This design comes from an exercise in tuning for small area and a short achievable clock period on the open sky130 flow, not from production work. At most, simulation tests tie the RTL to the original design; equivalence was not proved. Some runs may be left out. An edit can pass the tests and still lose a function that they never use. The RTL of runs 6 and 7 was laid out without a check of its function. With no activity given, the tool overestimates toggling in this design, so its power and IR-drop figures are unreliable.

**Run 1: wires at chosen ports, followed through buffers**

(3 px per µm)
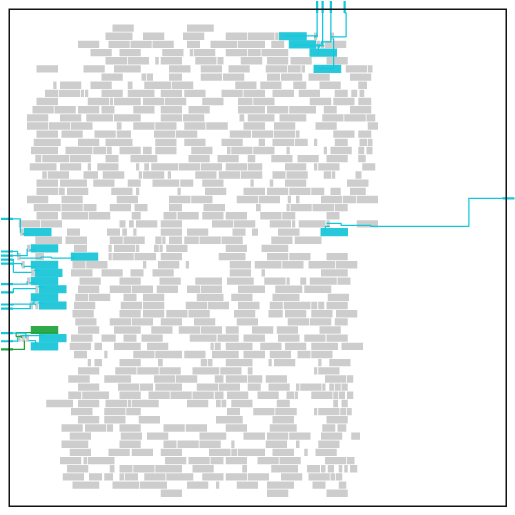
**Run 1: metal 2**

(3 px per µm)
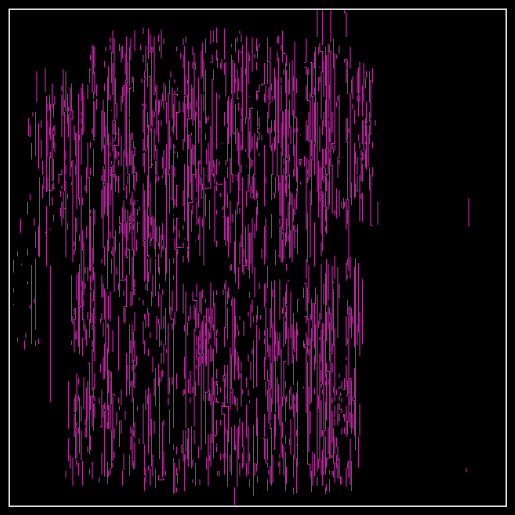
**Run 1: drive-strength map**

(3 px per µm)
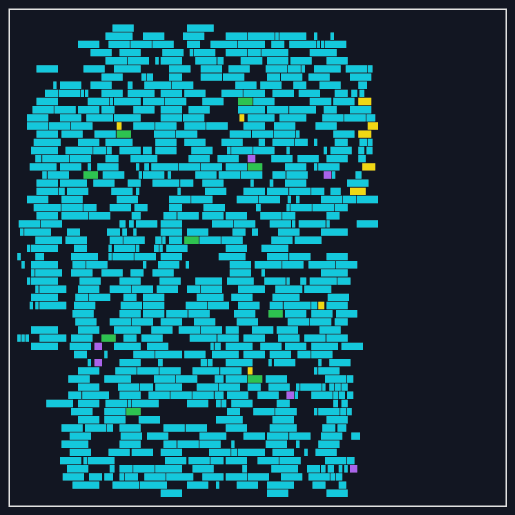
**Run 1: I/O pins on the die edge**

(3 px per µm) Pins as bars across the die edge, other pins in gray.
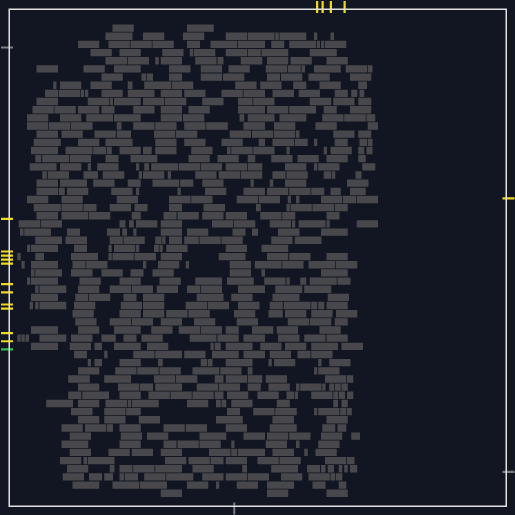
## design/flow/design.v

```verilog
module clk_ctrl
(
	input  wire        clk_i,
	input  wire        rstn_i,
	input  wire [15:0] freq,
	output wire        dds1_o,
	output wire        dds_o
);
reg  [15:0] fr;
reg  [31:0] cnt;      
reg  [31:0] cnt1;     
reg  [2:0]  pa;       
reg  [3:0]  pb;       
reg         dds;
reg         dds1;
wire [31:0] cnt_n;
wire [31:0] cnt1_n;
wire [2:0]  pa_n;
wire [3:0]  pb_n;
wire        dds_n;
wire        dds1_n;
wire [10:0] gq;       
localparam [31:0] CNT_INV  = 32'h00000000;
localparam [31:0] CNT1_INV = 32'h00000000;
always @(posedge clk_i or negedge rstn_i)
	if (rstn_i == 1'b0) begin
		fr   <= 16'd0;
		cnt  <= CNT_INV;
		cnt1 <= CNT1_INV;
		pa   <= 0;
		pb   <= 0;
		dds  <= 1'b0;
		dds1 <= 1'b0;
	end else begin
		fr   <= freq;
		cnt  <= cnt_n;
		cnt1 <= cnt1_n;
		pa   <= pa_n;
		pb   <= pb_n;
		dds  <= dds_n;
		dds1 <= dds1_n;
	end
assign dds_o  = dds;
assign dds1_o = dds1;
wire n_1;
wire n_2;
wire n_3;
wire n_4;
wire n_5;
wire n_6;
wire n_7;
wire n_8;
wire n_9;
wire n_10;
wire n_11;
wire n_12;
wire n_13;
wire n_14;
wire n_15;
wire n_16;
wire p3s_17;
wire p3c_18;
wire p3s_19;
wire p3c_20;
wire p3s_21;
wire p3c_22;
wire p3s_23;
wire p3c_24;
wire p3s_25;
wire p3c_26;
wire p3s_27;
wire p3c_28;
wire p3s_29;
wire p3c_30;
wire p3s_31;
wire p3c_32;
wire p3s_33;
wire p3c_34;
wire p3s_35;
wire p3c_36;
wire p3s_37;
wire p3c_38;
wire p3s_39;
wire p3c_40;
wire p3s_41;
wire p3c_42;
wire p3s_43;
wire p3c_44;
wire p3s_45;
wire p3c_46;
wire p3s_47;
wire p3c_48;
wire n_49;
wire n_50;
wire n_51;
wire n_52;
wire n_53;
wire n_54;
wire n_55;
wire n_56;
wire n_57;
wire n_58;
wire n_59;
wire n_60;
wire n_61;
wire n_62;
wire n_63;
wire n_64;
wire n_65;
wire as_66;
wire ac_67;
wire as_68;
wire ac_69;
wire as_70;
wire ac_71;
wire as_72;
wire ac_73;
wire as_74;
wire ac_75;
wire as_76;
wire ac_77;
wire as_78;
wire ac_79;
wire as_80;
wire ac_81;
wire as_82;
wire ac_83;
wire as_84;
wire ac_85;
wire as_86;
wire ac_87;
wire as_88;
wire ac_89;
wire as_90;
wire ac_91;
wire as_92;
wire ac_93;
wire as_94;
wire ac_95;
wire as_96;
wire ac_97;
wire as_98;
wire ac_99;
wire as_100;
wire ac_101;
wire as_102;
wire ac_103;
wire as_104;
wire ac_105;
wire as_106;
wire ac_107;
wire as_108;
wire ac_109;
wire as_110;
wire ac_111;
wire as_112;
wire ac_113;
wire as_114;
wire ac_115;
wire as_116;
wire ac_117;
wire as_118;
wire ac_119;
wire as_120;
wire ac_121;
wire as_122;
wire ac_123;
wire as_124;
wire ac_125;
wire as_126;
wire ac_127;
wire as_128;
wire ac_129;
wire as_130;
wire ac_131;
wire as_132;
wire ac_133;
wire as_134;
wire ac_135;
wire as_136;
wire ac_137;
wire as_138;
wire ac_139;
wire as_140;
wire ac_141;
wire as_142;
wire ac_143;
wire as_144;
wire ac_145;
wire as_146;
wire ac_147;
wire as_148;
wire ac_149;
wire as_150;
wire ac_151;
wire as_152;
wire ac_153;
wire as_154;
wire ac_155;
wire as_156;
wire ac_157;
wire as_158;
wire ac_159;
wire as_160;
wire ac_161;
wire as_162;
wire ac_163;
wire as_164;
wire ac_165;
wire as_166;
wire ac_167;
wire as_168;
wire ac_169;
wire as_170;
wire ac_171;
wire as_172;
wire ac_173;
wire as_174;
wire ac_175;
wire as_176;
wire ac_177;
wire as_178;
wire ac_179;
wire as_180;
wire ac_181;
wire as_182;
wire ac_183;
wire as_184;
wire ac_185;
wire as_186;
wire ac_187;
wire as_188;
wire ac_189;
wire as_190;
wire ac_191;
wire as_192;
wire ac_193;
wire as_194;
wire ac_195;
wire as_196;
wire ac_197;
wire as_198;
wire ac_199;
wire as_200;
wire ac_201;
wire as_202;
wire ac_203;
wire as_204;
wire ac_205;
wire as_206;
wire ac_207;
wire as_208;
wire ac_209;
wire as_210;
wire ac_211;
wire as_212;
wire ac_213;
wire as_214;
wire ac_215;
wire as_216;
wire ac_217;
wire as_218;
wire ac_219;
wire as_220;
wire ac_221;
wire as_222;
wire ac_223;
wire as_224;
wire ac_225;
wire as_226;
wire ac_227;
wire as_228;
wire ac_229;
wire as_230;
wire ac_231;
wire as_232;
wire ac_233;
wire as_234;
wire ac_235;
wire as_236;
wire ac_237;
wire as_238;
wire ac_239;
wire as_240;
wire ac_241;
wire as_242;
wire ac_243;
wire as_244;
wire ac_245;
wire as_246;
wire ac_247;
wire as_248;
wire ac_249;
wire as_250;
wire ac_251;
wire as_252;
wire ac_253;
wire as_254;
wire ac_255;
wire as_256;
wire ac_257;
wire as_258;
wire ac_259;
wire as_260;
wire ac_261;
wire as_262;
wire ac_263;
wire as_264;
wire ac_265;
wire as_266;
wire ac_267;
wire as_268;
wire ac_269;
wire as_270;
wire ac_271;
wire as_272;
wire ac_273;
wire as_274;
wire ac_275;
wire as_276;
wire ac_277;
wire as_278;
wire ac_279;
wire as_280;
wire ac_281;
wire as_282;
wire ac_283;
wire as_284;
wire ac_285;
wire as_286;
wire ac_287;
wire as_288;
wire ac_289;
wire as_290;
wire ac_291;
wire as_292;
wire ac_293;
wire as_294;
wire ac_295;
wire as_296;
wire ac_297;
wire as_298;
wire ac_299;
wire as_300;
wire ac_301;
wire as_302;
wire ac_303;
wire as_304;
wire ac_305;
wire as_306;
wire ac_307;
wire as_308;
wire ac_309;
wire as_310;
wire ac_311;
wire as_312;
wire ac_313;
wire as_314;
wire ac_315;
wire as_316;
wire ac_317;
wire as_318;
wire ac_319;
wire as_320;
wire ac_321;
wire as_322;
wire ac_323;
wire as_324;
wire ac_325;
wire as_326;
wire ac_327;
wire as_328;
wire ac_329;
wire as_330;
wire ac_331;
wire as_332;
wire ac_333;
wire as_334;
wire ac_335;
wire as_336;
wire ac_337;
wire as_338;
wire ac_339;
wire as_340;
wire ac_341;
wire as_342;
wire ac_343;
wire as_344;
wire ac_345;
wire as_346;
wire ac_347;
wire as_348;
wire ac_349;
wire as_350;
wire ac_351;
wire as_352;
wire ac_353;
wire as_354;
wire ac_355;
wire as_356;
wire ac_357;
wire afg_358;
wire afp_359;
wire afg_360;
wire afp_361;
wire afg_362;
wire afp_363;
wire afg_364;
wire afp_365;
wire afg_366;
wire afp_367;
wire afg_368;
wire afp_369;
wire afg_370;
wire afp_371;
wire afg_372;
wire afp_373;
wire afg_374;
wire afp_375;
wire afg_376;
wire afp_377;
wire afg_378;
wire afp_379;
wire afG_380;
wire afP_381;
wire afG_382;
wire afP_383;
wire afG_384;
wire afP_385;
wire afG_386;
wire afP_387;
wire afG_388;
wire afP_389;
wire afG_390;
wire afP_391;
wire afG_392;
wire afP_393;
wire afG_394;
wire afP_395;
wire afG_396;
wire afP_397;
wire afG_398;
wire afP_399;
wire afG_400;
wire afP_401;
wire ars_402;
wire arc_403;
wire ars_404;
wire arc_405;
wire ars_406;
wire arc_407;
wire ars_408;
wire arc_409;
wire ars_410;
wire arc_411;
wire ars_412;
wire arc_413;
wire ars_414;
wire arc_415;
wire ars_416;
wire arc_417;
wire ars_418;
wire arc_419;
wire ars_420;
wire arc_421;
wire ars_422;
wire arc_423;
wire ars_424;
wire arc_425;
wire ars_426;
wire arc_427;
wire ars_428;
wire arc_429;
wire ars_430;
wire arc_431;
wire ars_432;
wire arc_433;
wire ars_434;
wire arc_435;
wire ars_436;
wire arc_437;
wire ars_438;
wire arc_439;
wire ars_440;
wire arc_441;
wire ars_442;
wire arc_443;
wire ars_444;
wire arc_445;
wire ars_446;
wire arc_447;
wire ars_448;
wire arc_449;
wire ars_450;
wire arc_451;
wire ars_452;
wire arc_453;
wire ars_454;
wire arc_455;
wire ars_456;
wire arc_457;
wire ars_458;
wire arc_459;
wire ars_460;
wire arc_461;
wire ars_462;
wire arc_463;
wire ars_464;
wire arc_465;
wire qs_466;
wire qc_467;
wire qs_468;
wire qc_469;
wire qs_470;
wire qc_471;
wire qs_472;
wire qc_473;
wire qs_474;
wire qc_475;
wire qs_476;
wire qc_477;
wire qs_478;
wire qc_479;
wire qs_480;
wire qc_481;
wire qs_482;
wire qc_483;
wire qs_484;
wire qc_485;
wire qs_486;
wire qc_487;
wire qs_488;
wire qc_489;
wire qs_490;
wire qc_491;
wire qs_492;
wire qc_493;
wire qs_494;
wire qc_495;
wire qs_496;
wire qc_497;
wire qs_498;
wire qc_499;
wire qs_500;
wire qc_501;
wire qs_502;
wire qc_503;
wire qs_504;
wire qc_505;
wire qs_506;
wire qc_507;
wire qs_508;
wire qc_509;
wire qs_510;
wire qc_511;
wire qs_512;
wire qc_513;
wire qs_514;
wire qc_515;
wire qs_516;
wire qc_517;
wire qs_518;
wire qc_519;
wire qs_520;
wire qc_521;
wire qs_522;
wire qc_523;
wire qs_524;
wire qc_525;
wire qs_526;
wire qc_527;
wire qs_528;
wire qc_529;
wire qs_530;
wire qc_531;
wire qs_532;
wire qc_533;
wire qs_534;
wire qc_535;
wire qs_536;
wire qc_537;
wire qfg_538;
wire qfp_539;
wire qfg_540;
wire qfp_541;
wire qfg_542;
wire qfp_543;
wire qfg_544;
wire qfp_545;
wire qfg_546;
wire qfp_547;
wire qfG_548;
wire qfP_549;
wire qfG_550;
wire qfP_551;
wire qfG_552;
wire qfP_553;
wire qfG_554;
wire qfP_555;
wire qrs_556;
wire qrc_557;
wire qrs_558;
wire qrc_559;
wire qrs_560;
wire qrc_561;
wire qrs_562;
wire qrc_563;
wire qrs_564;
wire qrc_565;
wire qrs_566;
wire qrc_567;
wire qrs_568;
wire qrc_569;
wire qrs_570;
wire qrc_571;
wire qrs_572;
wire qrc_573;
wire qrs_574;
wire qrc_575;
wire qrs_576;
wire qrc_577;
wire n_578;
wire n_579;
wire n_580;
wire n_581;
wire n_582;
wire n_583;
wire n_584;
wire n_585;
wire n_586;
wire n_587;
wire n_588;
wire bs_589;
wire bc_590;
wire bs_591;
wire bc_592;
wire bs_593;
wire bc_594;
wire bs_595;
wire bc_596;
wire bs_597;
wire bc_598;
wire bs_599;
wire bc_600;
wire bs_601;
wire bc_602;
wire bs_603;
wire bc_604;
wire bs_605;
wire bc_606;
wire bs_607;
wire bc_608;
wire bs_609;
wire bc_610;
wire bs_611;
wire bc_612;
wire bs_613;
wire bc_614;
wire bs_615;
wire bc_616;
wire bs_617;
wire bc_618;
wire bs_619;
wire bc_620;
wire bs_621;
wire bc_622;
wire bs_623;
wire bc_624;
wire bs_625;
wire bc_626;
wire bs_627;
wire bc_628;
wire bs_629;
wire bc_630;
wire bs_631;
wire bc_632;
wire bs_633;
wire bc_634;
wire bs_635;
wire bc_636;
wire bs_637;
wire bc_638;
wire bs_639;
wire bc_640;
wire bs_641;
wire bc_642;
wire bs_643;
wire bc_644;
wire bs_645;
wire bc_646;
wire bs_647;
wire bc_648;
wire bs_649;
wire bc_650;
wire bs_651;
wire bc_652;
wire bs_653;
wire bc_654;
wire bs_655;
wire bc_656;
wire bs_657;
wire bc_658;
wire bs_659;
wire bc_660;
wire bs_661;
wire bc_662;
wire bs_663;
wire bc_664;
wire bs_665;
wire bc_666;
wire bs_667;
wire bc_668;
wire bs_669;
wire bc_670;
wire bs_671;
wire bc_672;
wire bs_673;
wire bc_674;
wire bs_675;
wire bc_676;
wire bs_677;
wire bc_678;
wire bs_679;
wire bc_680;
wire bs_681;
wire bc_682;
wire bs_683;
wire bc_684;
wire bs_685;
wire bc_686;
wire bs_687;
wire bc_688;
wire bs_689;
wire bc_690;
wire bs_691;
wire bc_692;
wire bs_693;
wire bc_694;
wire bs_695;
wire bc_696;
wire bs_697;
wire bc_698;
wire bs_699;
wire bc_700;
wire bs_701;
wire bc_702;
wire bs_703;
wire bc_704;
wire bs_705;
wire bc_706;
wire bs_707;
wire bc_708;
wire bs_709;
wire bc_710;
wire bs_711;
wire bc_712;
wire bs_713;
wire bc_714;
wire bs_715;
wire bc_716;
wire bs_717;
wire bc_718;
wire bs_719;
wire bc_720;
wire bs_721;
wire bc_722;
wire bs_723;
wire bc_724;
wire bs_725;
wire bc_726;
wire bs_727;
wire bc_728;
wire bs_729;
wire bc_730;
wire bs_731;
wire bc_732;
wire bs_733;
wire bc_734;
wire bs_735;
wire bc_736;
wire bs_737;
wire bc_738;
wire bs_739;
wire bc_740;
wire bs_741;
wire bc_742;
wire bs_743;
wire bc_744;
wire bs_745;
wire bc_746;
wire bs_747;
wire bc_748;
wire bs_749;
wire bc_750;
wire bs_751;
wire bc_752;
wire bs_753;
wire bc_754;
wire bs_755;
wire bc_756;
wire bs_757;
wire bc_758;
wire bs_759;
wire bc_760;
wire bs_761;
wire bc_762;
wire bs_763;
wire bc_764;
wire bs_765;
wire bc_766;
wire bs_767;
wire bc_768;
wire bs_769;
wire bc_770;
wire bs_771;
wire bc_772;
wire bs_773;
wire bc_774;
wire bs_775;
wire bc_776;
wire bs_777;
wire bc_778;
wire bs_779;
wire bc_780;
wire bs_781;
wire bc_782;
wire bs_783;
wire bc_784;
wire bs_785;
wire bc_786;
wire bs_787;
wire bc_788;
wire bs_789;
wire bc_790;
wire bs_791;
wire bc_792;
wire bs_793;
wire bc_794;
wire bs_795;
wire bc_796;
wire bs_797;
wire bc_798;
wire bs_799;
wire bc_800;
wire bs_801;
wire bc_802;
wire bs_803;
wire bc_804;
wire bs_805;
wire bc_806;
wire bs_807;
wire bc_808;
wire bs_809;
wire bc_810;
wire bs_811;
wire bc_812;
wire bs_813;
wire bc_814;
wire bs_815;
wire bc_816;
wire bs_817;
wire bc_818;
wire bs_819;
wire bc_820;
wire bs_821;
wire bc_822;
wire bs_823;
wire bc_824;
wire bs_825;
wire bc_826;
wire bs_827;
wire bc_828;
wire bfg_829;
wire bfp_830;
wire bfg_831;
wire bfp_832;
wire bfg_833;
wire bfp_834;
wire bfg_835;
wire bfp_836;
wire bfg_837;
wire bfp_838;
wire bfg_839;
wire bfp_840;
wire bfg_841;
wire bfp_842;
wire bfg_843;
wire bfp_844;
wire bfg_845;
wire bfp_846;
wire bfG_847;
wire bfP_848;
wire bfG_849;
wire bfP_850;
wire bfG_851;
wire bfP_852;
wire bfG_853;
wire bfP_854;
wire bfG_855;
wire bfP_856;
wire bfG_857;
wire bfP_858;
wire bfG_859;
wire bfP_860;
wire bfG_861;
wire bfP_862;
wire bfG_863;
wire bfP_864;
wire brs_865;
wire brc_866;
wire brs_867;
wire brc_868;
wire brs_869;
wire brc_870;
wire brs_871;
wire brc_872;
wire brs_873;
wire brc_874;
wire brs_875;
wire brc_876;
wire brs_877;
wire brc_878;
wire brs_879;
wire brc_880;
wire brs_881;
wire brc_882;
wire brs_883;
wire brc_884;
wire brs_885;
wire brc_886;
wire brs_887;
wire brc_888;
wire brs_889;
wire brc_890;
wire brs_891;
wire brc_892;
wire brs_893;
wire brc_894;
wire brs_895;
wire brc_896;
wire brs_897;
wire brc_898;
wire brs_899;
wire brc_900;
wire brs_901;
wire brc_902;
wire brs_903;
wire brc_904;
wire brs_905;
wire brc_906;
wire brs_907;
wire brc_908;
wire brs_909;
wire brc_910;
wire brs_911;
wire brc_912;
wire brs_913;
wire brc_914;
wire brs_915;
wire brc_916;
wire brs_917;
wire brc_918;
wire brs_919;
wire brc_920;
wire brs_921;
wire brc_922;
wire brs_923;
wire brc_924;
wire brs_925;
wire brc_926;
wire brs_927;
wire brc_928;
wire tA_0;
wire tB_0;
wire tA_1;
wire tB_1;
wire tA_2;
wire tB_2;
wire tA_3;
wire tB_3;
wire tA_4;
wire tB_4;
wire tA_5;
wire tB_5;
wire tA_6;
wire tB_6;
wire tA_7;
wire tB_7;
wire tA_8;
wire tB_8;
wire tA_9;
wire tB_9;
wire tA_10;
wire tB_10;
wire tA_11;
wire tB_11;
wire tA_12;
wire tB_12;
wire tA_13;
wire tB_13;
wire tA_14;
wire tB_14;
wire tA_15;
wire tB_15;
wire tA_16;
wire tB_16;
wire tA_17;
wire tB_17;
wire tA_18;
wire tB_18;
wire tA_19;
wire tB_19;
wire tA_20;
wire tB_20;
wire tA_21;
wire tB_21;
wire tA_22;
wire tB_22;
wire tA_23;
wire tB_23;
wire tA_24;
wire tB_24;
wire tA_25;
wire tB_25;
wire tA_26;
wire tB_26;
wire tA_27;
wire tB_27;
wire tA_28;
wire tB_28;
wire tA_29;
wire tB_29;
wire tA_30;
wire tB_30;
wire tA_31;
wire tB_31;
wire dc_929;
wire dc_930;
wire dc_931;
wire dc_932;
wire dc_933;
assign n_1 = ~fr[0];
assign n_2 = ~fr[1];
assign n_3 = ~fr[2];
assign n_4 = ~fr[3];
assign n_5 = ~fr[4];
assign n_6 = ~fr[5];
assign n_7 = ~fr[6];
assign n_8 = ~fr[7];
assign n_9 = ~fr[8];
assign n_10 = ~fr[9];
assign n_11 = ~fr[10];
assign n_12 = ~fr[11];
assign n_13 = ~fr[12];
assign n_14 = ~fr[13];
assign n_15 = ~fr[14];
assign n_16 = ~fr[15];
cc_ha up3s_17 (.a(fr[0]), .b(fr[1]), .s(p3s_17), .co(p3c_18));
cc_fa up3s_19 (.a(fr[1]), .b(fr[2]), .c(p3c_18), .s(p3s_19), .co(p3c_20));
cc_fa up3s_21 (.a(fr[2]), .b(fr[3]), .c(p3c_20), .s(p3s_21), .co(p3c_22));
cc_fa up3s_23 (.a(fr[3]), .b(fr[4]), .c(p3c_22), .s(p3s_23), .co(p3c_24));
cc_fa up3s_25 (.a(fr[4]), .b(fr[5]), .c(p3c_24), .s(p3s_25), .co(p3c_26));
cc_fa up3s_27 (.a(fr[5]), .b(fr[6]), .c(p3c_26), .s(p3s_27), .co(p3c_28));
cc_fa up3s_29 (.a(fr[6]), .b(fr[7]), .c(p3c_28), .s(p3s_29), .co(p3c_30));
cc_fa up3s_31 (.a(fr[7]), .b(fr[8]), .c(p3c_30), .s(p3s_31), .co(p3c_32));
cc_fa up3s_33 (.a(fr[8]), .b(fr[9]), .c(p3c_32), .s(p3s_33), .co(p3c_34));
cc_fa up3s_35 (.a(fr[9]), .b(fr[10]), .c(p3c_34), .s(p3s_35), .co(p3c_36));
cc_fa up3s_37 (.a(fr[10]), .b(fr[11]), .c(p3c_36), .s(p3s_37), .co(p3c_38));
cc_fa up3s_39 (.a(fr[11]), .b(fr[12]), .c(p3c_38), .s(p3s_39), .co(p3c_40));
cc_fa up3s_41 (.a(fr[12]), .b(fr[13]), .c(p3c_40), .s(p3s_41), .co(p3c_42));
cc_fa up3s_43 (.a(fr[13]), .b(fr[14]), .c(p3c_42), .s(p3s_43), .co(p3c_44));
cc_fa up3s_45 (.a(fr[14]), .b(fr[15]), .c(p3c_44), .s(p3s_45), .co(p3c_46));
cc_ha up3s_47 (.a(fr[15]), .b(p3c_46), .s(p3s_47), .co(p3c_48));
assign n_49 = ~p3s_17;
assign n_50 = ~p3s_19;
assign n_51 = ~p3s_21;
assign n_52 = ~p3s_23;
assign n_53 = ~p3s_25;
assign n_54 = ~p3s_27;
assign n_55 = ~p3s_29;
assign n_56 = ~p3s_31;
assign n_57 = ~p3s_33;
assign n_58 = ~p3s_35;
assign n_59 = ~p3s_37;
assign n_60 = ~p3s_39;
assign n_61 = ~p3s_41;
assign n_62 = ~p3s_43;
assign n_63 = ~p3s_45;
assign n_64 = ~p3s_47;
assign n_65 = ~p3c_48;
cc_ha uas_66 (.a(cnt[0]), .b(pa[0]), .s(as_66), .co(ac_67));
cc_ha uas_68 (.a(cnt[1]), .b(n_1), .s(as_68), .co(ac_69));
cc_fa uas_70 (.a(cnt[2]), .b(n_2), .c(n_53), .s(as_70), .co(ac_71));
cc_ha uas_72 (.a(cnt[3]), .b(n_3), .s(as_72), .co(ac_73));
cc_ha uas_74 (.a(cnt[6]), .b(n_1), .s(as_74), .co(ac_75));
cc_ha uas_76 (.a(cnt[11]), .b(n_11), .s(as_76), .co(ac_77));
cc_ha uas_78 (.a(cnt[12]), .b(fr[0]), .s(as_78), .co(ac_79));
cc_ha uas_80 (.a(n_1), .b(fr[13]), .s(as_80), .co(ac_81));
cc_ha uas_82 (.a(n_15), .b(n_49), .s(as_82), .co(ac_83));
cc_fa uas_84 (.a(fr[14]), .b(fr[15]), .c(n_50), .s(as_84), .co(ac_85));
cc_ha uas_86 (.a(n_49), .b(n_54), .s(as_86), .co(ac_87));
cc_ha uas_88 (.a(n_50), .b(n_55), .s(as_88), .co(ac_89));
cc_fa uas_90 (.a(n_1), .b(n_51), .c(n_56), .s(as_90), .co(ac_91));
cc_fa uas_92 (.a(n_49), .b(n_52), .c(n_57), .s(as_92), .co(ac_93));
cc_ha uas_94 (.a(n_60), .b(p3s_43), .s(as_94), .co(ac_95));
cc_fa uas_96 (.a(n_50), .b(n_53), .c(n_58), .s(as_96), .co(ac_97));
cc_ha uas_98 (.a(n_61), .b(p3s_47), .s(as_98), .co(ac_99));
cc_fa uas_100 (.a(as_66), .b(n_51), .c(n_54), .s(as_100), .co(ac_101));
cc_fa uas_102 (.a(n_59), .b(n_62), .c(p3c_48), .s(as_102), .co(ac_103));
cc_fa uas_104 (.a(ac_67), .b(as_68), .c(n_52), .s(as_104), .co(ac_105));
cc_fa uas_106 (.a(n_55), .b(n_60), .c(p3s_45), .s(as_106), .co(ac_107));
cc_fa uas_108 (.a(ac_69), .b(as_70), .c(n_56), .s(as_108), .co(ac_109));
cc_fa uas_110 (.a(n_61), .b(n_63), .c(n_64), .s(as_110), .co(ac_111));
cc_fa uas_112 (.a(as_72), .b(ac_71), .c(n_54), .s(as_112), .co(ac_113));
cc_fa uas_114 (.a(n_57), .b(n_62), .c(n_65), .s(as_114), .co(ac_115));
cc_fa uas_116 (.a(cnt[4]), .b(n_4), .c(ac_73), .s(as_116), .co(ac_117));
cc_fa uas_118 (.a(n_55), .b(n_58), .c(p3s_45), .s(as_118), .co(ac_119));
cc_fa uas_120 (.a(cnt[5]), .b(n_5), .c(n_56), .s(as_120), .co(ac_121));
cc_fa uas_122 (.a(n_59), .b(n_63), .c(p3s_47), .s(as_122), .co(ac_123));
cc_fa uas_124 (.a(n_6), .b(as_74), .c(n_57), .s(as_124), .co(ac_125));
cc_fa uas_126 (.a(n_60), .b(n_65), .c(n_64), .s(as_126), .co(ac_127));
cc_fa uas_128 (.a(cnt[7]), .b(n_7), .c(ac_75), .s(as_128), .co(ac_129));
cc_fa uas_130 (.a(n_49), .b(n_58), .c(p3s_41), .s(as_130), .co(ac_131));
cc_fa uas_132 (.a(cnt[8]), .b(n_8), .c(n_50), .s(as_132), .co(ac_133));
cc_fa uas_134 (.a(n_59), .b(n_61), .c(p3s_43), .s(as_134), .co(ac_135));
cc_fa uas_136 (.a(cnt[9]), .b(n_9), .c(n_51), .s(as_136), .co(ac_137));
cc_fa uas_138 (.a(n_60), .b(n_62), .c(p3s_45), .s(as_138), .co(ac_139));
cc_fa uas_140 (.a(cnt[10]), .b(n_10), .c(n_52), .s(as_140), .co(ac_141));
cc_fa uas_142 (.a(n_61), .b(n_63), .c(p3s_47), .s(as_142), .co(ac_143));
cc_fa uas_144 (.a(pa[1]), .b(as_76), .c(n_53), .s(as_144), .co(ac_145));
cc_fa uas_146 (.a(n_62), .b(p3c_48), .c(n_64), .s(as_146), .co(ac_147));
cc_fa uas_148 (.a(n_12), .b(ac_77), .c(as_78), .s(as_148), .co(ac_149));
cc_fa uas_150 (.a(n_54), .b(n_63), .c(n_65), .s(as_150), .co(ac_151));
cc_fa uas_152 (.a(cnt[13]), .b(n_13), .c(ac_79), .s(as_152), .co(ac_153));
cc_fa uas_154 (.a(p3s_17), .b(n_55), .c(p3s_47), .s(as_154), .co(ac_155));
cc_fa uas_156 (.a(cnt[14]), .b(n_14), .c(p3s_19), .s(as_156), .co(ac_157));
cc_fa uas_158 (.a(n_56), .b(p3c_48), .c(n_64), .s(as_158), .co(ac_159));
cc_fa uas_160 (.a(cnt[15]), .b(n_15), .c(p3s_21), .s(as_160), .co(ac_161));
cc_ha uas_162 (.a(n_57), .b(n_65), .s(as_162), .co(ac_163));
cc_fa uas_164 (.a(cnt[16]), .b(fr[15]), .c(p3s_23), .s(as_164), .co(ac_165));
cc_fa uas_166 (.a(cnt[17]), .b(fr[0]), .c(n_16), .s(as_166), .co(ac_167));
cc_ha uas_168 (.a(cnt[18]), .b(fr[1]), .s(as_168), .co(ac_169));
cc_fa uas_170 (.a(cnt[19]), .b(fr[2]), .c(p3s_29), .s(as_170), .co(ac_171));
cc_fa uas_172 (.a(cnt[20]), .b(fr[3]), .c(p3s_31), .s(as_172), .co(ac_173));
cc_fa uas_174 (.a(cnt[21]), .b(fr[4]), .c(p3s_33), .s(as_174), .co(ac_175));
cc_fa uas_176 (.a(cnt[22]), .b(fr[5]), .c(pa[2]), .s(as_176), .co(ac_177));
cc_ha uas_178 (.a(p3s_35), .b(n_63), .s(as_178), .co(ac_179));
cc_fa uas_180 (.a(cnt[23]), .b(fr[6]), .c(p3s_37), .s(as_180), .co(ac_181));
cc_ha uas_182 (.a(p3c_48), .b(n_64), .s(as_182), .co(ac_183));
cc_fa uas_184 (.a(cnt[24]), .b(fr[7]), .c(p3s_39), .s(as_184), .co(ac_185));
cc_ha uas_186 (.a(as_80), .b(n_50), .s(as_186), .co(ac_187));
cc_fa uas_188 (.a(ac_81), .b(as_82), .c(n_52), .s(as_188), .co(ac_189));
cc_fa uas_190 (.a(ac_83), .b(as_84), .c(n_53), .s(as_190), .co(ac_191));
cc_fa uas_192 (.a(ac_85), .b(n_51), .c(n_54), .s(as_192), .co(ac_193));
cc_ha uas_194 (.a(n_52), .b(n_55), .s(as_194), .co(ac_195));
cc_fa uas_196 (.a(n_1), .b(n_53), .c(n_56), .s(as_196), .co(ac_197));
cc_fa uas_198 (.a(as_86), .b(n_57), .c(p3s_37), .s(as_198), .co(ac_199));
cc_fa uas_200 (.a(ac_87), .b(as_88), .c(n_58), .s(as_200), .co(ac_201));
cc_fa uas_202 (.a(ac_89), .b(as_90), .c(n_59), .s(as_202), .co(ac_203));
cc_fa uas_204 (.a(ac_91), .b(as_92), .c(as_94), .s(as_204), .co(ac_205));
cc_fa uas_206 (.a(ac_93), .b(as_96), .c(ac_95), .s(as_206), .co(ac_207));
cc_fa uas_208 (.a(as_100), .b(ac_97), .c(ac_99), .s(as_208), .co(ac_209));
cc_fa uas_210 (.a(as_104), .b(ac_101), .c(ac_103), .s(as_210), .co(ac_211));
cc_fa uas_212 (.a(ac_105), .b(as_108), .c(ac_107), .s(as_212), .co(ac_213));
cc_fa uas_214 (.a(as_112), .b(ac_109), .c(ac_111), .s(as_214), .co(ac_215));
cc_fa uas_216 (.a(as_116), .b(ac_113), .c(ac_115), .s(as_216), .co(ac_217));
cc_fa uas_218 (.a(ac_117), .b(as_120), .c(ac_119), .s(as_218), .co(ac_219));
cc_fa uas_220 (.a(ac_121), .b(as_124), .c(ac_123), .s(as_220), .co(ac_221));
cc_fa uas_222 (.a(as_128), .b(ac_125), .c(as_130), .s(as_222), .co(ac_223));
cc_fa uas_224 (.a(ac_129), .b(as_132), .c(ac_131), .s(as_224), .co(ac_225));
cc_fa uas_226 (.a(ac_133), .b(as_136), .c(ac_135), .s(as_226), .co(ac_227));
cc_fa uas_228 (.a(ac_137), .b(as_140), .c(ac_139), .s(as_228), .co(ac_229));
cc_fa uas_230 (.a(ac_141), .b(as_144), .c(ac_143), .s(as_230), .co(ac_231));
cc_fa uas_232 (.a(as_148), .b(ac_145), .c(ac_147), .s(as_232), .co(ac_233));
cc_fa uas_234 (.a(ac_149), .b(as_152), .c(ac_151), .s(as_234), .co(ac_235));
cc_fa uas_236 (.a(ac_153), .b(as_156), .c(ac_155), .s(as_236), .co(ac_237));
cc_fa uas_238 (.a(ac_157), .b(as_160), .c(as_162), .s(as_238), .co(ac_239));
cc_fa uas_240 (.a(ac_161), .b(as_164), .c(n_58), .s(as_240), .co(ac_241));
cc_fa uas_242 (.a(as_166), .b(ac_165), .c(p3s_25), .s(as_242), .co(ac_243));
cc_fa uas_244 (.a(ac_167), .b(as_168), .c(p3s_27), .s(as_244), .co(ac_245));
cc_fa uas_246 (.a(ac_169), .b(as_170), .c(n_60), .s(as_246), .co(ac_247));
cc_fa uas_248 (.a(ac_171), .b(as_172), .c(n_61), .s(as_248), .co(ac_249));
cc_fa uas_250 (.a(ac_173), .b(as_174), .c(n_62), .s(as_250), .co(ac_251));
cc_fa uas_252 (.a(as_176), .b(ac_175), .c(p3s_47), .s(as_252), .co(ac_253));
cc_fa uas_254 (.a(ac_177), .b(as_180), .c(ac_179), .s(as_254), .co(ac_255));
cc_fa uas_256 (.a(ac_181), .b(as_184), .c(n_65), .s(as_256), .co(ac_257));
cc_fa uas_258 (.a(cnt[25]), .b(fr[8]), .c(ac_185), .s(as_258), .co(ac_259));
cc_fa uas_260 (.a(cnt[26]), .b(fr[9]), .c(p3s_41), .s(as_260), .co(ac_261));
cc_fa uas_262 (.a(cnt[27]), .b(fr[10]), .c(p3s_43), .s(as_262), .co(ac_263));
cc_fa uas_264 (.a(cnt[28]), .b(fr[11]), .c(p3s_45), .s(as_264), .co(ac_265));
cc_fa uas_266 (.a(cnt[29]), .b(fr[12]), .c(n_65), .s(as_266), .co(ac_267));
cc_ha uas_268 (.a(cnt[30]), .b(n_14), .s(as_268), .co(ac_269));
cc_ha uas_270 (.a(cnt[31]), .b(fr[13]), .s(as_270), .co(ac_271));
cc_ha uas_272 (.a(as_186), .b(n_51), .s(as_272), .co(ac_273));
cc_fa uas_274 (.a(ac_187), .b(as_188), .c(p3s_29), .s(as_274), .co(ac_275));
cc_fa uas_276 (.a(ac_189), .b(as_190), .c(p3s_31), .s(as_276), .co(ac_277));
cc_fa uas_278 (.a(ac_191), .b(as_192), .c(p3s_33), .s(as_278), .co(ac_279));
cc_fa uas_280 (.a(ac_193), .b(as_194), .c(p3s_35), .s(as_280), .co(ac_281));
cc_fa uas_282 (.a(ac_195), .b(as_196), .c(n_59), .s(as_282), .co(ac_283));
cc_fa uas_284 (.a(ac_197), .b(p3s_39), .c(as_198), .s(as_284), .co(ac_285));
cc_fa uas_286 (.a(as_200), .b(ac_199), .c(p3s_41), .s(as_286), .co(ac_287));
cc_fa uas_288 (.a(ac_201), .b(as_202), .c(n_62), .s(as_288), .co(ac_289));
cc_fa uas_290 (.a(ac_203), .b(p3s_45), .c(as_204), .s(as_290), .co(ac_291));
cc_fa uas_292 (.a(ac_205), .b(as_206), .c(as_98), .s(as_292), .co(ac_293));
cc_fa uas_294 (.a(ac_207), .b(as_102), .c(as_208), .s(as_294), .co(ac_295));
cc_fa uas_296 (.a(as_106), .b(ac_209), .c(as_210), .s(as_296), .co(ac_297));
cc_fa uas_298 (.a(as_110), .b(ac_211), .c(as_212), .s(as_298), .co(ac_299));
cc_fa uas_300 (.a(as_114), .b(ac_213), .c(as_214), .s(as_300), .co(ac_301));
cc_fa uas_302 (.a(as_118), .b(ac_215), .c(as_216), .s(as_302), .co(ac_303));
cc_fa uas_304 (.a(as_122), .b(ac_217), .c(as_218), .s(as_304), .co(ac_305));
cc_fa uas_306 (.a(ac_219), .b(as_126), .c(as_220), .s(as_306), .co(ac_307));
cc_fa uas_308 (.a(as_222), .b(ac_127), .c(ac_221), .s(as_308), .co(ac_309));
cc_fa uas_310 (.a(ac_223), .b(as_134), .c(as_224), .s(as_310), .co(ac_311));
cc_fa uas_312 (.a(ac_225), .b(as_138), .c(as_226), .s(as_312), .co(ac_313));
cc_fa uas_314 (.a(ac_227), .b(as_142), .c(as_228), .s(as_314), .co(ac_315));
cc_fa uas_316 (.a(ac_229), .b(as_146), .c(as_230), .s(as_316), .co(ac_317));
cc_fa uas_318 (.a(as_150), .b(ac_231), .c(as_232), .s(as_318), .co(ac_319));
cc_fa uas_320 (.a(as_154), .b(ac_233), .c(as_234), .s(as_320), .co(ac_321));
cc_fa uas_322 (.a(as_158), .b(ac_235), .c(as_236), .s(as_322), .co(ac_323));
cc_fa uas_324 (.a(ac_159), .b(ac_237), .c(as_238), .s(as_324), .co(ac_325));
cc_fa uas_326 (.a(as_240), .b(ac_163), .c(ac_239), .s(as_326), .co(ac_327));
cc_fa uas_328 (.a(as_242), .b(n_59), .c(ac_241), .s(as_328), .co(ac_329));
cc_fa uas_330 (.a(ac_243), .b(as_244), .c(p3s_39), .s(as_330), .co(ac_331));
cc_fa uas_332 (.a(ac_245), .b(p3s_41), .c(as_246), .s(as_332), .co(ac_333));
cc_fa uas_334 (.a(ac_247), .b(p3s_43), .c(as_248), .s(as_334), .co(ac_335));
cc_fa uas_336 (.a(ac_249), .b(p3s_45), .c(as_250), .s(as_336), .co(ac_337));
cc_fa uas_338 (.a(ac_251), .b(as_178), .c(as_252), .s(as_338), .co(ac_339));
cc_fa uas_340 (.a(ac_253), .b(as_182), .c(as_254), .s(as_340), .co(ac_341));
cc_fa uas_342 (.a(ac_183), .b(ac_255), .c(as_256), .s(as_342), .co(ac_343));
cc_fa uas_344 (.a(n_61), .b(as_258), .c(ac_257), .s(as_344), .co(ac_345));
cc_fa uas_346 (.a(ac_259), .b(n_62), .c(as_260), .s(as_346), .co(ac_347));
cc_fa uas_348 (.a(ac_261), .b(n_63), .c(as_262), .s(as_348), .co(ac_349));
cc_fa uas_350 (.a(ac_263), .b(n_64), .c(as_264), .s(as_350), .co(ac_351));
cc_fa uas_352 (.a(p3s_47), .b(ac_265), .c(as_266), .s(as_352), .co(ac_353));
cc_fa uas_354 (.a(as_268), .b(p3c_48), .c(ac_267), .s(as_354), .co(ac_355));
cc_fa uas_356 (.a(n_15), .b(ac_269), .c(as_270), .s(as_356), .co(ac_357));
assign afg_358 = as_272 & p3s_27;
assign afp_359 = as_272 | p3s_27;
assign afg_360 = ac_273 & as_274;
assign afp_361 = ac_273 | as_274;
assign afg_362 = ac_275 & as_276;
assign afp_363 = ac_275 | as_276;
assign afg_364 = ac_277 & as_278;
assign afp_365 = ac_277 | as_278;
assign afg_366 = ac_279 & as_280;
assign afp_367 = ac_279 | as_280;
assign afg_368 = ac_281 & as_282;
assign afp_369 = ac_281 | as_282;
assign afg_370 = ac_283 & as_284;
assign afp_371 = ac_283 | as_284;
assign afg_372 = ac_285 & as_286;
assign afp_373 = ac_285 | as_286;
assign afg_374 = ac_287 & as_288;
assign afp_375 = ac_287 | as_288;
assign afg_376 = ac_289 & as_290;
assign afp_377 = ac_289 | as_290;
assign afg_378 = ac_291 & as_292;
assign afp_379 = ac_291 | as_292;
assign afG_380 = afg_358 | (afp_359 & 1'b0);
assign afP_381 = afp_359 & p3s_19;
assign afG_382 = afg_362 | (afp_363 & afg_360);
assign afP_383 = afp_363 & afp_361;
assign afG_384 = afg_366 | (afp_367 & afg_364);
assign afP_385 = afp_367 & afp_365;
assign afG_386 = afg_370 | (afp_371 & afg_368);
assign afP_387 = afp_371 & afp_369;
assign afG_388 = afg_374 | (afp_375 & afg_372);
assign afP_389 = afp_375 & afp_373;
assign afG_390 = afg_378 | (afp_379 & afg_376);
assign afP_391 = afp_379 & afp_377;
assign afG_392 = afG_382 | (afP_383 & afG_380);
assign afP_393 = afP_383 & afP_381;
assign afG_394 = afG_386 | (afP_387 & afG_384);
assign afP_395 = afP_387 & afP_385;
assign afG_396 = afG_390 | (afP_391 & afG_388);
assign afP_397 = afP_391 & afP_389;
assign afG_398 = afG_394 | (afP_395 & afG_392);
assign afP_399 = afP_395 & afP_393;
assign afG_400 = afG_396 | (afP_397 & afG_398);
assign afP_401 = afP_397 & afP_399;
cc_ha uars_402 (.a(ac_293), .b(as_294), .s(ars_402), .co(arc_403));
cc_fa uars_404 (.a(ac_295), .b(as_296), .c(arc_403), .s(ars_404), .co(arc_405));
cc_fa uars_406 (.a(ac_297), .b(as_298), .c(arc_405), .s(ars_406), .co(arc_407));
cc_fa uars_408 (.a(ac_299), .b(as_300), .c(arc_407), .s(ars_408), .co(arc_409));
cc_fa uars_410 (.a(ac_301), .b(as_302), .c(arc_409), .s(ars_410), .co(arc_411));
cc_fa uars_412 (.a(ac_303), .b(as_304), .c(arc_411), .s(ars_412), .co(arc_413));
cc_fa uars_414 (.a(ac_305), .b(as_306), .c(arc_413), .s(ars_414), .co(arc_415));
cc_fa uars_416 (.a(ac_307), .b(as_308), .c(arc_415), .s(ars_416), .co(arc_417));
cc_fa uars_418 (.a(as_310), .b(ac_309), .c(arc_417), .s(ars_418), .co(arc_419));
cc_fa uars_420 (.a(ac_311), .b(as_312), .c(arc_419), .s(ars_420), .co(arc_421));
cc_fa uars_422 (.a(ac_313), .b(as_314), .c(arc_421), .s(ars_422), .co(arc_423));
cc_ha uars_424 (.a(ac_315), .b(as_316), .s(ars_424), .co(arc_425));
cc_fa uars_426 (.a(ac_317), .b(as_318), .c(arc_425), .s(ars_426), .co(arc_427));
cc_fa uars_428 (.a(ac_319), .b(as_320), .c(arc_427), .s(ars_428), .co(arc_429));
cc_fa uars_430 (.a(ac_321), .b(as_322), .c(arc_429), .s(ars_430), .co(arc_431));
cc_fa uars_432 (.a(ac_323), .b(as_324), .c(arc_431), .s(ars_432), .co(arc_433));
cc_fa uars_434 (.a(ac_325), .b(as_326), .c(arc_433), .s(ars_434), .co(arc_435));
cc_fa uars_436 (.a(as_328), .b(ac_327), .c(arc_435), .s(ars_436), .co(arc_437));
cc_fa uars_438 (.a(ac_329), .b(as_330), .c(arc_437), .s(ars_438), .co(arc_439));
cc_fa uars_440 (.a(ac_331), .b(as_332), .c(arc_439), .s(ars_440), .co(arc_441));
cc_fa uars_442 (.a(ac_333), .b(as_334), .c(arc_441), .s(ars_442), .co(arc_443));
cc_fa uars_444 (.a(ac_335), .b(as_336), .c(arc_443), .s(ars_444), .co(arc_445));
cc_ha uars_446 (.a(ac_337), .b(as_338), .s(ars_446), .co(arc_447));
cc_fa uars_448 (.a(ac_339), .b(as_340), .c(arc_447), .s(ars_448), .co(arc_449));
cc_fa uars_450 (.a(ac_341), .b(as_342), .c(arc_449), .s(ars_450), .co(arc_451));
cc_fa uars_452 (.a(ac_343), .b(as_344), .c(arc_451), .s(ars_452), .co(arc_453));
cc_fa uars_454 (.a(as_346), .b(ac_345), .c(arc_453), .s(ars_454), .co(arc_455));
cc_fa uars_456 (.a(ac_347), .b(as_348), .c(arc_455), .s(ars_456), .co(arc_457));
cc_fa uars_458 (.a(ac_349), .b(as_350), .c(arc_457), .s(ars_458), .co(arc_459));
cc_fa uars_460 (.a(ac_351), .b(as_352), .c(arc_459), .s(ars_460), .co(arc_461));
cc_fa uars_462 (.a(ac_353), .b(as_354), .c(arc_461), .s(ars_462), .co(arc_463));
cc_fa uars_464 (.a(as_356), .b(ac_355), .c(arc_463), .s(ars_464), .co(arc_465));
cc_ha uqs_466 (.a(fr[12]), .b(n_16), .s(qs_466), .co(qc_467));
cc_ha uqs_468 (.a(n_11), .b(n_5), .s(qs_468), .co(qc_469));
cc_fa uqs_470 (.a(n_12), .b(fr[13]), .c(fr[14]), .s(qs_470), .co(qc_471));
cc_ha uqs_472 (.a(fr[2]), .b(n_6), .s(qs_472), .co(qc_473));
cc_fa uqs_474 (.a(n_13), .b(fr[15]), .c(fr[3]), .s(qs_474), .co(qc_475));
cc_ha uqs_476 (.a(n_7), .b(fr[9]), .s(qs_476), .co(qc_477));
cc_fa uqs_478 (.a(fr[10]), .b(n_14), .c(fr[4]), .s(qs_478), .co(qc_479));
cc_ha uqs_480 (.a(fr[11]), .b(n_15), .s(qs_480), .co(qc_481));
cc_ha uqs_482 (.a(fr[12]), .b(n_16), .s(qs_482), .co(qc_483));
cc_ha uqs_484 (.a(n_4), .b(fr[6]), .s(qs_484), .co(qc_485));
cc_fa uqs_486 (.a(fr[7]), .b(n_14), .c(qc_467), .s(qs_486), .co(qc_487));
cc_fa uqs_488 (.a(fr[8]), .b(qc_469), .c(qs_472), .s(qs_488), .co(qc_489));
cc_fa uqs_490 (.a(qc_473), .b(qc_471), .c(qs_476), .s(qs_490), .co(qc_491));
cc_fa uqs_492 (.a(n_8), .b(qc_477), .c(qc_475), .s(qs_492), .co(qc_493));
cc_fa uqs_494 (.a(fr[5]), .b(n_9), .c(qc_479), .s(qs_494), .co(qc_495));
cc_fa uqs_496 (.a(fr[6]), .b(n_10), .c(qc_481), .s(qs_496), .co(qc_497));
cc_fa uqs_498 (.a(n_11), .b(fr[7]), .c(n_14), .s(qs_498), .co(qc_499));
cc_fa uqs_500 (.a(n_12), .b(fr[13]), .c(fr[8]), .s(qs_500), .co(qc_501));
cc_fa uqs_502 (.a(n_13), .b(fr[14]), .c(fr[9]), .s(qs_502), .co(qc_503));
cc_ha uqs_504 (.a(fr[10]), .b(fr[15]), .s(qs_504), .co(qc_505));
cc_ha uqs_506 (.a(fr[11]), .b(n_14), .s(qs_506), .co(qc_507));
cc_ha uqs_508 (.a(fr[12]), .b(n_15), .s(qs_508), .co(qc_509));
cc_ha uqs_510 (.a(n_10), .b(qs_466), .s(qs_510), .co(qc_511));
cc_fa uqs_512 (.a(qc_485), .b(qs_468), .c(qs_486), .s(qs_512), .co(qc_513));
cc_fa uqs_514 (.a(qs_470), .b(qc_487), .c(qs_488), .s(qs_514), .co(qc_515));
cc_fa uqs_516 (.a(qs_474), .b(qc_489), .c(qs_490), .s(qs_516), .co(qc_517));
cc_fa uqs_518 (.a(qs_478), .b(qc_491), .c(qs_492), .s(qs_518), .co(qc_519));
cc_fa uqs_520 (.a(qs_480), .b(qc_493), .c(qs_494), .s(qs_520), .co(qc_521));
cc_fa uqs_522 (.a(qs_482), .b(qc_495), .c(qs_496), .s(qs_522), .co(qc_523));
cc_fa uqs_524 (.a(qc_483), .b(qs_498), .c(qc_497), .s(qs_524), .co(qc_525));
cc_fa uqs_526 (.a(n_15), .b(qc_499), .c(qs_500), .s(qs_526), .co(qc_527));
cc_fa uqs_528 (.a(n_16), .b(qc_501), .c(qs_502), .s(qs_528), .co(qc_529));
cc_fa uqs_530 (.a(fr[13]), .b(qc_503), .c(qs_504), .s(qs_530), .co(qc_531));
cc_fa uqs_532 (.a(fr[14]), .b(qc_505), .c(qs_506), .s(qs_532), .co(qc_533));
cc_fa uqs_534 (.a(fr[15]), .b(qc_507), .c(qs_508), .s(qs_534), .co(qc_535));
cc_fa uqs_536 (.a(fr[13]), .b(n_16), .c(qc_509), .s(qs_536), .co(qc_537));
assign qfg_538 = qs_484 & qs_510;
assign qfp_539 = qs_484 | qs_510;
assign qfg_540 = qc_511 & qs_512;
assign qfp_541 = qc_511 | qs_512;
assign qfg_542 = qc_513 & qs_514;
assign qfp_543 = qc_513 | qs_514;
assign qfg_544 = qc_515 & qs_516;
assign qfp_545 = qc_515 | qs_516;
assign qfg_546 = qc_517 & qs_518;
assign qfp_547 = qc_517 | qs_518;
assign qfG_548 = qfg_540 | (qfp_541 & qfg_538);
assign qfP_549 = qfp_541 & qfp_539;
assign qfG_550 = qfg_544 | (qfp_545 & qfg_542);
assign qfP_551 = qfp_545 & qfp_543;
assign qfG_552 = qfG_550 | (qfP_551 & qfG_548);
assign qfP_553 = qfP_551 & qfP_549;
assign qfG_554 = qfg_546 | (qfp_547 & qfG_552);
assign qfP_555 = qfp_547 & qfP_553;
cc_fa uqrs_556 (.a(qc_519), .b(qs_520), .c(qfG_554), .s(qrs_556), .co(qrc_557));
cc_fa uqrs_558 (.a(qc_521), .b(qs_522), .c(qrc_557), .s(qrs_558), .co(qrc_559));
cc_fa uqrs_560 (.a(qc_523), .b(qs_524), .c(qrc_559), .s(qrs_560), .co(qrc_561));
cc_fa uqrs_562 (.a(qc_525), .b(qs_526), .c(qrc_561), .s(qrs_562), .co(qrc_563));
cc_fa uqrs_564 (.a(qc_527), .b(qs_528), .c(qrc_563), .s(qrs_564), .co(qrc_565));
cc_fa uqrs_566 (.a(qc_529), .b(qs_530), .c(qrc_565), .s(qrs_566), .co(qrc_567));
cc_fa uqrs_568 (.a(qc_531), .b(qs_532), .c(qrc_567), .s(qrs_568), .co(qrc_569));
cc_fa uqrs_570 (.a(qc_533), .b(qs_534), .c(qrc_569), .s(qrs_570), .co(qrc_571));
cc_fa uqrs_572 (.a(qc_535), .b(qs_536), .c(qrc_571), .s(qrs_572), .co(qrc_573));
cc_fa uqrs_574 (.a(n_15), .b(qc_537), .c(qrc_573), .s(qrs_574), .co(qrc_575));
cc_fa uqrs_576 (.a(fr[14]), .b(n_16), .c(qrc_575), .s(qrs_576), .co(qrc_577));
assign gq[0] = qrs_556;
assign gq[1] = qrs_558;
assign gq[2] = qrs_560;
assign gq[3] = qrs_562;
assign gq[4] = qrs_564;
assign gq[5] = qrs_566;
assign gq[6] = qrs_568;
assign gq[7] = qrs_570;
assign gq[8] = qrs_572;
assign gq[9] = qrs_574;
assign gq[10] = qrs_576;
assign n_578 = ~gq[0];
assign n_579 = ~gq[1];
assign n_580 = ~gq[2];
assign n_581 = ~gq[3];
assign n_582 = ~gq[4];
assign n_583 = ~gq[5];
assign n_584 = ~gq[6];
assign n_585 = ~gq[7];
assign n_586 = ~gq[8];
assign n_587 = ~gq[9];
assign n_588 = ~gq[10];
cc_ha ubs_589 (.a(cnt1[0]), .b(pb[0]), .s(bs_589), .co(bc_590));
cc_ha ubs_591 (.a(cnt1[3]), .b(gq[0]), .s(bs_591), .co(bc_592));
cc_fa ubs_593 (.a(cnt1[4]), .b(gq[1]), .c(n_584), .s(bs_593), .co(bc_594));
cc_fa ubs_595 (.a(cnt1[5]), .b(n_578), .c(gq[2]), .s(bs_595), .co(bc_596));
cc_ha ubs_597 (.a(cnt1[6]), .b(n_579), .s(bs_597), .co(bc_598));
cc_fa ubs_599 (.a(cnt1[7]), .b(gq[0]), .c(n_580), .s(bs_599), .co(bc_600));
cc_fa ubs_601 (.a(cnt1[8]), .b(pb[1]), .c(gq[1]), .s(bs_601), .co(bc_602));
cc_ha ubs_603 (.a(n_581), .b(gq[5]), .s(bs_603), .co(bc_604));
cc_fa ubs_605 (.a(cnt1[9]), .b(gq[2]), .c(n_582), .s(bs_605), .co(bc_606));
cc_fa ubs_607 (.a(cnt1[10]), .b(gq[3]), .c(n_583), .s(bs_607), .co(bc_608));
cc_fa ubs_609 (.a(cnt1[11]), .b(n_578), .c(gq[4]), .s(bs_609), .co(bc_610));
cc_ha ubs_611 (.a(n_584), .b(gq[7]), .s(bs_611), .co(bc_612));
cc_fa ubs_613 (.a(cnt1[12]), .b(n_579), .c(gq[5]), .s(bs_613), .co(bc_614));
cc_ha ubs_615 (.a(n_585), .b(gq[9]), .s(bs_615), .co(bc_616));
cc_fa ubs_617 (.a(cnt1[13]), .b(n_578), .c(n_580), .s(bs_617), .co(bc_618));
cc_fa ubs_619 (.a(gq[6]), .b(n_586), .c(n_588), .s(bs_619), .co(bc_620));
cc_fa ubs_621 (.a(cnt1[14]), .b(n_579), .c(n_581), .s(bs_621), .co(bc_622));
cc_fa ubs_623 (.a(gq[7]), .b(n_587), .c(gq[10]), .s(bs_623), .co(bc_624));
cc_fa ubs_625 (.a(cnt1[15]), .b(n_580), .c(n_582), .s(bs_625), .co(bc_626));
cc_ha ubs_627 (.a(gq[8]), .b(n_588), .s(bs_627), .co(bc_628));
cc_fa ubs_629 (.a(cnt1[16]), .b(pb[2]), .c(n_581), .s(bs_629), .co(bc_630));
cc_ha ubs_631 (.a(n_583), .b(n_587), .s(bs_631), .co(bc_632));
cc_fa ubs_633 (.a(cnt1[17]), .b(n_578), .c(n_582), .s(bs_633), .co(bc_634));
cc_fa ubs_635 (.a(n_584), .b(gq[9]), .c(gq[10]), .s(bs_635), .co(bc_636));
cc_fa ubs_637 (.a(cnt1[18]), .b(n_579), .c(n_583), .s(bs_637), .co(bc_638));
cc_fa ubs_639 (.a(cnt1[19]), .b(n_578), .c(n_580), .s(bs_639), .co(bc_640));
cc_fa ubs_641 (.a(cnt1[20]), .b(n_579), .c(n_581), .s(bs_641), .co(bc_642));
cc_ha ubs_643 (.a(n_585), .b(n_586), .s(bs_643), .co(bc_644));
cc_fa ubs_645 (.a(cnt1[21]), .b(gq[0]), .c(n_580), .s(bs_645), .co(bc_646));
cc_fa ubs_647 (.a(n_582), .b(n_586), .c(n_588), .s(bs_647), .co(bc_648));
cc_fa ubs_649 (.a(cnt1[22]), .b(gq[1]), .c(n_581), .s(bs_649), .co(bc_650));
cc_ha ubs_651 (.a(n_583), .b(gq[9]), .s(bs_651), .co(bc_652));
cc_fa ubs_653 (.a(cnt1[23]), .b(gq[2]), .c(n_582), .s(bs_653), .co(bc_654));
cc_fa ubs_655 (.a(n_584), .b(n_587), .c(gq[10]), .s(bs_655), .co(bc_656));
cc_fa ubs_657 (.a(cnt1[24]), .b(pb[3]), .c(gq[3]), .s(bs_657), .co(bc_658));
cc_fa ubs_659 (.a(n_583), .b(n_585), .c(n_588), .s(bs_659), .co(bc_660));
cc_fa ubs_661 (.a(cnt1[25]), .b(gq[4]), .c(n_584), .s(bs_661), .co(bc_662));
cc_fa ubs_663 (.a(cnt1[26]), .b(gq[5]), .c(n_585), .s(bs_663), .co(bc_664));
cc_fa ubs_665 (.a(cnt1[27]), .b(gq[6]), .c(n_586), .s(bs_665), .co(bc_666));
cc_ha ubs_667 (.a(cnt1[28]), .b(gq[7]), .s(bs_667), .co(bc_668));
cc_ha ubs_669 (.a(n_581), .b(n_582), .s(bs_669), .co(bc_670));
cc_fa ubs_671 (.a(n_582), .b(n_584), .c(n_586), .s(bs_671), .co(bc_672));
cc_fa ubs_673 (.a(gq[0]), .b(n_583), .c(n_585), .s(bs_673), .co(bc_674));
cc_ha ubs_675 (.a(gq[1]), .b(n_584), .s(bs_675), .co(bc_676));
cc_fa ubs_677 (.a(gq[2]), .b(n_585), .c(n_586), .s(bs_677), .co(bc_678));
cc_fa ubs_679 (.a(gq[3]), .b(n_586), .c(n_587), .s(bs_679), .co(bc_680));
cc_fa ubs_681 (.a(n_578), .b(gq[4]), .c(gq[9]), .s(bs_681), .co(bc_682));
cc_fa ubs_683 (.a(n_579), .b(gq[5]), .c(n_587), .s(bs_683), .co(bc_684));
cc_fa ubs_685 (.a(bs_589), .b(n_580), .c(gq[6]), .s(bs_685), .co(bc_686));
cc_fa ubs_687 (.a(cnt1[1]), .b(bc_590), .c(n_581), .s(bs_687), .co(bc_688));
cc_fa ubs_689 (.a(cnt1[2]), .b(n_582), .c(gq[7]), .s(bs_689), .co(bc_690));
cc_fa ubs_691 (.a(bs_591), .b(n_583), .c(gq[8]), .s(bs_691), .co(bc_692));
cc_fa ubs_693 (.a(bc_592), .b(bs_593), .c(gq[9]), .s(bs_693), .co(bc_694));
cc_fa ubs_695 (.a(bs_595), .b(bc_594), .c(n_585), .s(bs_695), .co(bc_696));
cc_fa ubs_697 (.a(bs_597), .b(bc_596), .c(gq[3]), .s(bs_697), .co(bc_698));
cc_fa ubs_699 (.a(bc_598), .b(bs_599), .c(gq[4]), .s(bs_699), .co(bc_700));
cc_fa ubs_701 (.a(bs_601), .b(bc_600), .c(bs_603), .s(bs_701), .co(bc_702));
cc_fa ubs_703 (.a(bc_602), .b(bs_605), .c(bc_604), .s(bs_703), .co(bc_704));
cc_fa ubs_705 (.a(bc_606), .b(gq[6]), .c(bs_607), .s(bs_705), .co(bc_706));
cc_fa ubs_707 (.a(bs_609), .b(bc_608), .c(gq[8]), .s(bs_707), .co(bc_708));
cc_fa ubs_709 (.a(bc_610), .b(bs_613), .c(bc_612), .s(bs_709), .co(bc_710));
cc_fa ubs_711 (.a(bs_617), .b(bc_614), .c(bc_616), .s(bs_711), .co(bc_712));
cc_fa ubs_713 (.a(bc_618), .b(bs_621), .c(bc_620), .s(bs_713), .co(bc_714));
cc_fa ubs_715 (.a(bc_622), .b(bs_625), .c(bc_624), .s(bs_715), .co(bc_716));
cc_fa ubs_717 (.a(bs_629), .b(bc_626), .c(bs_631), .s(bs_717), .co(bc_718));
cc_fa ubs_719 (.a(bc_630), .b(bs_633), .c(bc_632), .s(bs_719), .co(bc_720));
cc_fa ubs_721 (.a(bc_634), .b(bs_637), .c(n_585), .s(bs_721), .co(bc_722));
cc_fa ubs_723 (.a(bs_639), .b(bc_638), .c(n_584), .s(bs_723), .co(bc_724));
cc_fa ubs_725 (.a(bc_640), .b(bs_641), .c(bs_643), .s(bs_725), .co(bc_726));
cc_fa ubs_727 (.a(bs_645), .b(bc_642), .c(bc_644), .s(bs_727), .co(bc_728));
cc_fa ubs_729 (.a(bc_646), .b(bs_649), .c(bs_651), .s(bs_729), .co(bc_730));
cc_fa ubs_731 (.a(bc_650), .b(bs_653), .c(bc_652), .s(bs_731), .co(bc_732));
cc_fa ubs_733 (.a(bs_657), .b(bc_654), .c(bc_656), .s(bs_733), .co(bc_734));
cc_fa ubs_735 (.a(bc_658), .b(bs_661), .c(gq[8]), .s(bs_735), .co(bc_736));
cc_fa ubs_737 (.a(bc_662), .b(n_586), .c(bs_663), .s(bs_737), .co(bc_738));
cc_fa ubs_739 (.a(bc_664), .b(n_587), .c(bs_665), .s(bs_739), .co(bc_740));
cc_fa ubs_741 (.a(bs_667), .b(bc_666), .c(n_587), .s(bs_741), .co(bc_742));
cc_fa ubs_743 (.a(cnt1[29]), .b(bc_668), .c(gq[8]), .s(bs_743), .co(bc_744));
cc_ha ubs_745 (.a(cnt1[30]), .b(gq[9]), .s(bs_745), .co(bc_746));
cc_ha ubs_747 (.a(n_579), .b(n_580), .s(bs_747), .co(bc_748));
cc_fa ubs_749 (.a(bs_669), .b(n_583), .c(gq[8]), .s(bs_749), .co(bc_750));
cc_fa ubs_751 (.a(bc_670), .b(n_587), .c(bs_671), .s(bs_751), .co(bc_752));
cc_fa ubs_753 (.a(bs_673), .b(bc_672), .c(n_588), .s(bs_753), .co(bc_754));
cc_fa ubs_755 (.a(bs_675), .b(gq[8]), .c(bc_674), .s(bs_755), .co(bc_756));
cc_fa ubs_757 (.a(bc_676), .b(gq[9]), .c(bs_677), .s(bs_757), .co(bc_758));
cc_fa ubs_759 (.a(bc_678), .b(gq[10]), .c(bs_679), .s(bs_759), .co(bc_760));
cc_fa ubs_761 (.a(bc_680), .b(n_588), .c(bs_681), .s(bs_761), .co(bc_762));
cc_fa ubs_763 (.a(bc_682), .b(gq[10]), .c(bs_683), .s(bs_763), .co(bc_764));
cc_fa ubs_765 (.a(bs_685), .b(bc_684), .c(n_588), .s(bs_765), .co(bc_766));
cc_fa ubs_767 (.a(bs_687), .b(bc_686), .c(n_585), .s(bs_767), .co(bc_768));
cc_fa ubs_769 (.a(bc_688), .b(n_586), .c(bs_689), .s(bs_769), .co(bc_770));
cc_fa ubs_771 (.a(bc_690), .b(n_587), .c(bs_691), .s(bs_771), .co(bc_772));
cc_fa ubs_773 (.a(bc_692), .b(n_588), .c(bs_693), .s(bs_773), .co(bc_774));
cc_fa ubs_775 (.a(bs_695), .b(bc_694), .c(gq[10]), .s(bs_775), .co(bc_776));
cc_fa ubs_777 (.a(bs_697), .b(n_586), .c(bc_696), .s(bs_777), .co(bc_778));
cc_fa ubs_779 (.a(bc_698), .b(bs_699), .c(n_587), .s(bs_779), .co(bc_780));
cc_fa ubs_781 (.a(bc_700), .b(bs_701), .c(n_588), .s(bs_781), .co(bc_782));
cc_fa ubs_783 (.a(n_584), .b(bc_702), .c(bs_703), .s(bs_783), .co(bc_784));
cc_fa ubs_785 (.a(bc_704), .b(n_585), .c(bs_705), .s(bs_785), .co(bc_786));
cc_fa ubs_787 (.a(bc_706), .b(bs_611), .c(bs_707), .s(bs_787), .co(bc_788));
cc_fa ubs_789 (.a(bc_708), .b(bs_709), .c(bs_615), .s(bs_789), .co(bc_790));
cc_fa ubs_791 (.a(bc_710), .b(bs_711), .c(bs_619), .s(bs_791), .co(bc_792));
cc_fa ubs_793 (.a(bc_712), .b(bs_623), .c(bs_713), .s(bs_793), .co(bc_794));
cc_fa ubs_795 (.a(bs_627), .b(bc_714), .c(bs_715), .s(bs_795), .co(bc_796));
cc_fa ubs_797 (.a(bc_628), .b(bs_717), .c(bc_716), .s(bs_797), .co(bc_798));
cc_fa ubs_799 (.a(bc_718), .b(bs_719), .c(bs_635), .s(bs_799), .co(bc_800));
cc_fa ubs_801 (.a(bs_721), .b(bc_720), .c(bc_636), .s(bs_801), .co(bc_802));
cc_fa ubs_803 (.a(bs_723), .b(gq[8]), .c(bc_722), .s(bs_803), .co(bc_804));
cc_fa ubs_805 (.a(bc_724), .b(n_587), .c(bs_725), .s(bs_805), .co(bc_806));
cc_fa ubs_807 (.a(bc_726), .b(bs_727), .c(bs_647), .s(bs_807), .co(bc_808));
cc_fa ubs_809 (.a(bc_728), .b(bc_648), .c(bs_729), .s(bs_809), .co(bc_810));
cc_fa ubs_811 (.a(bc_730), .b(bs_731), .c(bs_655), .s(bs_811), .co(bc_812));
cc_fa ubs_813 (.a(bc_732), .b(bs_659), .c(bs_733), .s(bs_813), .co(bc_814));
cc_fa ubs_815 (.a(bs_735), .b(bc_660), .c(bc_734), .s(bs_815), .co(bc_816));
cc_fa ubs_817 (.a(bc_736), .b(gq[9]), .c(bs_737), .s(bs_817), .co(bc_818));
cc_fa ubs_819 (.a(bc_738), .b(gq[10]), .c(bs_739), .s(bs_819), .co(bc_820));
cc_fa ubs_821 (.a(n_588), .b(bc_740), .c(bs_741), .s(bs_821), .co(bc_822));
cc_fa ubs_823 (.a(bs_743), .b(bc_742), .c(gq[10]), .s(bs_823), .co(bc_824));
cc_fa ubs_825 (.a(bc_744), .b(bs_745), .c(n_588), .s(bs_825), .co(bc_826));
cc_fa ubs_827 (.a(cnt1[31]), .b(bc_746), .c(n_588), .s(bs_827), .co(bc_828));
assign bfg_829 = bs_747 & gq[4];
assign bfp_830 = bs_747 | gq[4];
assign bfg_831 = bc_748 & bs_749;
assign bfp_832 = bc_748 | bs_749;
assign bfg_833 = bc_750 & bs_751;
assign bfp_834 = bc_750 | bs_751;
assign bfg_835 = bc_752 & bs_753;
assign bfp_836 = bc_752 | bs_753;
assign bfg_837 = bs_755 & bc_754;
assign bfp_838 = bs_755 | bc_754;
assign bfg_839 = bc_756 & bs_757;
assign bfp_840 = bc_756 | bs_757;
assign bfg_841 = bc_758 & bs_759;
assign bfp_842 = bc_758 | bs_759;
assign bfg_843 = bc_760 & bs_761;
assign bfp_844 = bc_760 | bs_761;
assign bfg_845 = bc_762 & bs_763;
assign bfp_846 = bc_762 | bs_763;
assign bfG_847 = bfg_829 | (bfp_830 & 1'b0);
assign bfP_848 = bfp_830 & gq[1];
assign bfG_849 = bfg_833 | (bfp_834 & bfg_831);
assign bfP_850 = bfp_834 & bfp_832;
assign bfG_851 = bfg_837 | (bfp_838 & bfg_835);
assign bfP_852 = bfp_838 & bfp_836;
assign bfG_853 = bfg_841 | (bfp_842 & bfg_839);
assign bfP_854 = bfp_842 & bfp_840;
assign bfG_855 = bfg_845 | (bfp_846 & bfg_843);
assign bfP_856 = bfp_846 & bfp_844;
assign bfG_857 = bfG_849 | (bfP_850 & bfG_847);
assign bfP_858 = bfP_850 & bfP_848;
assign bfG_859 = bfG_853 | (bfP_854 & bfG_851);
assign bfP_860 = bfP_854 & bfP_852;
assign bfG_861 = bfG_859 | (bfP_860 & bfG_857);
assign bfP_862 = bfP_860 & bfP_858;
assign bfG_863 = bfG_855 | (bfP_856 & bfG_861);
assign bfP_864 = bfP_856 & bfP_862;
cc_ha ubrs_865 (.a(bc_764), .b(bs_765), .s(brs_865), .co(brc_866));
cc_fa ubrs_867 (.a(bs_767), .b(bc_766), .c(brc_866), .s(brs_867), .co(brc_868));
cc_fa ubrs_869 (.a(bc_768), .b(bs_769), .c(brc_868), .s(brs_869), .co(brc_870));
cc_fa ubrs_871 (.a(bc_770), .b(bs_771), .c(brc_870), .s(brs_871), .co(brc_872));
cc_fa ubrs_873 (.a(bc_772), .b(bs_773), .c(brc_872), .s(brs_873), .co(brc_874));
cc_fa ubrs_875 (.a(bc_774), .b(bs_775), .c(brc_874), .s(brs_875), .co(brc_876));
cc_fa ubrs_877 (.a(bs_777), .b(bc_776), .c(brc_876), .s(brs_877), .co(brc_878));
cc_fa ubrs_879 (.a(bc_778), .b(bs_779), .c(brc_878), .s(brs_879), .co(brc_880));
cc_ha ubrs_881 (.a(bc_780), .b(bs_781), .s(brs_881), .co(brc_882));
cc_fa ubrs_883 (.a(bs_783), .b(bc_782), .c(brc_882), .s(brs_883), .co(brc_884));
cc_fa ubrs_885 (.a(bc_784), .b(bs_785), .c(brc_884), .s(brs_885), .co(brc_886));
cc_fa ubrs_887 (.a(bc_786), .b(bs_787), .c(brc_886), .s(brs_887), .co(brc_888));
cc_fa ubrs_889 (.a(bc_788), .b(bs_789), .c(brc_888), .s(brs_889), .co(brc_890));
cc_fa ubrs_891 (.a(bc_790), .b(bs_791), .c(brc_890), .s(brs_891), .co(brc_892));
cc_fa ubrs_893 (.a(bc_792), .b(bs_793), .c(brc_892), .s(brs_893), .co(brc_894));
cc_fa ubrs_895 (.a(bc_794), .b(bs_795), .c(brc_894), .s(brs_895), .co(brc_896));
cc_ha ubrs_897 (.a(bc_796), .b(bs_797), .s(brs_897), .co(brc_898));
cc_fa ubrs_899 (.a(bs_799), .b(bc_798), .c(brc_898), .s(brs_899), .co(brc_900));
cc_fa ubrs_901 (.a(bc_800), .b(bs_801), .c(brc_900), .s(brs_901), .co(brc_902));
cc_fa ubrs_903 (.a(bs_803), .b(bc_802), .c(brc_902), .s(brs_903), .co(brc_904));
cc_fa ubrs_905 (.a(bc_804), .b(bs_805), .c(brc_904), .s(brs_905), .co(brc_906));
cc_fa ubrs_907 (.a(bc_806), .b(bs_807), .c(brc_906), .s(brs_907), .co(brc_908));
cc_fa ubrs_909 (.a(bc_808), .b(bs_809), .c(brc_908), .s(brs_909), .co(brc_910));
cc_fa ubrs_911 (.a(bc_810), .b(bs_811), .c(brc_910), .s(brs_911), .co(brc_912));
cc_ha ubrs_913 (.a(bc_812), .b(bs_813), .s(brs_913), .co(brc_914));
cc_fa ubrs_915 (.a(bc_814), .b(bs_815), .c(brc_914), .s(brs_915), .co(brc_916));
cc_fa ubrs_917 (.a(bs_817), .b(bc_816), .c(brc_916), .s(brs_917), .co(brc_918));
cc_fa ubrs_919 (.a(bc_818), .b(bs_819), .c(brc_918), .s(brs_919), .co(brc_920));
cc_fa ubrs_921 (.a(bc_820), .b(bs_821), .c(brc_920), .s(brs_921), .co(brc_922));
cc_fa ubrs_923 (.a(bc_822), .b(bs_823), .c(brc_922), .s(brs_923), .co(brc_924));
cc_fa ubrs_925 (.a(bc_824), .b(bs_825), .c(brc_924), .s(brs_925), .co(brc_926));
cc_fa ubrs_927 (.a(bc_826), .b(bs_827), .c(brc_926), .s(brs_927), .co(brc_928));
assign cnt_n[0] = ars_402;
assign cnt_n[1] = ars_404;
assign cnt_n[2] = ars_406;
assign cnt_n[3] = ars_408;
assign cnt_n[4] = ars_410;
assign cnt_n[5] = ars_412;
assign cnt_n[6] = ars_414;
assign cnt_n[7] = ars_416;
assign cnt_n[8] = ars_418;
assign cnt_n[9] = ars_420;
assign cnt_n[10] = ars_422;
assign cnt_n[11] = ars_424;
assign cnt_n[12] = ars_426;
assign cnt_n[13] = ars_428;
assign cnt_n[14] = ars_430;
assign cnt_n[15] = ars_432;
assign cnt_n[16] = ars_434;
assign cnt_n[17] = ars_436;
assign cnt_n[18] = ars_438;
assign cnt_n[19] = ars_440;
assign cnt_n[20] = ars_442;
assign cnt_n[21] = ars_444;
assign cnt_n[22] = ars_446;
assign cnt_n[23] = ars_448;
assign cnt_n[24] = ars_450;
assign cnt_n[25] = ars_452;
assign cnt_n[26] = ars_454;
assign cnt_n[27] = ars_456;
assign cnt_n[28] = ars_458;
assign cnt_n[29] = ars_460;
assign cnt_n[30] = ars_462;
assign cnt_n[31] = ars_464;
assign cnt1_n[0] = brs_865;
assign cnt1_n[1] = brs_867;
assign cnt1_n[2] = brs_869;
assign cnt1_n[3] = brs_871;
assign cnt1_n[4] = brs_873;
assign cnt1_n[5] = brs_875;
assign cnt1_n[6] = brs_877;
assign cnt1_n[7] = brs_879;
assign cnt1_n[8] = brs_881;
assign cnt1_n[9] = brs_883;
assign cnt1_n[10] = brs_885;
assign cnt1_n[11] = brs_887;
assign cnt1_n[12] = brs_889;
assign cnt1_n[13] = brs_891;
assign cnt1_n[14] = brs_893;
assign cnt1_n[15] = brs_895;
assign cnt1_n[16] = brs_897;
assign cnt1_n[17] = brs_899;
assign cnt1_n[18] = brs_901;
assign cnt1_n[19] = brs_903;
assign cnt1_n[20] = brs_905;
assign cnt1_n[21] = brs_907;
assign cnt1_n[22] = brs_909;
assign cnt1_n[23] = brs_911;
assign cnt1_n[24] = brs_913;
assign cnt1_n[25] = brs_915;
assign cnt1_n[26] = brs_917;
assign cnt1_n[27] = brs_919;
assign cnt1_n[28] = brs_921;
assign cnt1_n[29] = brs_923;
assign cnt1_n[30] = brs_925;
assign cnt1_n[31] = brs_927;
assign pa_n[0] = afG_400;
assign pa_n[1] = arc_423;
assign pa_n[2] = arc_445;
assign pb_n[0] = bfG_863;
assign pb_n[1] = brc_880;
assign pb_n[2] = brc_896;
assign pb_n[3] = brc_912;
assign tA_0 = cnt_n[0];
assign tB_0 = cnt1_n[0];
assign tA_1 = cnt_n[1];
assign tB_1 = cnt1_n[1];
assign tA_2 = cnt_n[2];
assign tB_2 = cnt1_n[2];
assign tA_3 = cnt_n[3];
assign tB_3 = cnt1_n[3];
assign tA_4 = cnt_n[4];
assign tB_4 = cnt1_n[4];
assign tA_5 = cnt_n[5];
assign tB_5 = cnt1_n[5];
assign tA_6 = cnt_n[6];
assign tB_6 = cnt1_n[6];
assign tA_7 = cnt_n[7];
assign tB_7 = cnt1_n[7];
assign tA_8 = cnt_n[8];
assign tB_8 = cnt1_n[8];
assign tA_9 = cnt_n[9];
assign tB_9 = cnt1_n[9];
assign tA_10 = cnt_n[10];
assign tB_10 = cnt1_n[10];
assign tA_11 = cnt_n[11];
assign tB_11 = cnt1_n[11];
assign tA_12 = cnt_n[12];
assign tB_12 = cnt1_n[12];
assign tA_13 = cnt_n[13];
assign tB_13 = cnt1_n[13];
assign tA_14 = cnt_n[14];
assign tB_14 = cnt1_n[14];
assign tA_15 = cnt_n[15];
assign tB_15 = cnt1_n[15];
assign tA_16 = cnt_n[16];
assign tB_16 = cnt1_n[16];
assign tA_17 = cnt_n[17];
assign tB_17 = cnt1_n[17];
assign tA_18 = cnt_n[18];
assign tB_18 = cnt1_n[18];
assign tA_19 = cnt_n[19];
assign tB_19 = cnt1_n[19];
assign tA_20 = cnt_n[20];
assign tB_20 = cnt1_n[20];
assign tA_21 = cnt_n[21];
assign tB_21 = cnt1_n[21];
assign tA_22 = cnt_n[22];
assign tB_22 = cnt1_n[22];
assign tA_23 = cnt_n[23];
assign tB_23 = cnt1_n[23];
assign tA_24 = cnt_n[24];
assign tB_24 = cnt1_n[24];
assign tA_25 = cnt_n[25];
assign tB_25 = cnt1_n[25];
assign tA_26 = cnt_n[26];
assign tB_26 = cnt1_n[26];
assign tA_27 = cnt_n[27];
assign tB_27 = cnt1_n[27];
assign tA_28 = cnt_n[28];
assign tB_28 = cnt1_n[28];
assign tA_29 = cnt_n[29];
assign tB_29 = cnt1_n[29];
assign tA_30 = cnt_n[30];
assign tB_30 = cnt1_n[30];
assign tA_31 = cnt_n[31];
assign tB_31 = cnt1_n[31];
assign dc_929 = (pa_n[0] & 1'b0 & (&{tA_1,tA_2,tA_3,tA_4,tA_5,tA_6,tA_7,tA_8,tA_9,tA_10})) | ((pa_n[0] | 1'b0) & (&{tA_0,tA_1,tA_2,tA_3,tA_4,tA_5,tA_6,tA_7,tA_8,tA_9,tA_10}));
assign dc_930 = (pa_n[1] & dc_929 & (&{tA_12,tA_13,tA_14,tA_15,tA_16,tA_17,tA_18,tA_19,tA_20,tA_21})) | ((pa_n[1] | dc_929) & (&{tA_11,tA_12,tA_13,tA_14,tA_15,tA_16,tA_17,tA_18,tA_19,tA_20,tA_21}));
assign dds_n = tA_31 ^ (((pa_n[2] ^ dc_930) & (&{tA_22,tA_23,tA_24,tA_25,tA_26,tA_27,tA_28,tA_29,tA_30})) | (pa_n[2] & dc_930 & (&{tA_23,tA_24,tA_25,tA_26,tA_27,tA_28,tA_29,tA_30})));
assign dc_931 = (pb_n[0] & 1'b0 & (&{tB_1,tB_2,tB_3,tB_4,tB_5,tB_6,tB_7})) | ((pb_n[0] | 1'b0) & (&{tB_0,tB_1,tB_2,tB_3,tB_4,tB_5,tB_6,tB_7}));
assign dc_932 = (pb_n[1] & dc_931 & (&{tB_9,tB_10,tB_11,tB_12,tB_13,tB_14,tB_15})) | ((pb_n[1] | dc_931) & (&{tB_8,tB_9,tB_10,tB_11,tB_12,tB_13,tB_14,tB_15}));
assign dc_933 = (pb_n[2] & dc_932 & (&{tB_17,tB_18,tB_19,tB_20,tB_21,tB_22,tB_23})) | ((pb_n[2] | dc_932) & (&{tB_16,tB_17,tB_18,tB_19,tB_20,tB_21,tB_22,tB_23}));
assign dds1_n = tB_31 ^ (((pb_n[3] ^ dc_933) & (&{tB_24,tB_25,tB_26,tB_27,tB_28,tB_29,tB_30})) | (pb_n[3] & dc_933 & (&{tB_25,tB_26,tB_27,tB_28,tB_29,tB_30})));
endmodule
module cc_ha (input wire a, input wire b, output wire s, output wire co);
assign s  = a ^ b;
assign co = a & b;
endmodule
module cc_fa (input wire a, input wire b, input wire c, output wire s, output wire co);
assign s  = a ^ b ^ c;
assign co = (a & b) | (a & c) | (b & c);
endmodule
```

## design/flow/flow/run.sh

```bash
#!/bin/bash
# The standard layout (standard.sh, all ORFS steps unchanged), except that the
# port buffers that buffer_ports inserts are plain sky130_fd_sc_hd__buf_1 cells
# instead of the delay buffers it picks by default. Every port is still buffered.
set -euo pipefail
export BUFFER_PORTS_ARGS="-buffer_cell sky130_fd_sc_hd__buf_1"
bash standard.sh finish > standard_make.log 2>&1
```

## design/flow/standard.sh

```bash
#!/bin/bash
# synth_recipe.tcl (not shown) runs the flow's synth.tcl, then flattens the netlist and writes it again
# the make line also repeats each setting of config.mk as NAME=value (left out here)
make -C /OpenROAD-flow-scripts/flow DESIGN_CONFIG=/design/flow/config.mk WORK_HOME=/design/flow/orfs CLKGATE_MAP_FILE= SYNTH_SCRIPT=/design/flow/synth_recipe.tcl "${@:-finish}"
```

## design/flow/config.mk

```make
export PLATFORM = sky130hd
export DESIGN_NAME = clk_ctrl
export DESIGN_NICKNAME = clk_ctrl
export VERILOG_FILES = /design/flow/design.v
export SDC_FILE = /design/flow/constraint.sdc
export NUM_CORES = 4
export LEC_CHECK = 0
export CAP_MARGIN = 20
export CORE_MARGIN = 2
export CORE_UTILIZATION = 40
export CTS_BUF_LIST = sky130_fd_sc_hd__clkbuf_8
export SLEW_MARGIN = 20
export SYNTH_HIERARCHICAL = 1
```

## design/flow/constraint.sdc

```tcl
create_clock -name core_clock -period 70.0 [get_ports {clk_i}]
set_input_delay 14.0000 -clock core_clock [delete_from_list [all_inputs] [get_ports {clk_i}]]
set_output_delay 14.0000 -clock core_clock [all_outputs]
set_load 0.01 [all_outputs]
```

==> summary.md, run 1 <==
| Metric | Value |
|---|---|
| Status | `no timing/DRC/antenna violations` |
| Nets | `1,057` |
| Via-to-Cell Ratio | `5.37` |
| Final Hold Slack | `0.827 ns` |
| CP endpoint kind | `output port` |
| Final Non-Filler Cells | `977` |
| CTS Root Cell | `clkbuf_8` |
| Avg WL per Cell | `24.2 µm` |
| Area grow syn2layout | `6.43%` |
| Relative slew slack | `45.5%` |
| Final Cycle Share | `21.3%` |
| Cell variety after synth | `30` |
| CP max stage delay | `0.38 ns` |
| Final min period | `14.89 ns` |
| Fillers | `2,180` |
| Hold_buf cts | `0` |
| Crit-path leading delay family | `flip-flops` |
| Standard-cell row count | `58` |
| Worst Path Required | `56.00 ns` |
| Max Cap Viol | `0` |
| First-pass DRT Iterations | `4` |
| Final Hold Viols | `0` |
| Least-Margin Pin Slew | `0.817 ns` |
| Clock transition at path regs | `0.10 ns` |
| Mapped Cells | `610` |
| Initial antenna violation count | `0` |
| Synth Area in XOR/XNOR | `0.169%` |
| FF+latch count, synth | `89` |
| YS warnings | `7` |
| Post-synth top cells | `fa_1 (337), dfrtp_1 (89), ha_1 (58)` |
| Worst-Skew Late Latency | `0.39 ns` |
| Number of synthesized flops with an enable pin | `0` |
| Grt ovf | `0` |
| Synth area leader | `fa_1` |
| Share of layout cells above drive strength 1 | `3.71%` |
| Synthesized-area fraction occupied by adder cells | `71.9%` |
| Most used DFF post-synth | `dfrtp_1` |
| Largest family of logic cells by synthesized area | `adder cells` |
| Total CTS buffers | `9` |
| Worst hold path class | `register to register` |
| Most frequent cell after synthesis | `fa_1` |
| Setup Buffers After CTS | `0` |
| Antenna cells | `0` |
| Worst-path maximum fanout | `1` |
| Mapped Area | `10,400 µm²` |
| Core Area | `25,300 µm²` |
| Slowest cell on crit path | `dfrtp_1` |
| Largest net degree at the start of global routing | `52` |
| Yosys top cell area share | `64.9%` |
| CTS tree | `done` |
| Crit path kind | `register to output port` |
| Compound-Gate Fraction of Synth Area | `2.64%` |
-- 'wires at chosen ports, followed through buffers' (at the start) --
freq: drawn in cyan, bits 16, direction input, edge 11 left, 4 top, 1 right, end cells 16, buffers 16, wire 291 µm. dds_o: drawn in green, bits 1, direction output, edge left, end cells 1, buffers 1, wire 24.6 µm.
I/O pin total: 20
port bufs: 19

-- 'metal 2' (at the start) --
959 nets have wire on it. The layer holds 49% of the routed length. The wires run mostly vertical.

-- 'drive-strength map' (at the start) --
drive 6 and up: drawn in green, cells 9, share 1.4%, most used clkbuf_8. drive 2: drawn in yellow, cells 9, share 1.4%, most used clkinv_2. drive 3 to 4: drawn in purple, cells 6, share 0.93%, most used buf_4. drive 1 or less: drawn in cyan, cells 623, share 96%, most used fa_1.

-- 'I/O pins on the die edge' (at the start) --
freq: drawn in yellow, pins 16, direction input, edge 11 left, 4 top, 1 right. dds_o: drawn in green, pins 1, direction output, edge left.
Die Width: 165 µm
Die H: 165 µm

[run 1: registers in the layout, summed over array words and instances (netlist names)]
| register | count |
|---|---|
| cnt1 | 32 |
| cnt | 32 |
| fr | 16 |
| pb | 4 |
| pa | 3 |
| dds | 1 |
| dds1 | 1 |
[run 1: path summary, 6_finish.rpt]
| kind | from | end | cells past startpoint |
|---|---|---|---|
| worst max register to register | fr[0]$_DFF_PN0_ | dds$_DFF_PN0_ | 38 |
| max in group asynchronous | rstn_i | pa[1]$_DFF_PN0_ | 2 |
| min in group asynchronous | rstn_i | cnt1[18]$_DFF_PN0_ | 1 |
| worst min register to register | cnt1[31]$_DFF_PN0_ | cnt1[31]$_DFF_PN0_ | 2 |
| worst min-delay path | cnt1[31]$_DFF_PN0_ | cnt1[31]$_DFF_PN0_ | 2 |
| worst max-delay path | dds1$_DFF_PN0_ | dds1_o | 1 |
[run 1: per-module statistics from Yosys, one instance, submodules excluded]
module	flops+latches	cells inside	copies in the design	cell area, µm²
cc_fa	0	1	337	20.0
cc_ha	0	1	56	12.5
clk_ctrl	89	217	1	2940
[run 1: logic make-up after synthesis]
| group | after synthesis |
|---|---|
| flops | 89 |
| fa+ha+maj | 395 |
| xor+xnor | 2 |
| buf+inv | 44 |
| simple gates | 42 |
| compound gates | 38 |
[run 1: cell type report]
type                    count  area [µm²]  share of cell area [%]
flip-flops and latches     89        2230                    20.1
multi-input cells         477        8000                    72.3
clock inverters             5        26.3                   0.238
well taps                 330         413                    3.73
inverters                  44         165                    1.49
clock buffers               9         124                    1.12
repair buffers             23         105                   0.951
[run 1: metal layers]
metal  track usage, %  vias up  part of all wire [%]
li1                 -     2030                     -
met1             27.3     2985                    41
met2             32.1      188                    49
met3             6.17       40                   8.4
met4             5.69        0                   2.1
met5                0        -                     0
[run 1: metrics by stage]
step	setup slack [ns]	util, %
2_1_floorplan	55.62	-
3_3_place_gp	54.80	43.1
3_5_place_dp	54.74	43.1
4_1_cts	55.08	43.7
5_1_grt	54.91	43.7
6_report	55.11	43.7
[run 1: cell usage in the layout (no fill, tap or decap), drive strengths merged]
cell type | netlist | layout
nor3 | 9 | 9
a31oi | 5 | 5
or2 | 2 | 2
xor2 | 2 | 2
a21oi | 8 | 8
buf | 0 | 22
clkbuf | 0 | 10
nand2 | 5 | 5
a22o | 1 | 1
o2111ai | 3 | 3
o22ai | 8 | 8
o211ai | 1 | 1
fa | 337 | 337
clkinvlp | 0 | 1
or3 | 1 | 1
nand3 | 6 | 6
ha | 58 | 58
o21ai | 3 | 3
nor2 | 4 | 4
a221oi | 2 | 2
nor4 | 3 | 3
and2 | 1 | 1
nand4 | 11 | 11
o22a | 3 | 3
clkinv | 0 | 3
inv | 44 | 45
a22oi | 3 | 3
dfrtp | 89 | 89
o211a | 1 | 1
## Run 2: files that changed since run 1, shown whole
==> design/flow/design.v <==
module clk_ctrl
(
	input  wire        clk_i,
	input  wire        rstn_i,
	input  wire [15:0] freq,
	output wire        dds1_o,
	output wire        dds_o
);
reg  [15:0] fr;
reg  [31:0] cnt;      
reg  [31:0] cnt1;     
reg  [2:0]  pa;       
reg  [3:0]  pb;       
reg         dds;
reg         dds1;
wire [31:0] cnt_n;
wire [31:0] cnt1_n;
wire [2:0]  pa_n;
wire [3:0]  pb_n;
wire        dds_n;
wire        dds1_n;
wire [10:0] gq;       
localparam [31:0] CNT_INV  = 32'h00000000;
localparam [31:0] CNT1_INV = 32'h00000000;
always @(posedge clk_i or negedge rstn_i)
	if (rstn_i == 1'b0) begin
		fr   <= 16'd0;
		cnt  <= CNT_INV;
		cnt1 <= CNT1_INV;
		pa   <= 0;
		pb   <= 0;
		dds  <= 1'b0;
		dds1 <= 1'b0;
	end else begin
		fr   <= freq;
		cnt  <= cnt_n;
		cnt1 <= cnt1_n;
		pa   <= pa_n;
		pb   <= pb_n;
		dds  <= dds_n;
		dds1 <= dds1_n;
	end
assign dds_o  = dds;
assign dds1_o = dds1;
wire n_1;
wire n_2;
wire n_3;
wire n_4;
wire n_5;
wire n_6;
wire n_7;
wire n_8;
wire n_9;
wire n_10;
wire n_11;
wire n_12;
wire n_13;
wire n_14;
wire n_15;
wire n_16;
wire p3s_17;
wire p3c_18;
wire p3s_19;
wire p3c_20;
wire p3s_21;
wire p3c_22;
wire p3s_23;
wire p3c_24;
wire p3s_25;
wire p3c_26;
wire p3s_27;
wire p3c_28;
wire p3s_29;
wire p3c_30;
wire p3s_31;
wire p3c_32;
wire p3s_33;
wire p3c_34;
wire p3s_35;
wire p3c_36;
wire p3s_37;
wire p3c_38;
wire p3s_39;
wire p3c_40;
wire p3s_41;
wire p3c_42;
wire p3s_43;
wire p3c_44;
wire p3s_45;
wire p3c_46;
wire p3s_47;
wire p3c_48;
wire n_49;
wire n_50;
wire n_51;
wire n_52;
wire n_53;
wire n_54;
wire n_55;
wire n_56;
wire n_57;
wire n_58;
wire n_59;
wire n_60;
wire n_61;
wire n_62;
wire n_63;
wire n_64;
wire n_65;
wire as_66;
wire ac_67;
wire as_68;
wire ac_69;
wire as_70;
wire ac_71;
wire as_72;
wire ac_73;
wire as_74;
wire ac_75;
wire as_76;
wire ac_77;
wire as_78;
wire ac_79;
wire as_80;
wire ac_81;
wire as_82;
wire ac_83;
wire as_84;
wire ac_85;
wire as_86;
wire ac_87;
wire as_88;
wire ac_89;
wire as_90;
wire ac_91;
wire as_92;
wire ac_93;
wire as_94;
wire ac_95;
wire as_96;
wire ac_97;
wire as_98;
wire ac_99;
wire as_100;
wire ac_101;
wire as_102;
wire ac_103;
wire as_104;
wire ac_105;
wire as_106;
wire ac_107;
wire as_108;
wire ac_109;
wire as_110;
wire ac_111;
wire as_112;
wire ac_113;
wire as_114;
wire ac_115;
wire as_116;
wire ac_117;
wire as_118;
wire ac_119;
wire as_120;
wire ac_121;
wire as_122;
wire ac_123;
wire as_124;
wire ac_125;
wire as_126;
wire ac_127;
wire as_128;
wire ac_129;
wire as_130;
wire ac_131;
wire as_132;
wire ac_133;
wire as_134;
wire ac_135;
wire as_136;
wire ac_137;
wire as_138;
wire ac_139;
wire as_140;
wire ac_141;
wire as_142;
wire ac_143;
wire as_144;
wire ac_145;
wire as_146;
wire ac_147;
wire as_148;
wire ac_149;
wire as_150;
wire ac_151;
wire as_152;
wire ac_153;
wire as_154;
wire ac_155;
wire as_156;
wire ac_157;
wire as_158;
wire ac_159;
wire as_160;
wire ac_161;
wire as_162;
wire ac_163;
wire as_164;
wire ac_165;
wire as_166;
wire ac_167;
wire as_168;
wire ac_169;
wire as_170;
wire ac_171;
wire as_172;
wire ac_173;
wire as_174;
wire ac_175;
wire as_176;
wire ac_177;
wire as_178;
wire ac_179;
wire as_180;
wire ac_181;
wire as_182;
wire ac_183;
wire as_184;
wire ac_185;
wire as_186;
wire ac_187;
wire as_188;
wire ac_189;
wire as_190;
wire ac_191;
wire as_192;
wire ac_193;
wire as_194;
wire ac_195;
wire as_196;
wire ac_197;
wire as_198;
wire ac_199;
wire as_200;
wire ac_201;
wire as_202;
wire ac_203;
wire as_204;
wire ac_205;
wire as_206;
wire ac_207;
wire as_208;
wire ac_209;
wire as_210;
wire ac_211;
wire as_212;
wire ac_213;
wire as_214;
wire ac_215;
wire as_216;
wire ac_217;
wire as_218;
wire ac_219;
wire as_220;
wire ac_221;
wire as_222;
wire ac_223;
wire as_224;
wire ac_225;
wire as_226;
wire ac_227;
wire as_228;
wire ac_229;
wire as_230;
wire ac_231;
wire as_232;
wire ac_233;
wire as_234;
wire ac_235;
wire as_236;
wire ac_237;
wire as_238;
wire ac_239;
wire as_240;
wire ac_241;
wire as_242;
wire ac_243;
wire as_244;
wire ac_245;
wire as_246;
wire ac_247;
wire as_248;
wire ac_249;
wire as_250;
wire ac_251;
wire as_252;
wire ac_253;
wire as_254;
wire ac_255;
wire as_256;
wire ac_257;
wire as_258;
wire ac_259;
wire as_260;
wire ac_261;
wire as_262;
wire ac_263;
wire as_264;
wire ac_265;
wire as_266;
wire ac_267;
wire as_268;
wire ac_269;
wire as_270;
wire ac_271;
wire as_272;
wire ac_273;
wire as_274;
wire ac_275;
wire as_276;
wire ac_277;
wire as_278;
wire ac_279;
wire as_280;
wire ac_281;
wire as_282;
wire ac_283;
wire as_284;
wire ac_285;
wire as_286;
wire ac_287;
wire as_288;
wire ac_289;
wire as_290;
wire ac_291;
wire as_292;
wire ac_293;
wire as_294;
wire ac_295;
wire as_296;
wire ac_297;
wire as_298;
wire ac_299;
wire as_300;
wire ac_301;
wire as_302;
wire ac_303;
wire as_304;
wire ac_305;
wire as_306;
wire ac_307;
wire as_308;
wire ac_309;
wire as_310;
wire ac_311;
wire as_312;
wire ac_313;
wire as_314;
wire ac_315;
wire as_316;
wire ac_317;
wire as_318;
wire ac_319;
wire as_320;
wire ac_321;
wire as_322;
wire ac_323;
wire as_324;
wire ac_325;
wire as_326;
wire ac_327;
wire as_328;
wire ac_329;
wire as_330;
wire ac_331;
wire as_332;
wire ac_333;
wire as_334;
wire ac_335;
wire as_336;
wire ac_337;
wire as_338;
wire ac_339;
wire as_340;
wire ac_341;
wire as_342;
wire ac_343;
wire as_344;
wire ac_345;
wire as_346;
wire ac_347;
wire as_348;
wire ac_349;
wire as_350;
wire ac_351;
wire as_352;
wire ac_353;
wire afg_354;
wire afp_355;
wire afg_356;
wire afp_357;
wire afg_358;
wire afp_359;
wire afg_360;
wire afp_361;
wire afg_362;
wire afp_363;
wire afg_364;
wire afp_365;
wire afg_366;
wire afp_367;
wire afg_368;
wire afp_369;
wire afg_370;
wire afp_371;
wire afg_372;
wire afp_373;
wire afG_374;
wire afP_375;
wire afG_376;
wire afP_377;
wire afG_378;
wire afP_379;
wire afG_380;
wire afP_381;
wire afG_382;
wire afP_383;
wire afG_384;
wire afP_385;
wire afG_386;
wire afP_387;
wire afG_388;
wire afP_389;
wire afG_390;
wire afP_391;
wire afG_392;
wire afP_393;
wire afG_394;
wire afP_395;
wire ars_396;
wire arc_397;
wire ars_398;
wire arc_399;
wire ars_400;
wire arc_401;
wire ars_402;
wire arc_403;
wire ars_404;
wire arc_405;
wire ars_406;
wire arc_407;
wire ars_408;
wire arc_409;
wire ars_410;
wire arc_411;
wire ars_412;
wire arc_413;
wire ars_414;
wire arc_415;
wire ars_416;
wire arc_417;
wire ars_418;
wire arc_419;
wire ars_420;
wire arc_421;
wire ars_422;
wire arc_423;
wire ars_424;
wire arc_425;
wire ars_426;
wire arc_427;
wire ars_428;
wire arc_429;
wire ars_430;
wire arc_431;
wire ars_432;
wire arc_433;
wire ars_434;
wire arc_435;
wire ars_436;
wire arc_437;
wire ars_438;
wire arc_439;
wire ars_440;
wire arc_441;
wire ars_442;
wire arc_443;
wire ars_444;
wire arc_445;
wire ars_446;
wire arc_447;
wire ars_448;
wire arc_449;
wire ars_450;
wire arc_451;
wire ars_452;
wire arc_453;
wire ars_454;
wire arc_455;
wire ars_456;
wire arc_457;
wire ars_458;
wire arc_459;
wire qs_460;
wire qc_461;
wire qs_462;
wire qc_463;
wire qs_464;
wire qc_465;
wire qs_466;
wire qc_467;
wire qs_468;
wire qc_469;
wire qs_470;
wire qc_471;
wire qs_472;
wire qc_473;
wire qs_474;
wire qc_475;
wire qs_476;
wire qc_477;
wire qs_478;
wire qc_479;
wire qs_480;
wire qc_481;
wire qs_482;
wire qc_483;
wire qs_484;
wire qc_485;
wire qs_486;
wire qc_487;
wire qs_488;
wire qc_489;
wire qs_490;
wire qc_491;
wire qs_492;
wire qc_493;
wire qs_494;
wire qc_495;
wire qs_496;
wire qc_497;
wire qs_498;
wire qc_499;
wire qs_500;
wire qc_501;
wire qs_502;
wire qc_503;
wire qs_504;
wire qc_505;
wire qs_506;
wire qc_507;
wire qs_508;
wire qc_509;
wire qs_510;
wire qc_511;
wire qs_512;
wire qc_513;
wire qs_514;
wire qc_515;
wire qs_516;
wire qc_517;
wire qs_518;
wire qc_519;
wire qs_520;
wire qc_521;
wire qs_522;
wire qc_523;
wire qs_524;
wire qc_525;
wire qfg_526;
wire qfp_527;
wire qfg_528;
wire qfp_529;
wire qfg_530;
wire qfp_531;
wire qfg_532;
wire qfp_533;
wire qfG_534;
wire qfP_535;
wire qfG_536;
wire qfP_537;
wire qfG_538;
wire qfP_539;
wire qfG_540;
wire qfP_541;
wire qrs_542;
wire qrc_543;
wire qrs_544;
wire qrc_545;
wire qrs_546;
wire qrc_547;
wire qrs_548;
wire qrc_549;
wire qrs_550;
wire qrc_551;
wire qrs_552;
wire qrc_553;
wire qrs_554;
wire qrc_555;
wire qrs_556;
wire qrc_557;
wire qrs_558;
wire qrc_559;
wire qrs_560;
wire qrc_561;
wire qrs_562;
wire qrc_563;
wire n_564;
wire n_565;
wire n_566;
wire n_567;
wire n_568;
wire n_569;
wire n_570;
wire n_571;
wire n_572;
wire n_573;
wire n_574;
wire bs_575;
wire bc_576;
wire bs_577;
wire bc_578;
wire bs_579;
wire bc_580;
wire bs_581;
wire bc_582;
wire bs_583;
wire bc_584;
wire bs_585;
wire bc_586;
wire bs_587;
wire bc_588;
wire bs_589;
wire bc_590;
wire bs_591;
wire bc_592;
wire bs_593;
wire bc_594;
wire bs_595;
wire bc_596;
wire bs_597;
wire bc_598;
wire bs_599;
wire bc_600;
wire bs_601;
wire bc_602;
wire bs_603;
wire bc_604;
wire bs_605;
wire bc_606;
wire bs_607;
wire bc_608;
wire bs_609;
wire bc_610;
wire bs_611;
wire bc_612;
wire bs_613;
wire bc_614;
wire bs_615;
wire bc_616;
wire bs_617;
wire bc_618;
wire bs_619;
wire bc_620;
wire bs_621;
wire bc_622;
wire bs_623;
wire bc_624;
wire bs_625;
wire bc_626;
wire bs_627;
wire bc_628;
wire bs_629;
wire bc_630;
wire bs_631;
wire bc_632;
wire bs_633;
wire bc_634;
wire bs_635;
wire bc_636;
wire bs_637;
wire bc_638;
wire bs_639;
wire bc_640;
wire bs_641;
wire bc_642;
wire bs_643;
wire bc_644;
wire bs_645;
wire bc_646;
wire bs_647;
wire bc_648;
wire bs_649;
wire bc_650;
wire bs_651;
wire bc_652;
wire bs_653;
wire bc_654;
wire bs_655;
wire bc_656;
wire bs_657;
wire bc_658;
wire bs_659;
wire bc_660;
wire bs_661;
wire bc_662;
wire bs_663;
wire bc_664;
wire bs_665;
wire bc_666;
wire bs_667;
wire bc_668;
wire bs_669;
wire bc_670;
wire bs_671;
wire bc_672;
wire bs_673;
wire bc_674;
wire bs_675;
wire bc_676;
wire bs_677;
wire bc_678;
wire bs_679;
wire bc_680;
wire bs_681;
wire bc_682;
wire bs_683;
wire bc_684;
wire bs_685;
wire bc_686;
wire bs_687;
wire bc_688;
wire bs_689;
wire bc_690;
wire bs_691;
wire bc_692;
wire bs_693;
wire bc_694;
wire bs_695;
wire bc_696;
wire bs_697;
wire bc_698;
wire bs_699;
wire bc_700;
wire bs_701;
wire bc_702;
wire bs_703;
wire bc_704;
wire bs_705;
wire bc_706;
wire bs_707;
wire bc_708;
wire bs_709;
wire bc_710;
wire bs_711;
wire bc_712;
wire bs_713;
wire bc_714;
wire bs_715;
wire bc_716;
wire bs_717;
wire bc_718;
wire bs_719;
wire bc_720;
wire bs_721;
wire bc_722;
wire bs_723;
wire bc_724;
wire bs_725;
wire bc_726;
wire bs_727;
wire bc_728;
wire bs_729;
wire bc_730;
wire bs_731;
wire bc_732;
wire bs_733;
wire bc_734;
wire bs_735;
wire bc_736;
wire bs_737;
wire bc_738;
wire bs_739;
wire bc_740;
wire bs_741;
wire bc_742;
wire bs_743;
wire bc_744;
wire bs_745;
wire bc_746;
wire bs_747;
wire bc_748;
wire bs_749;
wire bc_750;
wire bs_751;
wire bc_752;
wire bs_753;
wire bc_754;
wire bs_755;
wire bc_756;
wire bs_757;
wire bc_758;
wire bs_759;
wire bc_760;
wire bs_761;
wire bc_762;
wire bs_763;
wire bc_764;
wire bs_765;
wire bc_766;
wire bs_767;
wire bc_768;
wire bs_769;
wire bc_770;
wire bs_771;
wire bc_772;
wire bs_773;
wire bc_774;
wire bs_775;
wire bc_776;
wire bs_777;
wire bc_778;
wire bs_779;
wire bc_780;
wire bs_781;
wire bc_782;
wire bs_783;
wire bc_784;
wire bs_785;
wire bc_786;
wire bs_787;
wire bc_788;
wire bs_789;
wire bc_790;
wire bs_791;
wire bc_792;
wire bs_793;
wire bc_794;
wire bs_795;
wire bc_796;
wire bs_797;
wire bc_798;
wire bs_799;
wire bc_800;
wire bs_801;
wire bc_802;
wire bs_803;
wire bc_804;
wire bs_805;
wire bc_806;
wire bs_807;
wire bc_808;
wire bs_809;
wire bc_810;
wire bs_811;
wire bc_812;
wire bs_813;
wire bc_814;
wire bfg_815;
wire bfp_816;
wire bfg_817;
wire bfp_818;
wire bfg_819;
wire bfp_820;
wire bfg_821;
wire bfp_822;
wire bfg_823;
wire bfp_824;
wire bfg_825;
wire bfp_826;
wire bfg_827;
wire bfp_828;
wire bfg_829;
wire bfp_830;
wire bfG_831;
wire bfP_832;
wire bfG_833;
wire bfP_834;
wire bfG_835;
wire bfP_836;
wire bfG_837;
wire bfP_838;
wire bfG_839;
wire bfP_840;
wire bfG_841;
wire bfP_842;
wire bfG_843;
wire bfP_844;
wire bfG_845;
wire bfP_846;
wire bfG_847;
wire bfP_848;
wire brs_849;
wire brc_850;
wire brs_851;
wire brc_852;
wire brs_853;
wire brc_854;
wire brs_855;
wire brc_856;
wire brs_857;
wire brc_858;
wire brs_859;
wire brc_860;
wire brs_861;
wire brc_862;
wire brs_863;
wire brc_864;
wire brs_865;
wire brc_866;
wire brs_867;
wire brc_868;
wire brs_869;
wire brc_870;
wire brs_871;
wire brc_872;
wire brs_873;
wire brc_874;
wire brs_875;
wire brc_876;
wire brs_877;
wire brc_878;
wire brs_879;
wire brc_880;
wire brs_881;
wire brc_882;
wire brs_883;
wire brc_884;
wire brs_885;
wire brc_886;
wire brs_887;
wire brc_888;
wire brs_889;
wire brc_890;
wire brs_891;
wire brc_892;
wire brs_893;
wire brc_894;
wire brs_895;
wire brc_896;
wire brs_897;
wire brc_898;
wire brs_899;
wire brc_900;
wire brs_901;
wire brc_902;
wire brs_903;
wire brc_904;
wire brs_905;
wire brc_906;
wire brs_907;
wire brc_908;
wire brs_909;
wire brc_910;
wire brs_911;
wire brc_912;
wire tA_0;
wire tB_0;
wire tA_1;
wire tB_1;
wire tA_2;
wire tB_2;
wire tA_3;
wire tB_3;
wire tA_4;
wire tB_4;
wire tA_5;
wire tB_5;
wire tA_6;
wire tB_6;
wire tA_7;
wire tB_7;
wire tA_8;
wire tB_8;
wire tA_9;
wire tB_9;
wire tA_10;
wire tB_10;
wire tA_11;
wire tB_11;
wire tA_12;
wire tB_12;
wire tA_13;
wire tB_13;
wire tA_14;
wire tB_14;
wire tA_15;
wire tB_15;
wire tA_16;
wire tB_16;
wire tA_17;
wire tB_17;
wire tA_18;
wire tB_18;
wire tA_19;
wire tB_19;
wire tA_20;
wire tB_20;
wire tA_21;
wire tB_21;
wire tA_22;
wire tB_22;
wire tA_23;
wire tB_23;
wire tA_24;
wire tB_24;
wire tA_25;
wire tB_25;
wire tA_26;
wire tB_26;
wire tA_27;
wire tB_27;
wire tA_28;
wire tB_28;
wire tA_29;
wire tB_29;
wire tA_30;
wire tB_30;
wire tA_31;
wire tB_31;
wire dc_913;
wire dc_914;
wire dc_915;
wire dc_916;
wire dc_917;
assign n_1 = ~fr[0];
assign n_2 = ~fr[1];
assign n_3 = ~fr[2];
assign n_4 = ~fr[3];
assign n_5 = ~fr[4];
assign n_6 = ~fr[5];
assign n_7 = ~fr[6];
assign n_8 = ~fr[7];
assign n_9 = ~fr[8];
assign n_10 = ~fr[9];
assign n_11 = ~fr[10];
assign n_12 = ~fr[11];
assign n_13 = ~fr[12];
assign n_14 = ~fr[13];
assign n_15 = ~fr[14];
assign n_16 = ~fr[15];
cc_ha up3s_17 (.a(fr[0]), .b(fr[1]), .s(p3s_17), .co(p3c_18));
cc_fa up3s_19 (.a(fr[1]), .b(fr[2]), .c(p3c_18), .s(p3s_19), .co(p3c_20));
cc_fa up3s_21 (.a(fr[2]), .b(fr[3]), .c(p3c_20), .s(p3s_21), .co(p3c_22));
cc_fa up3s_23 (.a(fr[3]), .b(fr[4]), .c(p3c_22), .s(p3s_23), .co(p3c_24));
cc_fa up3s_25 (.a(fr[4]), .b(fr[5]), .c(p3c_24), .s(p3s_25), .co(p3c_26));
cc_fa up3s_27 (.a(fr[5]), .b(fr[6]), .c(p3c_26), .s(p3s_27), .co(p3c_28));
cc_fa up3s_29 (.a(fr[6]), .b(fr[7]), .c(p3c_28), .s(p3s_29), .co(p3c_30));
cc_fa up3s_31 (.a(fr[7]), .b(fr[8]), .c(p3c_30), .s(p3s_31), .co(p3c_32));
cc_fa up3s_33 (.a(fr[8]), .b(fr[9]), .c(p3c_32), .s(p3s_33), .co(p3c_34));
cc_fa up3s_35 (.a(fr[9]), .b(fr[10]), .c(p3c_34), .s(p3s_35), .co(p3c_36));
cc_fa up3s_37 (.a(fr[10]), .b(fr[11]), .c(p3c_36), .s(p3s_37), .co(p3c_38));
cc_fa up3s_39 (.a(fr[11]), .b(fr[12]), .c(p3c_38), .s(p3s_39), .co(p3c_40));
cc_fa up3s_41 (.a(fr[12]), .b(fr[13]), .c(p3c_40), .s(p3s_41), .co(p3c_42));
cc_fa up3s_43 (.a(fr[13]), .b(fr[14]), .c(p3c_42), .s(p3s_43), .co(p3c_44));
cc_fa up3s_45 (.a(fr[14]), .b(fr[15]), .c(p3c_44), .s(p3s_45), .co(p3c_46));
cc_ha up3s_47 (.a(fr[15]), .b(p3c_46), .s(p3s_47), .co(p3c_48));
assign n_49 = ~p3s_17;
assign n_50 = ~p3s_19;
assign n_51 = ~p3s_21;
assign n_52 = ~p3s_23;
assign n_53 = ~p3s_25;
assign n_54 = ~p3s_27;
assign n_55 = ~p3s_29;
assign n_56 = ~p3s_31;
assign n_57 = ~p3s_33;
assign n_58 = ~p3s_35;
assign n_59 = ~p3s_37;
assign n_60 = ~p3s_39;
assign n_61 = ~p3s_41;
assign n_62 = ~p3s_43;
assign n_63 = ~p3s_45;
assign n_64 = ~p3s_47;
assign n_65 = ~p3c_48;
cc_fa uas_66 (.a(cnt[0]), .b(pa[0]), .c(n_51), .s(as_66), .co(ac_67));
cc_fa uas_68 (.a(cnt[1]), .b(n_1), .c(n_52), .s(as_68), .co(ac_69));
cc_fa uas_70 (.a(cnt[2]), .b(n_2), .c(n_53), .s(as_70), .co(ac_71));
cc_fa uas_72 (.a(cnt[3]), .b(n_3), .c(n_54), .s(as_72), .co(ac_73));
cc_fa uas_74 (.a(cnt[6]), .b(n_1), .c(n_6), .s(as_74), .co(ac_75));
cc_fa uas_76 (.a(cnt[11]), .b(n_11), .c(pa[1]), .s(as_76), .co(ac_77));
cc_fa uas_78 (.a(cnt[12]), .b(fr[0]), .c(n_12), .s(as_78), .co(ac_79));
cc_fa uas_80 (.a(n_1), .b(fr[13]), .c(n_50), .s(as_80), .co(ac_81));
cc_fa uas_82 (.a(n_15), .b(n_49), .c(n_52), .s(as_82), .co(ac_83));
cc_fa uas_84 (.a(fr[14]), .b(fr[15]), .c(n_50), .s(as_84), .co(ac_85));
cc_fa uas_86 (.a(n_49), .b(n_54), .c(n_57), .s(as_86), .co(ac_87));
cc_fa uas_88 (.a(n_50), .b(n_55), .c(n_58), .s(as_88), .co(ac_89));
cc_fa uas_90 (.a(n_1), .b(n_51), .c(n_56), .s(as_90), .co(ac_91));
cc_fa uas_92 (.a(n_49), .b(n_52), .c(n_57), .s(as_92), .co(ac_93));
cc_fa uas_94 (.a(n_60), .b(p3s_43), .c(p3s_45), .s(as_94), .co(ac_95));
cc_fa uas_96 (.a(n_50), .b(n_53), .c(n_58), .s(as_96), .co(ac_97));
cc_ha uas_98 (.a(n_61), .b(p3s_47), .s(as_98), .co(ac_99));
cc_fa uas_100 (.a(as_66), .b(n_54), .c(n_59), .s(as_100), .co(ac_101));
cc_ha uas_102 (.a(n_62), .b(p3c_48), .s(as_102), .co(ac_103));
cc_fa uas_104 (.a(ac_67), .b(as_68), .c(n_55), .s(as_104), .co(ac_105));
cc_ha uas_106 (.a(n_60), .b(p3s_45), .s(as_106), .co(ac_107));
cc_fa uas_108 (.a(ac_69), .b(as_70), .c(n_56), .s(as_108), .co(ac_109));
cc_fa uas_110 (.a(n_61), .b(n_63), .c(n_64), .s(as_110), .co(ac_111));
cc_fa uas_112 (.a(ac_71), .b(as_72), .c(n_57), .s(as_112), .co(ac_113));
cc_ha uas_114 (.a(n_62), .b(n_65), .s(as_114), .co(ac_115));
cc_fa uas_116 (.a(cnt[4]), .b(n_4), .c(ac_73), .s(as_116), .co(ac_117));
cc_fa uas_118 (.a(n_55), .b(n_58), .c(p3s_45), .s(as_118), .co(ac_119));
cc_fa uas_120 (.a(cnt[5]), .b(n_5), .c(n_56), .s(as_120), .co(ac_121));
cc_fa uas_122 (.a(n_59), .b(n_63), .c(p3s_47), .s(as_122), .co(ac_123));
cc_fa uas_124 (.a(as_74), .b(n_57), .c(n_60), .s(as_124), .co(ac_125));
cc_ha uas_126 (.a(n_65), .b(n_64), .s(as_126), .co(ac_127));
cc_fa uas_128 (.a(cnt[7]), .b(n_7), .c(ac_75), .s(as_128), .co(ac_129));
cc_fa uas_130 (.a(n_49), .b(n_58), .c(p3s_41), .s(as_130), .co(ac_131));
cc_fa uas_132 (.a(cnt[8]), .b(n_8), .c(n_50), .s(as_132), .co(ac_133));
cc_fa uas_134 (.a(n_59), .b(n_61), .c(p3s_43), .s(as_134), .co(ac_135));
cc_fa uas_136 (.a(cnt[9]), .b(n_9), .c(n_51), .s(as_136), .co(ac_137));
cc_fa uas_138 (.a(n_60), .b(n_62), .c(p3s_45), .s(as_138), .co(ac_139));
cc_fa uas_140 (.a(cnt[10]), .b(n_10), .c(n_52), .s(as_140), .co(ac_141));
cc_fa uas_142 (.a(n_61), .b(n_63), .c(p3s_47), .s(as_142), .co(ac_143));
cc_fa uas_144 (.a(as_76), .b(n_53), .c(n_62), .s(as_144), .co(ac_145));
cc_ha uas_146 (.a(p3c_48), .b(n_64), .s(as_146), .co(ac_147));
cc_fa uas_148 (.a(ac_77), .b(as_78), .c(n_54), .s(as_148), .co(ac_149));
cc_ha uas_150 (.a(n_63), .b(n_65), .s(as_150), .co(ac_151));
cc_fa uas_152 (.a(cnt[13]), .b(n_13), .c(ac_79), .s(as_152), .co(ac_153));
cc_fa uas_154 (.a(p3s_17), .b(n_55), .c(p3s_47), .s(as_154), .co(ac_155));
cc_fa uas_156 (.a(cnt[14]), .b(n_14), .c(p3s_19), .s(as_156), .co(ac_157));
cc_fa uas_158 (.a(n_56), .b(p3c_48), .c(n_64), .s(as_158), .co(ac_159));
cc_fa uas_160 (.a(cnt[15]), .b(n_15), .c(p3s_21), .s(as_160), .co(ac_161));
cc_ha uas_162 (.a(n_57), .b(n_65), .s(as_162), .co(ac_163));
cc_fa uas_164 (.a(cnt[16]), .b(fr[15]), .c(p3s_23), .s(as_164), .co(ac_165));
cc_fa uas_166 (.a(cnt[17]), .b(fr[0]), .c(n_16), .s(as_166), .co(ac_167));
cc_fa uas_168 (.a(cnt[18]), .b(fr[1]), .c(p3s_27), .s(as_168), .co(ac_169));
cc_fa uas_170 (.a(cnt[19]), .b(fr[2]), .c(p3s_29), .s(as_170), .co(ac_171));
cc_fa uas_172 (.a(cnt[20]), .b(fr[3]), .c(p3s_31), .s(as_172), .co(ac_173));
cc_fa uas_174 (.a(cnt[21]), .b(fr[4]), .c(p3s_33), .s(as_174), .co(ac_175));
cc_fa uas_176 (.a(cnt[22]), .b(fr[5]), .c(pa[2]), .s(as_176), .co(ac_177));
cc_fa uas_178 (.a(p3s_35), .b(n_63), .c(p3s_47), .s(as_178), .co(ac_179));
cc_fa uas_180 (.a(cnt[23]), .b(fr[6]), .c(p3s_37), .s(as_180), .co(ac_181));
cc_ha uas_182 (.a(p3c_48), .b(n_64), .s(as_182), .co(ac_183));
cc_fa uas_184 (.a(cnt[24]), .b(fr[7]), .c(p3s_39), .s(as_184), .co(ac_185));
cc_fa uas_186 (.a(as_84), .b(ac_83), .c(n_53), .s(as_186), .co(ac_187));
cc_fa uas_188 (.a(ac_85), .b(n_51), .c(n_54), .s(as_188), .co(ac_189));
cc_fa uas_190 (.a(n_52), .b(n_55), .c(p3s_35), .s(as_190), .co(ac_191));
cc_fa uas_192 (.a(n_1), .b(n_53), .c(n_56), .s(as_192), .co(ac_193));
cc_fa uas_194 (.a(as_86), .b(p3s_37), .c(p3s_39), .s(as_194), .co(ac_195));
cc_fa uas_196 (.a(ac_87), .b(as_88), .c(p3s_41), .s(as_196), .co(ac_197));
cc_fa uas_198 (.a(as_90), .b(n_59), .c(ac_89), .s(as_198), .co(ac_199));
cc_fa uas_200 (.a(ac_91), .b(as_92), .c(as_94), .s(as_200), .co(ac_201));
cc_fa uas_202 (.a(ac_93), .b(as_96), .c(ac_95), .s(as_202), .co(ac_203));
cc_fa uas_204 (.a(ac_97), .b(as_100), .c(ac_99), .s(as_204), .co(ac_205));
cc_fa uas_206 (.a(as_104), .b(ac_101), .c(ac_103), .s(as_206), .co(ac_207));
cc_fa uas_208 (.a(ac_105), .b(as_108), .c(ac_107), .s(as_208), .co(ac_209));
cc_fa uas_210 (.a(ac_109), .b(as_112), .c(as_114), .s(as_210), .co(ac_211));
cc_fa uas_212 (.a(as_116), .b(ac_113), .c(ac_115), .s(as_212), .co(ac_213));
cc_fa uas_214 (.a(ac_117), .b(as_120), .c(ac_119), .s(as_214), .co(ac_215));
cc_fa uas_216 (.a(ac_121), .b(as_124), .c(ac_123), .s(as_216), .co(ac_217));
cc_fa uas_218 (.a(as_128), .b(ac_125), .c(as_130), .s(as_218), .co(ac_219));
cc_fa uas_220 (.a(ac_129), .b(as_132), .c(ac_131), .s(as_220), .co(ac_221));
cc_fa uas_222 (.a(ac_133), .b(as_136), .c(ac_135), .s(as_222), .co(ac_223));
cc_fa uas_224 (.a(ac_137), .b(as_140), .c(ac_139), .s(as_224), .co(ac_225));
cc_fa uas_226 (.a(ac_141), .b(as_144), .c(ac_143), .s(as_226), .co(ac_227));
cc_fa uas_228 (.a(as_148), .b(ac_145), .c(ac_147), .s(as_228), .co(ac_229));
cc_fa uas_230 (.a(as_152), .b(ac_149), .c(ac_151), .s(as_230), .co(ac_231));
cc_fa uas_232 (.a(ac_153), .b(as_156), .c(ac_155), .s(as_232), .co(ac_233));
cc_fa uas_234 (.a(ac_157), .b(as_160), .c(as_162), .s(as_234), .co(ac_235));
cc_fa uas_236 (.a(ac_161), .b(as_164), .c(n_58), .s(as_236), .co(ac_237));
cc_fa uas_238 (.a(as_166), .b(ac_165), .c(p3s_25), .s(as_238), .co(ac_239));
cc_fa uas_240 (.a(ac_167), .b(as_168), .c(p3s_39), .s(as_240), .co(ac_241));
cc_fa uas_242 (.a(ac_169), .b(as_170), .c(n_60), .s(as_242), .co(ac_243));
cc_fa uas_244 (.a(ac_171), .b(as_172), .c(n_61), .s(as_244), .co(ac_245));
cc_fa uas_246 (.a(ac_173), .b(as_174), .c(n_62), .s(as_246), .co(ac_247));
cc_fa uas_248 (.a(as_176), .b(ac_175), .c(as_178), .s(as_248), .co(ac_249));
cc_fa uas_250 (.a(ac_177), .b(as_180), .c(ac_179), .s(as_250), .co(ac_251));
cc_fa uas_252 (.a(ac_181), .b(as_184), .c(n_65), .s(as_252), .co(ac_253));
cc_fa uas_254 (.a(cnt[25]), .b(fr[8]), .c(ac_185), .s(as_254), .co(ac_255));
cc_fa uas_256 (.a(cnt[26]), .b(fr[9]), .c(p3s_41), .s(as_256), .co(ac_257));
cc_fa uas_258 (.a(cnt[27]), .b(fr[10]), .c(p3s_43), .s(as_258), .co(ac_259));
cc_fa uas_260 (.a(cnt[28]), .b(fr[11]), .c(p3s_45), .s(as_260), .co(ac_261));
cc_fa uas_262 (.a(cnt[29]), .b(fr[12]), .c(n_65), .s(as_262), .co(ac_263));
cc_fa uas_264 (.a(cnt[30]), .b(n_14), .c(p3c_48), .s(as_264), .co(ac_265));
cc_fa uas_266 (.a(cnt[31]), .b(fr[13]), .c(n_15), .s(as_266), .co(ac_267));
cc_fa uas_268 (.a(n_51), .b(as_80), .c(p3s_27), .s(as_268), .co(ac_269));
cc_fa uas_270 (.a(ac_81), .b(as_82), .c(p3s_29), .s(as_270), .co(ac_271));
cc_ha uas_272 (.a(as_186), .b(p3s_31), .s(as_272), .co(ac_273));
cc_fa uas_274 (.a(ac_187), .b(as_188), .c(p3s_33), .s(as_274), .co(ac_275));
cc_ha uas_276 (.a(ac_189), .b(as_190), .s(as_276), .co(ac_277));
cc_fa uas_278 (.a(as_192), .b(n_59), .c(ac_191), .s(as_278), .co(ac_279));
cc_ha uas_280 (.a(ac_193), .b(as_194), .s(as_280), .co(ac_281));
cc_ha uas_282 (.a(ac_195), .b(as_196), .s(as_282), .co(ac_283));
cc_fa uas_284 (.a(as_198), .b(ac_197), .c(n_62), .s(as_284), .co(ac_285));
cc_ha uas_286 (.a(ac_199), .b(as_200), .s(as_286), .co(ac_287));
cc_fa uas_288 (.a(as_98), .b(ac_201), .c(as_202), .s(as_288), .co(ac_289));
cc_fa uas_290 (.a(as_102), .b(ac_203), .c(as_204), .s(as_290), .co(ac_291));
cc_fa uas_292 (.a(as_106), .b(ac_205), .c(as_206), .s(as_292), .co(ac_293));
cc_fa uas_294 (.a(ac_207), .b(as_110), .c(as_208), .s(as_294), .co(ac_295));
cc_fa uas_296 (.a(ac_111), .b(ac_209), .c(as_210), .s(as_296), .co(ac_297));
cc_fa uas_298 (.a(as_118), .b(ac_211), .c(as_212), .s(as_298), .co(ac_299));
cc_fa uas_300 (.a(ac_213), .b(as_122), .c(as_214), .s(as_300), .co(ac_301));
cc_fa uas_302 (.a(as_126), .b(ac_215), .c(as_216), .s(as_302), .co(ac_303));
cc_fa uas_304 (.a(as_218), .b(ac_127), .c(ac_217), .s(as_304), .co(ac_305));
cc_fa uas_306 (.a(ac_219), .b(as_134), .c(as_220), .s(as_306), .co(ac_307));
cc_fa uas_308 (.a(ac_221), .b(as_138), .c(as_222), .s(as_308), .co(ac_309));
cc_fa uas_310 (.a(ac_223), .b(as_142), .c(as_224), .s(as_310), .co(ac_311));
cc_fa uas_312 (.a(as_146), .b(ac_225), .c(as_226), .s(as_312), .co(ac_313));
cc_fa uas_314 (.a(as_150), .b(ac_227), .c(as_228), .s(as_314), .co(ac_315));
cc_fa uas_316 (.a(as_154), .b(ac_229), .c(as_230), .s(as_316), .co(ac_317));
cc_fa uas_318 (.a(ac_231), .b(as_158), .c(as_232), .s(as_318), .co(ac_319));
cc_fa uas_320 (.a(ac_159), .b(ac_233), .c(as_234), .s(as_320), .co(ac_321));
cc_fa uas_322 (.a(as_236), .b(ac_163), .c(ac_235), .s(as_322), .co(ac_323));
cc_fa uas_324 (.a(as_238), .b(n_59), .c(ac_237), .s(as_324), .co(ac_325));
cc_ha uas_326 (.a(ac_239), .b(as_240), .s(as_326), .co(ac_327));
cc_fa uas_328 (.a(ac_241), .b(p3s_41), .c(as_242), .s(as_328), .co(ac_329));
cc_fa uas_330 (.a(ac_243), .b(p3s_43), .c(as_244), .s(as_330), .co(ac_331));
cc_fa uas_332 (.a(ac_245), .b(p3s_45), .c(as_246), .s(as_332), .co(ac_333));
cc_ha uas_334 (.a(ac_247), .b(as_248), .s(as_334), .co(ac_335));
cc_fa uas_336 (.a(as_182), .b(ac_249), .c(as_250), .s(as_336), .co(ac_337));
cc_fa uas_338 (.a(ac_183), .b(as_252), .c(ac_251), .s(as_338), .co(ac_339));
cc_fa uas_340 (.a(n_61), .b(as_254), .c(ac_253), .s(as_340), .co(ac_341));
cc_fa uas_342 (.a(ac_255), .b(n_62), .c(as_256), .s(as_342), .co(ac_343));
cc_fa uas_344 (.a(ac_257), .b(n_63), .c(as_258), .s(as_344), .co(ac_345));
cc_fa uas_346 (.a(ac_259), .b(n_64), .c(as_260), .s(as_346), .co(ac_347));
cc_fa uas_348 (.a(p3s_47), .b(ac_261), .c(as_262), .s(as_348), .co(ac_349));
cc_ha uas_350 (.a(ac_263), .b(as_264), .s(as_350), .co(ac_351));
cc_ha uas_352 (.a(as_266), .b(ac_265), .s(as_352), .co(ac_353));
assign afg_354 = ac_269 & as_270;
assign afp_355 = ac_269 | as_270;
assign afg_356 = ac_271 & as_272;
assign afp_357 = ac_271 | as_272;
assign afg_358 = ac_273 & as_274;
assign afp_359 = ac_273 | as_274;
assign afg_360 = ac_275 & as_276;
assign afp_361 = ac_275 | as_276;
assign afg_362 = ac_277 & as_278;
assign afp_363 = ac_277 | as_278;
assign afg_364 = ac_279 & as_280;
assign afp_365 = ac_279 | as_280;
assign afg_366 = ac_281 & as_282;
assign afp_367 = ac_281 | as_282;
assign afg_368 = ac_283 & as_284;
assign afp_369 = ac_283 | as_284;
assign afg_370 = ac_285 & as_286;
assign afp_371 = ac_285 | as_286;
assign afg_372 = ac_287 & as_288;
assign afp_373 = ac_287 | as_288;
assign afG_374 = 1'b0 | (as_268 & 1'b0);
assign afP_375 = as_268 & p3s_19;
assign afG_376 = afg_356 | (afp_357 & afg_354);
assign afP_377 = afp_357 & afp_355;
assign afG_378 = afg_360 | (afp_361 & afg_358);
assign afP_379 = afp_361 & afp_359;
assign afG_380 = afg_364 | (afp_365 & afg_362);
assign afP_381 = afp_365 & afp_363;
assign afG_382 = afg_368 | (afp_369 & afg_366);
assign afP_383 = afp_369 & afp_367;
assign afG_384 = afg_372 | (afp_373 & afg_370);
assign afP_385 = afp_373 & afp_371;
assign afG_386 = afG_376 | (afP_377 & afG_374);
assign afP_387 = afP_377 & afP_375;
assign afG_388 = afG_380 | (afP_381 & afG_378);
assign afP_389 = afP_381 & afP_379;
assign afG_390 = afG_384 | (afP_385 & afG_382);
assign afP_391 = afP_385 & afP_383;
assign afG_392 = afG_388 | (afP_389 & afG_386);
assign afP_393 = afP_389 & afP_387;
assign afG_394 = afG_390 | (afP_391 & afG_392);
assign afP_395 = afP_391 & afP_393;
cc_ha uars_396 (.a(ac_289), .b(as_290), .s(ars_396), .co(arc_397));
cc_fa uars_398 (.a(ac_291), .b(as_292), .c(arc_397), .s(ars_398), .co(arc_399));
cc_fa uars_400 (.a(ac_293), .b(as_294), .c(arc_399), .s(ars_400), .co(arc_401));
cc_fa uars_402 (.a(ac_295), .b(as_296), .c(arc_401), .s(ars_402), .co(arc_403));
cc_fa uars_404 (.a(ac_297), .b(as_298), .c(arc_403), .s(ars_404), .co(arc_405));
cc_fa uars_406 (.a(ac_299), .b(as_300), .c(arc_405), .s(ars_406), .co(arc_407));
cc_fa uars_408 (.a(ac_301), .b(as_302), .c(arc_407), .s(ars_408), .co(arc_409));
cc_fa uars_410 (.a(ac_303), .b(as_304), .c(arc_409), .s(ars_410), .co(arc_411));
cc_fa uars_412 (.a(as_306), .b(ac_305), .c(arc_411), .s(ars_412), .co(arc_413));
cc_fa uars_414 (.a(ac_307), .b(as_308), .c(arc_413), .s(ars_414), .co(arc_415));
cc_fa uars_416 (.a(ac_309), .b(as_310), .c(arc_415), .s(ars_416), .co(arc_417));
cc_ha uars_418 (.a(ac_311), .b(as_312), .s(ars_418), .co(arc_419));
cc_fa uars_420 (.a(ac_313), .b(as_314), .c(arc_419), .s(ars_420), .co(arc_421));
cc_fa uars_422 (.a(ac_315), .b(as_316), .c(arc_421), .s(ars_422), .co(arc_423));
cc_fa uars_424 (.a(ac_317), .b(as_318), .c(arc_423), .s(ars_424), .co(arc_425));
cc_fa uars_426 (.a(ac_319), .b(as_320), .c(arc_425), .s(ars_426), .co(arc_427));
cc_fa uars_428 (.a(ac_321), .b(as_322), .c(arc_427), .s(ars_428), .co(arc_429));
cc_fa uars_430 (.a(as_324), .b(ac_323), .c(arc_429), .s(ars_430), .co(arc_431));
cc_fa uars_432 (.a(ac_325), .b(as_326), .c(arc_431), .s(ars_432), .co(arc_433));
cc_fa uars_434 (.a(ac_327), .b(as_328), .c(arc_433), .s(ars_434), .co(arc_435));
cc_fa uars_436 (.a(ac_329), .b(as_330), .c(arc_435), .s(ars_436), .co(arc_437));
cc_fa uars_438 (.a(ac_331), .b(as_332), .c(arc_437), .s(ars_438), .co(arc_439));
cc_ha uars_440 (.a(ac_333), .b(as_334), .s(ars_440), .co(arc_441));
cc_fa uars_442 (.a(ac_335), .b(as_336), .c(arc_441), .s(ars_442), .co(arc_443));
cc_fa uars_444 (.a(ac_337), .b(as_338), .c(arc_443), .s(ars_444), .co(arc_445));
cc_fa uars_446 (.a(as_340), .b(ac_339), .c(arc_445), .s(ars_446), .co(arc_447));
cc_fa uars_448 (.a(as_342), .b(ac_341), .c(arc_447), .s(ars_448), .co(arc_449));
cc_fa uars_450 (.a(ac_343), .b(as_344), .c(arc_449), .s(ars_450), .co(arc_451));
cc_fa uars_452 (.a(ac_345), .b(as_346), .c(arc_451), .s(ars_452), .co(arc_453));
cc_fa uars_454 (.a(ac_347), .b(as_348), .c(arc_453), .s(ars_454), .co(arc_455));
cc_fa uars_456 (.a(ac_349), .b(as_350), .c(arc_455), .s(ars_456), .co(arc_457));
cc_fa uars_458 (.a(as_352), .b(ac_351), .c(arc_457), .s(ars_458), .co(arc_459));
cc_fa uqs_460 (.a(fr[12]), .b(n_16), .c(n_4), .s(qs_460), .co(qc_461));
cc_fa uqs_462 (.a(n_11), .b(n_5), .c(fr[7]), .s(qs_462), .co(qc_463));
cc_fa uqs_464 (.a(n_12), .b(fr[13]), .c(fr[14]), .s(qs_464), .co(qc_465));
cc_fa uqs_466 (.a(fr[2]), .b(n_6), .c(fr[8]), .s(qs_466), .co(qc_467));
cc_fa uqs_468 (.a(n_13), .b(fr[15]), .c(fr[3]), .s(qs_468), .co(qc_469));
cc_ha uqs_470 (.a(n_7), .b(fr[9]), .s(qs_470), .co(qc_471));
cc_fa uqs_472 (.a(fr[10]), .b(n_14), .c(fr[4]), .s(qs_472), .co(qc_473));
cc_fa uqs_474 (.a(fr[11]), .b(n_15), .c(fr[5]), .s(qs_474), .co(qc_475));
cc_fa uqs_476 (.a(fr[12]), .b(n_16), .c(fr[6]), .s(qs_476), .co(qc_477));
cc_fa uqs_478 (.a(qc_465), .b(qc_467), .c(qs_470), .s(qs_478), .co(qc_479));
cc_fa uqs_480 (.a(n_8), .b(qc_471), .c(qc_469), .s(qs_480), .co(qc_481));
cc_fa uqs_482 (.a(n_9), .b(qc_473), .c(qs_474), .s(qs_482), .co(qc_483));
cc_fa uqs_484 (.a(n_10), .b(qc_475), .c(qs_476), .s(qs_484), .co(qc_485));
cc_fa uqs_486 (.a(n_11), .b(fr[7]), .c(n_14), .s(qs_486), .co(qc_487));
cc_fa uqs_488 (.a(n_12), .b(fr[13]), .c(fr[8]), .s(qs_488), .co(qc_489));
cc_fa uqs_490 (.a(n_13), .b(fr[14]), .c(fr[9]), .s(qs_490), .co(qc_491));
cc_fa uqs_492 (.a(fr[10]), .b(fr[15]), .c(fr[13]), .s(qs_492), .co(qc_493));
cc_fa uqs_494 (.a(fr[11]), .b(n_14), .c(fr[14]), .s(qs_494), .co(qc_495));
cc_fa uqs_496 (.a(fr[12]), .b(n_15), .c(fr[15]), .s(qs_496), .co(qc_497));
cc_fa uqs_498 (.a(fr[6]), .b(n_10), .c(qs_460), .s(qs_498), .co(qc_499));
cc_fa uqs_500 (.a(n_14), .b(qc_461), .c(qs_462), .s(qs_500), .co(qc_501));
cc_fa uqs_502 (.a(qc_463), .b(qs_464), .c(qs_466), .s(qs_502), .co(qc_503));
cc_ha uqs_504 (.a(qs_468), .b(qs_478), .s(qs_504), .co(qc_505));
cc_fa uqs_506 (.a(qs_472), .b(qc_479), .c(qs_480), .s(qs_506), .co(qc_507));
cc_ha uqs_508 (.a(qc_481), .b(qs_482), .s(qs_508), .co(qc_509));
cc_ha uqs_510 (.a(qc_483), .b(qs_484), .s(qs_510), .co(qc_511));
cc_fa uqs_512 (.a(qc_477), .b(qs_486), .c(qc_485), .s(qs_512), .co(qc_513));
cc_fa uqs_514 (.a(n_15), .b(qc_487), .c(qs_488), .s(qs_514), .co(qc_515));
cc_fa uqs_516 (.a(n_16), .b(qc_489), .c(qs_490), .s(qs_516), .co(qc_517));
cc_ha uqs_518 (.a(qc_491), .b(qs_492), .s(qs_518), .co(qc_519));
cc_ha uqs_520 (.a(qc_493), .b(qs_494), .s(qs_520), .co(qc_521));
cc_ha uqs_522 (.a(qc_495), .b(qs_496), .s(qs_522), .co(qc_523));
cc_fa uqs_524 (.a(fr[13]), .b(n_16), .c(qc_497), .s(qs_524), .co(qc_525));
assign qfg_526 = qc_499 & qs_500;
assign qfp_527 = qc_499 | qs_500;
assign qfg_528 = qc_501 & qs_502;
assign qfp_529 = qc_501 | qs_502;
assign qfg_530 = qc_503 & qs_504;
assign qfp_531 = qc_503 | qs_504;
assign qfg_532 = qc_505 & qs_506;
assign qfp_533 = qc_505 | qs_506;
assign qfG_534 = qfg_526 | (qfp_527 & 1'b0);
assign qfP_535 = qfp_527 & qs_498;
assign qfG_536 = qfg_530 | (qfp_531 & qfg_528);
assign qfP_537 = qfp_531 & qfp_529;
assign qfG_538 = qfG_536 | (qfP_537 & qfG_534);
assign qfP_539 = qfP_537 & qfP_535;
assign qfG_540 = qfg_532 | (qfp_533 & qfG_538);
assign qfP_541 = qfp_533 & qfP_539;
cc_fa uqrs_542 (.a(qc_507), .b(qs_508), .c(qfG_540), .s(qrs_542), .co(qrc_543));
cc_fa uqrs_544 (.a(qc_509), .b(qs_510), .c(qrc_543), .s(qrs_544), .co(qrc_545));
cc_fa uqrs_546 (.a(qc_511), .b(qs_512), .c(qrc_545), .s(qrs_546), .co(qrc_547));
cc_fa uqrs_548 (.a(qs_514), .b(qc_513), .c(qrc_547), .s(qrs_548), .co(qrc_549));
cc_fa uqrs_550 (.a(qc_515), .b(qs_516), .c(qrc_549), .s(qrs_550), .co(qrc_551));
cc_fa uqrs_552 (.a(qc_517), .b(qs_518), .c(qrc_551), .s(qrs_552), .co(qrc_553));
cc_fa uqrs_554 (.a(qc_519), .b(qs_520), .c(qrc_553), .s(qrs_554), .co(qrc_555));
cc_fa uqrs_556 (.a(qc_521), .b(qs_522), .c(qrc_555), .s(qrs_556), .co(qrc_557));
cc_fa uqrs_558 (.a(qc_523), .b(qs_524), .c(qrc_557), .s(qrs_558), .co(qrc_559));
cc_fa uqrs_560 (.a(n_15), .b(qc_525), .c(qrc_559), .s(qrs_560), .co(qrc_561));
cc_fa uqrs_562 (.a(fr[14]), .b(n_16), .c(qrc_561), .s(qrs_562), .co(qrc_563));
assign gq[0] = qrs_542;
assign gq[1] = qrs_544;
assign gq[2] = qrs_546;
assign gq[3] = qrs_548;
assign gq[4] = qrs_550;
assign gq[5] = qrs_552;
assign gq[6] = qrs_554;
assign gq[7] = qrs_556;
assign gq[8] = qrs_558;
assign gq[9] = qrs_560;
assign gq[10] = qrs_562;
assign n_564 = ~gq[0];
assign n_565 = ~gq[1];
assign n_566 = ~gq[2];
assign n_567 = ~gq[3];
assign n_568 = ~gq[4];
assign n_569 = ~gq[5];
assign n_570 = ~gq[6];
assign n_571 = ~gq[7];
assign n_572 = ~gq[8];
assign n_573 = ~gq[9];
assign n_574 = ~gq[10];
cc_fa ubs_575 (.a(cnt1[0]), .b(pb[0]), .c(n_566), .s(bs_575), .co(bc_576));
cc_fa ubs_577 (.a(cnt1[3]), .b(gq[0]), .c(n_569), .s(bs_577), .co(bc_578));
cc_fa ubs_579 (.a(cnt1[4]), .b(gq[1]), .c(n_570), .s(bs_579), .co(bc_580));
cc_fa ubs_581 (.a(cnt1[5]), .b(n_564), .c(gq[2]), .s(bs_581), .co(bc_582));
cc_fa ubs_583 (.a(cnt1[6]), .b(n_565), .c(gq[3]), .s(bs_583), .co(bc_584));
cc_fa ubs_585 (.a(cnt1[7]), .b(gq[0]), .c(n_566), .s(bs_585), .co(bc_586));
cc_fa ubs_587 (.a(cnt1[8]), .b(pb[1]), .c(gq[1]), .s(bs_587), .co(bc_588));
cc_fa ubs_589 (.a(n_567), .b(gq[5]), .c(n_574), .s(bs_589), .co(bc_590));
cc_fa ubs_591 (.a(cnt1[9]), .b(gq[2]), .c(n_568), .s(bs_591), .co(bc_592));
cc_fa ubs_593 (.a(cnt1[10]), .b(gq[3]), .c(n_569), .s(bs_593), .co(bc_594));
cc_fa ubs_595 (.a(cnt1[11]), .b(n_564), .c(gq[4]), .s(bs_595), .co(bc_596));
cc_fa ubs_597 (.a(n_570), .b(gq[7]), .c(gq[8]), .s(bs_597), .co(bc_598));
cc_fa ubs_599 (.a(cnt1[12]), .b(n_565), .c(gq[5]), .s(bs_599), .co(bc_600));
cc_ha ubs_601 (.a(n_571), .b(gq[9]), .s(bs_601), .co(bc_602));
cc_fa ubs_603 (.a(cnt1[13]), .b(n_564), .c(n_566), .s(bs_603), .co(bc_604));
cc_fa ubs_605 (.a(gq[6]), .b(n_572), .c(n_574), .s(bs_605), .co(bc_606));
cc_fa ubs_607 (.a(cnt1[14]), .b(n_565), .c(n_567), .s(bs_607), .co(bc_608));
cc_fa ubs_609 (.a(gq[7]), .b(n_573), .c(gq[10]), .s(bs_609), .co(bc_610));
cc_fa ubs_611 (.a(cnt1[15]), .b(n_566), .c(n_568), .s(bs_611), .co(bc_612));
cc_ha ubs_613 (.a(gq[8]), .b(n_574), .s(bs_613), .co(bc_614));
cc_fa ubs_615 (.a(cnt1[16]), .b(pb[2]), .c(n_567), .s(bs_615), .co(bc_616));
cc_ha ubs_617 (.a(n_569), .b(n_573), .s(bs_617), .co(bc_618));
cc_fa ubs_619 (.a(cnt1[17]), .b(n_564), .c(n_568), .s(bs_619), .co(bc_620));
cc_fa ubs_621 (.a(n_570), .b(gq[9]), .c(gq[10]), .s(bs_621), .co(bc_622));
cc_fa ubs_623 (.a(cnt1[18]), .b(n_565), .c(n_569), .s(bs_623), .co(bc_624));
cc_fa ubs_625 (.a(cnt1[19]), .b(n_564), .c(n_566), .s(bs_625), .co(bc_626));
cc_fa ubs_627 (.a(cnt1[20]), .b(n_565), .c(n_567), .s(bs_627), .co(bc_628));
cc_fa ubs_629 (.a(n_571), .b(n_572), .c(n_573), .s(bs_629), .co(bc_630));
cc_fa ubs_631 (.a(cnt1[21]), .b(gq[0]), .c(n_566), .s(bs_631), .co(bc_632));
cc_fa ubs_633 (.a(n_568), .b(n_572), .c(n_574), .s(bs_633), .co(bc_634));
cc_fa ubs_635 (.a(cnt1[22]), .b(gq[1]), .c(n_567), .s(bs_635), .co(bc_636));
cc_ha ubs_637 (.a(n_569), .b(gq[9]), .s(bs_637), .co(bc_638));
cc_fa ubs_639 (.a(cnt1[23]), .b(gq[2]), .c(n_568), .s(bs_639), .co(bc_640));
cc_fa ubs_641 (.a(n_570), .b(n_573), .c(gq[10]), .s(bs_641), .co(bc_642));
cc_fa ubs_643 (.a(cnt1[24]), .b(pb[3]), .c(gq[3]), .s(bs_643), .co(bc_644));
cc_fa ubs_645 (.a(n_569), .b(n_571), .c(n_574), .s(bs_645), .co(bc_646));
cc_fa ubs_647 (.a(cnt1[25]), .b(gq[4]), .c(n_570), .s(bs_647), .co(bc_648));
cc_fa ubs_649 (.a(cnt1[26]), .b(gq[5]), .c(n_571), .s(bs_649), .co(bc_650));
cc_fa ubs_651 (.a(cnt1[27]), .b(gq[6]), .c(n_572), .s(bs_651), .co(bc_652));
cc_fa ubs_653 (.a(cnt1[28]), .b(gq[7]), .c(n_573), .s(bs_653), .co(bc_654));
cc_fa ubs_655 (.a(n_567), .b(n_568), .c(n_569), .s(bs_655), .co(bc_656));
cc_fa ubs_657 (.a(n_568), .b(n_570), .c(n_572), .s(bs_657), .co(bc_658));
cc_fa ubs_659 (.a(gq[0]), .b(n_569), .c(n_571), .s(bs_659), .co(bc_660));
cc_fa ubs_661 (.a(gq[1]), .b(n_570), .c(gq[8]), .s(bs_661), .co(bc_662));
cc_fa ubs_663 (.a(gq[2]), .b(n_571), .c(n_572), .s(bs_663), .co(bc_664));
cc_fa ubs_665 (.a(gq[3]), .b(n_572), .c(n_573), .s(bs_665), .co(bc_666));
cc_fa ubs_667 (.a(n_564), .b(gq[4]), .c(gq[9]), .s(bs_667), .co(bc_668));
cc_fa ubs_669 (.a(n_565), .b(gq[5]), .c(n_573), .s(bs_669), .co(bc_670));
cc_fa ubs_671 (.a(bs_575), .b(gq[6]), .c(n_574), .s(bs_671), .co(bc_672));
cc_fa ubs_673 (.a(cnt1[1]), .b(bc_576), .c(n_567), .s(bs_673), .co(bc_674));
cc_fa ubs_675 (.a(cnt1[2]), .b(n_568), .c(gq[7]), .s(bs_675), .co(bc_676));
cc_fa ubs_677 (.a(bs_577), .b(gq[8]), .c(n_573), .s(bs_677), .co(bc_678));
cc_fa ubs_679 (.a(bc_578), .b(bs_579), .c(gq[9]), .s(bs_679), .co(bc_680));
cc_fa ubs_681 (.a(bs_581), .b(bc_580), .c(n_571), .s(bs_681), .co(bc_682));
cc_fa ubs_683 (.a(bc_582), .b(bs_583), .c(n_572), .s(bs_683), .co(bc_684));
cc_fa ubs_685 (.a(bs_585), .b(gq[4]), .c(bc_584), .s(bs_685), .co(bc_686));
cc_fa ubs_687 (.a(bs_587), .b(bc_586), .c(bs_589), .s(bs_687), .co(bc_688));
cc_fa ubs_689 (.a(bc_588), .b(bs_591), .c(n_570), .s(bs_689), .co(bc_690));
cc_fa ubs_691 (.a(bc_592), .b(gq[6]), .c(bs_593), .s(bs_691), .co(bc_692));
cc_fa ubs_693 (.a(bs_595), .b(bc_594), .c(bs_597), .s(bs_693), .co(bc_694));
cc_fa ubs_695 (.a(bc_596), .b(bs_599), .c(bc_598), .s(bs_695), .co(bc_696));
cc_fa ubs_697 (.a(bs_603), .b(bc_600), .c(bc_602), .s(bs_697), .co(bc_698));
cc_fa ubs_699 (.a(bc_604), .b(bs_607), .c(bc_606), .s(bs_699), .co(bc_700));
cc_fa ubs_701 (.a(bc_608), .b(bs_611), .c(bc_610), .s(bs_701), .co(bc_702));
cc_fa ubs_703 (.a(bs_615), .b(bc_612), .c(bs_617), .s(bs_703), .co(bc_704));
cc_fa ubs_705 (.a(bc_616), .b(bs_619), .c(bc_618), .s(bs_705), .co(bc_706));
cc_fa ubs_707 (.a(bc_620), .b(bs_623), .c(n_571), .s(bs_707), .co(bc_708));
cc_fa ubs_709 (.a(bs_625), .b(bc_624), .c(n_570), .s(bs_709), .co(bc_710));
cc_fa ubs_711 (.a(bc_626), .b(bs_627), .c(bs_629), .s(bs_711), .co(bc_712));
cc_fa ubs_713 (.a(bs_631), .b(bc_628), .c(bc_630), .s(bs_713), .co(bc_714));
cc_fa ubs_715 (.a(bc_632), .b(bs_635), .c(bs_637), .s(bs_715), .co(bc_716));
cc_fa ubs_717 (.a(bc_636), .b(bs_639), .c(bc_638), .s(bs_717), .co(bc_718));
cc_fa ubs_719 (.a(bs_643), .b(bc_640), .c(bc_642), .s(bs_719), .co(bc_720));
cc_fa ubs_721 (.a(bc_644), .b(bs_647), .c(gq[8]), .s(bs_721), .co(bc_722));
cc_fa ubs_723 (.a(bc_648), .b(n_572), .c(bs_649), .s(bs_723), .co(bc_724));
cc_fa ubs_725 (.a(bc_650), .b(n_573), .c(bs_651), .s(bs_725), .co(bc_726));
cc_fa ubs_727 (.a(bc_652), .b(n_574), .c(bs_653), .s(bs_727), .co(bc_728));
cc_fa ubs_729 (.a(cnt1[29]), .b(gq[8]), .c(bc_654), .s(bs_729), .co(bc_730));
cc_fa ubs_731 (.a(cnt1[30]), .b(gq[9]), .c(n_574), .s(bs_731), .co(bc_732));
cc_fa ubs_733 (.a(n_565), .b(n_566), .c(gq[4]), .s(bs_733), .co(bc_734));
cc_ha ubs_735 (.a(bs_655), .b(gq[8]), .s(bs_735), .co(bc_736));
cc_fa ubs_737 (.a(bc_656), .b(n_573), .c(bs_657), .s(bs_737), .co(bc_738));
cc_fa ubs_739 (.a(bs_659), .b(bc_658), .c(n_574), .s(bs_739), .co(bc_740));
cc_ha ubs_741 (.a(bc_660), .b(bs_661), .s(bs_741), .co(bc_742));
cc_fa ubs_743 (.a(bc_662), .b(gq[9]), .c(bs_663), .s(bs_743), .co(bc_744));
cc_fa ubs_745 (.a(bc_664), .b(gq[10]), .c(bs_665), .s(bs_745), .co(bc_746));
cc_fa ubs_747 (.a(bc_666), .b(n_574), .c(bs_667), .s(bs_747), .co(bc_748));
cc_fa ubs_749 (.a(bc_668), .b(gq[10]), .c(bs_669), .s(bs_749), .co(bc_750));
cc_ha ubs_751 (.a(bc_670), .b(bs_671), .s(bs_751), .co(bc_752));
cc_fa ubs_753 (.a(bs_673), .b(n_571), .c(bc_672), .s(bs_753), .co(bc_754));
cc_fa ubs_755 (.a(bc_674), .b(n_572), .c(bs_675), .s(bs_755), .co(bc_756));
cc_ha ubs_757 (.a(bc_676), .b(bs_677), .s(bs_757), .co(bc_758));
cc_fa ubs_759 (.a(bc_678), .b(n_574), .c(bs_679), .s(bs_759), .co(bc_760));
cc_fa ubs_761 (.a(bs_681), .b(bc_680), .c(gq[10]), .s(bs_761), .co(bc_762));
cc_ha ubs_763 (.a(bc_682), .b(bs_683), .s(bs_763), .co(bc_764));
cc_fa ubs_765 (.a(bs_685), .b(bc_684), .c(n_573), .s(bs_765), .co(bc_766));
cc_ha ubs_767 (.a(bc_686), .b(bs_687), .s(bs_767), .co(bc_768));
cc_fa ubs_769 (.a(bs_689), .b(bc_590), .c(bc_688), .s(bs_769), .co(bc_770));
cc_fa ubs_771 (.a(bc_690), .b(n_571), .c(bs_691), .s(bs_771), .co(bc_772));
cc_ha ubs_773 (.a(bc_692), .b(bs_693), .s(bs_773), .co(bc_774));
cc_fa ubs_775 (.a(bs_601), .b(bc_694), .c(bs_695), .s(bs_775), .co(bc_776));
cc_fa ubs_777 (.a(bc_696), .b(bs_697), .c(bs_605), .s(bs_777), .co(bc_778));
cc_fa ubs_779 (.a(bc_698), .b(bs_609), .c(bs_699), .s(bs_779), .co(bc_780));
cc_fa ubs_781 (.a(bs_613), .b(bc_700), .c(bs_701), .s(bs_781), .co(bc_782));
cc_fa ubs_783 (.a(bc_614), .b(bs_703), .c(bc_702), .s(bs_783), .co(bc_784));
cc_fa ubs_785 (.a(bc_704), .b(bs_705), .c(bs_621), .s(bs_785), .co(bc_786));
cc_fa ubs_787 (.a(bs_707), .b(bc_706), .c(bc_622), .s(bs_787), .co(bc_788));
cc_fa ubs_789 (.a(bs_709), .b(gq[8]), .c(bc_708), .s(bs_789), .co(bc_790));
cc_ha ubs_791 (.a(bc_710), .b(bs_711), .s(bs_791), .co(bc_792));
cc_fa ubs_793 (.a(bc_712), .b(bs_633), .c(bs_713), .s(bs_793), .co(bc_794));
cc_fa ubs_795 (.a(bc_634), .b(bc_714), .c(bs_715), .s(bs_795), .co(bc_796));
cc_fa ubs_797 (.a(bc_716), .b(bs_717), .c(bs_641), .s(bs_797), .co(bc_798));
cc_fa ubs_799 (.a(bc_718), .b(bs_645), .c(bs_719), .s(bs_799), .co(bc_800));
cc_fa ubs_801 (.a(bs_721), .b(bc_646), .c(bc_720), .s(bs_801), .co(bc_802));
cc_fa ubs_803 (.a(bc_722), .b(gq[9]), .c(bs_723), .s(bs_803), .co(bc_804));
cc_fa ubs_805 (.a(bc_724), .b(gq[10]), .c(bs_725), .s(bs_805), .co(bc_806));
cc_ha ubs_807 (.a(bc_726), .b(bs_727), .s(bs_807), .co(bc_808));
cc_fa ubs_809 (.a(gq[10]), .b(bc_728), .c(bs_729), .s(bs_809), .co(bc_810));
cc_ha ubs_811 (.a(bc_730), .b(bs_731), .s(bs_811), .co(bc_812));
cc_fa ubs_813 (.a(cnt1[31]), .b(n_574), .c(bc_732), .s(bs_813), .co(bc_814));
assign bfg_815 = bc_734 & bs_735;
assign bfp_816 = bc_734 | bs_735;
assign bfg_817 = bc_736 & bs_737;
assign bfp_818 = bc_736 | bs_737;
assign bfg_819 = bc_738 & bs_739;
assign bfp_820 = bc_738 | bs_739;
assign bfg_821 = bs_741 & bc_740;
assign bfp_822 = bs_741 | bc_740;
assign bfg_823 = bc_742 & bs_743;
assign bfp_824 = bc_742 | bs_743;
assign bfg_825 = bc_744 & bs_745;
assign bfp_826 = bc_744 | bs_745;
assign bfg_827 = bc_746 & bs_747;
assign bfp_828 = bc_746 | bs_747;
assign bfg_829 = bc_748 & bs_749;
assign bfp_830 = bc_748 | bs_749;
assign bfG_831 = 1'b0 | (bs_733 & 1'b0);
assign bfP_832 = bs_733 & gq[1];
assign bfG_833 = bfg_817 | (bfp_818 & bfg_815);
assign bfP_834 = bfp_818 & bfp_816;
assign bfG_835 = bfg_821 | (bfp_822 & bfg_819);
assign bfP_836 = bfp_822 & bfp_820;
assign bfG_837 = bfg_825 | (bfp_826 & bfg_823);
assign bfP_838 = bfp_826 & bfp_824;
assign bfG_839 = bfg_829 | (bfp_830 & bfg_827);
assign bfP_840 = bfp_830 & bfp_828;
assign bfG_841 = bfG_833 | (bfP_834 & bfG_831);
assign bfP_842 = bfP_834 & bfP_832;
assign bfG_843 = bfG_837 | (bfP_838 & bfG_835);
assign bfP_844 = bfP_838 & bfP_836;
assign bfG_845 = bfG_843 | (bfP_844 & bfG_841);
assign bfP_846 = bfP_844 & bfP_842;
assign bfG_847 = bfG_839 | (bfP_840 & bfG_845);
assign bfP_848 = bfP_840 & bfP_846;
cc_ha ubrs_849 (.a(bc_750), .b(bs_751), .s(brs_849), .co(brc_850));
cc_fa ubrs_851 (.a(bc_752), .b(bs_753), .c(brc_850), .s(brs_851), .co(brc_852));
cc_fa ubrs_853 (.a(bs_755), .b(bc_754), .c(brc_852), .s(brs_853), .co(brc_854));
cc_fa ubrs_855 (.a(bc_756), .b(bs_757), .c(brc_854), .s(brs_855), .co(brc_856));
cc_fa ubrs_857 (.a(bc_758), .b(bs_759), .c(brc_856), .s(brs_857), .co(brc_858));
cc_fa ubrs_859 (.a(bc_760), .b(bs_761), .c(brc_858), .s(brs_859), .co(brc_860));
cc_fa ubrs_861 (.a(bs_763), .b(bc_762), .c(brc_860), .s(brs_861), .co(brc_862));
cc_fa ubrs_863 (.a(bc_764), .b(bs_765), .c(brc_862), .s(brs_863), .co(brc_864));
cc_ha ubrs_865 (.a(bc_766), .b(bs_767), .s(brs_865), .co(brc_866));
cc_fa ubrs_867 (.a(bc_768), .b(bs_769), .c(brc_866), .s(brs_867), .co(brc_868));
cc_fa ubrs_869 (.a(bs_771), .b(bc_770), .c(brc_868), .s(brs_869), .co(brc_870));
cc_fa ubrs_871 (.a(bc_772), .b(bs_773), .c(brc_870), .s(brs_871), .co(brc_872));
cc_fa ubrs_873 (.a(bc_774), .b(bs_775), .c(brc_872), .s(brs_873), .co(brc_874));
cc_fa ubrs_875 (.a(bc_776), .b(bs_777), .c(brc_874), .s(brs_875), .co(brc_876));
cc_fa ubrs_877 (.a(bc_778), .b(bs_779), .c(brc_876), .s(brs_877), .co(brc_878));
cc_fa ubrs_879 (.a(bc_780), .b(bs_781), .c(brc_878), .s(brs_879), .co(brc_880));
cc_ha ubrs_881 (.a(bc_782), .b(bs_783), .s(brs_881), .co(brc_882));
cc_fa ubrs_883 (.a(bs_785), .b(bc_784), .c(brc_882), .s(brs_883), .co(brc_884));
cc_fa ubrs_885 (.a(bc_786), .b(bs_787), .c(brc_884), .s(brs_885), .co(brc_886));
cc_fa ubrs_887 (.a(bs_789), .b(bc_788), .c(brc_886), .s(brs_887), .co(brc_888));
cc_fa ubrs_889 (.a(bc_790), .b(bs_791), .c(brc_888), .s(brs_889), .co(brc_890));
cc_fa ubrs_891 (.a(bc_792), .b(bs_793), .c(brc_890), .s(brs_891), .co(brc_892));
cc_fa ubrs_893 (.a(bc_794), .b(bs_795), .c(brc_892), .s(brs_893), .co(brc_894));
cc_fa ubrs_895 (.a(bc_796), .b(bs_797), .c(brc_894), .s(brs_895), .co(brc_896));
cc_ha ubrs_897 (.a(bc_798), .b(bs_799), .s(brs_897), .co(brc_898));
cc_fa ubrs_899 (.a(bc_800), .b(bs_801), .c(brc_898), .s(brs_899), .co(brc_900));
cc_fa ubrs_901 (.a(bs_803), .b(bc_802), .c(brc_900), .s(brs_901), .co(brc_902));
cc_fa ubrs_903 (.a(bc_804), .b(bs_805), .c(brc_902), .s(brs_903), .co(brc_904));
cc_fa ubrs_905 (.a(bc_806), .b(bs_807), .c(brc_904), .s(brs_905), .co(brc_906));
cc_fa ubrs_907 (.a(bc_808), .b(bs_809), .c(brc_906), .s(brs_907), .co(brc_908));
cc_fa ubrs_909 (.a(bc_810), .b(bs_811), .c(brc_908), .s(brs_909), .co(brc_910));
cc_fa ubrs_911 (.a(bc_812), .b(bs_813), .c(brc_910), .s(brs_911), .co(brc_912));
assign cnt_n[0] = ars_396;
assign cnt_n[1] = ars_398;
assign cnt_n[2] = ars_400;
assign cnt_n[3] = ars_402;
assign cnt_n[4] = ars_404;
assign cnt_n[5] = ars_406;
assign cnt_n[6] = ars_408;
assign cnt_n[7] = ars_410;
assign cnt_n[8] = ars_412;
assign cnt_n[9] = ars_414;
assign cnt_n[10] = ars_416;
assign cnt_n[11] = ars_418;
assign cnt_n[12] = ars_420;
assign cnt_n[13] = ars_422;
assign cnt_n[14] = ars_424;
assign cnt_n[15] = ars_426;
assign cnt_n[16] = ars_428;
assign cnt_n[17] = ars_430;
assign cnt_n[18] = ars_432;
assign cnt_n[19] = ars_434;
assign cnt_n[20] = ars_436;
assign cnt_n[21] = ars_438;
assign cnt_n[22] = ars_440;
assign cnt_n[23] = ars_442;
assign cnt_n[24] = ars_444;
assign cnt_n[25] = ars_446;
assign cnt_n[26] = ars_448;
assign cnt_n[27] = ars_450;
assign cnt_n[28] = ars_452;
assign cnt_n[29] = ars_454;
assign cnt_n[30] = ars_456;
assign cnt_n[31] = ars_458;
assign cnt1_n[0] = brs_849;
assign cnt1_n[1] = brs_851;
assign cnt1_n[2] = brs_853;
assign cnt1_n[3] = brs_855;
assign cnt1_n[4] = brs_857;
assign cnt1_n[5] = brs_859;
assign cnt1_n[6] = brs_861;
assign cnt1_n[7] = brs_863;
assign cnt1_n[8] = brs_865;
assign cnt1_n[9] = brs_867;
assign cnt1_n[10] = brs_869;
assign cnt1_n[11] = brs_871;
assign cnt1_n[12] = brs_873;
assign cnt1_n[13] = brs_875;
assign cnt1_n[14] = brs_877;
assign cnt1_n[15] = brs_879;
assign cnt1_n[16] = brs_881;
assign cnt1_n[17] = brs_883;
assign cnt1_n[18] = brs_885;
assign cnt1_n[19] = brs_887;
assign cnt1_n[20] = brs_889;
assign cnt1_n[21] = brs_891;
assign cnt1_n[22] = brs_893;
assign cnt1_n[23] = brs_895;
assign cnt1_n[24] = brs_897;
assign cnt1_n[25] = brs_899;
assign cnt1_n[26] = brs_901;
assign cnt1_n[27] = brs_903;
assign cnt1_n[28] = brs_905;
assign cnt1_n[29] = brs_907;
assign cnt1_n[30] = brs_909;
assign cnt1_n[31] = brs_911;
assign pa_n[0] = afG_394;
assign pa_n[1] = arc_417;
assign pa_n[2] = arc_439;
assign pb_n[0] = bfG_847;
assign pb_n[1] = brc_864;
assign pb_n[2] = brc_880;
assign pb_n[3] = brc_896;
assign tA_0 = cnt_n[0];
assign tB_0 = cnt1_n[0];
assign tA_1 = cnt_n[1];
assign tB_1 = cnt1_n[1];
assign tA_2 = cnt_n[2];
assign tB_2 = cnt1_n[2];
assign tA_3 = cnt_n[3];
assign tB_3 = cnt1_n[3];
assign tA_4 = cnt_n[4];
assign tB_4 = cnt1_n[4];
assign tA_5 = cnt_n[5];
assign tB_5 = cnt1_n[5];
assign tA_6 = cnt_n[6];
assign tB_6 = cnt1_n[6];
assign tA_7 = cnt_n[7];
assign tB_7 = cnt1_n[7];
assign tA_8 = cnt_n[8];
assign tB_8 = cnt1_n[8];
assign tA_9 = cnt_n[9];
assign tB_9 = cnt1_n[9];
assign tA_10 = cnt_n[10];
assign tB_10 = cnt1_n[10];
assign tA_11 = cnt_n[11];
assign tB_11 = cnt1_n[11];
assign tA_12 = cnt_n[12];
assign tB_12 = cnt1_n[12];
assign tA_13 = cnt_n[13];
assign tB_13 = cnt1_n[13];
assign tA_14 = cnt_n[14];
assign tB_14 = cnt1_n[14];
assign tA_15 = cnt_n[15];
assign tB_15 = cnt1_n[15];
assign tA_16 = cnt_n[16];
assign tB_16 = cnt1_n[16];
assign tA_17 = cnt_n[17];
assign tB_17 = cnt1_n[17];
assign tA_18 = cnt_n[18];
assign tB_18 = cnt1_n[18];
assign tA_19 = cnt_n[19];
assign tB_19 = cnt1_n[19];
assign tA_20 = cnt_n[20];
assign tB_20 = cnt1_n[20];
assign tA_21 = cnt_n[21];
assign tB_21 = cnt1_n[21];
assign tA_22 = cnt_n[22];
assign tB_22 = cnt1_n[22];
assign tA_23 = cnt_n[23];
assign tB_23 = cnt1_n[23];
assign tA_24 = cnt_n[24];
assign tB_24 = cnt1_n[24];
assign tA_25 = cnt_n[25];
assign tB_25 = cnt1_n[25];
assign tA_26 = cnt_n[26];
assign tB_26 = cnt1_n[26];
assign tA_27 = cnt_n[27];
assign tB_27 = cnt1_n[27];
assign tA_28 = cnt_n[28];
assign tB_28 = cnt1_n[28];
assign tA_29 = cnt_n[29];
assign tB_29 = cnt1_n[29];
assign tA_30 = cnt_n[30];
assign tB_30 = cnt1_n[30];
assign tA_31 = cnt_n[31];
assign tB_31 = cnt1_n[31];
assign dc_913 = (pa_n[0] & 1'b0 & (&{tA_1,tA_2,tA_3,tA_4,tA_5,tA_6,tA_7,tA_8,tA_9,tA_10})) | ((pa_n[0] | 1'b0) & (&{tA_0,tA_1,tA_2,tA_3,tA_4,tA_5,tA_6,tA_7,tA_8,tA_9,tA_10}));
assign dc_914 = (pa_n[1] & dc_913 & (&{tA_12,tA_13,tA_14,tA_15,tA_16,tA_17,tA_18,tA_19,tA_20,tA_21})) | ((pa_n[1] | dc_913) & (&{tA_11,tA_12,tA_13,tA_14,tA_15,tA_16,tA_17,tA_18,tA_19,tA_20,tA_21}));
assign dds_n = tA_31 ^ (((pa_n[2] ^ dc_914) & (&{tA_22,tA_23,tA_24,tA_25,tA_26,tA_27,tA_28,tA_29,tA_30})) | (pa_n[2] & dc_914 & (&{tA_23,tA_24,tA_25,tA_26,tA_27,tA_28,tA_29,tA_30})));
assign dc_915 = (pb_n[0] & 1'b0 & (&{tB_1,tB_2,tB_3,tB_4,tB_5,tB_6,tB_7})) | ((pb_n[0] | 1'b0) & (&{tB_0,tB_1,tB_2,tB_3,tB_4,tB_5,tB_6,tB_7}));
assign dc_916 = (pb_n[1] & dc_915 & (&{tB_9,tB_10,tB_11,tB_12,tB_13,tB_14,tB_15})) | ((pb_n[1] | dc_915) & (&{tB_8,tB_9,tB_10,tB_11,tB_12,tB_13,tB_14,tB_15}));
assign dc_917 = (pb_n[2] & dc_916 & (&{tB_17,tB_18,tB_19,tB_20,tB_21,tB_22,tB_23})) | ((pb_n[2] | dc_916) & (&{tB_16,tB_17,tB_18,tB_19,tB_20,tB_21,tB_22,tB_23}));
assign dds1_n = tB_31 ^ (((pb_n[3] ^ dc_917) & (&{tB_24,tB_25,tB_26,tB_27,tB_28,tB_29,tB_30})) | (pb_n[3] & dc_917 & (&{tB_25,tB_26,tB_27,tB_28,tB_29,tB_30})));
endmodule
module cc_ha (input wire a, input wire b, output wire s, output wire co);
assign s  = a ^ b;
assign co = a & b;
endmodule
module cc_fa (input wire a, input wire b, input wire c, output wire s, output wire co);
assign s  = a ^ b ^ c;
assign co = (a & b) | (a & c) | (b & c);
endmodule
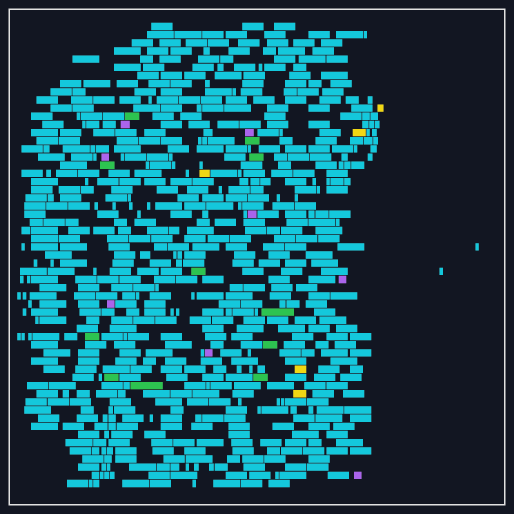
**Above:** run 2 (drive-strength map).
(3 px per µm)
worst setup margin: 55.12 ns
area grow syn2layout: 7.05%
Non-clk bufs: 22
fin area: 11,000 µm²

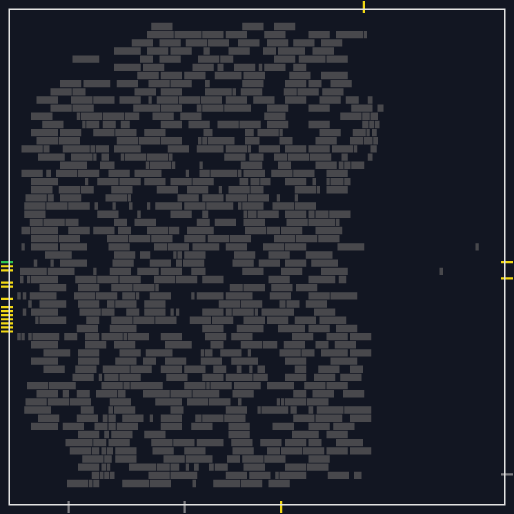
**Above:** run 2 (I/O pins on the die edge).
(3 px per µm) Pins as bars across the die edge, other pins in gray.
freq: drawn in yellow, pins 16, direction input, edge 12 left, 2 right, 1 top, 1 bottom. dds_o: drawn in green, pins 1, direction output, edge left.
All pins by edge: 13 left, 3 bottom, 3 right, 1 top.
Die Width: 165 µm
Die H: 165 µm

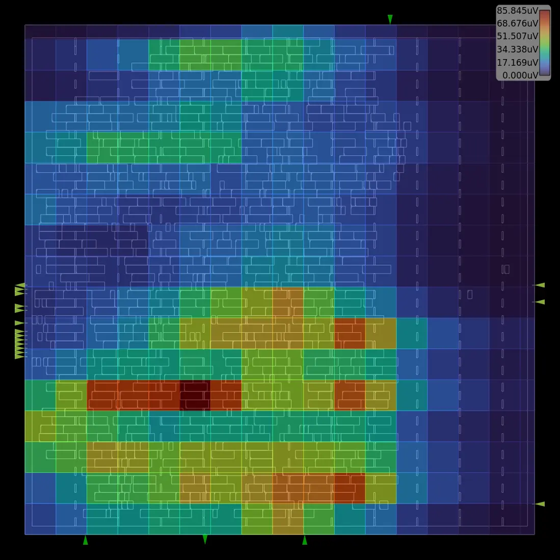
**Above:** run 2 (IR drop over the die).

==> summary.md, run 2 <==
| Metric | Value |
|---|---|
| Worst Path Required | `56.00 ns` |
| I/O pin total | `20` |
| Routing usage on met1 | `29.4%` |
| Hold_buf cts | `0` |
| Crit path from | `dds1$_DFF_PN0_` |
| Worst-Skew Late Latency | `0.39 ns` |
| Fillers | `2,242` |
| Hold endpoint | `cnt1[31]$_DFF_PN0_` |
| Least-Margin Pin Slew | `0.776 ns` |
| Most used DFF post-synth | `dfrtp_1` |
| Crit path kind | `register to output port` |
| Commonest cells after routing, fill and taps aside | `fa_1 (340), dfrtp_1 (89), ha_1 (50), inv_1 (45), buf_1 (18)` |
| Met2 usage | `32.9%` |
| CP max stage delay | `0.37 ns` |
| Mapped Cells | `603` |
| Initial antenna violation count | `0` |
| Yosys top cell area share | `65.9%` |
| Largest net degree at the start of global routing | `47` |
| Final min period | `14.88 ns` |
| Post-synth top cells | `fa_1 (340), dfrtp_1 (89), ha_1 (50)` |
| Post-Place Worst Slack | `54.75 ns` |
| Clock transition at path regs | `0.10 ns` |
| Worst hold path class | `register to register` |
| Synth area leader | `fa_1` |
| Status | `no timing/DRC/antenna violations` |
| Via-to-Cell Ratio | `5.34` |
| R2R depth | `40` |
| Reg2reg start | `fr[15]$_DFF_PN0_` |
| Avg WL per Cell | `24.6 µm` |
| Grt ovf | `0` |
| Cell variety after synth | `31` |
| Final Hold Slack | `0.817 ns` |
| Worst-path maximum fanout | `1` |
| Port bufs | `19` |
| Setup Buffers After CTS | `0` |
| Slowest cell on crit path | `dfrtp_1` |
| Routing usage on met3 | `4.22%` |
| Most frequent cell after synthesis | `fa_1` |
| Total CTS buffers | `9` |
## run 2: Yosys stat by module (local to each module, per instance)
module	copies in the design	flip-flops and latches	cell area, µm²	cells inside
cc_fa	340	0	20.0	1
cc_ha	48	0	12.5	1
clk_ctrl	1	89	2910	215
## run 2: layer usage
layer,vias to the layer above,wire (µm)
li1,1993,-
met1,2976,9960
met2,179,11800
met3,27,1610
met4,0,398
met5,-,0
## run 2: worst max-delay path by stage
| stage | end | cells after the start |
|---|---|---|
| after global placement | cnt[0]$_DFF_PN0_ | 2 |
| after global routing | dds1$_DFF_PN0_ | 40 |
| final | dds1_o | 1 |
| after CTS | dds1_o | 1 |
| after detailed placement | cnt[4]$_DFF_PN0_ | 2 |
| after floorplan | dds1_o | 0 |
## run 2: final cells by class
type	instances	area, µm²	area share, %
multi-input cells	469	7930	71.7
clock inverters	6	93.8	0.849
inverters	45	169	1.53
flip-flops and latches	89	2230	20.2
clock buffers	9	124	1.12
repair buffers	22	97.6	0.883
well taps	330	413	3.74
## run 2: cells by family after synthesis
| kind of cell | synth area share, % |
|---|---|
| xor+xnor | 0.170 |
| fa+ha+maj | 72.3 |
| simple gates | 1.84 |
| flops | 21.6 |
| compound gates | 2.46 |
| buf+inv | 1.64 |
## run 2: per-stage QoR
| stage | instance area, µm² | utilization, % | instances |
|---|---|---|---|
| after floorplan | 10300 | - | 603 |
| after global placement | 10800 | 42.9 | 955 |
| after detailed placement | 10800 | 42.9 | 955 |
| after CTS | 11000 | 43.8 | 970 |
| after global routing | 11000 | 43.8 | 970 |
| final | 11000 | 43.8 | 970 |
==> run 3: changes to the inputs <==
==> design/flow/flow/run.sh (replaced) <==
#!/bin/bash
# The standard layout (standard.sh, all ORFS steps unchanged), except:
#  - the port buffers that buffer_ports inserts are plain sky130_fd_sc_hd__buf_1 cells
#    instead of the delay buffers it picks by default (every port is still buffered);
#  - clock tree synthesis with clkbuf_8 buffers and without dummy loads.
set -euo pipefail
export BUFFER_PORTS_ARGS="-buffer_cell sky130_fd_sc_hd__buf_1"
export CTS_ARGS="-sink_clustering_enable -repair_clock_nets -buf_list sky130_fd_sc_hd__clkbuf_8 -dont_use_dummy_load"
bash standard.sh finish > standard_make.log 2>&1
--- a/design/flow/config.mk
+++ b/design/flow/config.mk
@@ -7,7 +7,7 @@
 export LEC_CHECK = 0
 export CAP_MARGIN = 20
 export CORE_MARGIN = 2
-export CORE_UTILIZATION = 40
+export CORE_UTILIZATION = 55
 export CTS_BUF_LIST = sky130_fd_sc_hd__clkbuf_8
 export SLEW_MARGIN = 20
 export SYNTH_HIERARCHICAL = 1
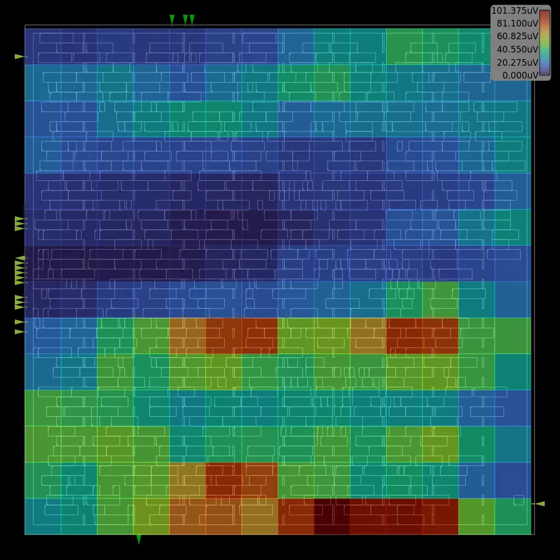
**Above:** run 3 (IR drop over the die).

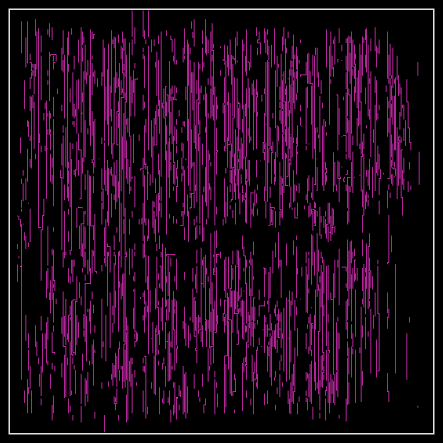
**Above:** run 3 (metal 2).
(3 px per µm)
DRT Wirelength: 22.5 mm
via count: 5,075
met2 usage: 41.0%

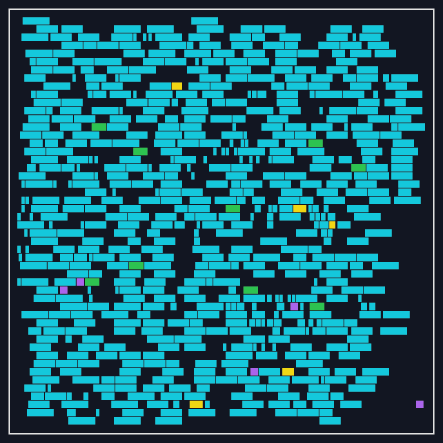
**Above:** run 3 (drive-strength map).
(3 px per µm)
drive 1 or less: drawn in cyan, cells 616, share 97%, most used fa_1. drive 6 and up: drawn in green, cells 9, share 1.4%, most used clkbuf_8. drive 3 to 4: drawn in purple, cells 5, share 0.79%, most used buf_4. drive 2: drawn in yellow, cells 5, share 0.79%.

==> summary.md, run 3 <==
| Metric | Value |
|---|---|
| Status | `no timing/DRC/antenna violations` |
| Least-Margin Pin Slew | `0.848 ns` |
| Via-to-Cell Ratio | `5.84` |
| Most frequent cell after synthesis | `fa_1` |
| Hold_sp | `cnt1[31]$_DFF_PN0_` |
| Slowest cell on crit path | `dfrtp_1` |
| Mapped Cells | `603` |
| Worst-path maximum fanout | `1` |
| First-pass DRT Iterations | `4` |
| CTS tree | `done` |
| Port bufs | `19` |
| Relative slew slack | `43.4%` |
| CTS Root Cell | `clkbuf_8` |
| Nets | `1,045` |
| Met3 wire length | `1.50 mm` |
| Crit path from | `dds$_DFF_PN0_` |
| Fin util | `58.4%` |
| I/O pin total | `20` |
| Grt ovf | `0` |
| Die H | `141 µm` |
| Reg2reg start | `fr[15]$_DFF_PN0_` |
| Clock transition at path regs | `0.10 ns` |
| Final Hold Viols | `0` |
| Cell variety after synth | `31` |
| FF+latch count, synth | `89` |
| Crit-path leading delay family | `flip-flops` |
| Hold_buf cts | `0` |
| Post-synth top cells | `fa_1 (340), dfrtp_1 (89), ha_1 (50)` |
| Commonest cells after routing, fill and taps aside | `fa_1 (340), dfrtp_1 (89), ha_1 (50), inv_1 (45), buf_1 (18)` |
| YS warnings | `7` |
| WL met2 | `11.0 mm` |
| Core Area | `18,600 µm²` |
| Antenna cells | `0` |
| Die Width | `141 µm` |
| Number of synthesized flops with an enable pin | `0` |
| Mapped Area | `10,300 µm²` |
| Synth area leader | `fa_1` |
| Yosys top cell area share | `65.9%` |
| Setup Buffers After CTS | `0` |
| Max Cap Viol | `0` |
| CP endpoint kind | `output port` |
| Max Used Layer | `met4` |
| Final min period | `14.89 ns` |
| Final Non-Filler Cells | `869` |
| Met1 wire length | `9.70 mm` |
| Total CTS buffers | `9` |
| Crit path kind | `register to output port` |
| Most used DFF post-synth | `dfrtp_1` |
| CP max stage delay | `0.38 ns` |
| Share of layout cells above drive strength 1 | `2.99%` |
[run 3: cell counts after synthesis]
Identical to the previous run, type by type.
[run 3: worst min-delay path, delay by kind of cell, from the launching register on]
family | cells | cell delay, ns
DFF | 1 | 0.37
adders and majority gates | 2 | 0.41
[run 3: per-module statistics from Yosys (local to each module, per instance)]
module	flops+latches	copies in the design	cell area (µm²)	cells inside
cc_fa	0	340	20.0	1
cc_ha	0	48	12.5	1
clk_ctrl	89	1	2910	215
[run 3: metal layers]
metal	vias to the layer above	track usage [%]
met5	-	0
met4	0	5.37
met3	21	6.32
met2	149	41.0
met1	2919	40.2
li1	1986	-
[run 3: stage by stage]
stage	setup WS [ns]	cell area [µm²]
2_1_floorplan	55.62	10300
3_3_place_gp	54.78	10700
3_5_place_dp	54.73	10700
4_1_cts	55.08	10800
5_1_grt	54.98	10800
6_report	55.11	10800
[run 3: path summary, 6_finish.rpt]
check / to / depth (start not counted)
setup / recovery: dds_o / 1
hold / removal: cnt1[31]$_DFF_PN0_ / 2
setup reg to reg: dds1$_DFF_PN0_ / 40
hold reg to reg: cnt1[31]$_DFF_PN0_ / 2
max in group asynchronous: cnt[16]$_DFF_PN0_ / 2
min in group asynchronous: cnt1[8]$_DFF_PN0_ / 1
[run 3: final cells by class]
cell class | instances | area, µm²
Multi-Input combinational cell | 469 | 7930
Clock buffer | 9 | 124
Sequential cell | 89 | 2230
Fill cell | 1426 | 7740
Tap cell | 234 | 293
Inverter | 45 | 169
Timing Repair Buffer | 23 | 105
[run 3: logic make-up (layout without fill, tap and decap cells)]
| family | after synthesis | after routing | share of synthesized area, % |
|---|---|---|---|
| simple gates | 35 | 35 | 1.84 |
| compound gates | 39 | 39 | 2.46 |
| fa+ha+maj | 393 | 393 | 72.3 |
| flops | 89 | 89 | 21.6 |
| buf+inv | 45 | 77 | 1.64 |
| xor+xnor | 2 | 2 | 0.170 |
==> run 4: changes to the inputs <==
--- a/design/flow/config.mk
+++ b/design/flow/config.mk
@@ -7,7 +7,7 @@
 export LEC_CHECK = 0
 export CAP_MARGIN = 20
 export CORE_MARGIN = 2
-export CORE_UTILIZATION = 55
+export CORE_UTILIZATION = 70
 export CTS_BUF_LIST = sky130_fd_sc_hd__clkbuf_8
 export SLEW_MARGIN = 20
 export SYNTH_HIERARCHICAL = 1
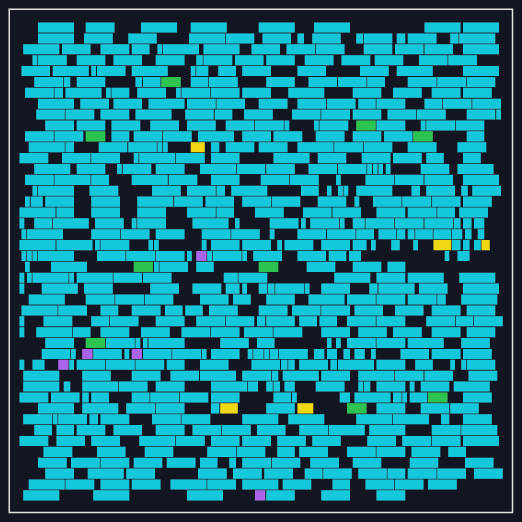
**Above:** run 4 (drive-strength map).
(4 px per µm)
drive 3 to 4: drawn in purple, cells 5, share 0.79%, most used buf_4. drive 1 or less: drawn in cyan, cells 616, share 97%, most used fa_1. drive 6 and up: drawn in green, cells 9, share 1.4%, most used clkbuf_8. drive 2: drawn in yellow, cells 5, share 0.79%.

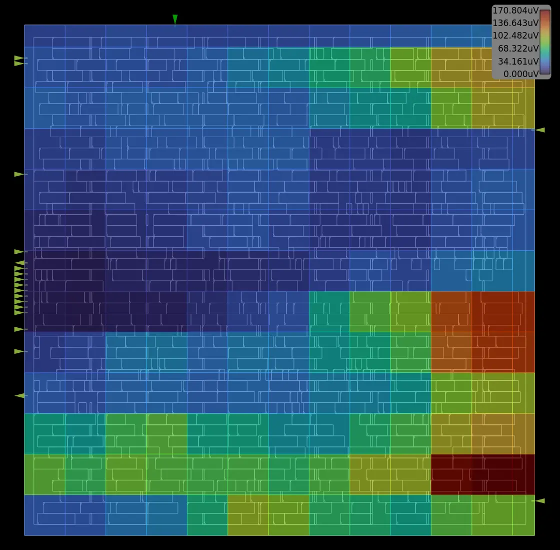
**Above:** run 4 (IR drop over the die).

==> summary.md, run 4 <==
| Metric | Value |
|---|---|
| Status | `no timing/DRC/antenna violations` |
| Commonest cells after routing, fill and taps aside | `fa_1 (340), dfrtp_1 (89), ha_1 (50), inv_1 (45), buf_1 (18)` |
| Register-to-Register Setup Slack | `55.57 ns` |
| Standard-cell row count | `44` |
| Slowest cell on crit path | `dfrtp_1` |
| Post-synth top cells | `fa_1 (340), dfrtp_1 (89), ha_1 (50)` |
| Crit-path leading delay family | `flip-flops` |
| Final min period | `14.91 ns` |
| Number of synthesized flops with an enable pin | `0` |
| Worst-path maximum fanout | `1` |
| Die Width | `125 µm` |
| Worst r2r dst | `dds1$_DFF_PN0_` |
| Worst hold path class | `register to register` |
| Area of the multi-input gates | `7930 µm²` |
| Avg WL per Cell | `26.6 µm` |
| Final Hold Viols | `0` |
| Most frequent cell after synthesis | `fa_1` |
| FF+latch count, synth | `89` |
| Biggest regs | `cnt1 (32), cnt (32), fr (16)` |
| First-pass DRT Iterations | `6` |
| Reg2reg start | `fr[15]$_DFF_PN0_` |
| Initial antenna violation count | `0` |
| Register area | `2230 µm²` |
| Via count | `5,147` |
| Worst-Skew Late Latency | `0.40 ns` |
| Worst hold stages | `2` |
| Grt ovf | `0` |
| Hold_sp | `cnt1[31]$_DFF_PN0_` |
| Crit path kind | `register to output port` |
| Yosys top cell area share | `65.9%` |
| Core Area | `14,500 µm²` |
| Hold_buf cts | `0` |
| Largest net degree at the start of global routing | `50` |
| Nets | `1,045` |
| Share of layout cells above drive strength 1 | `2.99%` |
| Clock transition at path regs | `0.09 ns` |
| Die area | `15,700 µm²` |
| CP endpoint kind | `output port` |
| Mapped Area | `10,300 µm²` |
| CP max stage delay | `0.38 ns` |
| CTS Root Cell | `clkbuf_8` |
| Most common cell after layout, fill and taps aside | `fa_1` |
| Mapped Cells | `603` |
| Antenna cells | `0` |
| Area grow syn2layout | `4.45%` |
| DRT Wirelength | `21.8 mm` |
| Total CTS buffers | `9` |
| Synth area leader | `fa_1` |
| Most used DFF post-synth | `dfrtp_1` |
| Setup Buffers After CTS | `0` |
| Final Cycle Share | `21.3%` |
| I/O pin total | `20` |
| Least-Margin Pin Slew | `0.777 ns` |
| CTS tree | `done` |
| Max Cap Viol | `0` |
| Hold endpoint | `cnt1[31]$_DFF_PN0_` |
| Fin area | `10,800 µm²` |
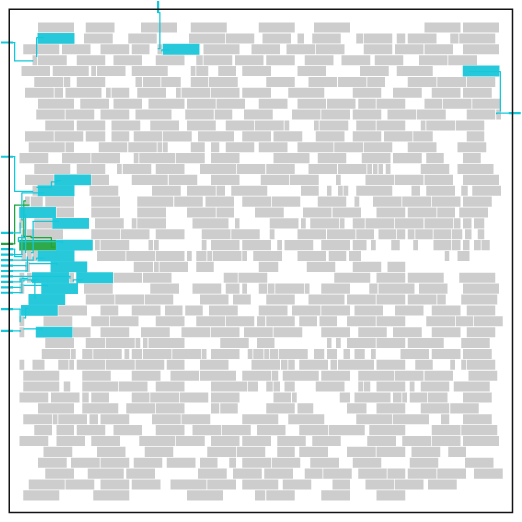
**Above:** run 4 (wires at chosen ports, followed through buffers).
(4 px per µm)

[run 4: cell counts after synthesis]
No cell type changed its count.
[run 4: modules after synthesis, one instance, submodules excluded]
module / times used / flip-flops and latches / cells inside
cc_ha: 48 / 0 / 1
cc_fa: 340 / 0 / 1
clk_ctrl: 1 / 89 / 215
[run 4: layer usage]
layer	wire length, µm	vias to the layer above	share of wire, %	GRT usage (%)
met3	2010	27	9.2	10.9
met5	0	-	0	0
met2	10700	211	49	50.2
met1	8740	2920	40	48.3
li1	-	1989	-	-
met4	382	0	1.8	8.17
[run 4: worst max-delay path by stage]
stage	startpoint	to	slack (ns)	cells past startpoint
detailed placement	rstn_i	cnt1[10]$_DFF_PN0_	54.78	2
floorplan	dds1$_DFF_PN0_	dds1_o	55.62	0
global placement	rstn_i	cnt1[10]$_DFF_PN0_	54.84	2
global route	fr[15]$_DFF_PN0_	dds1$_DFF_PN0_	54.89	41
finish	dds$_DFF_PN0_	dds_o	55.09	1
CTS	dds$_DFF_PN0_	dds_o	55.07	1
[run 4: final cells by class]
type / count / share of cell area, %
clock buffer: 9 / 1.15
inverter: 45 / 1.57
multi-input combinational: 469 / 73.5
sequential: 89 / 20.7
tap: 184 / 2.14
timing repair buffer: 23 / 0.975
[run 4: kinds of logic (layout without fill, tap and decap cells)]
logic type	Yosys count	in the layout	synth area share, %
compound gates	39	39	2.46
xor+xnor	2	2	0.170
fa+ha+maj	393	393	72.3
buf+inv	45	77	1.64
flops	89	89	21.6
simple gates	35	35	1.84
[run 4: stage by stage]
step	cells	utilization, %	hold WS [ns]	setup slack, ns
after floorplan	603	-	0.753	55.62
after global placement	810	73.6	0.786	54.84
after detailed placement	810	73.6	0.784	54.78
after CTS	819	74.5	0.819	55.07
after global routing	819	74.5	0.865	54.89
final	819	74.5	0.812	55.09
**Run 4: I/O pins on the die edge**

(4 px per µm) Pins as bars across the die edge, other pins in gray.
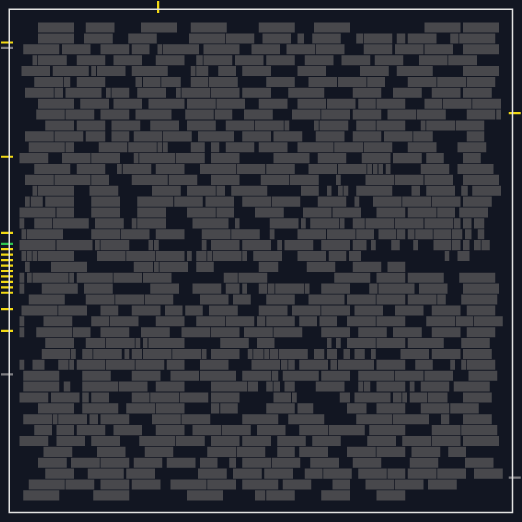

==> run 5: changes to the inputs <==
--- a/design/flow/config.mk
+++ b/design/flow/config.mk
@@ -7,7 +7,7 @@
 export LEC_CHECK = 0
 export CAP_MARGIN = 20
 export CORE_MARGIN = 2
-export CORE_UTILIZATION = 70
+export CORE_UTILIZATION = 40
 export CTS_BUF_LIST = sky130_fd_sc_hd__clkbuf_8
 export SLEW_MARGIN = 20
 export SYNTH_HIERARCHICAL = 1
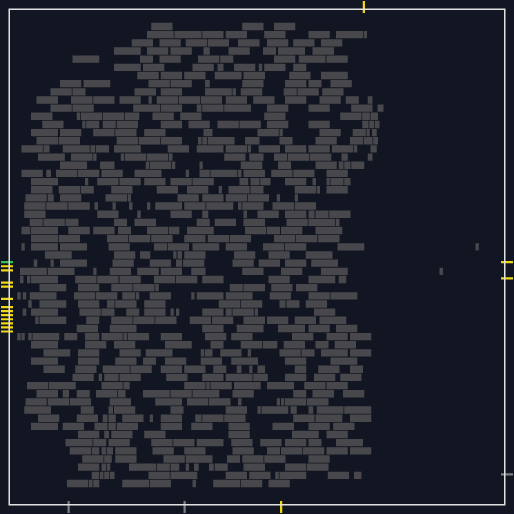
**Above:** run 5 (I/O pins on the die edge).
(3 px per µm) Pins as bars across the die edge, other pins in gray.
dds_o: drawn in green, pins 1, direction output, edge left. freq: drawn in yellow, pins 16, direction input, edge 12 left, 2 right, 1 top, 1 bottom.

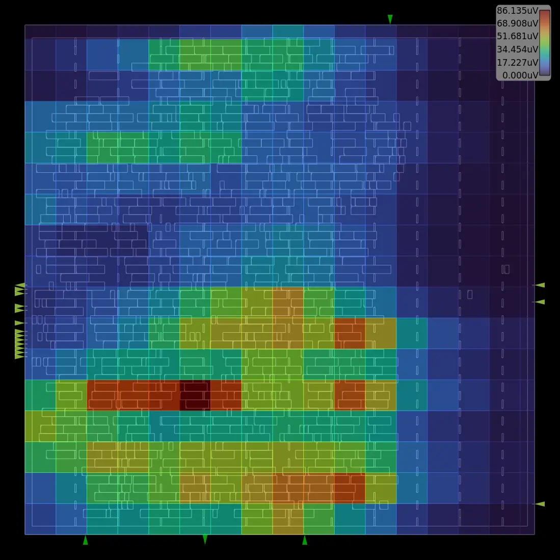
**Above:** run 5 (IR drop over the die).

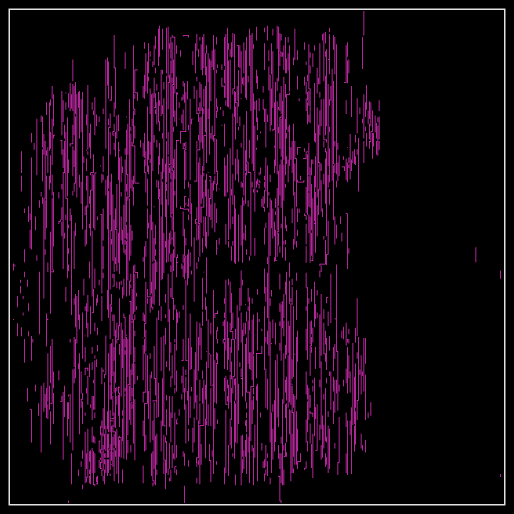
**Above:** run 5 (metal 2).
(3 px per µm)
The longest straight run is 61.2 µm. The wires run mostly vertical.

==> summary.md, run 5 <==
| Metric | Value |
|---|---|
| Status | `no timing/DRC/antenna violations` |
| Via count | `5,111` |
| Die area | `27,100 µm²` |
| Setup Buffers After CTS | `0` |
| Avg WL per Cell | `24.5 µm` |
| Worst-Skew Late Latency | `0.39 ns` |
| Number of synthesized flops with an enable pin | `0` |
| Final Hold Viols | `0` |
| Yosys top cell area share | `65.9%` |
| CP endpoint kind | `output port` |
| Fin area | `11,000 µm²` |
| YS warnings | `7` |
| Area grow syn2layout | `6.15%` |
| Post-Place Worst Slack | `54.75 ns` |
| Worst hold stages | `2` |
| Synth Area in XOR/XNOR | `0.170%` |
| Nets | `1,044` |
| Via-to-Cell Ratio | `5.30` |
| Fin util | `43.4%` |
| Port bufs | `19` |
| Antenna cells | `0` |
| Final min period | `14.87 ns` |
| DRT Wirelength | `23.6 mm` |
| Die Width | `165 µm` |
| Worst r2r dst | `dds1$_DFF_PN0_` |
| Standard-cell row count | `58` |
| Hold_sp | `cnt1[31]$_DFF_PN0_` |
| Share of layout cells above drive strength 1 | `2.84%` |
| Synth area leader | `fa_1` |
| Worst setup margin | `55.13 ns` |
| CTS Root Cell | `clkbuf_8` |
| Initial antenna violation count | `0` |
| Final Non-Filler Cells | `964` |
| Slowest cell on crit path | `dfrtp_1` |
| Synth Area in Simple Gates | `1.84%` |
| Post-synth top cells | `fa_1 (340), dfrtp_1 (89), ha_1 (50)` |
==> run 5: worst max-delay path by stage <==
stage	start	endpoint	cells after the start	slack (ns)
5_1_grt	fr[15]$_DFF_PN0_	dds1$_DFF_PN0_	40	54.79
2_1_floorplan	dds1$_DFF_PN0_	dds1_o	0	55.62
3_5_place_dp	rstn_i	cnt[4]$_DFF_PN0_	2	54.75
6_report	dds1$_DFF_PN0_	dds1_o	1	55.13
4_1_cts	dds1$_DFF_PN0_	dds1_o	1	55.11
3_3_place_gp	rstn_i	cnt[0]$_DFF_PN0_	2	54.82
==> run 5: area by class of cell <==
type	instances	area, µm²
clock buffers	9	124
well taps	330	413
fillers	2249	14300
multi-input cells	469	7930
flip-flops and latches	89	2230
inverters	45	169
repair buffers	22	97.6
==> run 5: kinds of logic after synthesis <==
kind of cell	Yosys count
adder cells (fa/ha/maj)	393
flip-flops	89
buffers and inverters	45
AO/OA/AOI/OAI	39
AND/OR/NAND/NOR	35
XOR/XNOR	2
==> run 5: per-layer routing <==
layer / track usage (%) / vias up / wire [µm]
met2: 32.6 / 170 / 11800
met5: 0 / - / 0
li1: - / 1987 / -
met4: 4.51 / 0 / 373
met1: 29.3 / 2930 / 9650
met3: 4.32 / 24 / 1760
==> run 5: worst register-to-register path: cells and delay by family, from the launching register on <==
kind	cells	cell delay, ns
AND/OR/NAND/NOR	6	0.73
flip-flops	1	0.72
buffers and inverters	2	0.54
adder cells (fa/ha/maj)	28	11.67
AO/OA/AOI/OAI	3	0.59
XOR/XNOR	1	0.14
==> run 5: per-module statistics from Yosys, one instance, submodules excluded <==
module,times used,flops+latches
clk_ctrl,1,89
cc_ha,48,0
cc_fa,340,0
==> run 5: stage by stage <==
stage          hold slack, ns
2_1_floorplan           0.753
3_3_place_gp            0.781
3_5_place_dp            0.808
4_1_cts                 0.829
5_1_grt                 0.886
6_report                0.817
**Run 5: wires at chosen ports, followed through buffers**

(3 px per µm)
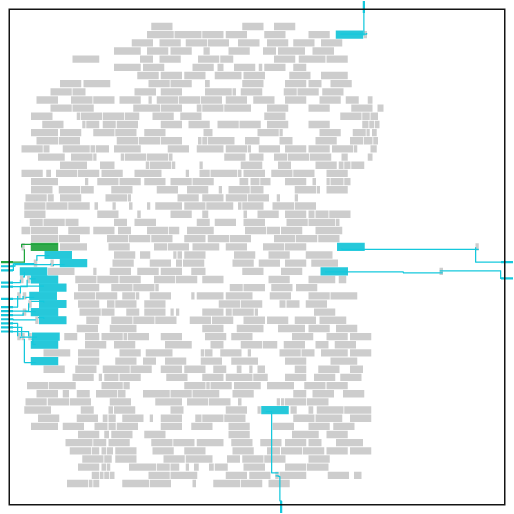

## Run 6: large edit since run 5, in outline
design/flow/design.v: 1711 -> 1642 lines; modules unchanged: 2
  clk_ctrl: edited, 1703 -> 1634 lines
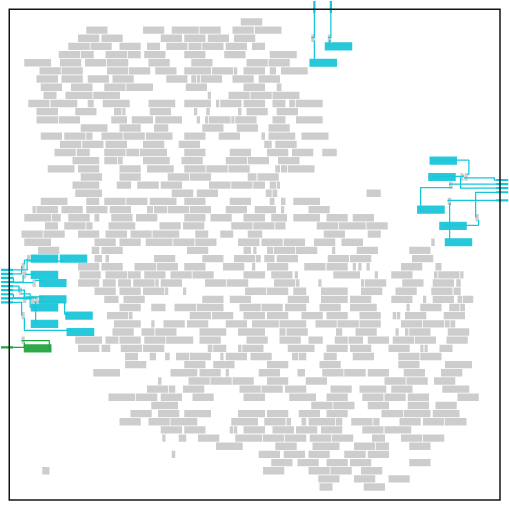
**Above:** run 6 (wires at chosen ports, followed through buffers).
(3 px per µm)
dds_o: drawn in green, bits 1, direction output, edge left, end cells 1, buffers 1, wire 18.6 µm. freq: drawn in cyan, bits 16, direction input, edge 9 left, 5 right, 2 top, end cells 16, buffers 16, wire 323 µm.

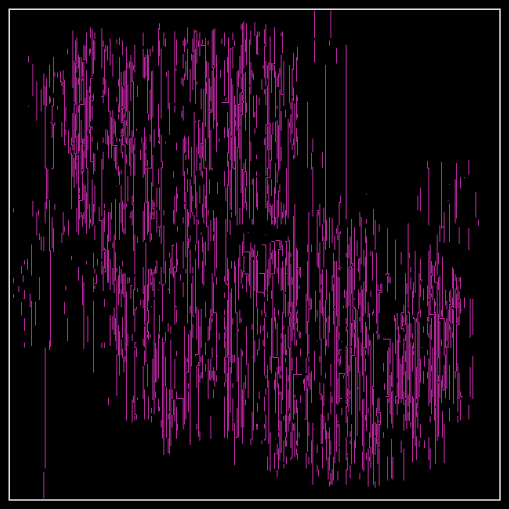
**Above:** run 6 (metal 2).
(3 px per µm)
via count: 4,820
met2 usage: 33.0%
DRT Wirelength: 22.7 mm

==> summary.md, run 6 <==
| Metric | Value |
|---|---|
| Final Cycle Share | `21.3%` |
| Core Area | `25,000 µm²` |
| Synth area leader | `fa_1` |
| Worst hold path class | `register to register` |
| Crit path kind | `register to output port` |
| Most common cell after layout, fill and taps aside | `fa_1` |
| Worst-path maximum fanout | `1` |
| Antenna cells | `0` |
| Final Hold Slack | `0.823 ns` |
| Die area | `26,600 µm²` |
| Area grow syn2layout | `6.34%` |
| Clock transition at path regs | `0.10 ns` |
| Least-Margin Pin Slew | `0.784 ns` |
| Grt ovf | `0` |
| Synth Area in Simple Gates | `1.78%` |
| Port bufs | `19` |
| CP max stage delay | `0.38 ns` |
| Status | `no timing/DRC/antenna violations` |
| Most frequent cell after synthesis | `fa_1` |
| Number of synthesized flops with an enable pin | `0` |
| CP endpoint kind | `output port` |
| Final min period | `14.89 ns` |
| Slowest cell on crit path | `dfrtp_1` |
| Avg WL per Cell | `24.3 µm` |
| Nets | `1,002` |
| Total CTS buffers | `9` |
| Mapped Cells | `570` |
| Final Hold Viols | `0` |
| Compound-Gate Fraction of Synth Area | `1.58%` |
| Hold_buf cts | `0` |
| CTS Root Cell | `clkbuf_8` |
| Largest family of logic cells by synthesized area | `adder cells` |
| Largest net degree at the start of global routing | `50` |
| Standard-cell row count | `58` |
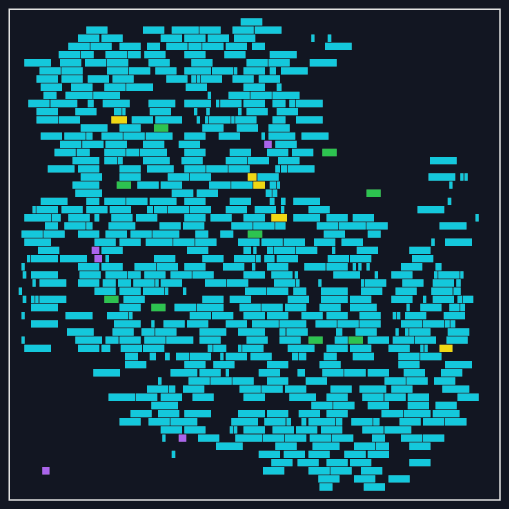
**Above:** run 6 (drive-strength map).
(3 px per µm)
fin area: 10,800 µm²
worst setup margin: 55.11 ns
Non-clk bufs: 23

==> run 6: final timing paths <==
| kind | startpoint | end | cells after the start | slack [ns] |
|---|---|---|---|---|
| worst min register to register | cnt1[31]$_DFF_PN0_ | cnt1[31]$_DFF_PN0_ | 2 | 0.82 |
| worst min-delay path | cnt1[31]$_DFF_PN0_ | cnt1[31]$_DFF_PN0_ | 2 | 0.82 |
| worst max-delay path | dds1$_DFF_PN0_ | dds1_o | 1 | 55.11 |
| max in group asynchronous | rstn_i | cnt[17]$_DFF_PN0_ | 2 | 55.23 |
| worst max register to register | fr[13]$_DFF_PN0_ | dds1$_DFF_PN0_ | 38 | 56.52 |
| min in group asynchronous | rstn_i | dds1$_DFF_PN0_ | 1 | 13.63 |
==> run 6: cell families after synthesis <==
| logic type | count (synthesis) |
|---|---|
| buffers and inverters | 45 |
| DFF | 88 |
| adders and majority gates | 382 |
| and+or+nand+nor | 31 |
| AOI/OAI and AO/OA | 22 |
| xor gates and xnor gates | 2 |
==> run 6: metal layers <==
| metal | up-vias | share of wire [%] | track usage (%) |
|---|---|---|---|
| met5 | - | 0 | 0 |
| met2 | 102 | 52 | 33.0 |
| met1 | 2853 | 42 | 28.7 |
| met4 | 0 | 1.3 | 4.42 |
| met3 | 19 | 4.7 | 4.19 |
| li1 | 1846 | - | - |
==> run 6: final cells by class <==
cell class	instances	area (µm²)	share of cell area [%]
flip-flops and latches	88	2200	20.5
repair buffers	23	105	0.976
inverters	45	169	1.57
clock buffers	9	124	1.15
well taps	330	413	3.83
multi-input cells	437	7750	72.0
==> run 6: worst register-to-register path: cells and delay by family (launching register included) <==
kind | cells | cell delay (ns)
DFF | 1 | 0.78
xor gates and xnor gates | 1 | 0.15
and+or+nand+nor | 3 | 0.43
adders and majority gates | 28 | 10.01
AOI/OAI and AO/OA | 3 | 0.77
buffers and inverters | 3 | 1.27
==> run 6: per-stage QoR <==
stage	cell area, µm²	setup slack, ns	instances	util (%)
finish	10800	55.11	932	43.0
global route	10800	55.01	932	43.0
CTS	10800	55.09	932	43.0
detailed placement	10600	54.74	923	42.5
global placement	10600	54.79	923	42.5
floorplan	10100	55.62	570	-
==> run 6: per-module statistics from Yosys, one instance, submodules excluded <==
module | flops+latches | cells inside | copies in the design | cell area, µm²
cc_fa | 0 | 1 | 349 | 20.0
cc_ha | 0 | 1 | 29 | 12.5
clk_ctrl | 88 | 192 | 1 | 2780
==> run 7: too many edits to list; what changed since run 6 <==
design/flow/design.v: 1642 -> 1645 lines; modules unchanged: 2
  clk_ctrl: edited, 1634 -> 1637 lines
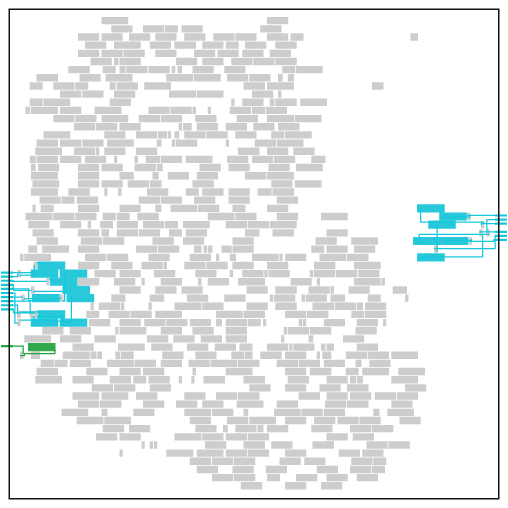
**Above:** run 7 (wires at chosen ports, followed through buffers).
(3 px per µm)
dds_o: drawn in green, bits 1, direction output, edge left, end cells 1, buffers 1, wire 20.0 µm. freq: drawn in cyan, bits 16, direction input, edge 10 left, 6 right, end cells 16, buffers 16, wire 352 µm.

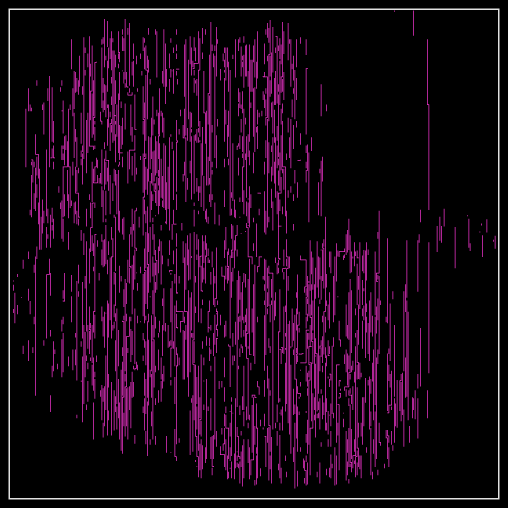
**Above:** run 7 (metal 2).
(3 px per µm)
met2 usage: 31.0%
via count: 4,778

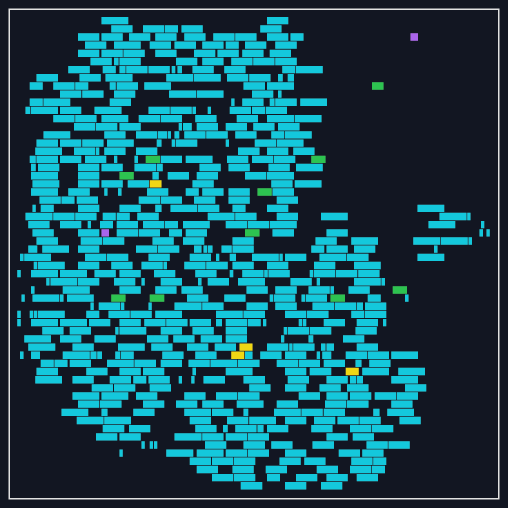
**Above:** run 7 (drive-strength map).
(3 px per µm)
drive 1 or less: drawn in cyan, cells 577, share 97%, most used fa_1. drive 3 to 4: drawn in purple, cells 2, share 0.34%. drive 2: drawn in yellow, cells 4, share 0.67%. drive 6 and up: drawn in green, cells 10, share 1.7%, most used clkbuf_8.
area grow syn2layout: 6.26%
worst setup margin: 55.10 ns
Non-clk bufs: 21
fin area: 10,700 µm²

==> summary.md, run 7 <==
| Metric | Value |
|---|---|
| Worst hold path class | `register to register` |
| Port bufs | `19` |
| Total CTS buffers | `9` |
| Worst r2r dst | `dds$_DFF_PN0_` |
| Commonest cells after routing, fill and taps aside | `fa_1 (349), dfrtp_1 (88), inv_1 (45), ha_1 (31), buf_1 (18)` |
| Post-synth top cells | `fa_1 (349), dfrtp_1 (88), inv_1 (45)` |
| First-pass DRT Iterations | `4` |
| Slowest cell on crit path | `dfrtp_1` |
| YS warnings | `7` |
| Multiplexer share of the synthesized area | `0%` |
| CTS tree | `done` |
| Cell variety after synth | `26` |
| Mapped Area | `10,100 µm²` |
| Hold_sp | `cnt1[31]$_DFF_PN0_` |
| Final Cycle Share | `21.3%` |
| Most used DFF post-synth | `dfrtp_1` |
| Status | `no timing/DRC/antenna violations` |
| Mapped Cells | `563` |
| Clock transition at path regs | `0.11 ns` |
| Fillers | `2,261` |
| Yosys top cell area share | `69.4%` |
| Fin util | `42.9%` |
| Die Width | `163 µm` |
| Max Cap Viol | `0` |
| Most frequent cell after synthesis | `fa_1` |
==> run 7: cell count changes in the layout (fill, tap and decap cells not counted), moves of 2 or more <==
cell | before | now
o211ai_1 | 3 | 1
a2111oi_2 | 2 | 0
nand4_1 | 13 | 11
buf_4 | 4 | 1
o22ai_1 | 1 | 3
o211a_1 | 2 | 0
a32oi_1 | 0 | 2
==> run 7: metal layers <==
metal / global-route usage, % / wire (µm)
met1: 27.8 / 9460
met2: 31.0 / 11300
met3: 5.14 / 1360
met4: 3.90 / 344
met5: 0 / 0
==> run 7: stage by stage <==
stage	instance area, µm²	instances	hold WS, ns
after floorplan	10100	563	0.764
after global placement	10600	914	0.795
after detailed placement	10600	914	0.809
after CTS	10700	923	0.841
after global routing	10700	923	0.897
final	10700	923	0.820
==> run 7: layout make-up <==
class / count / area share [%]
Tap cell: 330 / 3.86
Clock buffer: 9 / 1.16
Sequential cell: 88 / 20.6
Multi-Input combinational cell: 430 / 72.0
Inverter: 45 / 1.58
Timing Repair Buffer: 21 / 0.877
==> run 7: cells by family (layout without fill, tap and decap cells) <==
| group | Yosys count | after routing |
|---|---|---|
| simple gates | 27 | 27 |
| flops | 88 | 88 |
| fa+ha+maj | 382 | 382 |
| xor+xnor | 2 | 2 |
| buf+inv | 45 | 75 |
| compound gates | 19 | 19 |
==> run 7: worst max path at each step <==
stage | startpoint | endpoint | slack, ns | cells after the start
after global placement | rstn_i | cnt[27]$_DFF_PN0_ | 54.81 | 2
after global routing | dds$_DFF_PN0_ | dds_o | 55.04 | 1
after detailed placement | rstn_i | cnt[27]$_DFF_PN0_ | 54.75 | 2
after floorplan | dds1$_DFF_PN0_ | dds1_o | 55.62 | 0
after CTS | dds$_DFF_PN0_ | dds_o | 55.07 | 1
final | dds1$_DFF_PN0_ | dds1_o | 55.10 | 1
==> run 7: tightest hold or removal path: cells and delay by family, from the launching register on <==
family,cells,cell delay (ns)
adder cells (fa/ha/maj),2,0.41
flip-flops,1,0.37
==> run 7: modules after synthesis, one instance, submodules excluded <==
module / copies in the design / area [µm²] / cells inside / flops+latches
cc_fa: 349 / 20.0 / 1 / 0
cc_ha: 29 / 12.5 / 1 / 0
clk_ctrl: 1 / 2720 / 185 / 88
## Run 8: large edit since run 7, in outline
design/flow/design.v: 1645 -> 1645 lines; modules unchanged: 2
  clk_ctrl: edited, 1637 -> 1637 lines
==> summary.md, run 8 <==
| Metric | Value |
|---|---|
| Status | `no timing/DRC/antenna violations` |
| CP max stage delay | `0.37 ns` |
| Share of layout cells above drive strength 1 | `3.44%` |
| Worst-path maximum fanout | `1` |
| Max Cap Viol | `0` |
| Clock transition at path regs | `0.10 ns` |
| Standard-cell row count | `58` |
| Port bufs | `19` |
| CP endpoint kind | `output port` |
| Worst hold path class | `register to register` |
| CTS tree | `done` |
| Grt ovf | `0` |
| Most frequent cell after synthesis | `fa_1` |
| Area grow syn2layout | `6.39%` |
| Die Width | `163 µm` |
| Yosys top cell area share | `68.8%` |
| Die area | `26,700 µm²` |
| Commonest cells after routing, fill and taps aside | `fa_1 (349), dfrtp_1 (89), inv_1 (47), ha_1 (31), buf_1 (18)` |
| Worst-Skew Late Latency | `0.39 ns` |
| Reg2reg start | `fr[0]$_DFF_PN0_` |
| FF+latch count, synth | `89` |
| Mapped Area | `10,200 µm²` |
| Hold endpoint | `cnt1[31]$_DFF_PN0_` |
| Least-Margin Pin Slew | `0.777 ns` |
[run 8: cell types whose count changed after synthesis, moves of 2 or more]
| cell | previous run | this run |
|---|---|---|
| a21oi_1 | 5 | 3 |
| inv_1 | 45 | 47 |
| nand2_1 | 3 | 7 |
| nand3_1 | 4 | 2 |
| nand4_1 | 11 | 13 |
| nor2_1 | 2 | 6 |
| nor3_1 | 4 | 6 |
| o21ai_1 | 0 | 2 |
| o22ai_1 | 3 | 1 |
[run 8: final cells by class]
type                       instances  area (µm²)
fill                            2222       14200
multi-input combinational        441        7760
timing repair buffer              24         113
clock buffer                       9         124
sequential                        89        2230
inverter                          47         176
tap                              330         413
[run 8: how the worst max path moves through the flow]
stage                        start                  to  slack (ns)  depth (start not counted)
floorplan           dds1$_DFF_PN0_              dds1_o       55.62                          0
global placement            rstn_i  cnt1[28]$_DFF_PN0_       54.81                          2
detailed placement          rstn_i     fr[3]$_DFF_PN0_       54.75                          2
CTS                  dds$_DFF_PN0_               dds_o       55.10                          1
global route                rstn_i     pa[1]$_DFF_PN0_       54.99                          2
finish               dds$_DFF_PN0_               dds_o       55.12                          1
[run 8: per-layer routing]
metal | global-route usage (%) | vias to the layer above | part of all wire [%]
met5 | 0 | - | 0
met4 | 5.07 | 0 | 1.7
met3 | 5.05 | 33 | 6.8
met2 | 33.1 | 164 | 50
met1 | 29.2 | 2884 | 41
li1 | - | 1852 | -
[run 8: tightest hold or removal path, stage by stage, from the launching register on]
cell     delay, ns
dfrtp_1       0.39
fa_1          0.22
fa_1          0.23
[run 8: Yosys stat by module, one instance, submodules excluded]
| module | times used | flops+latches |
|---|---|---|
| cc_ha | 29 | 0 |
| clk_ctrl | 1 | 89 |
| cc_fa | 349 | 0 |
[run 8: cells by family after synthesis]
group | count (synthesis) | synth area share [%]
AND/OR/NAND/NOR | 38 | 1.98
adder cells (fa/ha/maj) | 383 | 72.9
flip-flops | 89 | 21.9
buffers and inverters | 47 | 1.74
XOR/XNOR | 2 | 0.172
AO/OA/AOI/OAI | 18 | 1.29
[run 8: per-stage QoR]
step	hold WS (ns)	utilization [%]	setup WS, ns	instance area (µm²)	instances
2_1_floorplan	0.764	-	55.62	10200	577
3_3_place_gp	0.845	42.7	54.81	10700	931
3_5_place_dp	0.852	42.7	54.75	10700	931
4_1_cts	0.892	43.2	55.10	10800	940
5_1_grt	0.934	43.2	54.99	10800	940
6_report	0.877	43.2	55.12	10800	940
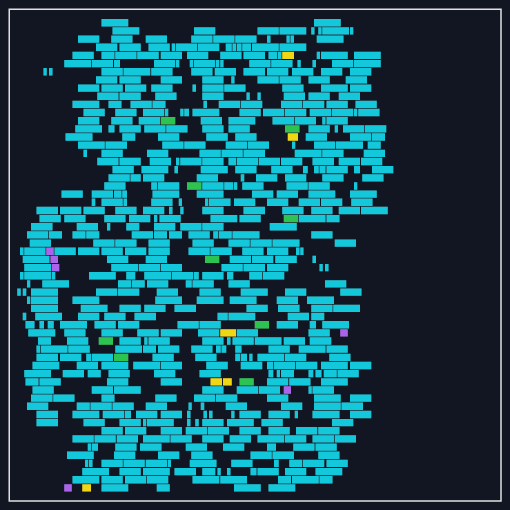
**Above:** run 8 (drive-strength map).
(3 px per µm)
drive 2: drawn in yellow, cells 6, share 0.98%, most used maj3_2. drive 1 or less: drawn in cyan, cells 589, share 97%, most used fa_1. drive 3 to 4: drawn in purple, cells 6, share 0.98%, most used buf_4. drive 6 and up: drawn in green, cells 9, share 1.5%, most used clkbuf_8.

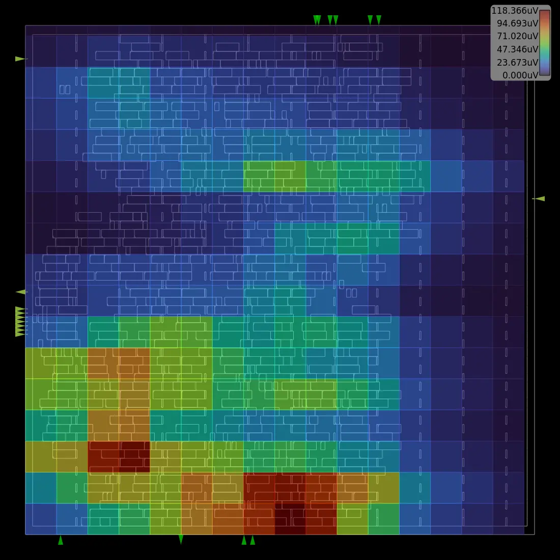
**Above:** run 8 (IR drop over the die).

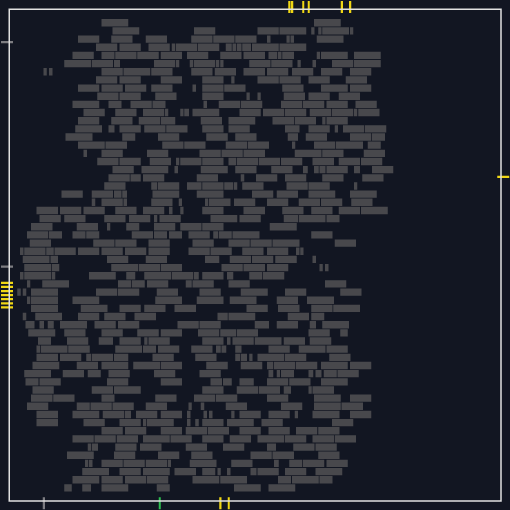
**Above:** run 8 (I/O pins on the die edge).
(3 px per µm) Pins as bars across the die edge, other pins in gray.
freq: drawn in yellow, pins 16, direction input, edge 7 left, 6 top, 2 bottom, 1 right. dds_o: drawn in green, pins 1, direction output, edge bottom.
All pins by edge: 9 left, 6 top, 4 bottom, 1 right.


==> layout pictures side by side <==
Wires at chosen ports, followed through buffers.
(3 px per µm)
picture 1
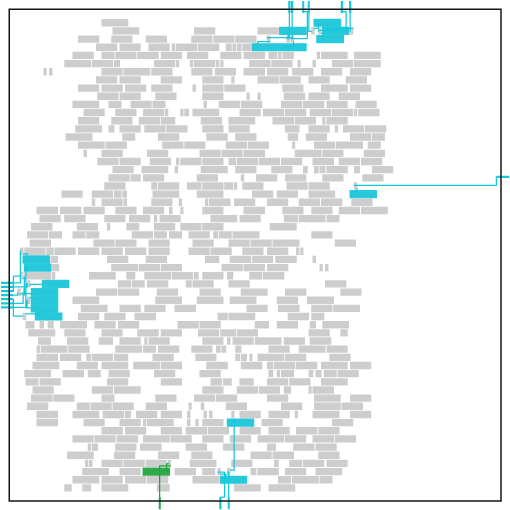
picture 2
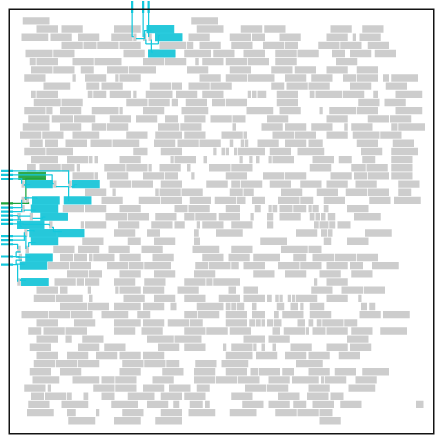
picture 3
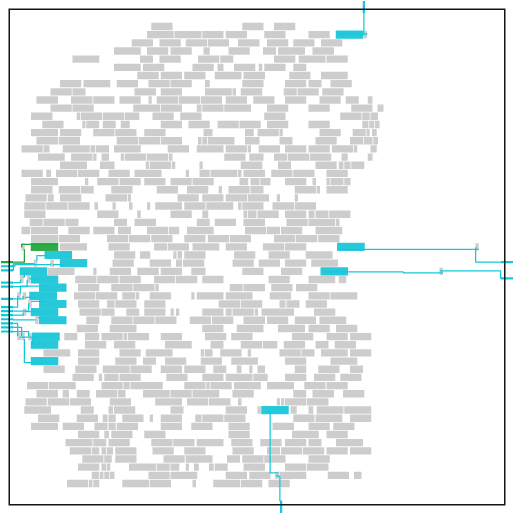
For run 2, see picture 3.
For run 3, see picture 2.
For run 8, see picture 1.
- smallest die: picture 2

Key to picture 2:
dds_o: drawn in green, bits 1, direction output, edge left, end cells 1, buffers 1, wire 19.5 µm. freq: drawn in cyan, bits 16, direction input, edge 13 left, 3 top, end cells 16, buffers 16, wire 212 µm.


==> screenshots <==
IR drop over the die.
Plate I
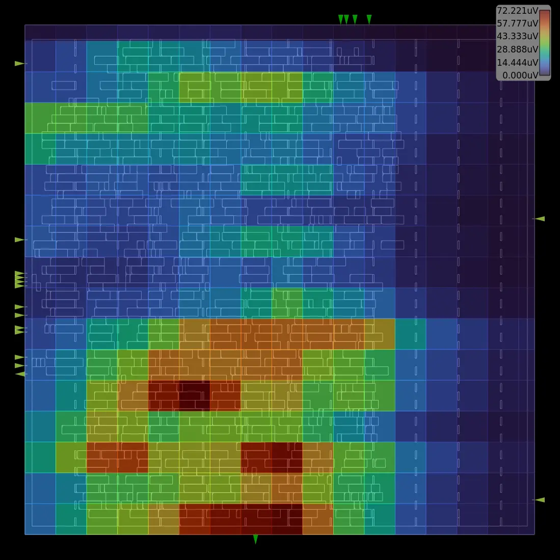
Plate II
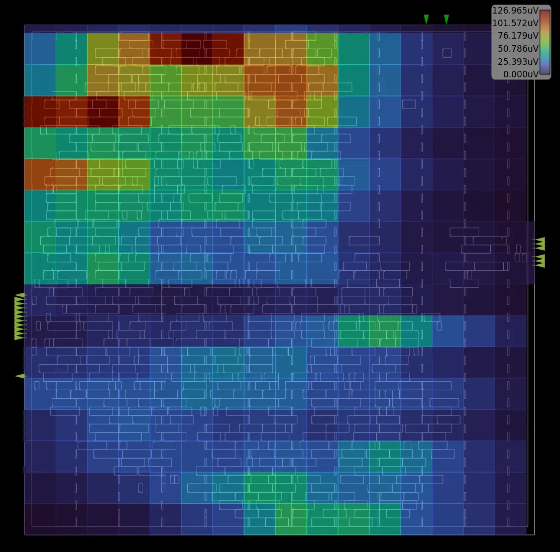
run 7: Plate II
run 1: Plate I

[separate check: timing with driven ports]
The results above use ideal ports. As a check the final layouts listed here were re-extracted and re-timed, cells and wires unchanged.
Step 1 assumes that a clkbuf_16 drives the clock port and a buf_2 every other input.
Step 2 times the ports against the registers' clock, not the clock port: input delays grow and output delays shrink by t, the midpoint of the rising clock arrivals with the driver on.
a / b / c = ideal / step 1 / step 2; a / b = the first two.
run | shift t [ns] | slack for setup (ns) | worst setup path after step 2 | latest minus earliest clock arrival (ns)
run 1 | 0.421 | 55.105 / 55.066 / 54.772 | input, reset recovery | 0.017 / 0.018
run 2 | 0.420 | 55.118 / 55.081 / 54.793 | input, reset recovery | 0.017 / 0.017
run 3 | 0.414 | 55.107 / 55.064 / 54.822 | input, reset recovery | 0.029 / 0.029
run 4 | 0.425 | 55.092 / 55.053 / 54.809 | input, reset recovery | 0.033 / 0.033
run 5 | 0.417 | 55.133 / 55.096 / 54.812 | input, reset recovery | 0.030 / 0.030
run 6 | 0.416 | 55.114 / 55.068 / 54.835 | input, reset recovery | 0.032 / 0.032
run 7 | 0.409 | 55.102 / 55.066 / 55.141 | input, reset recovery | 0.040 / 0.040
run 8 | 0.416 | 55.118 / 55.075 / 54.797 | input, reset recovery | 0.041 / 0.040
After both steps every run listed still meets setup and hold. For run 1, which loses most, drivers alone change the setup slack by -0.039 ns; drivers and shift together by -0.333 ns. The worst setup slack also covers recovery checks on asynchronous resets.
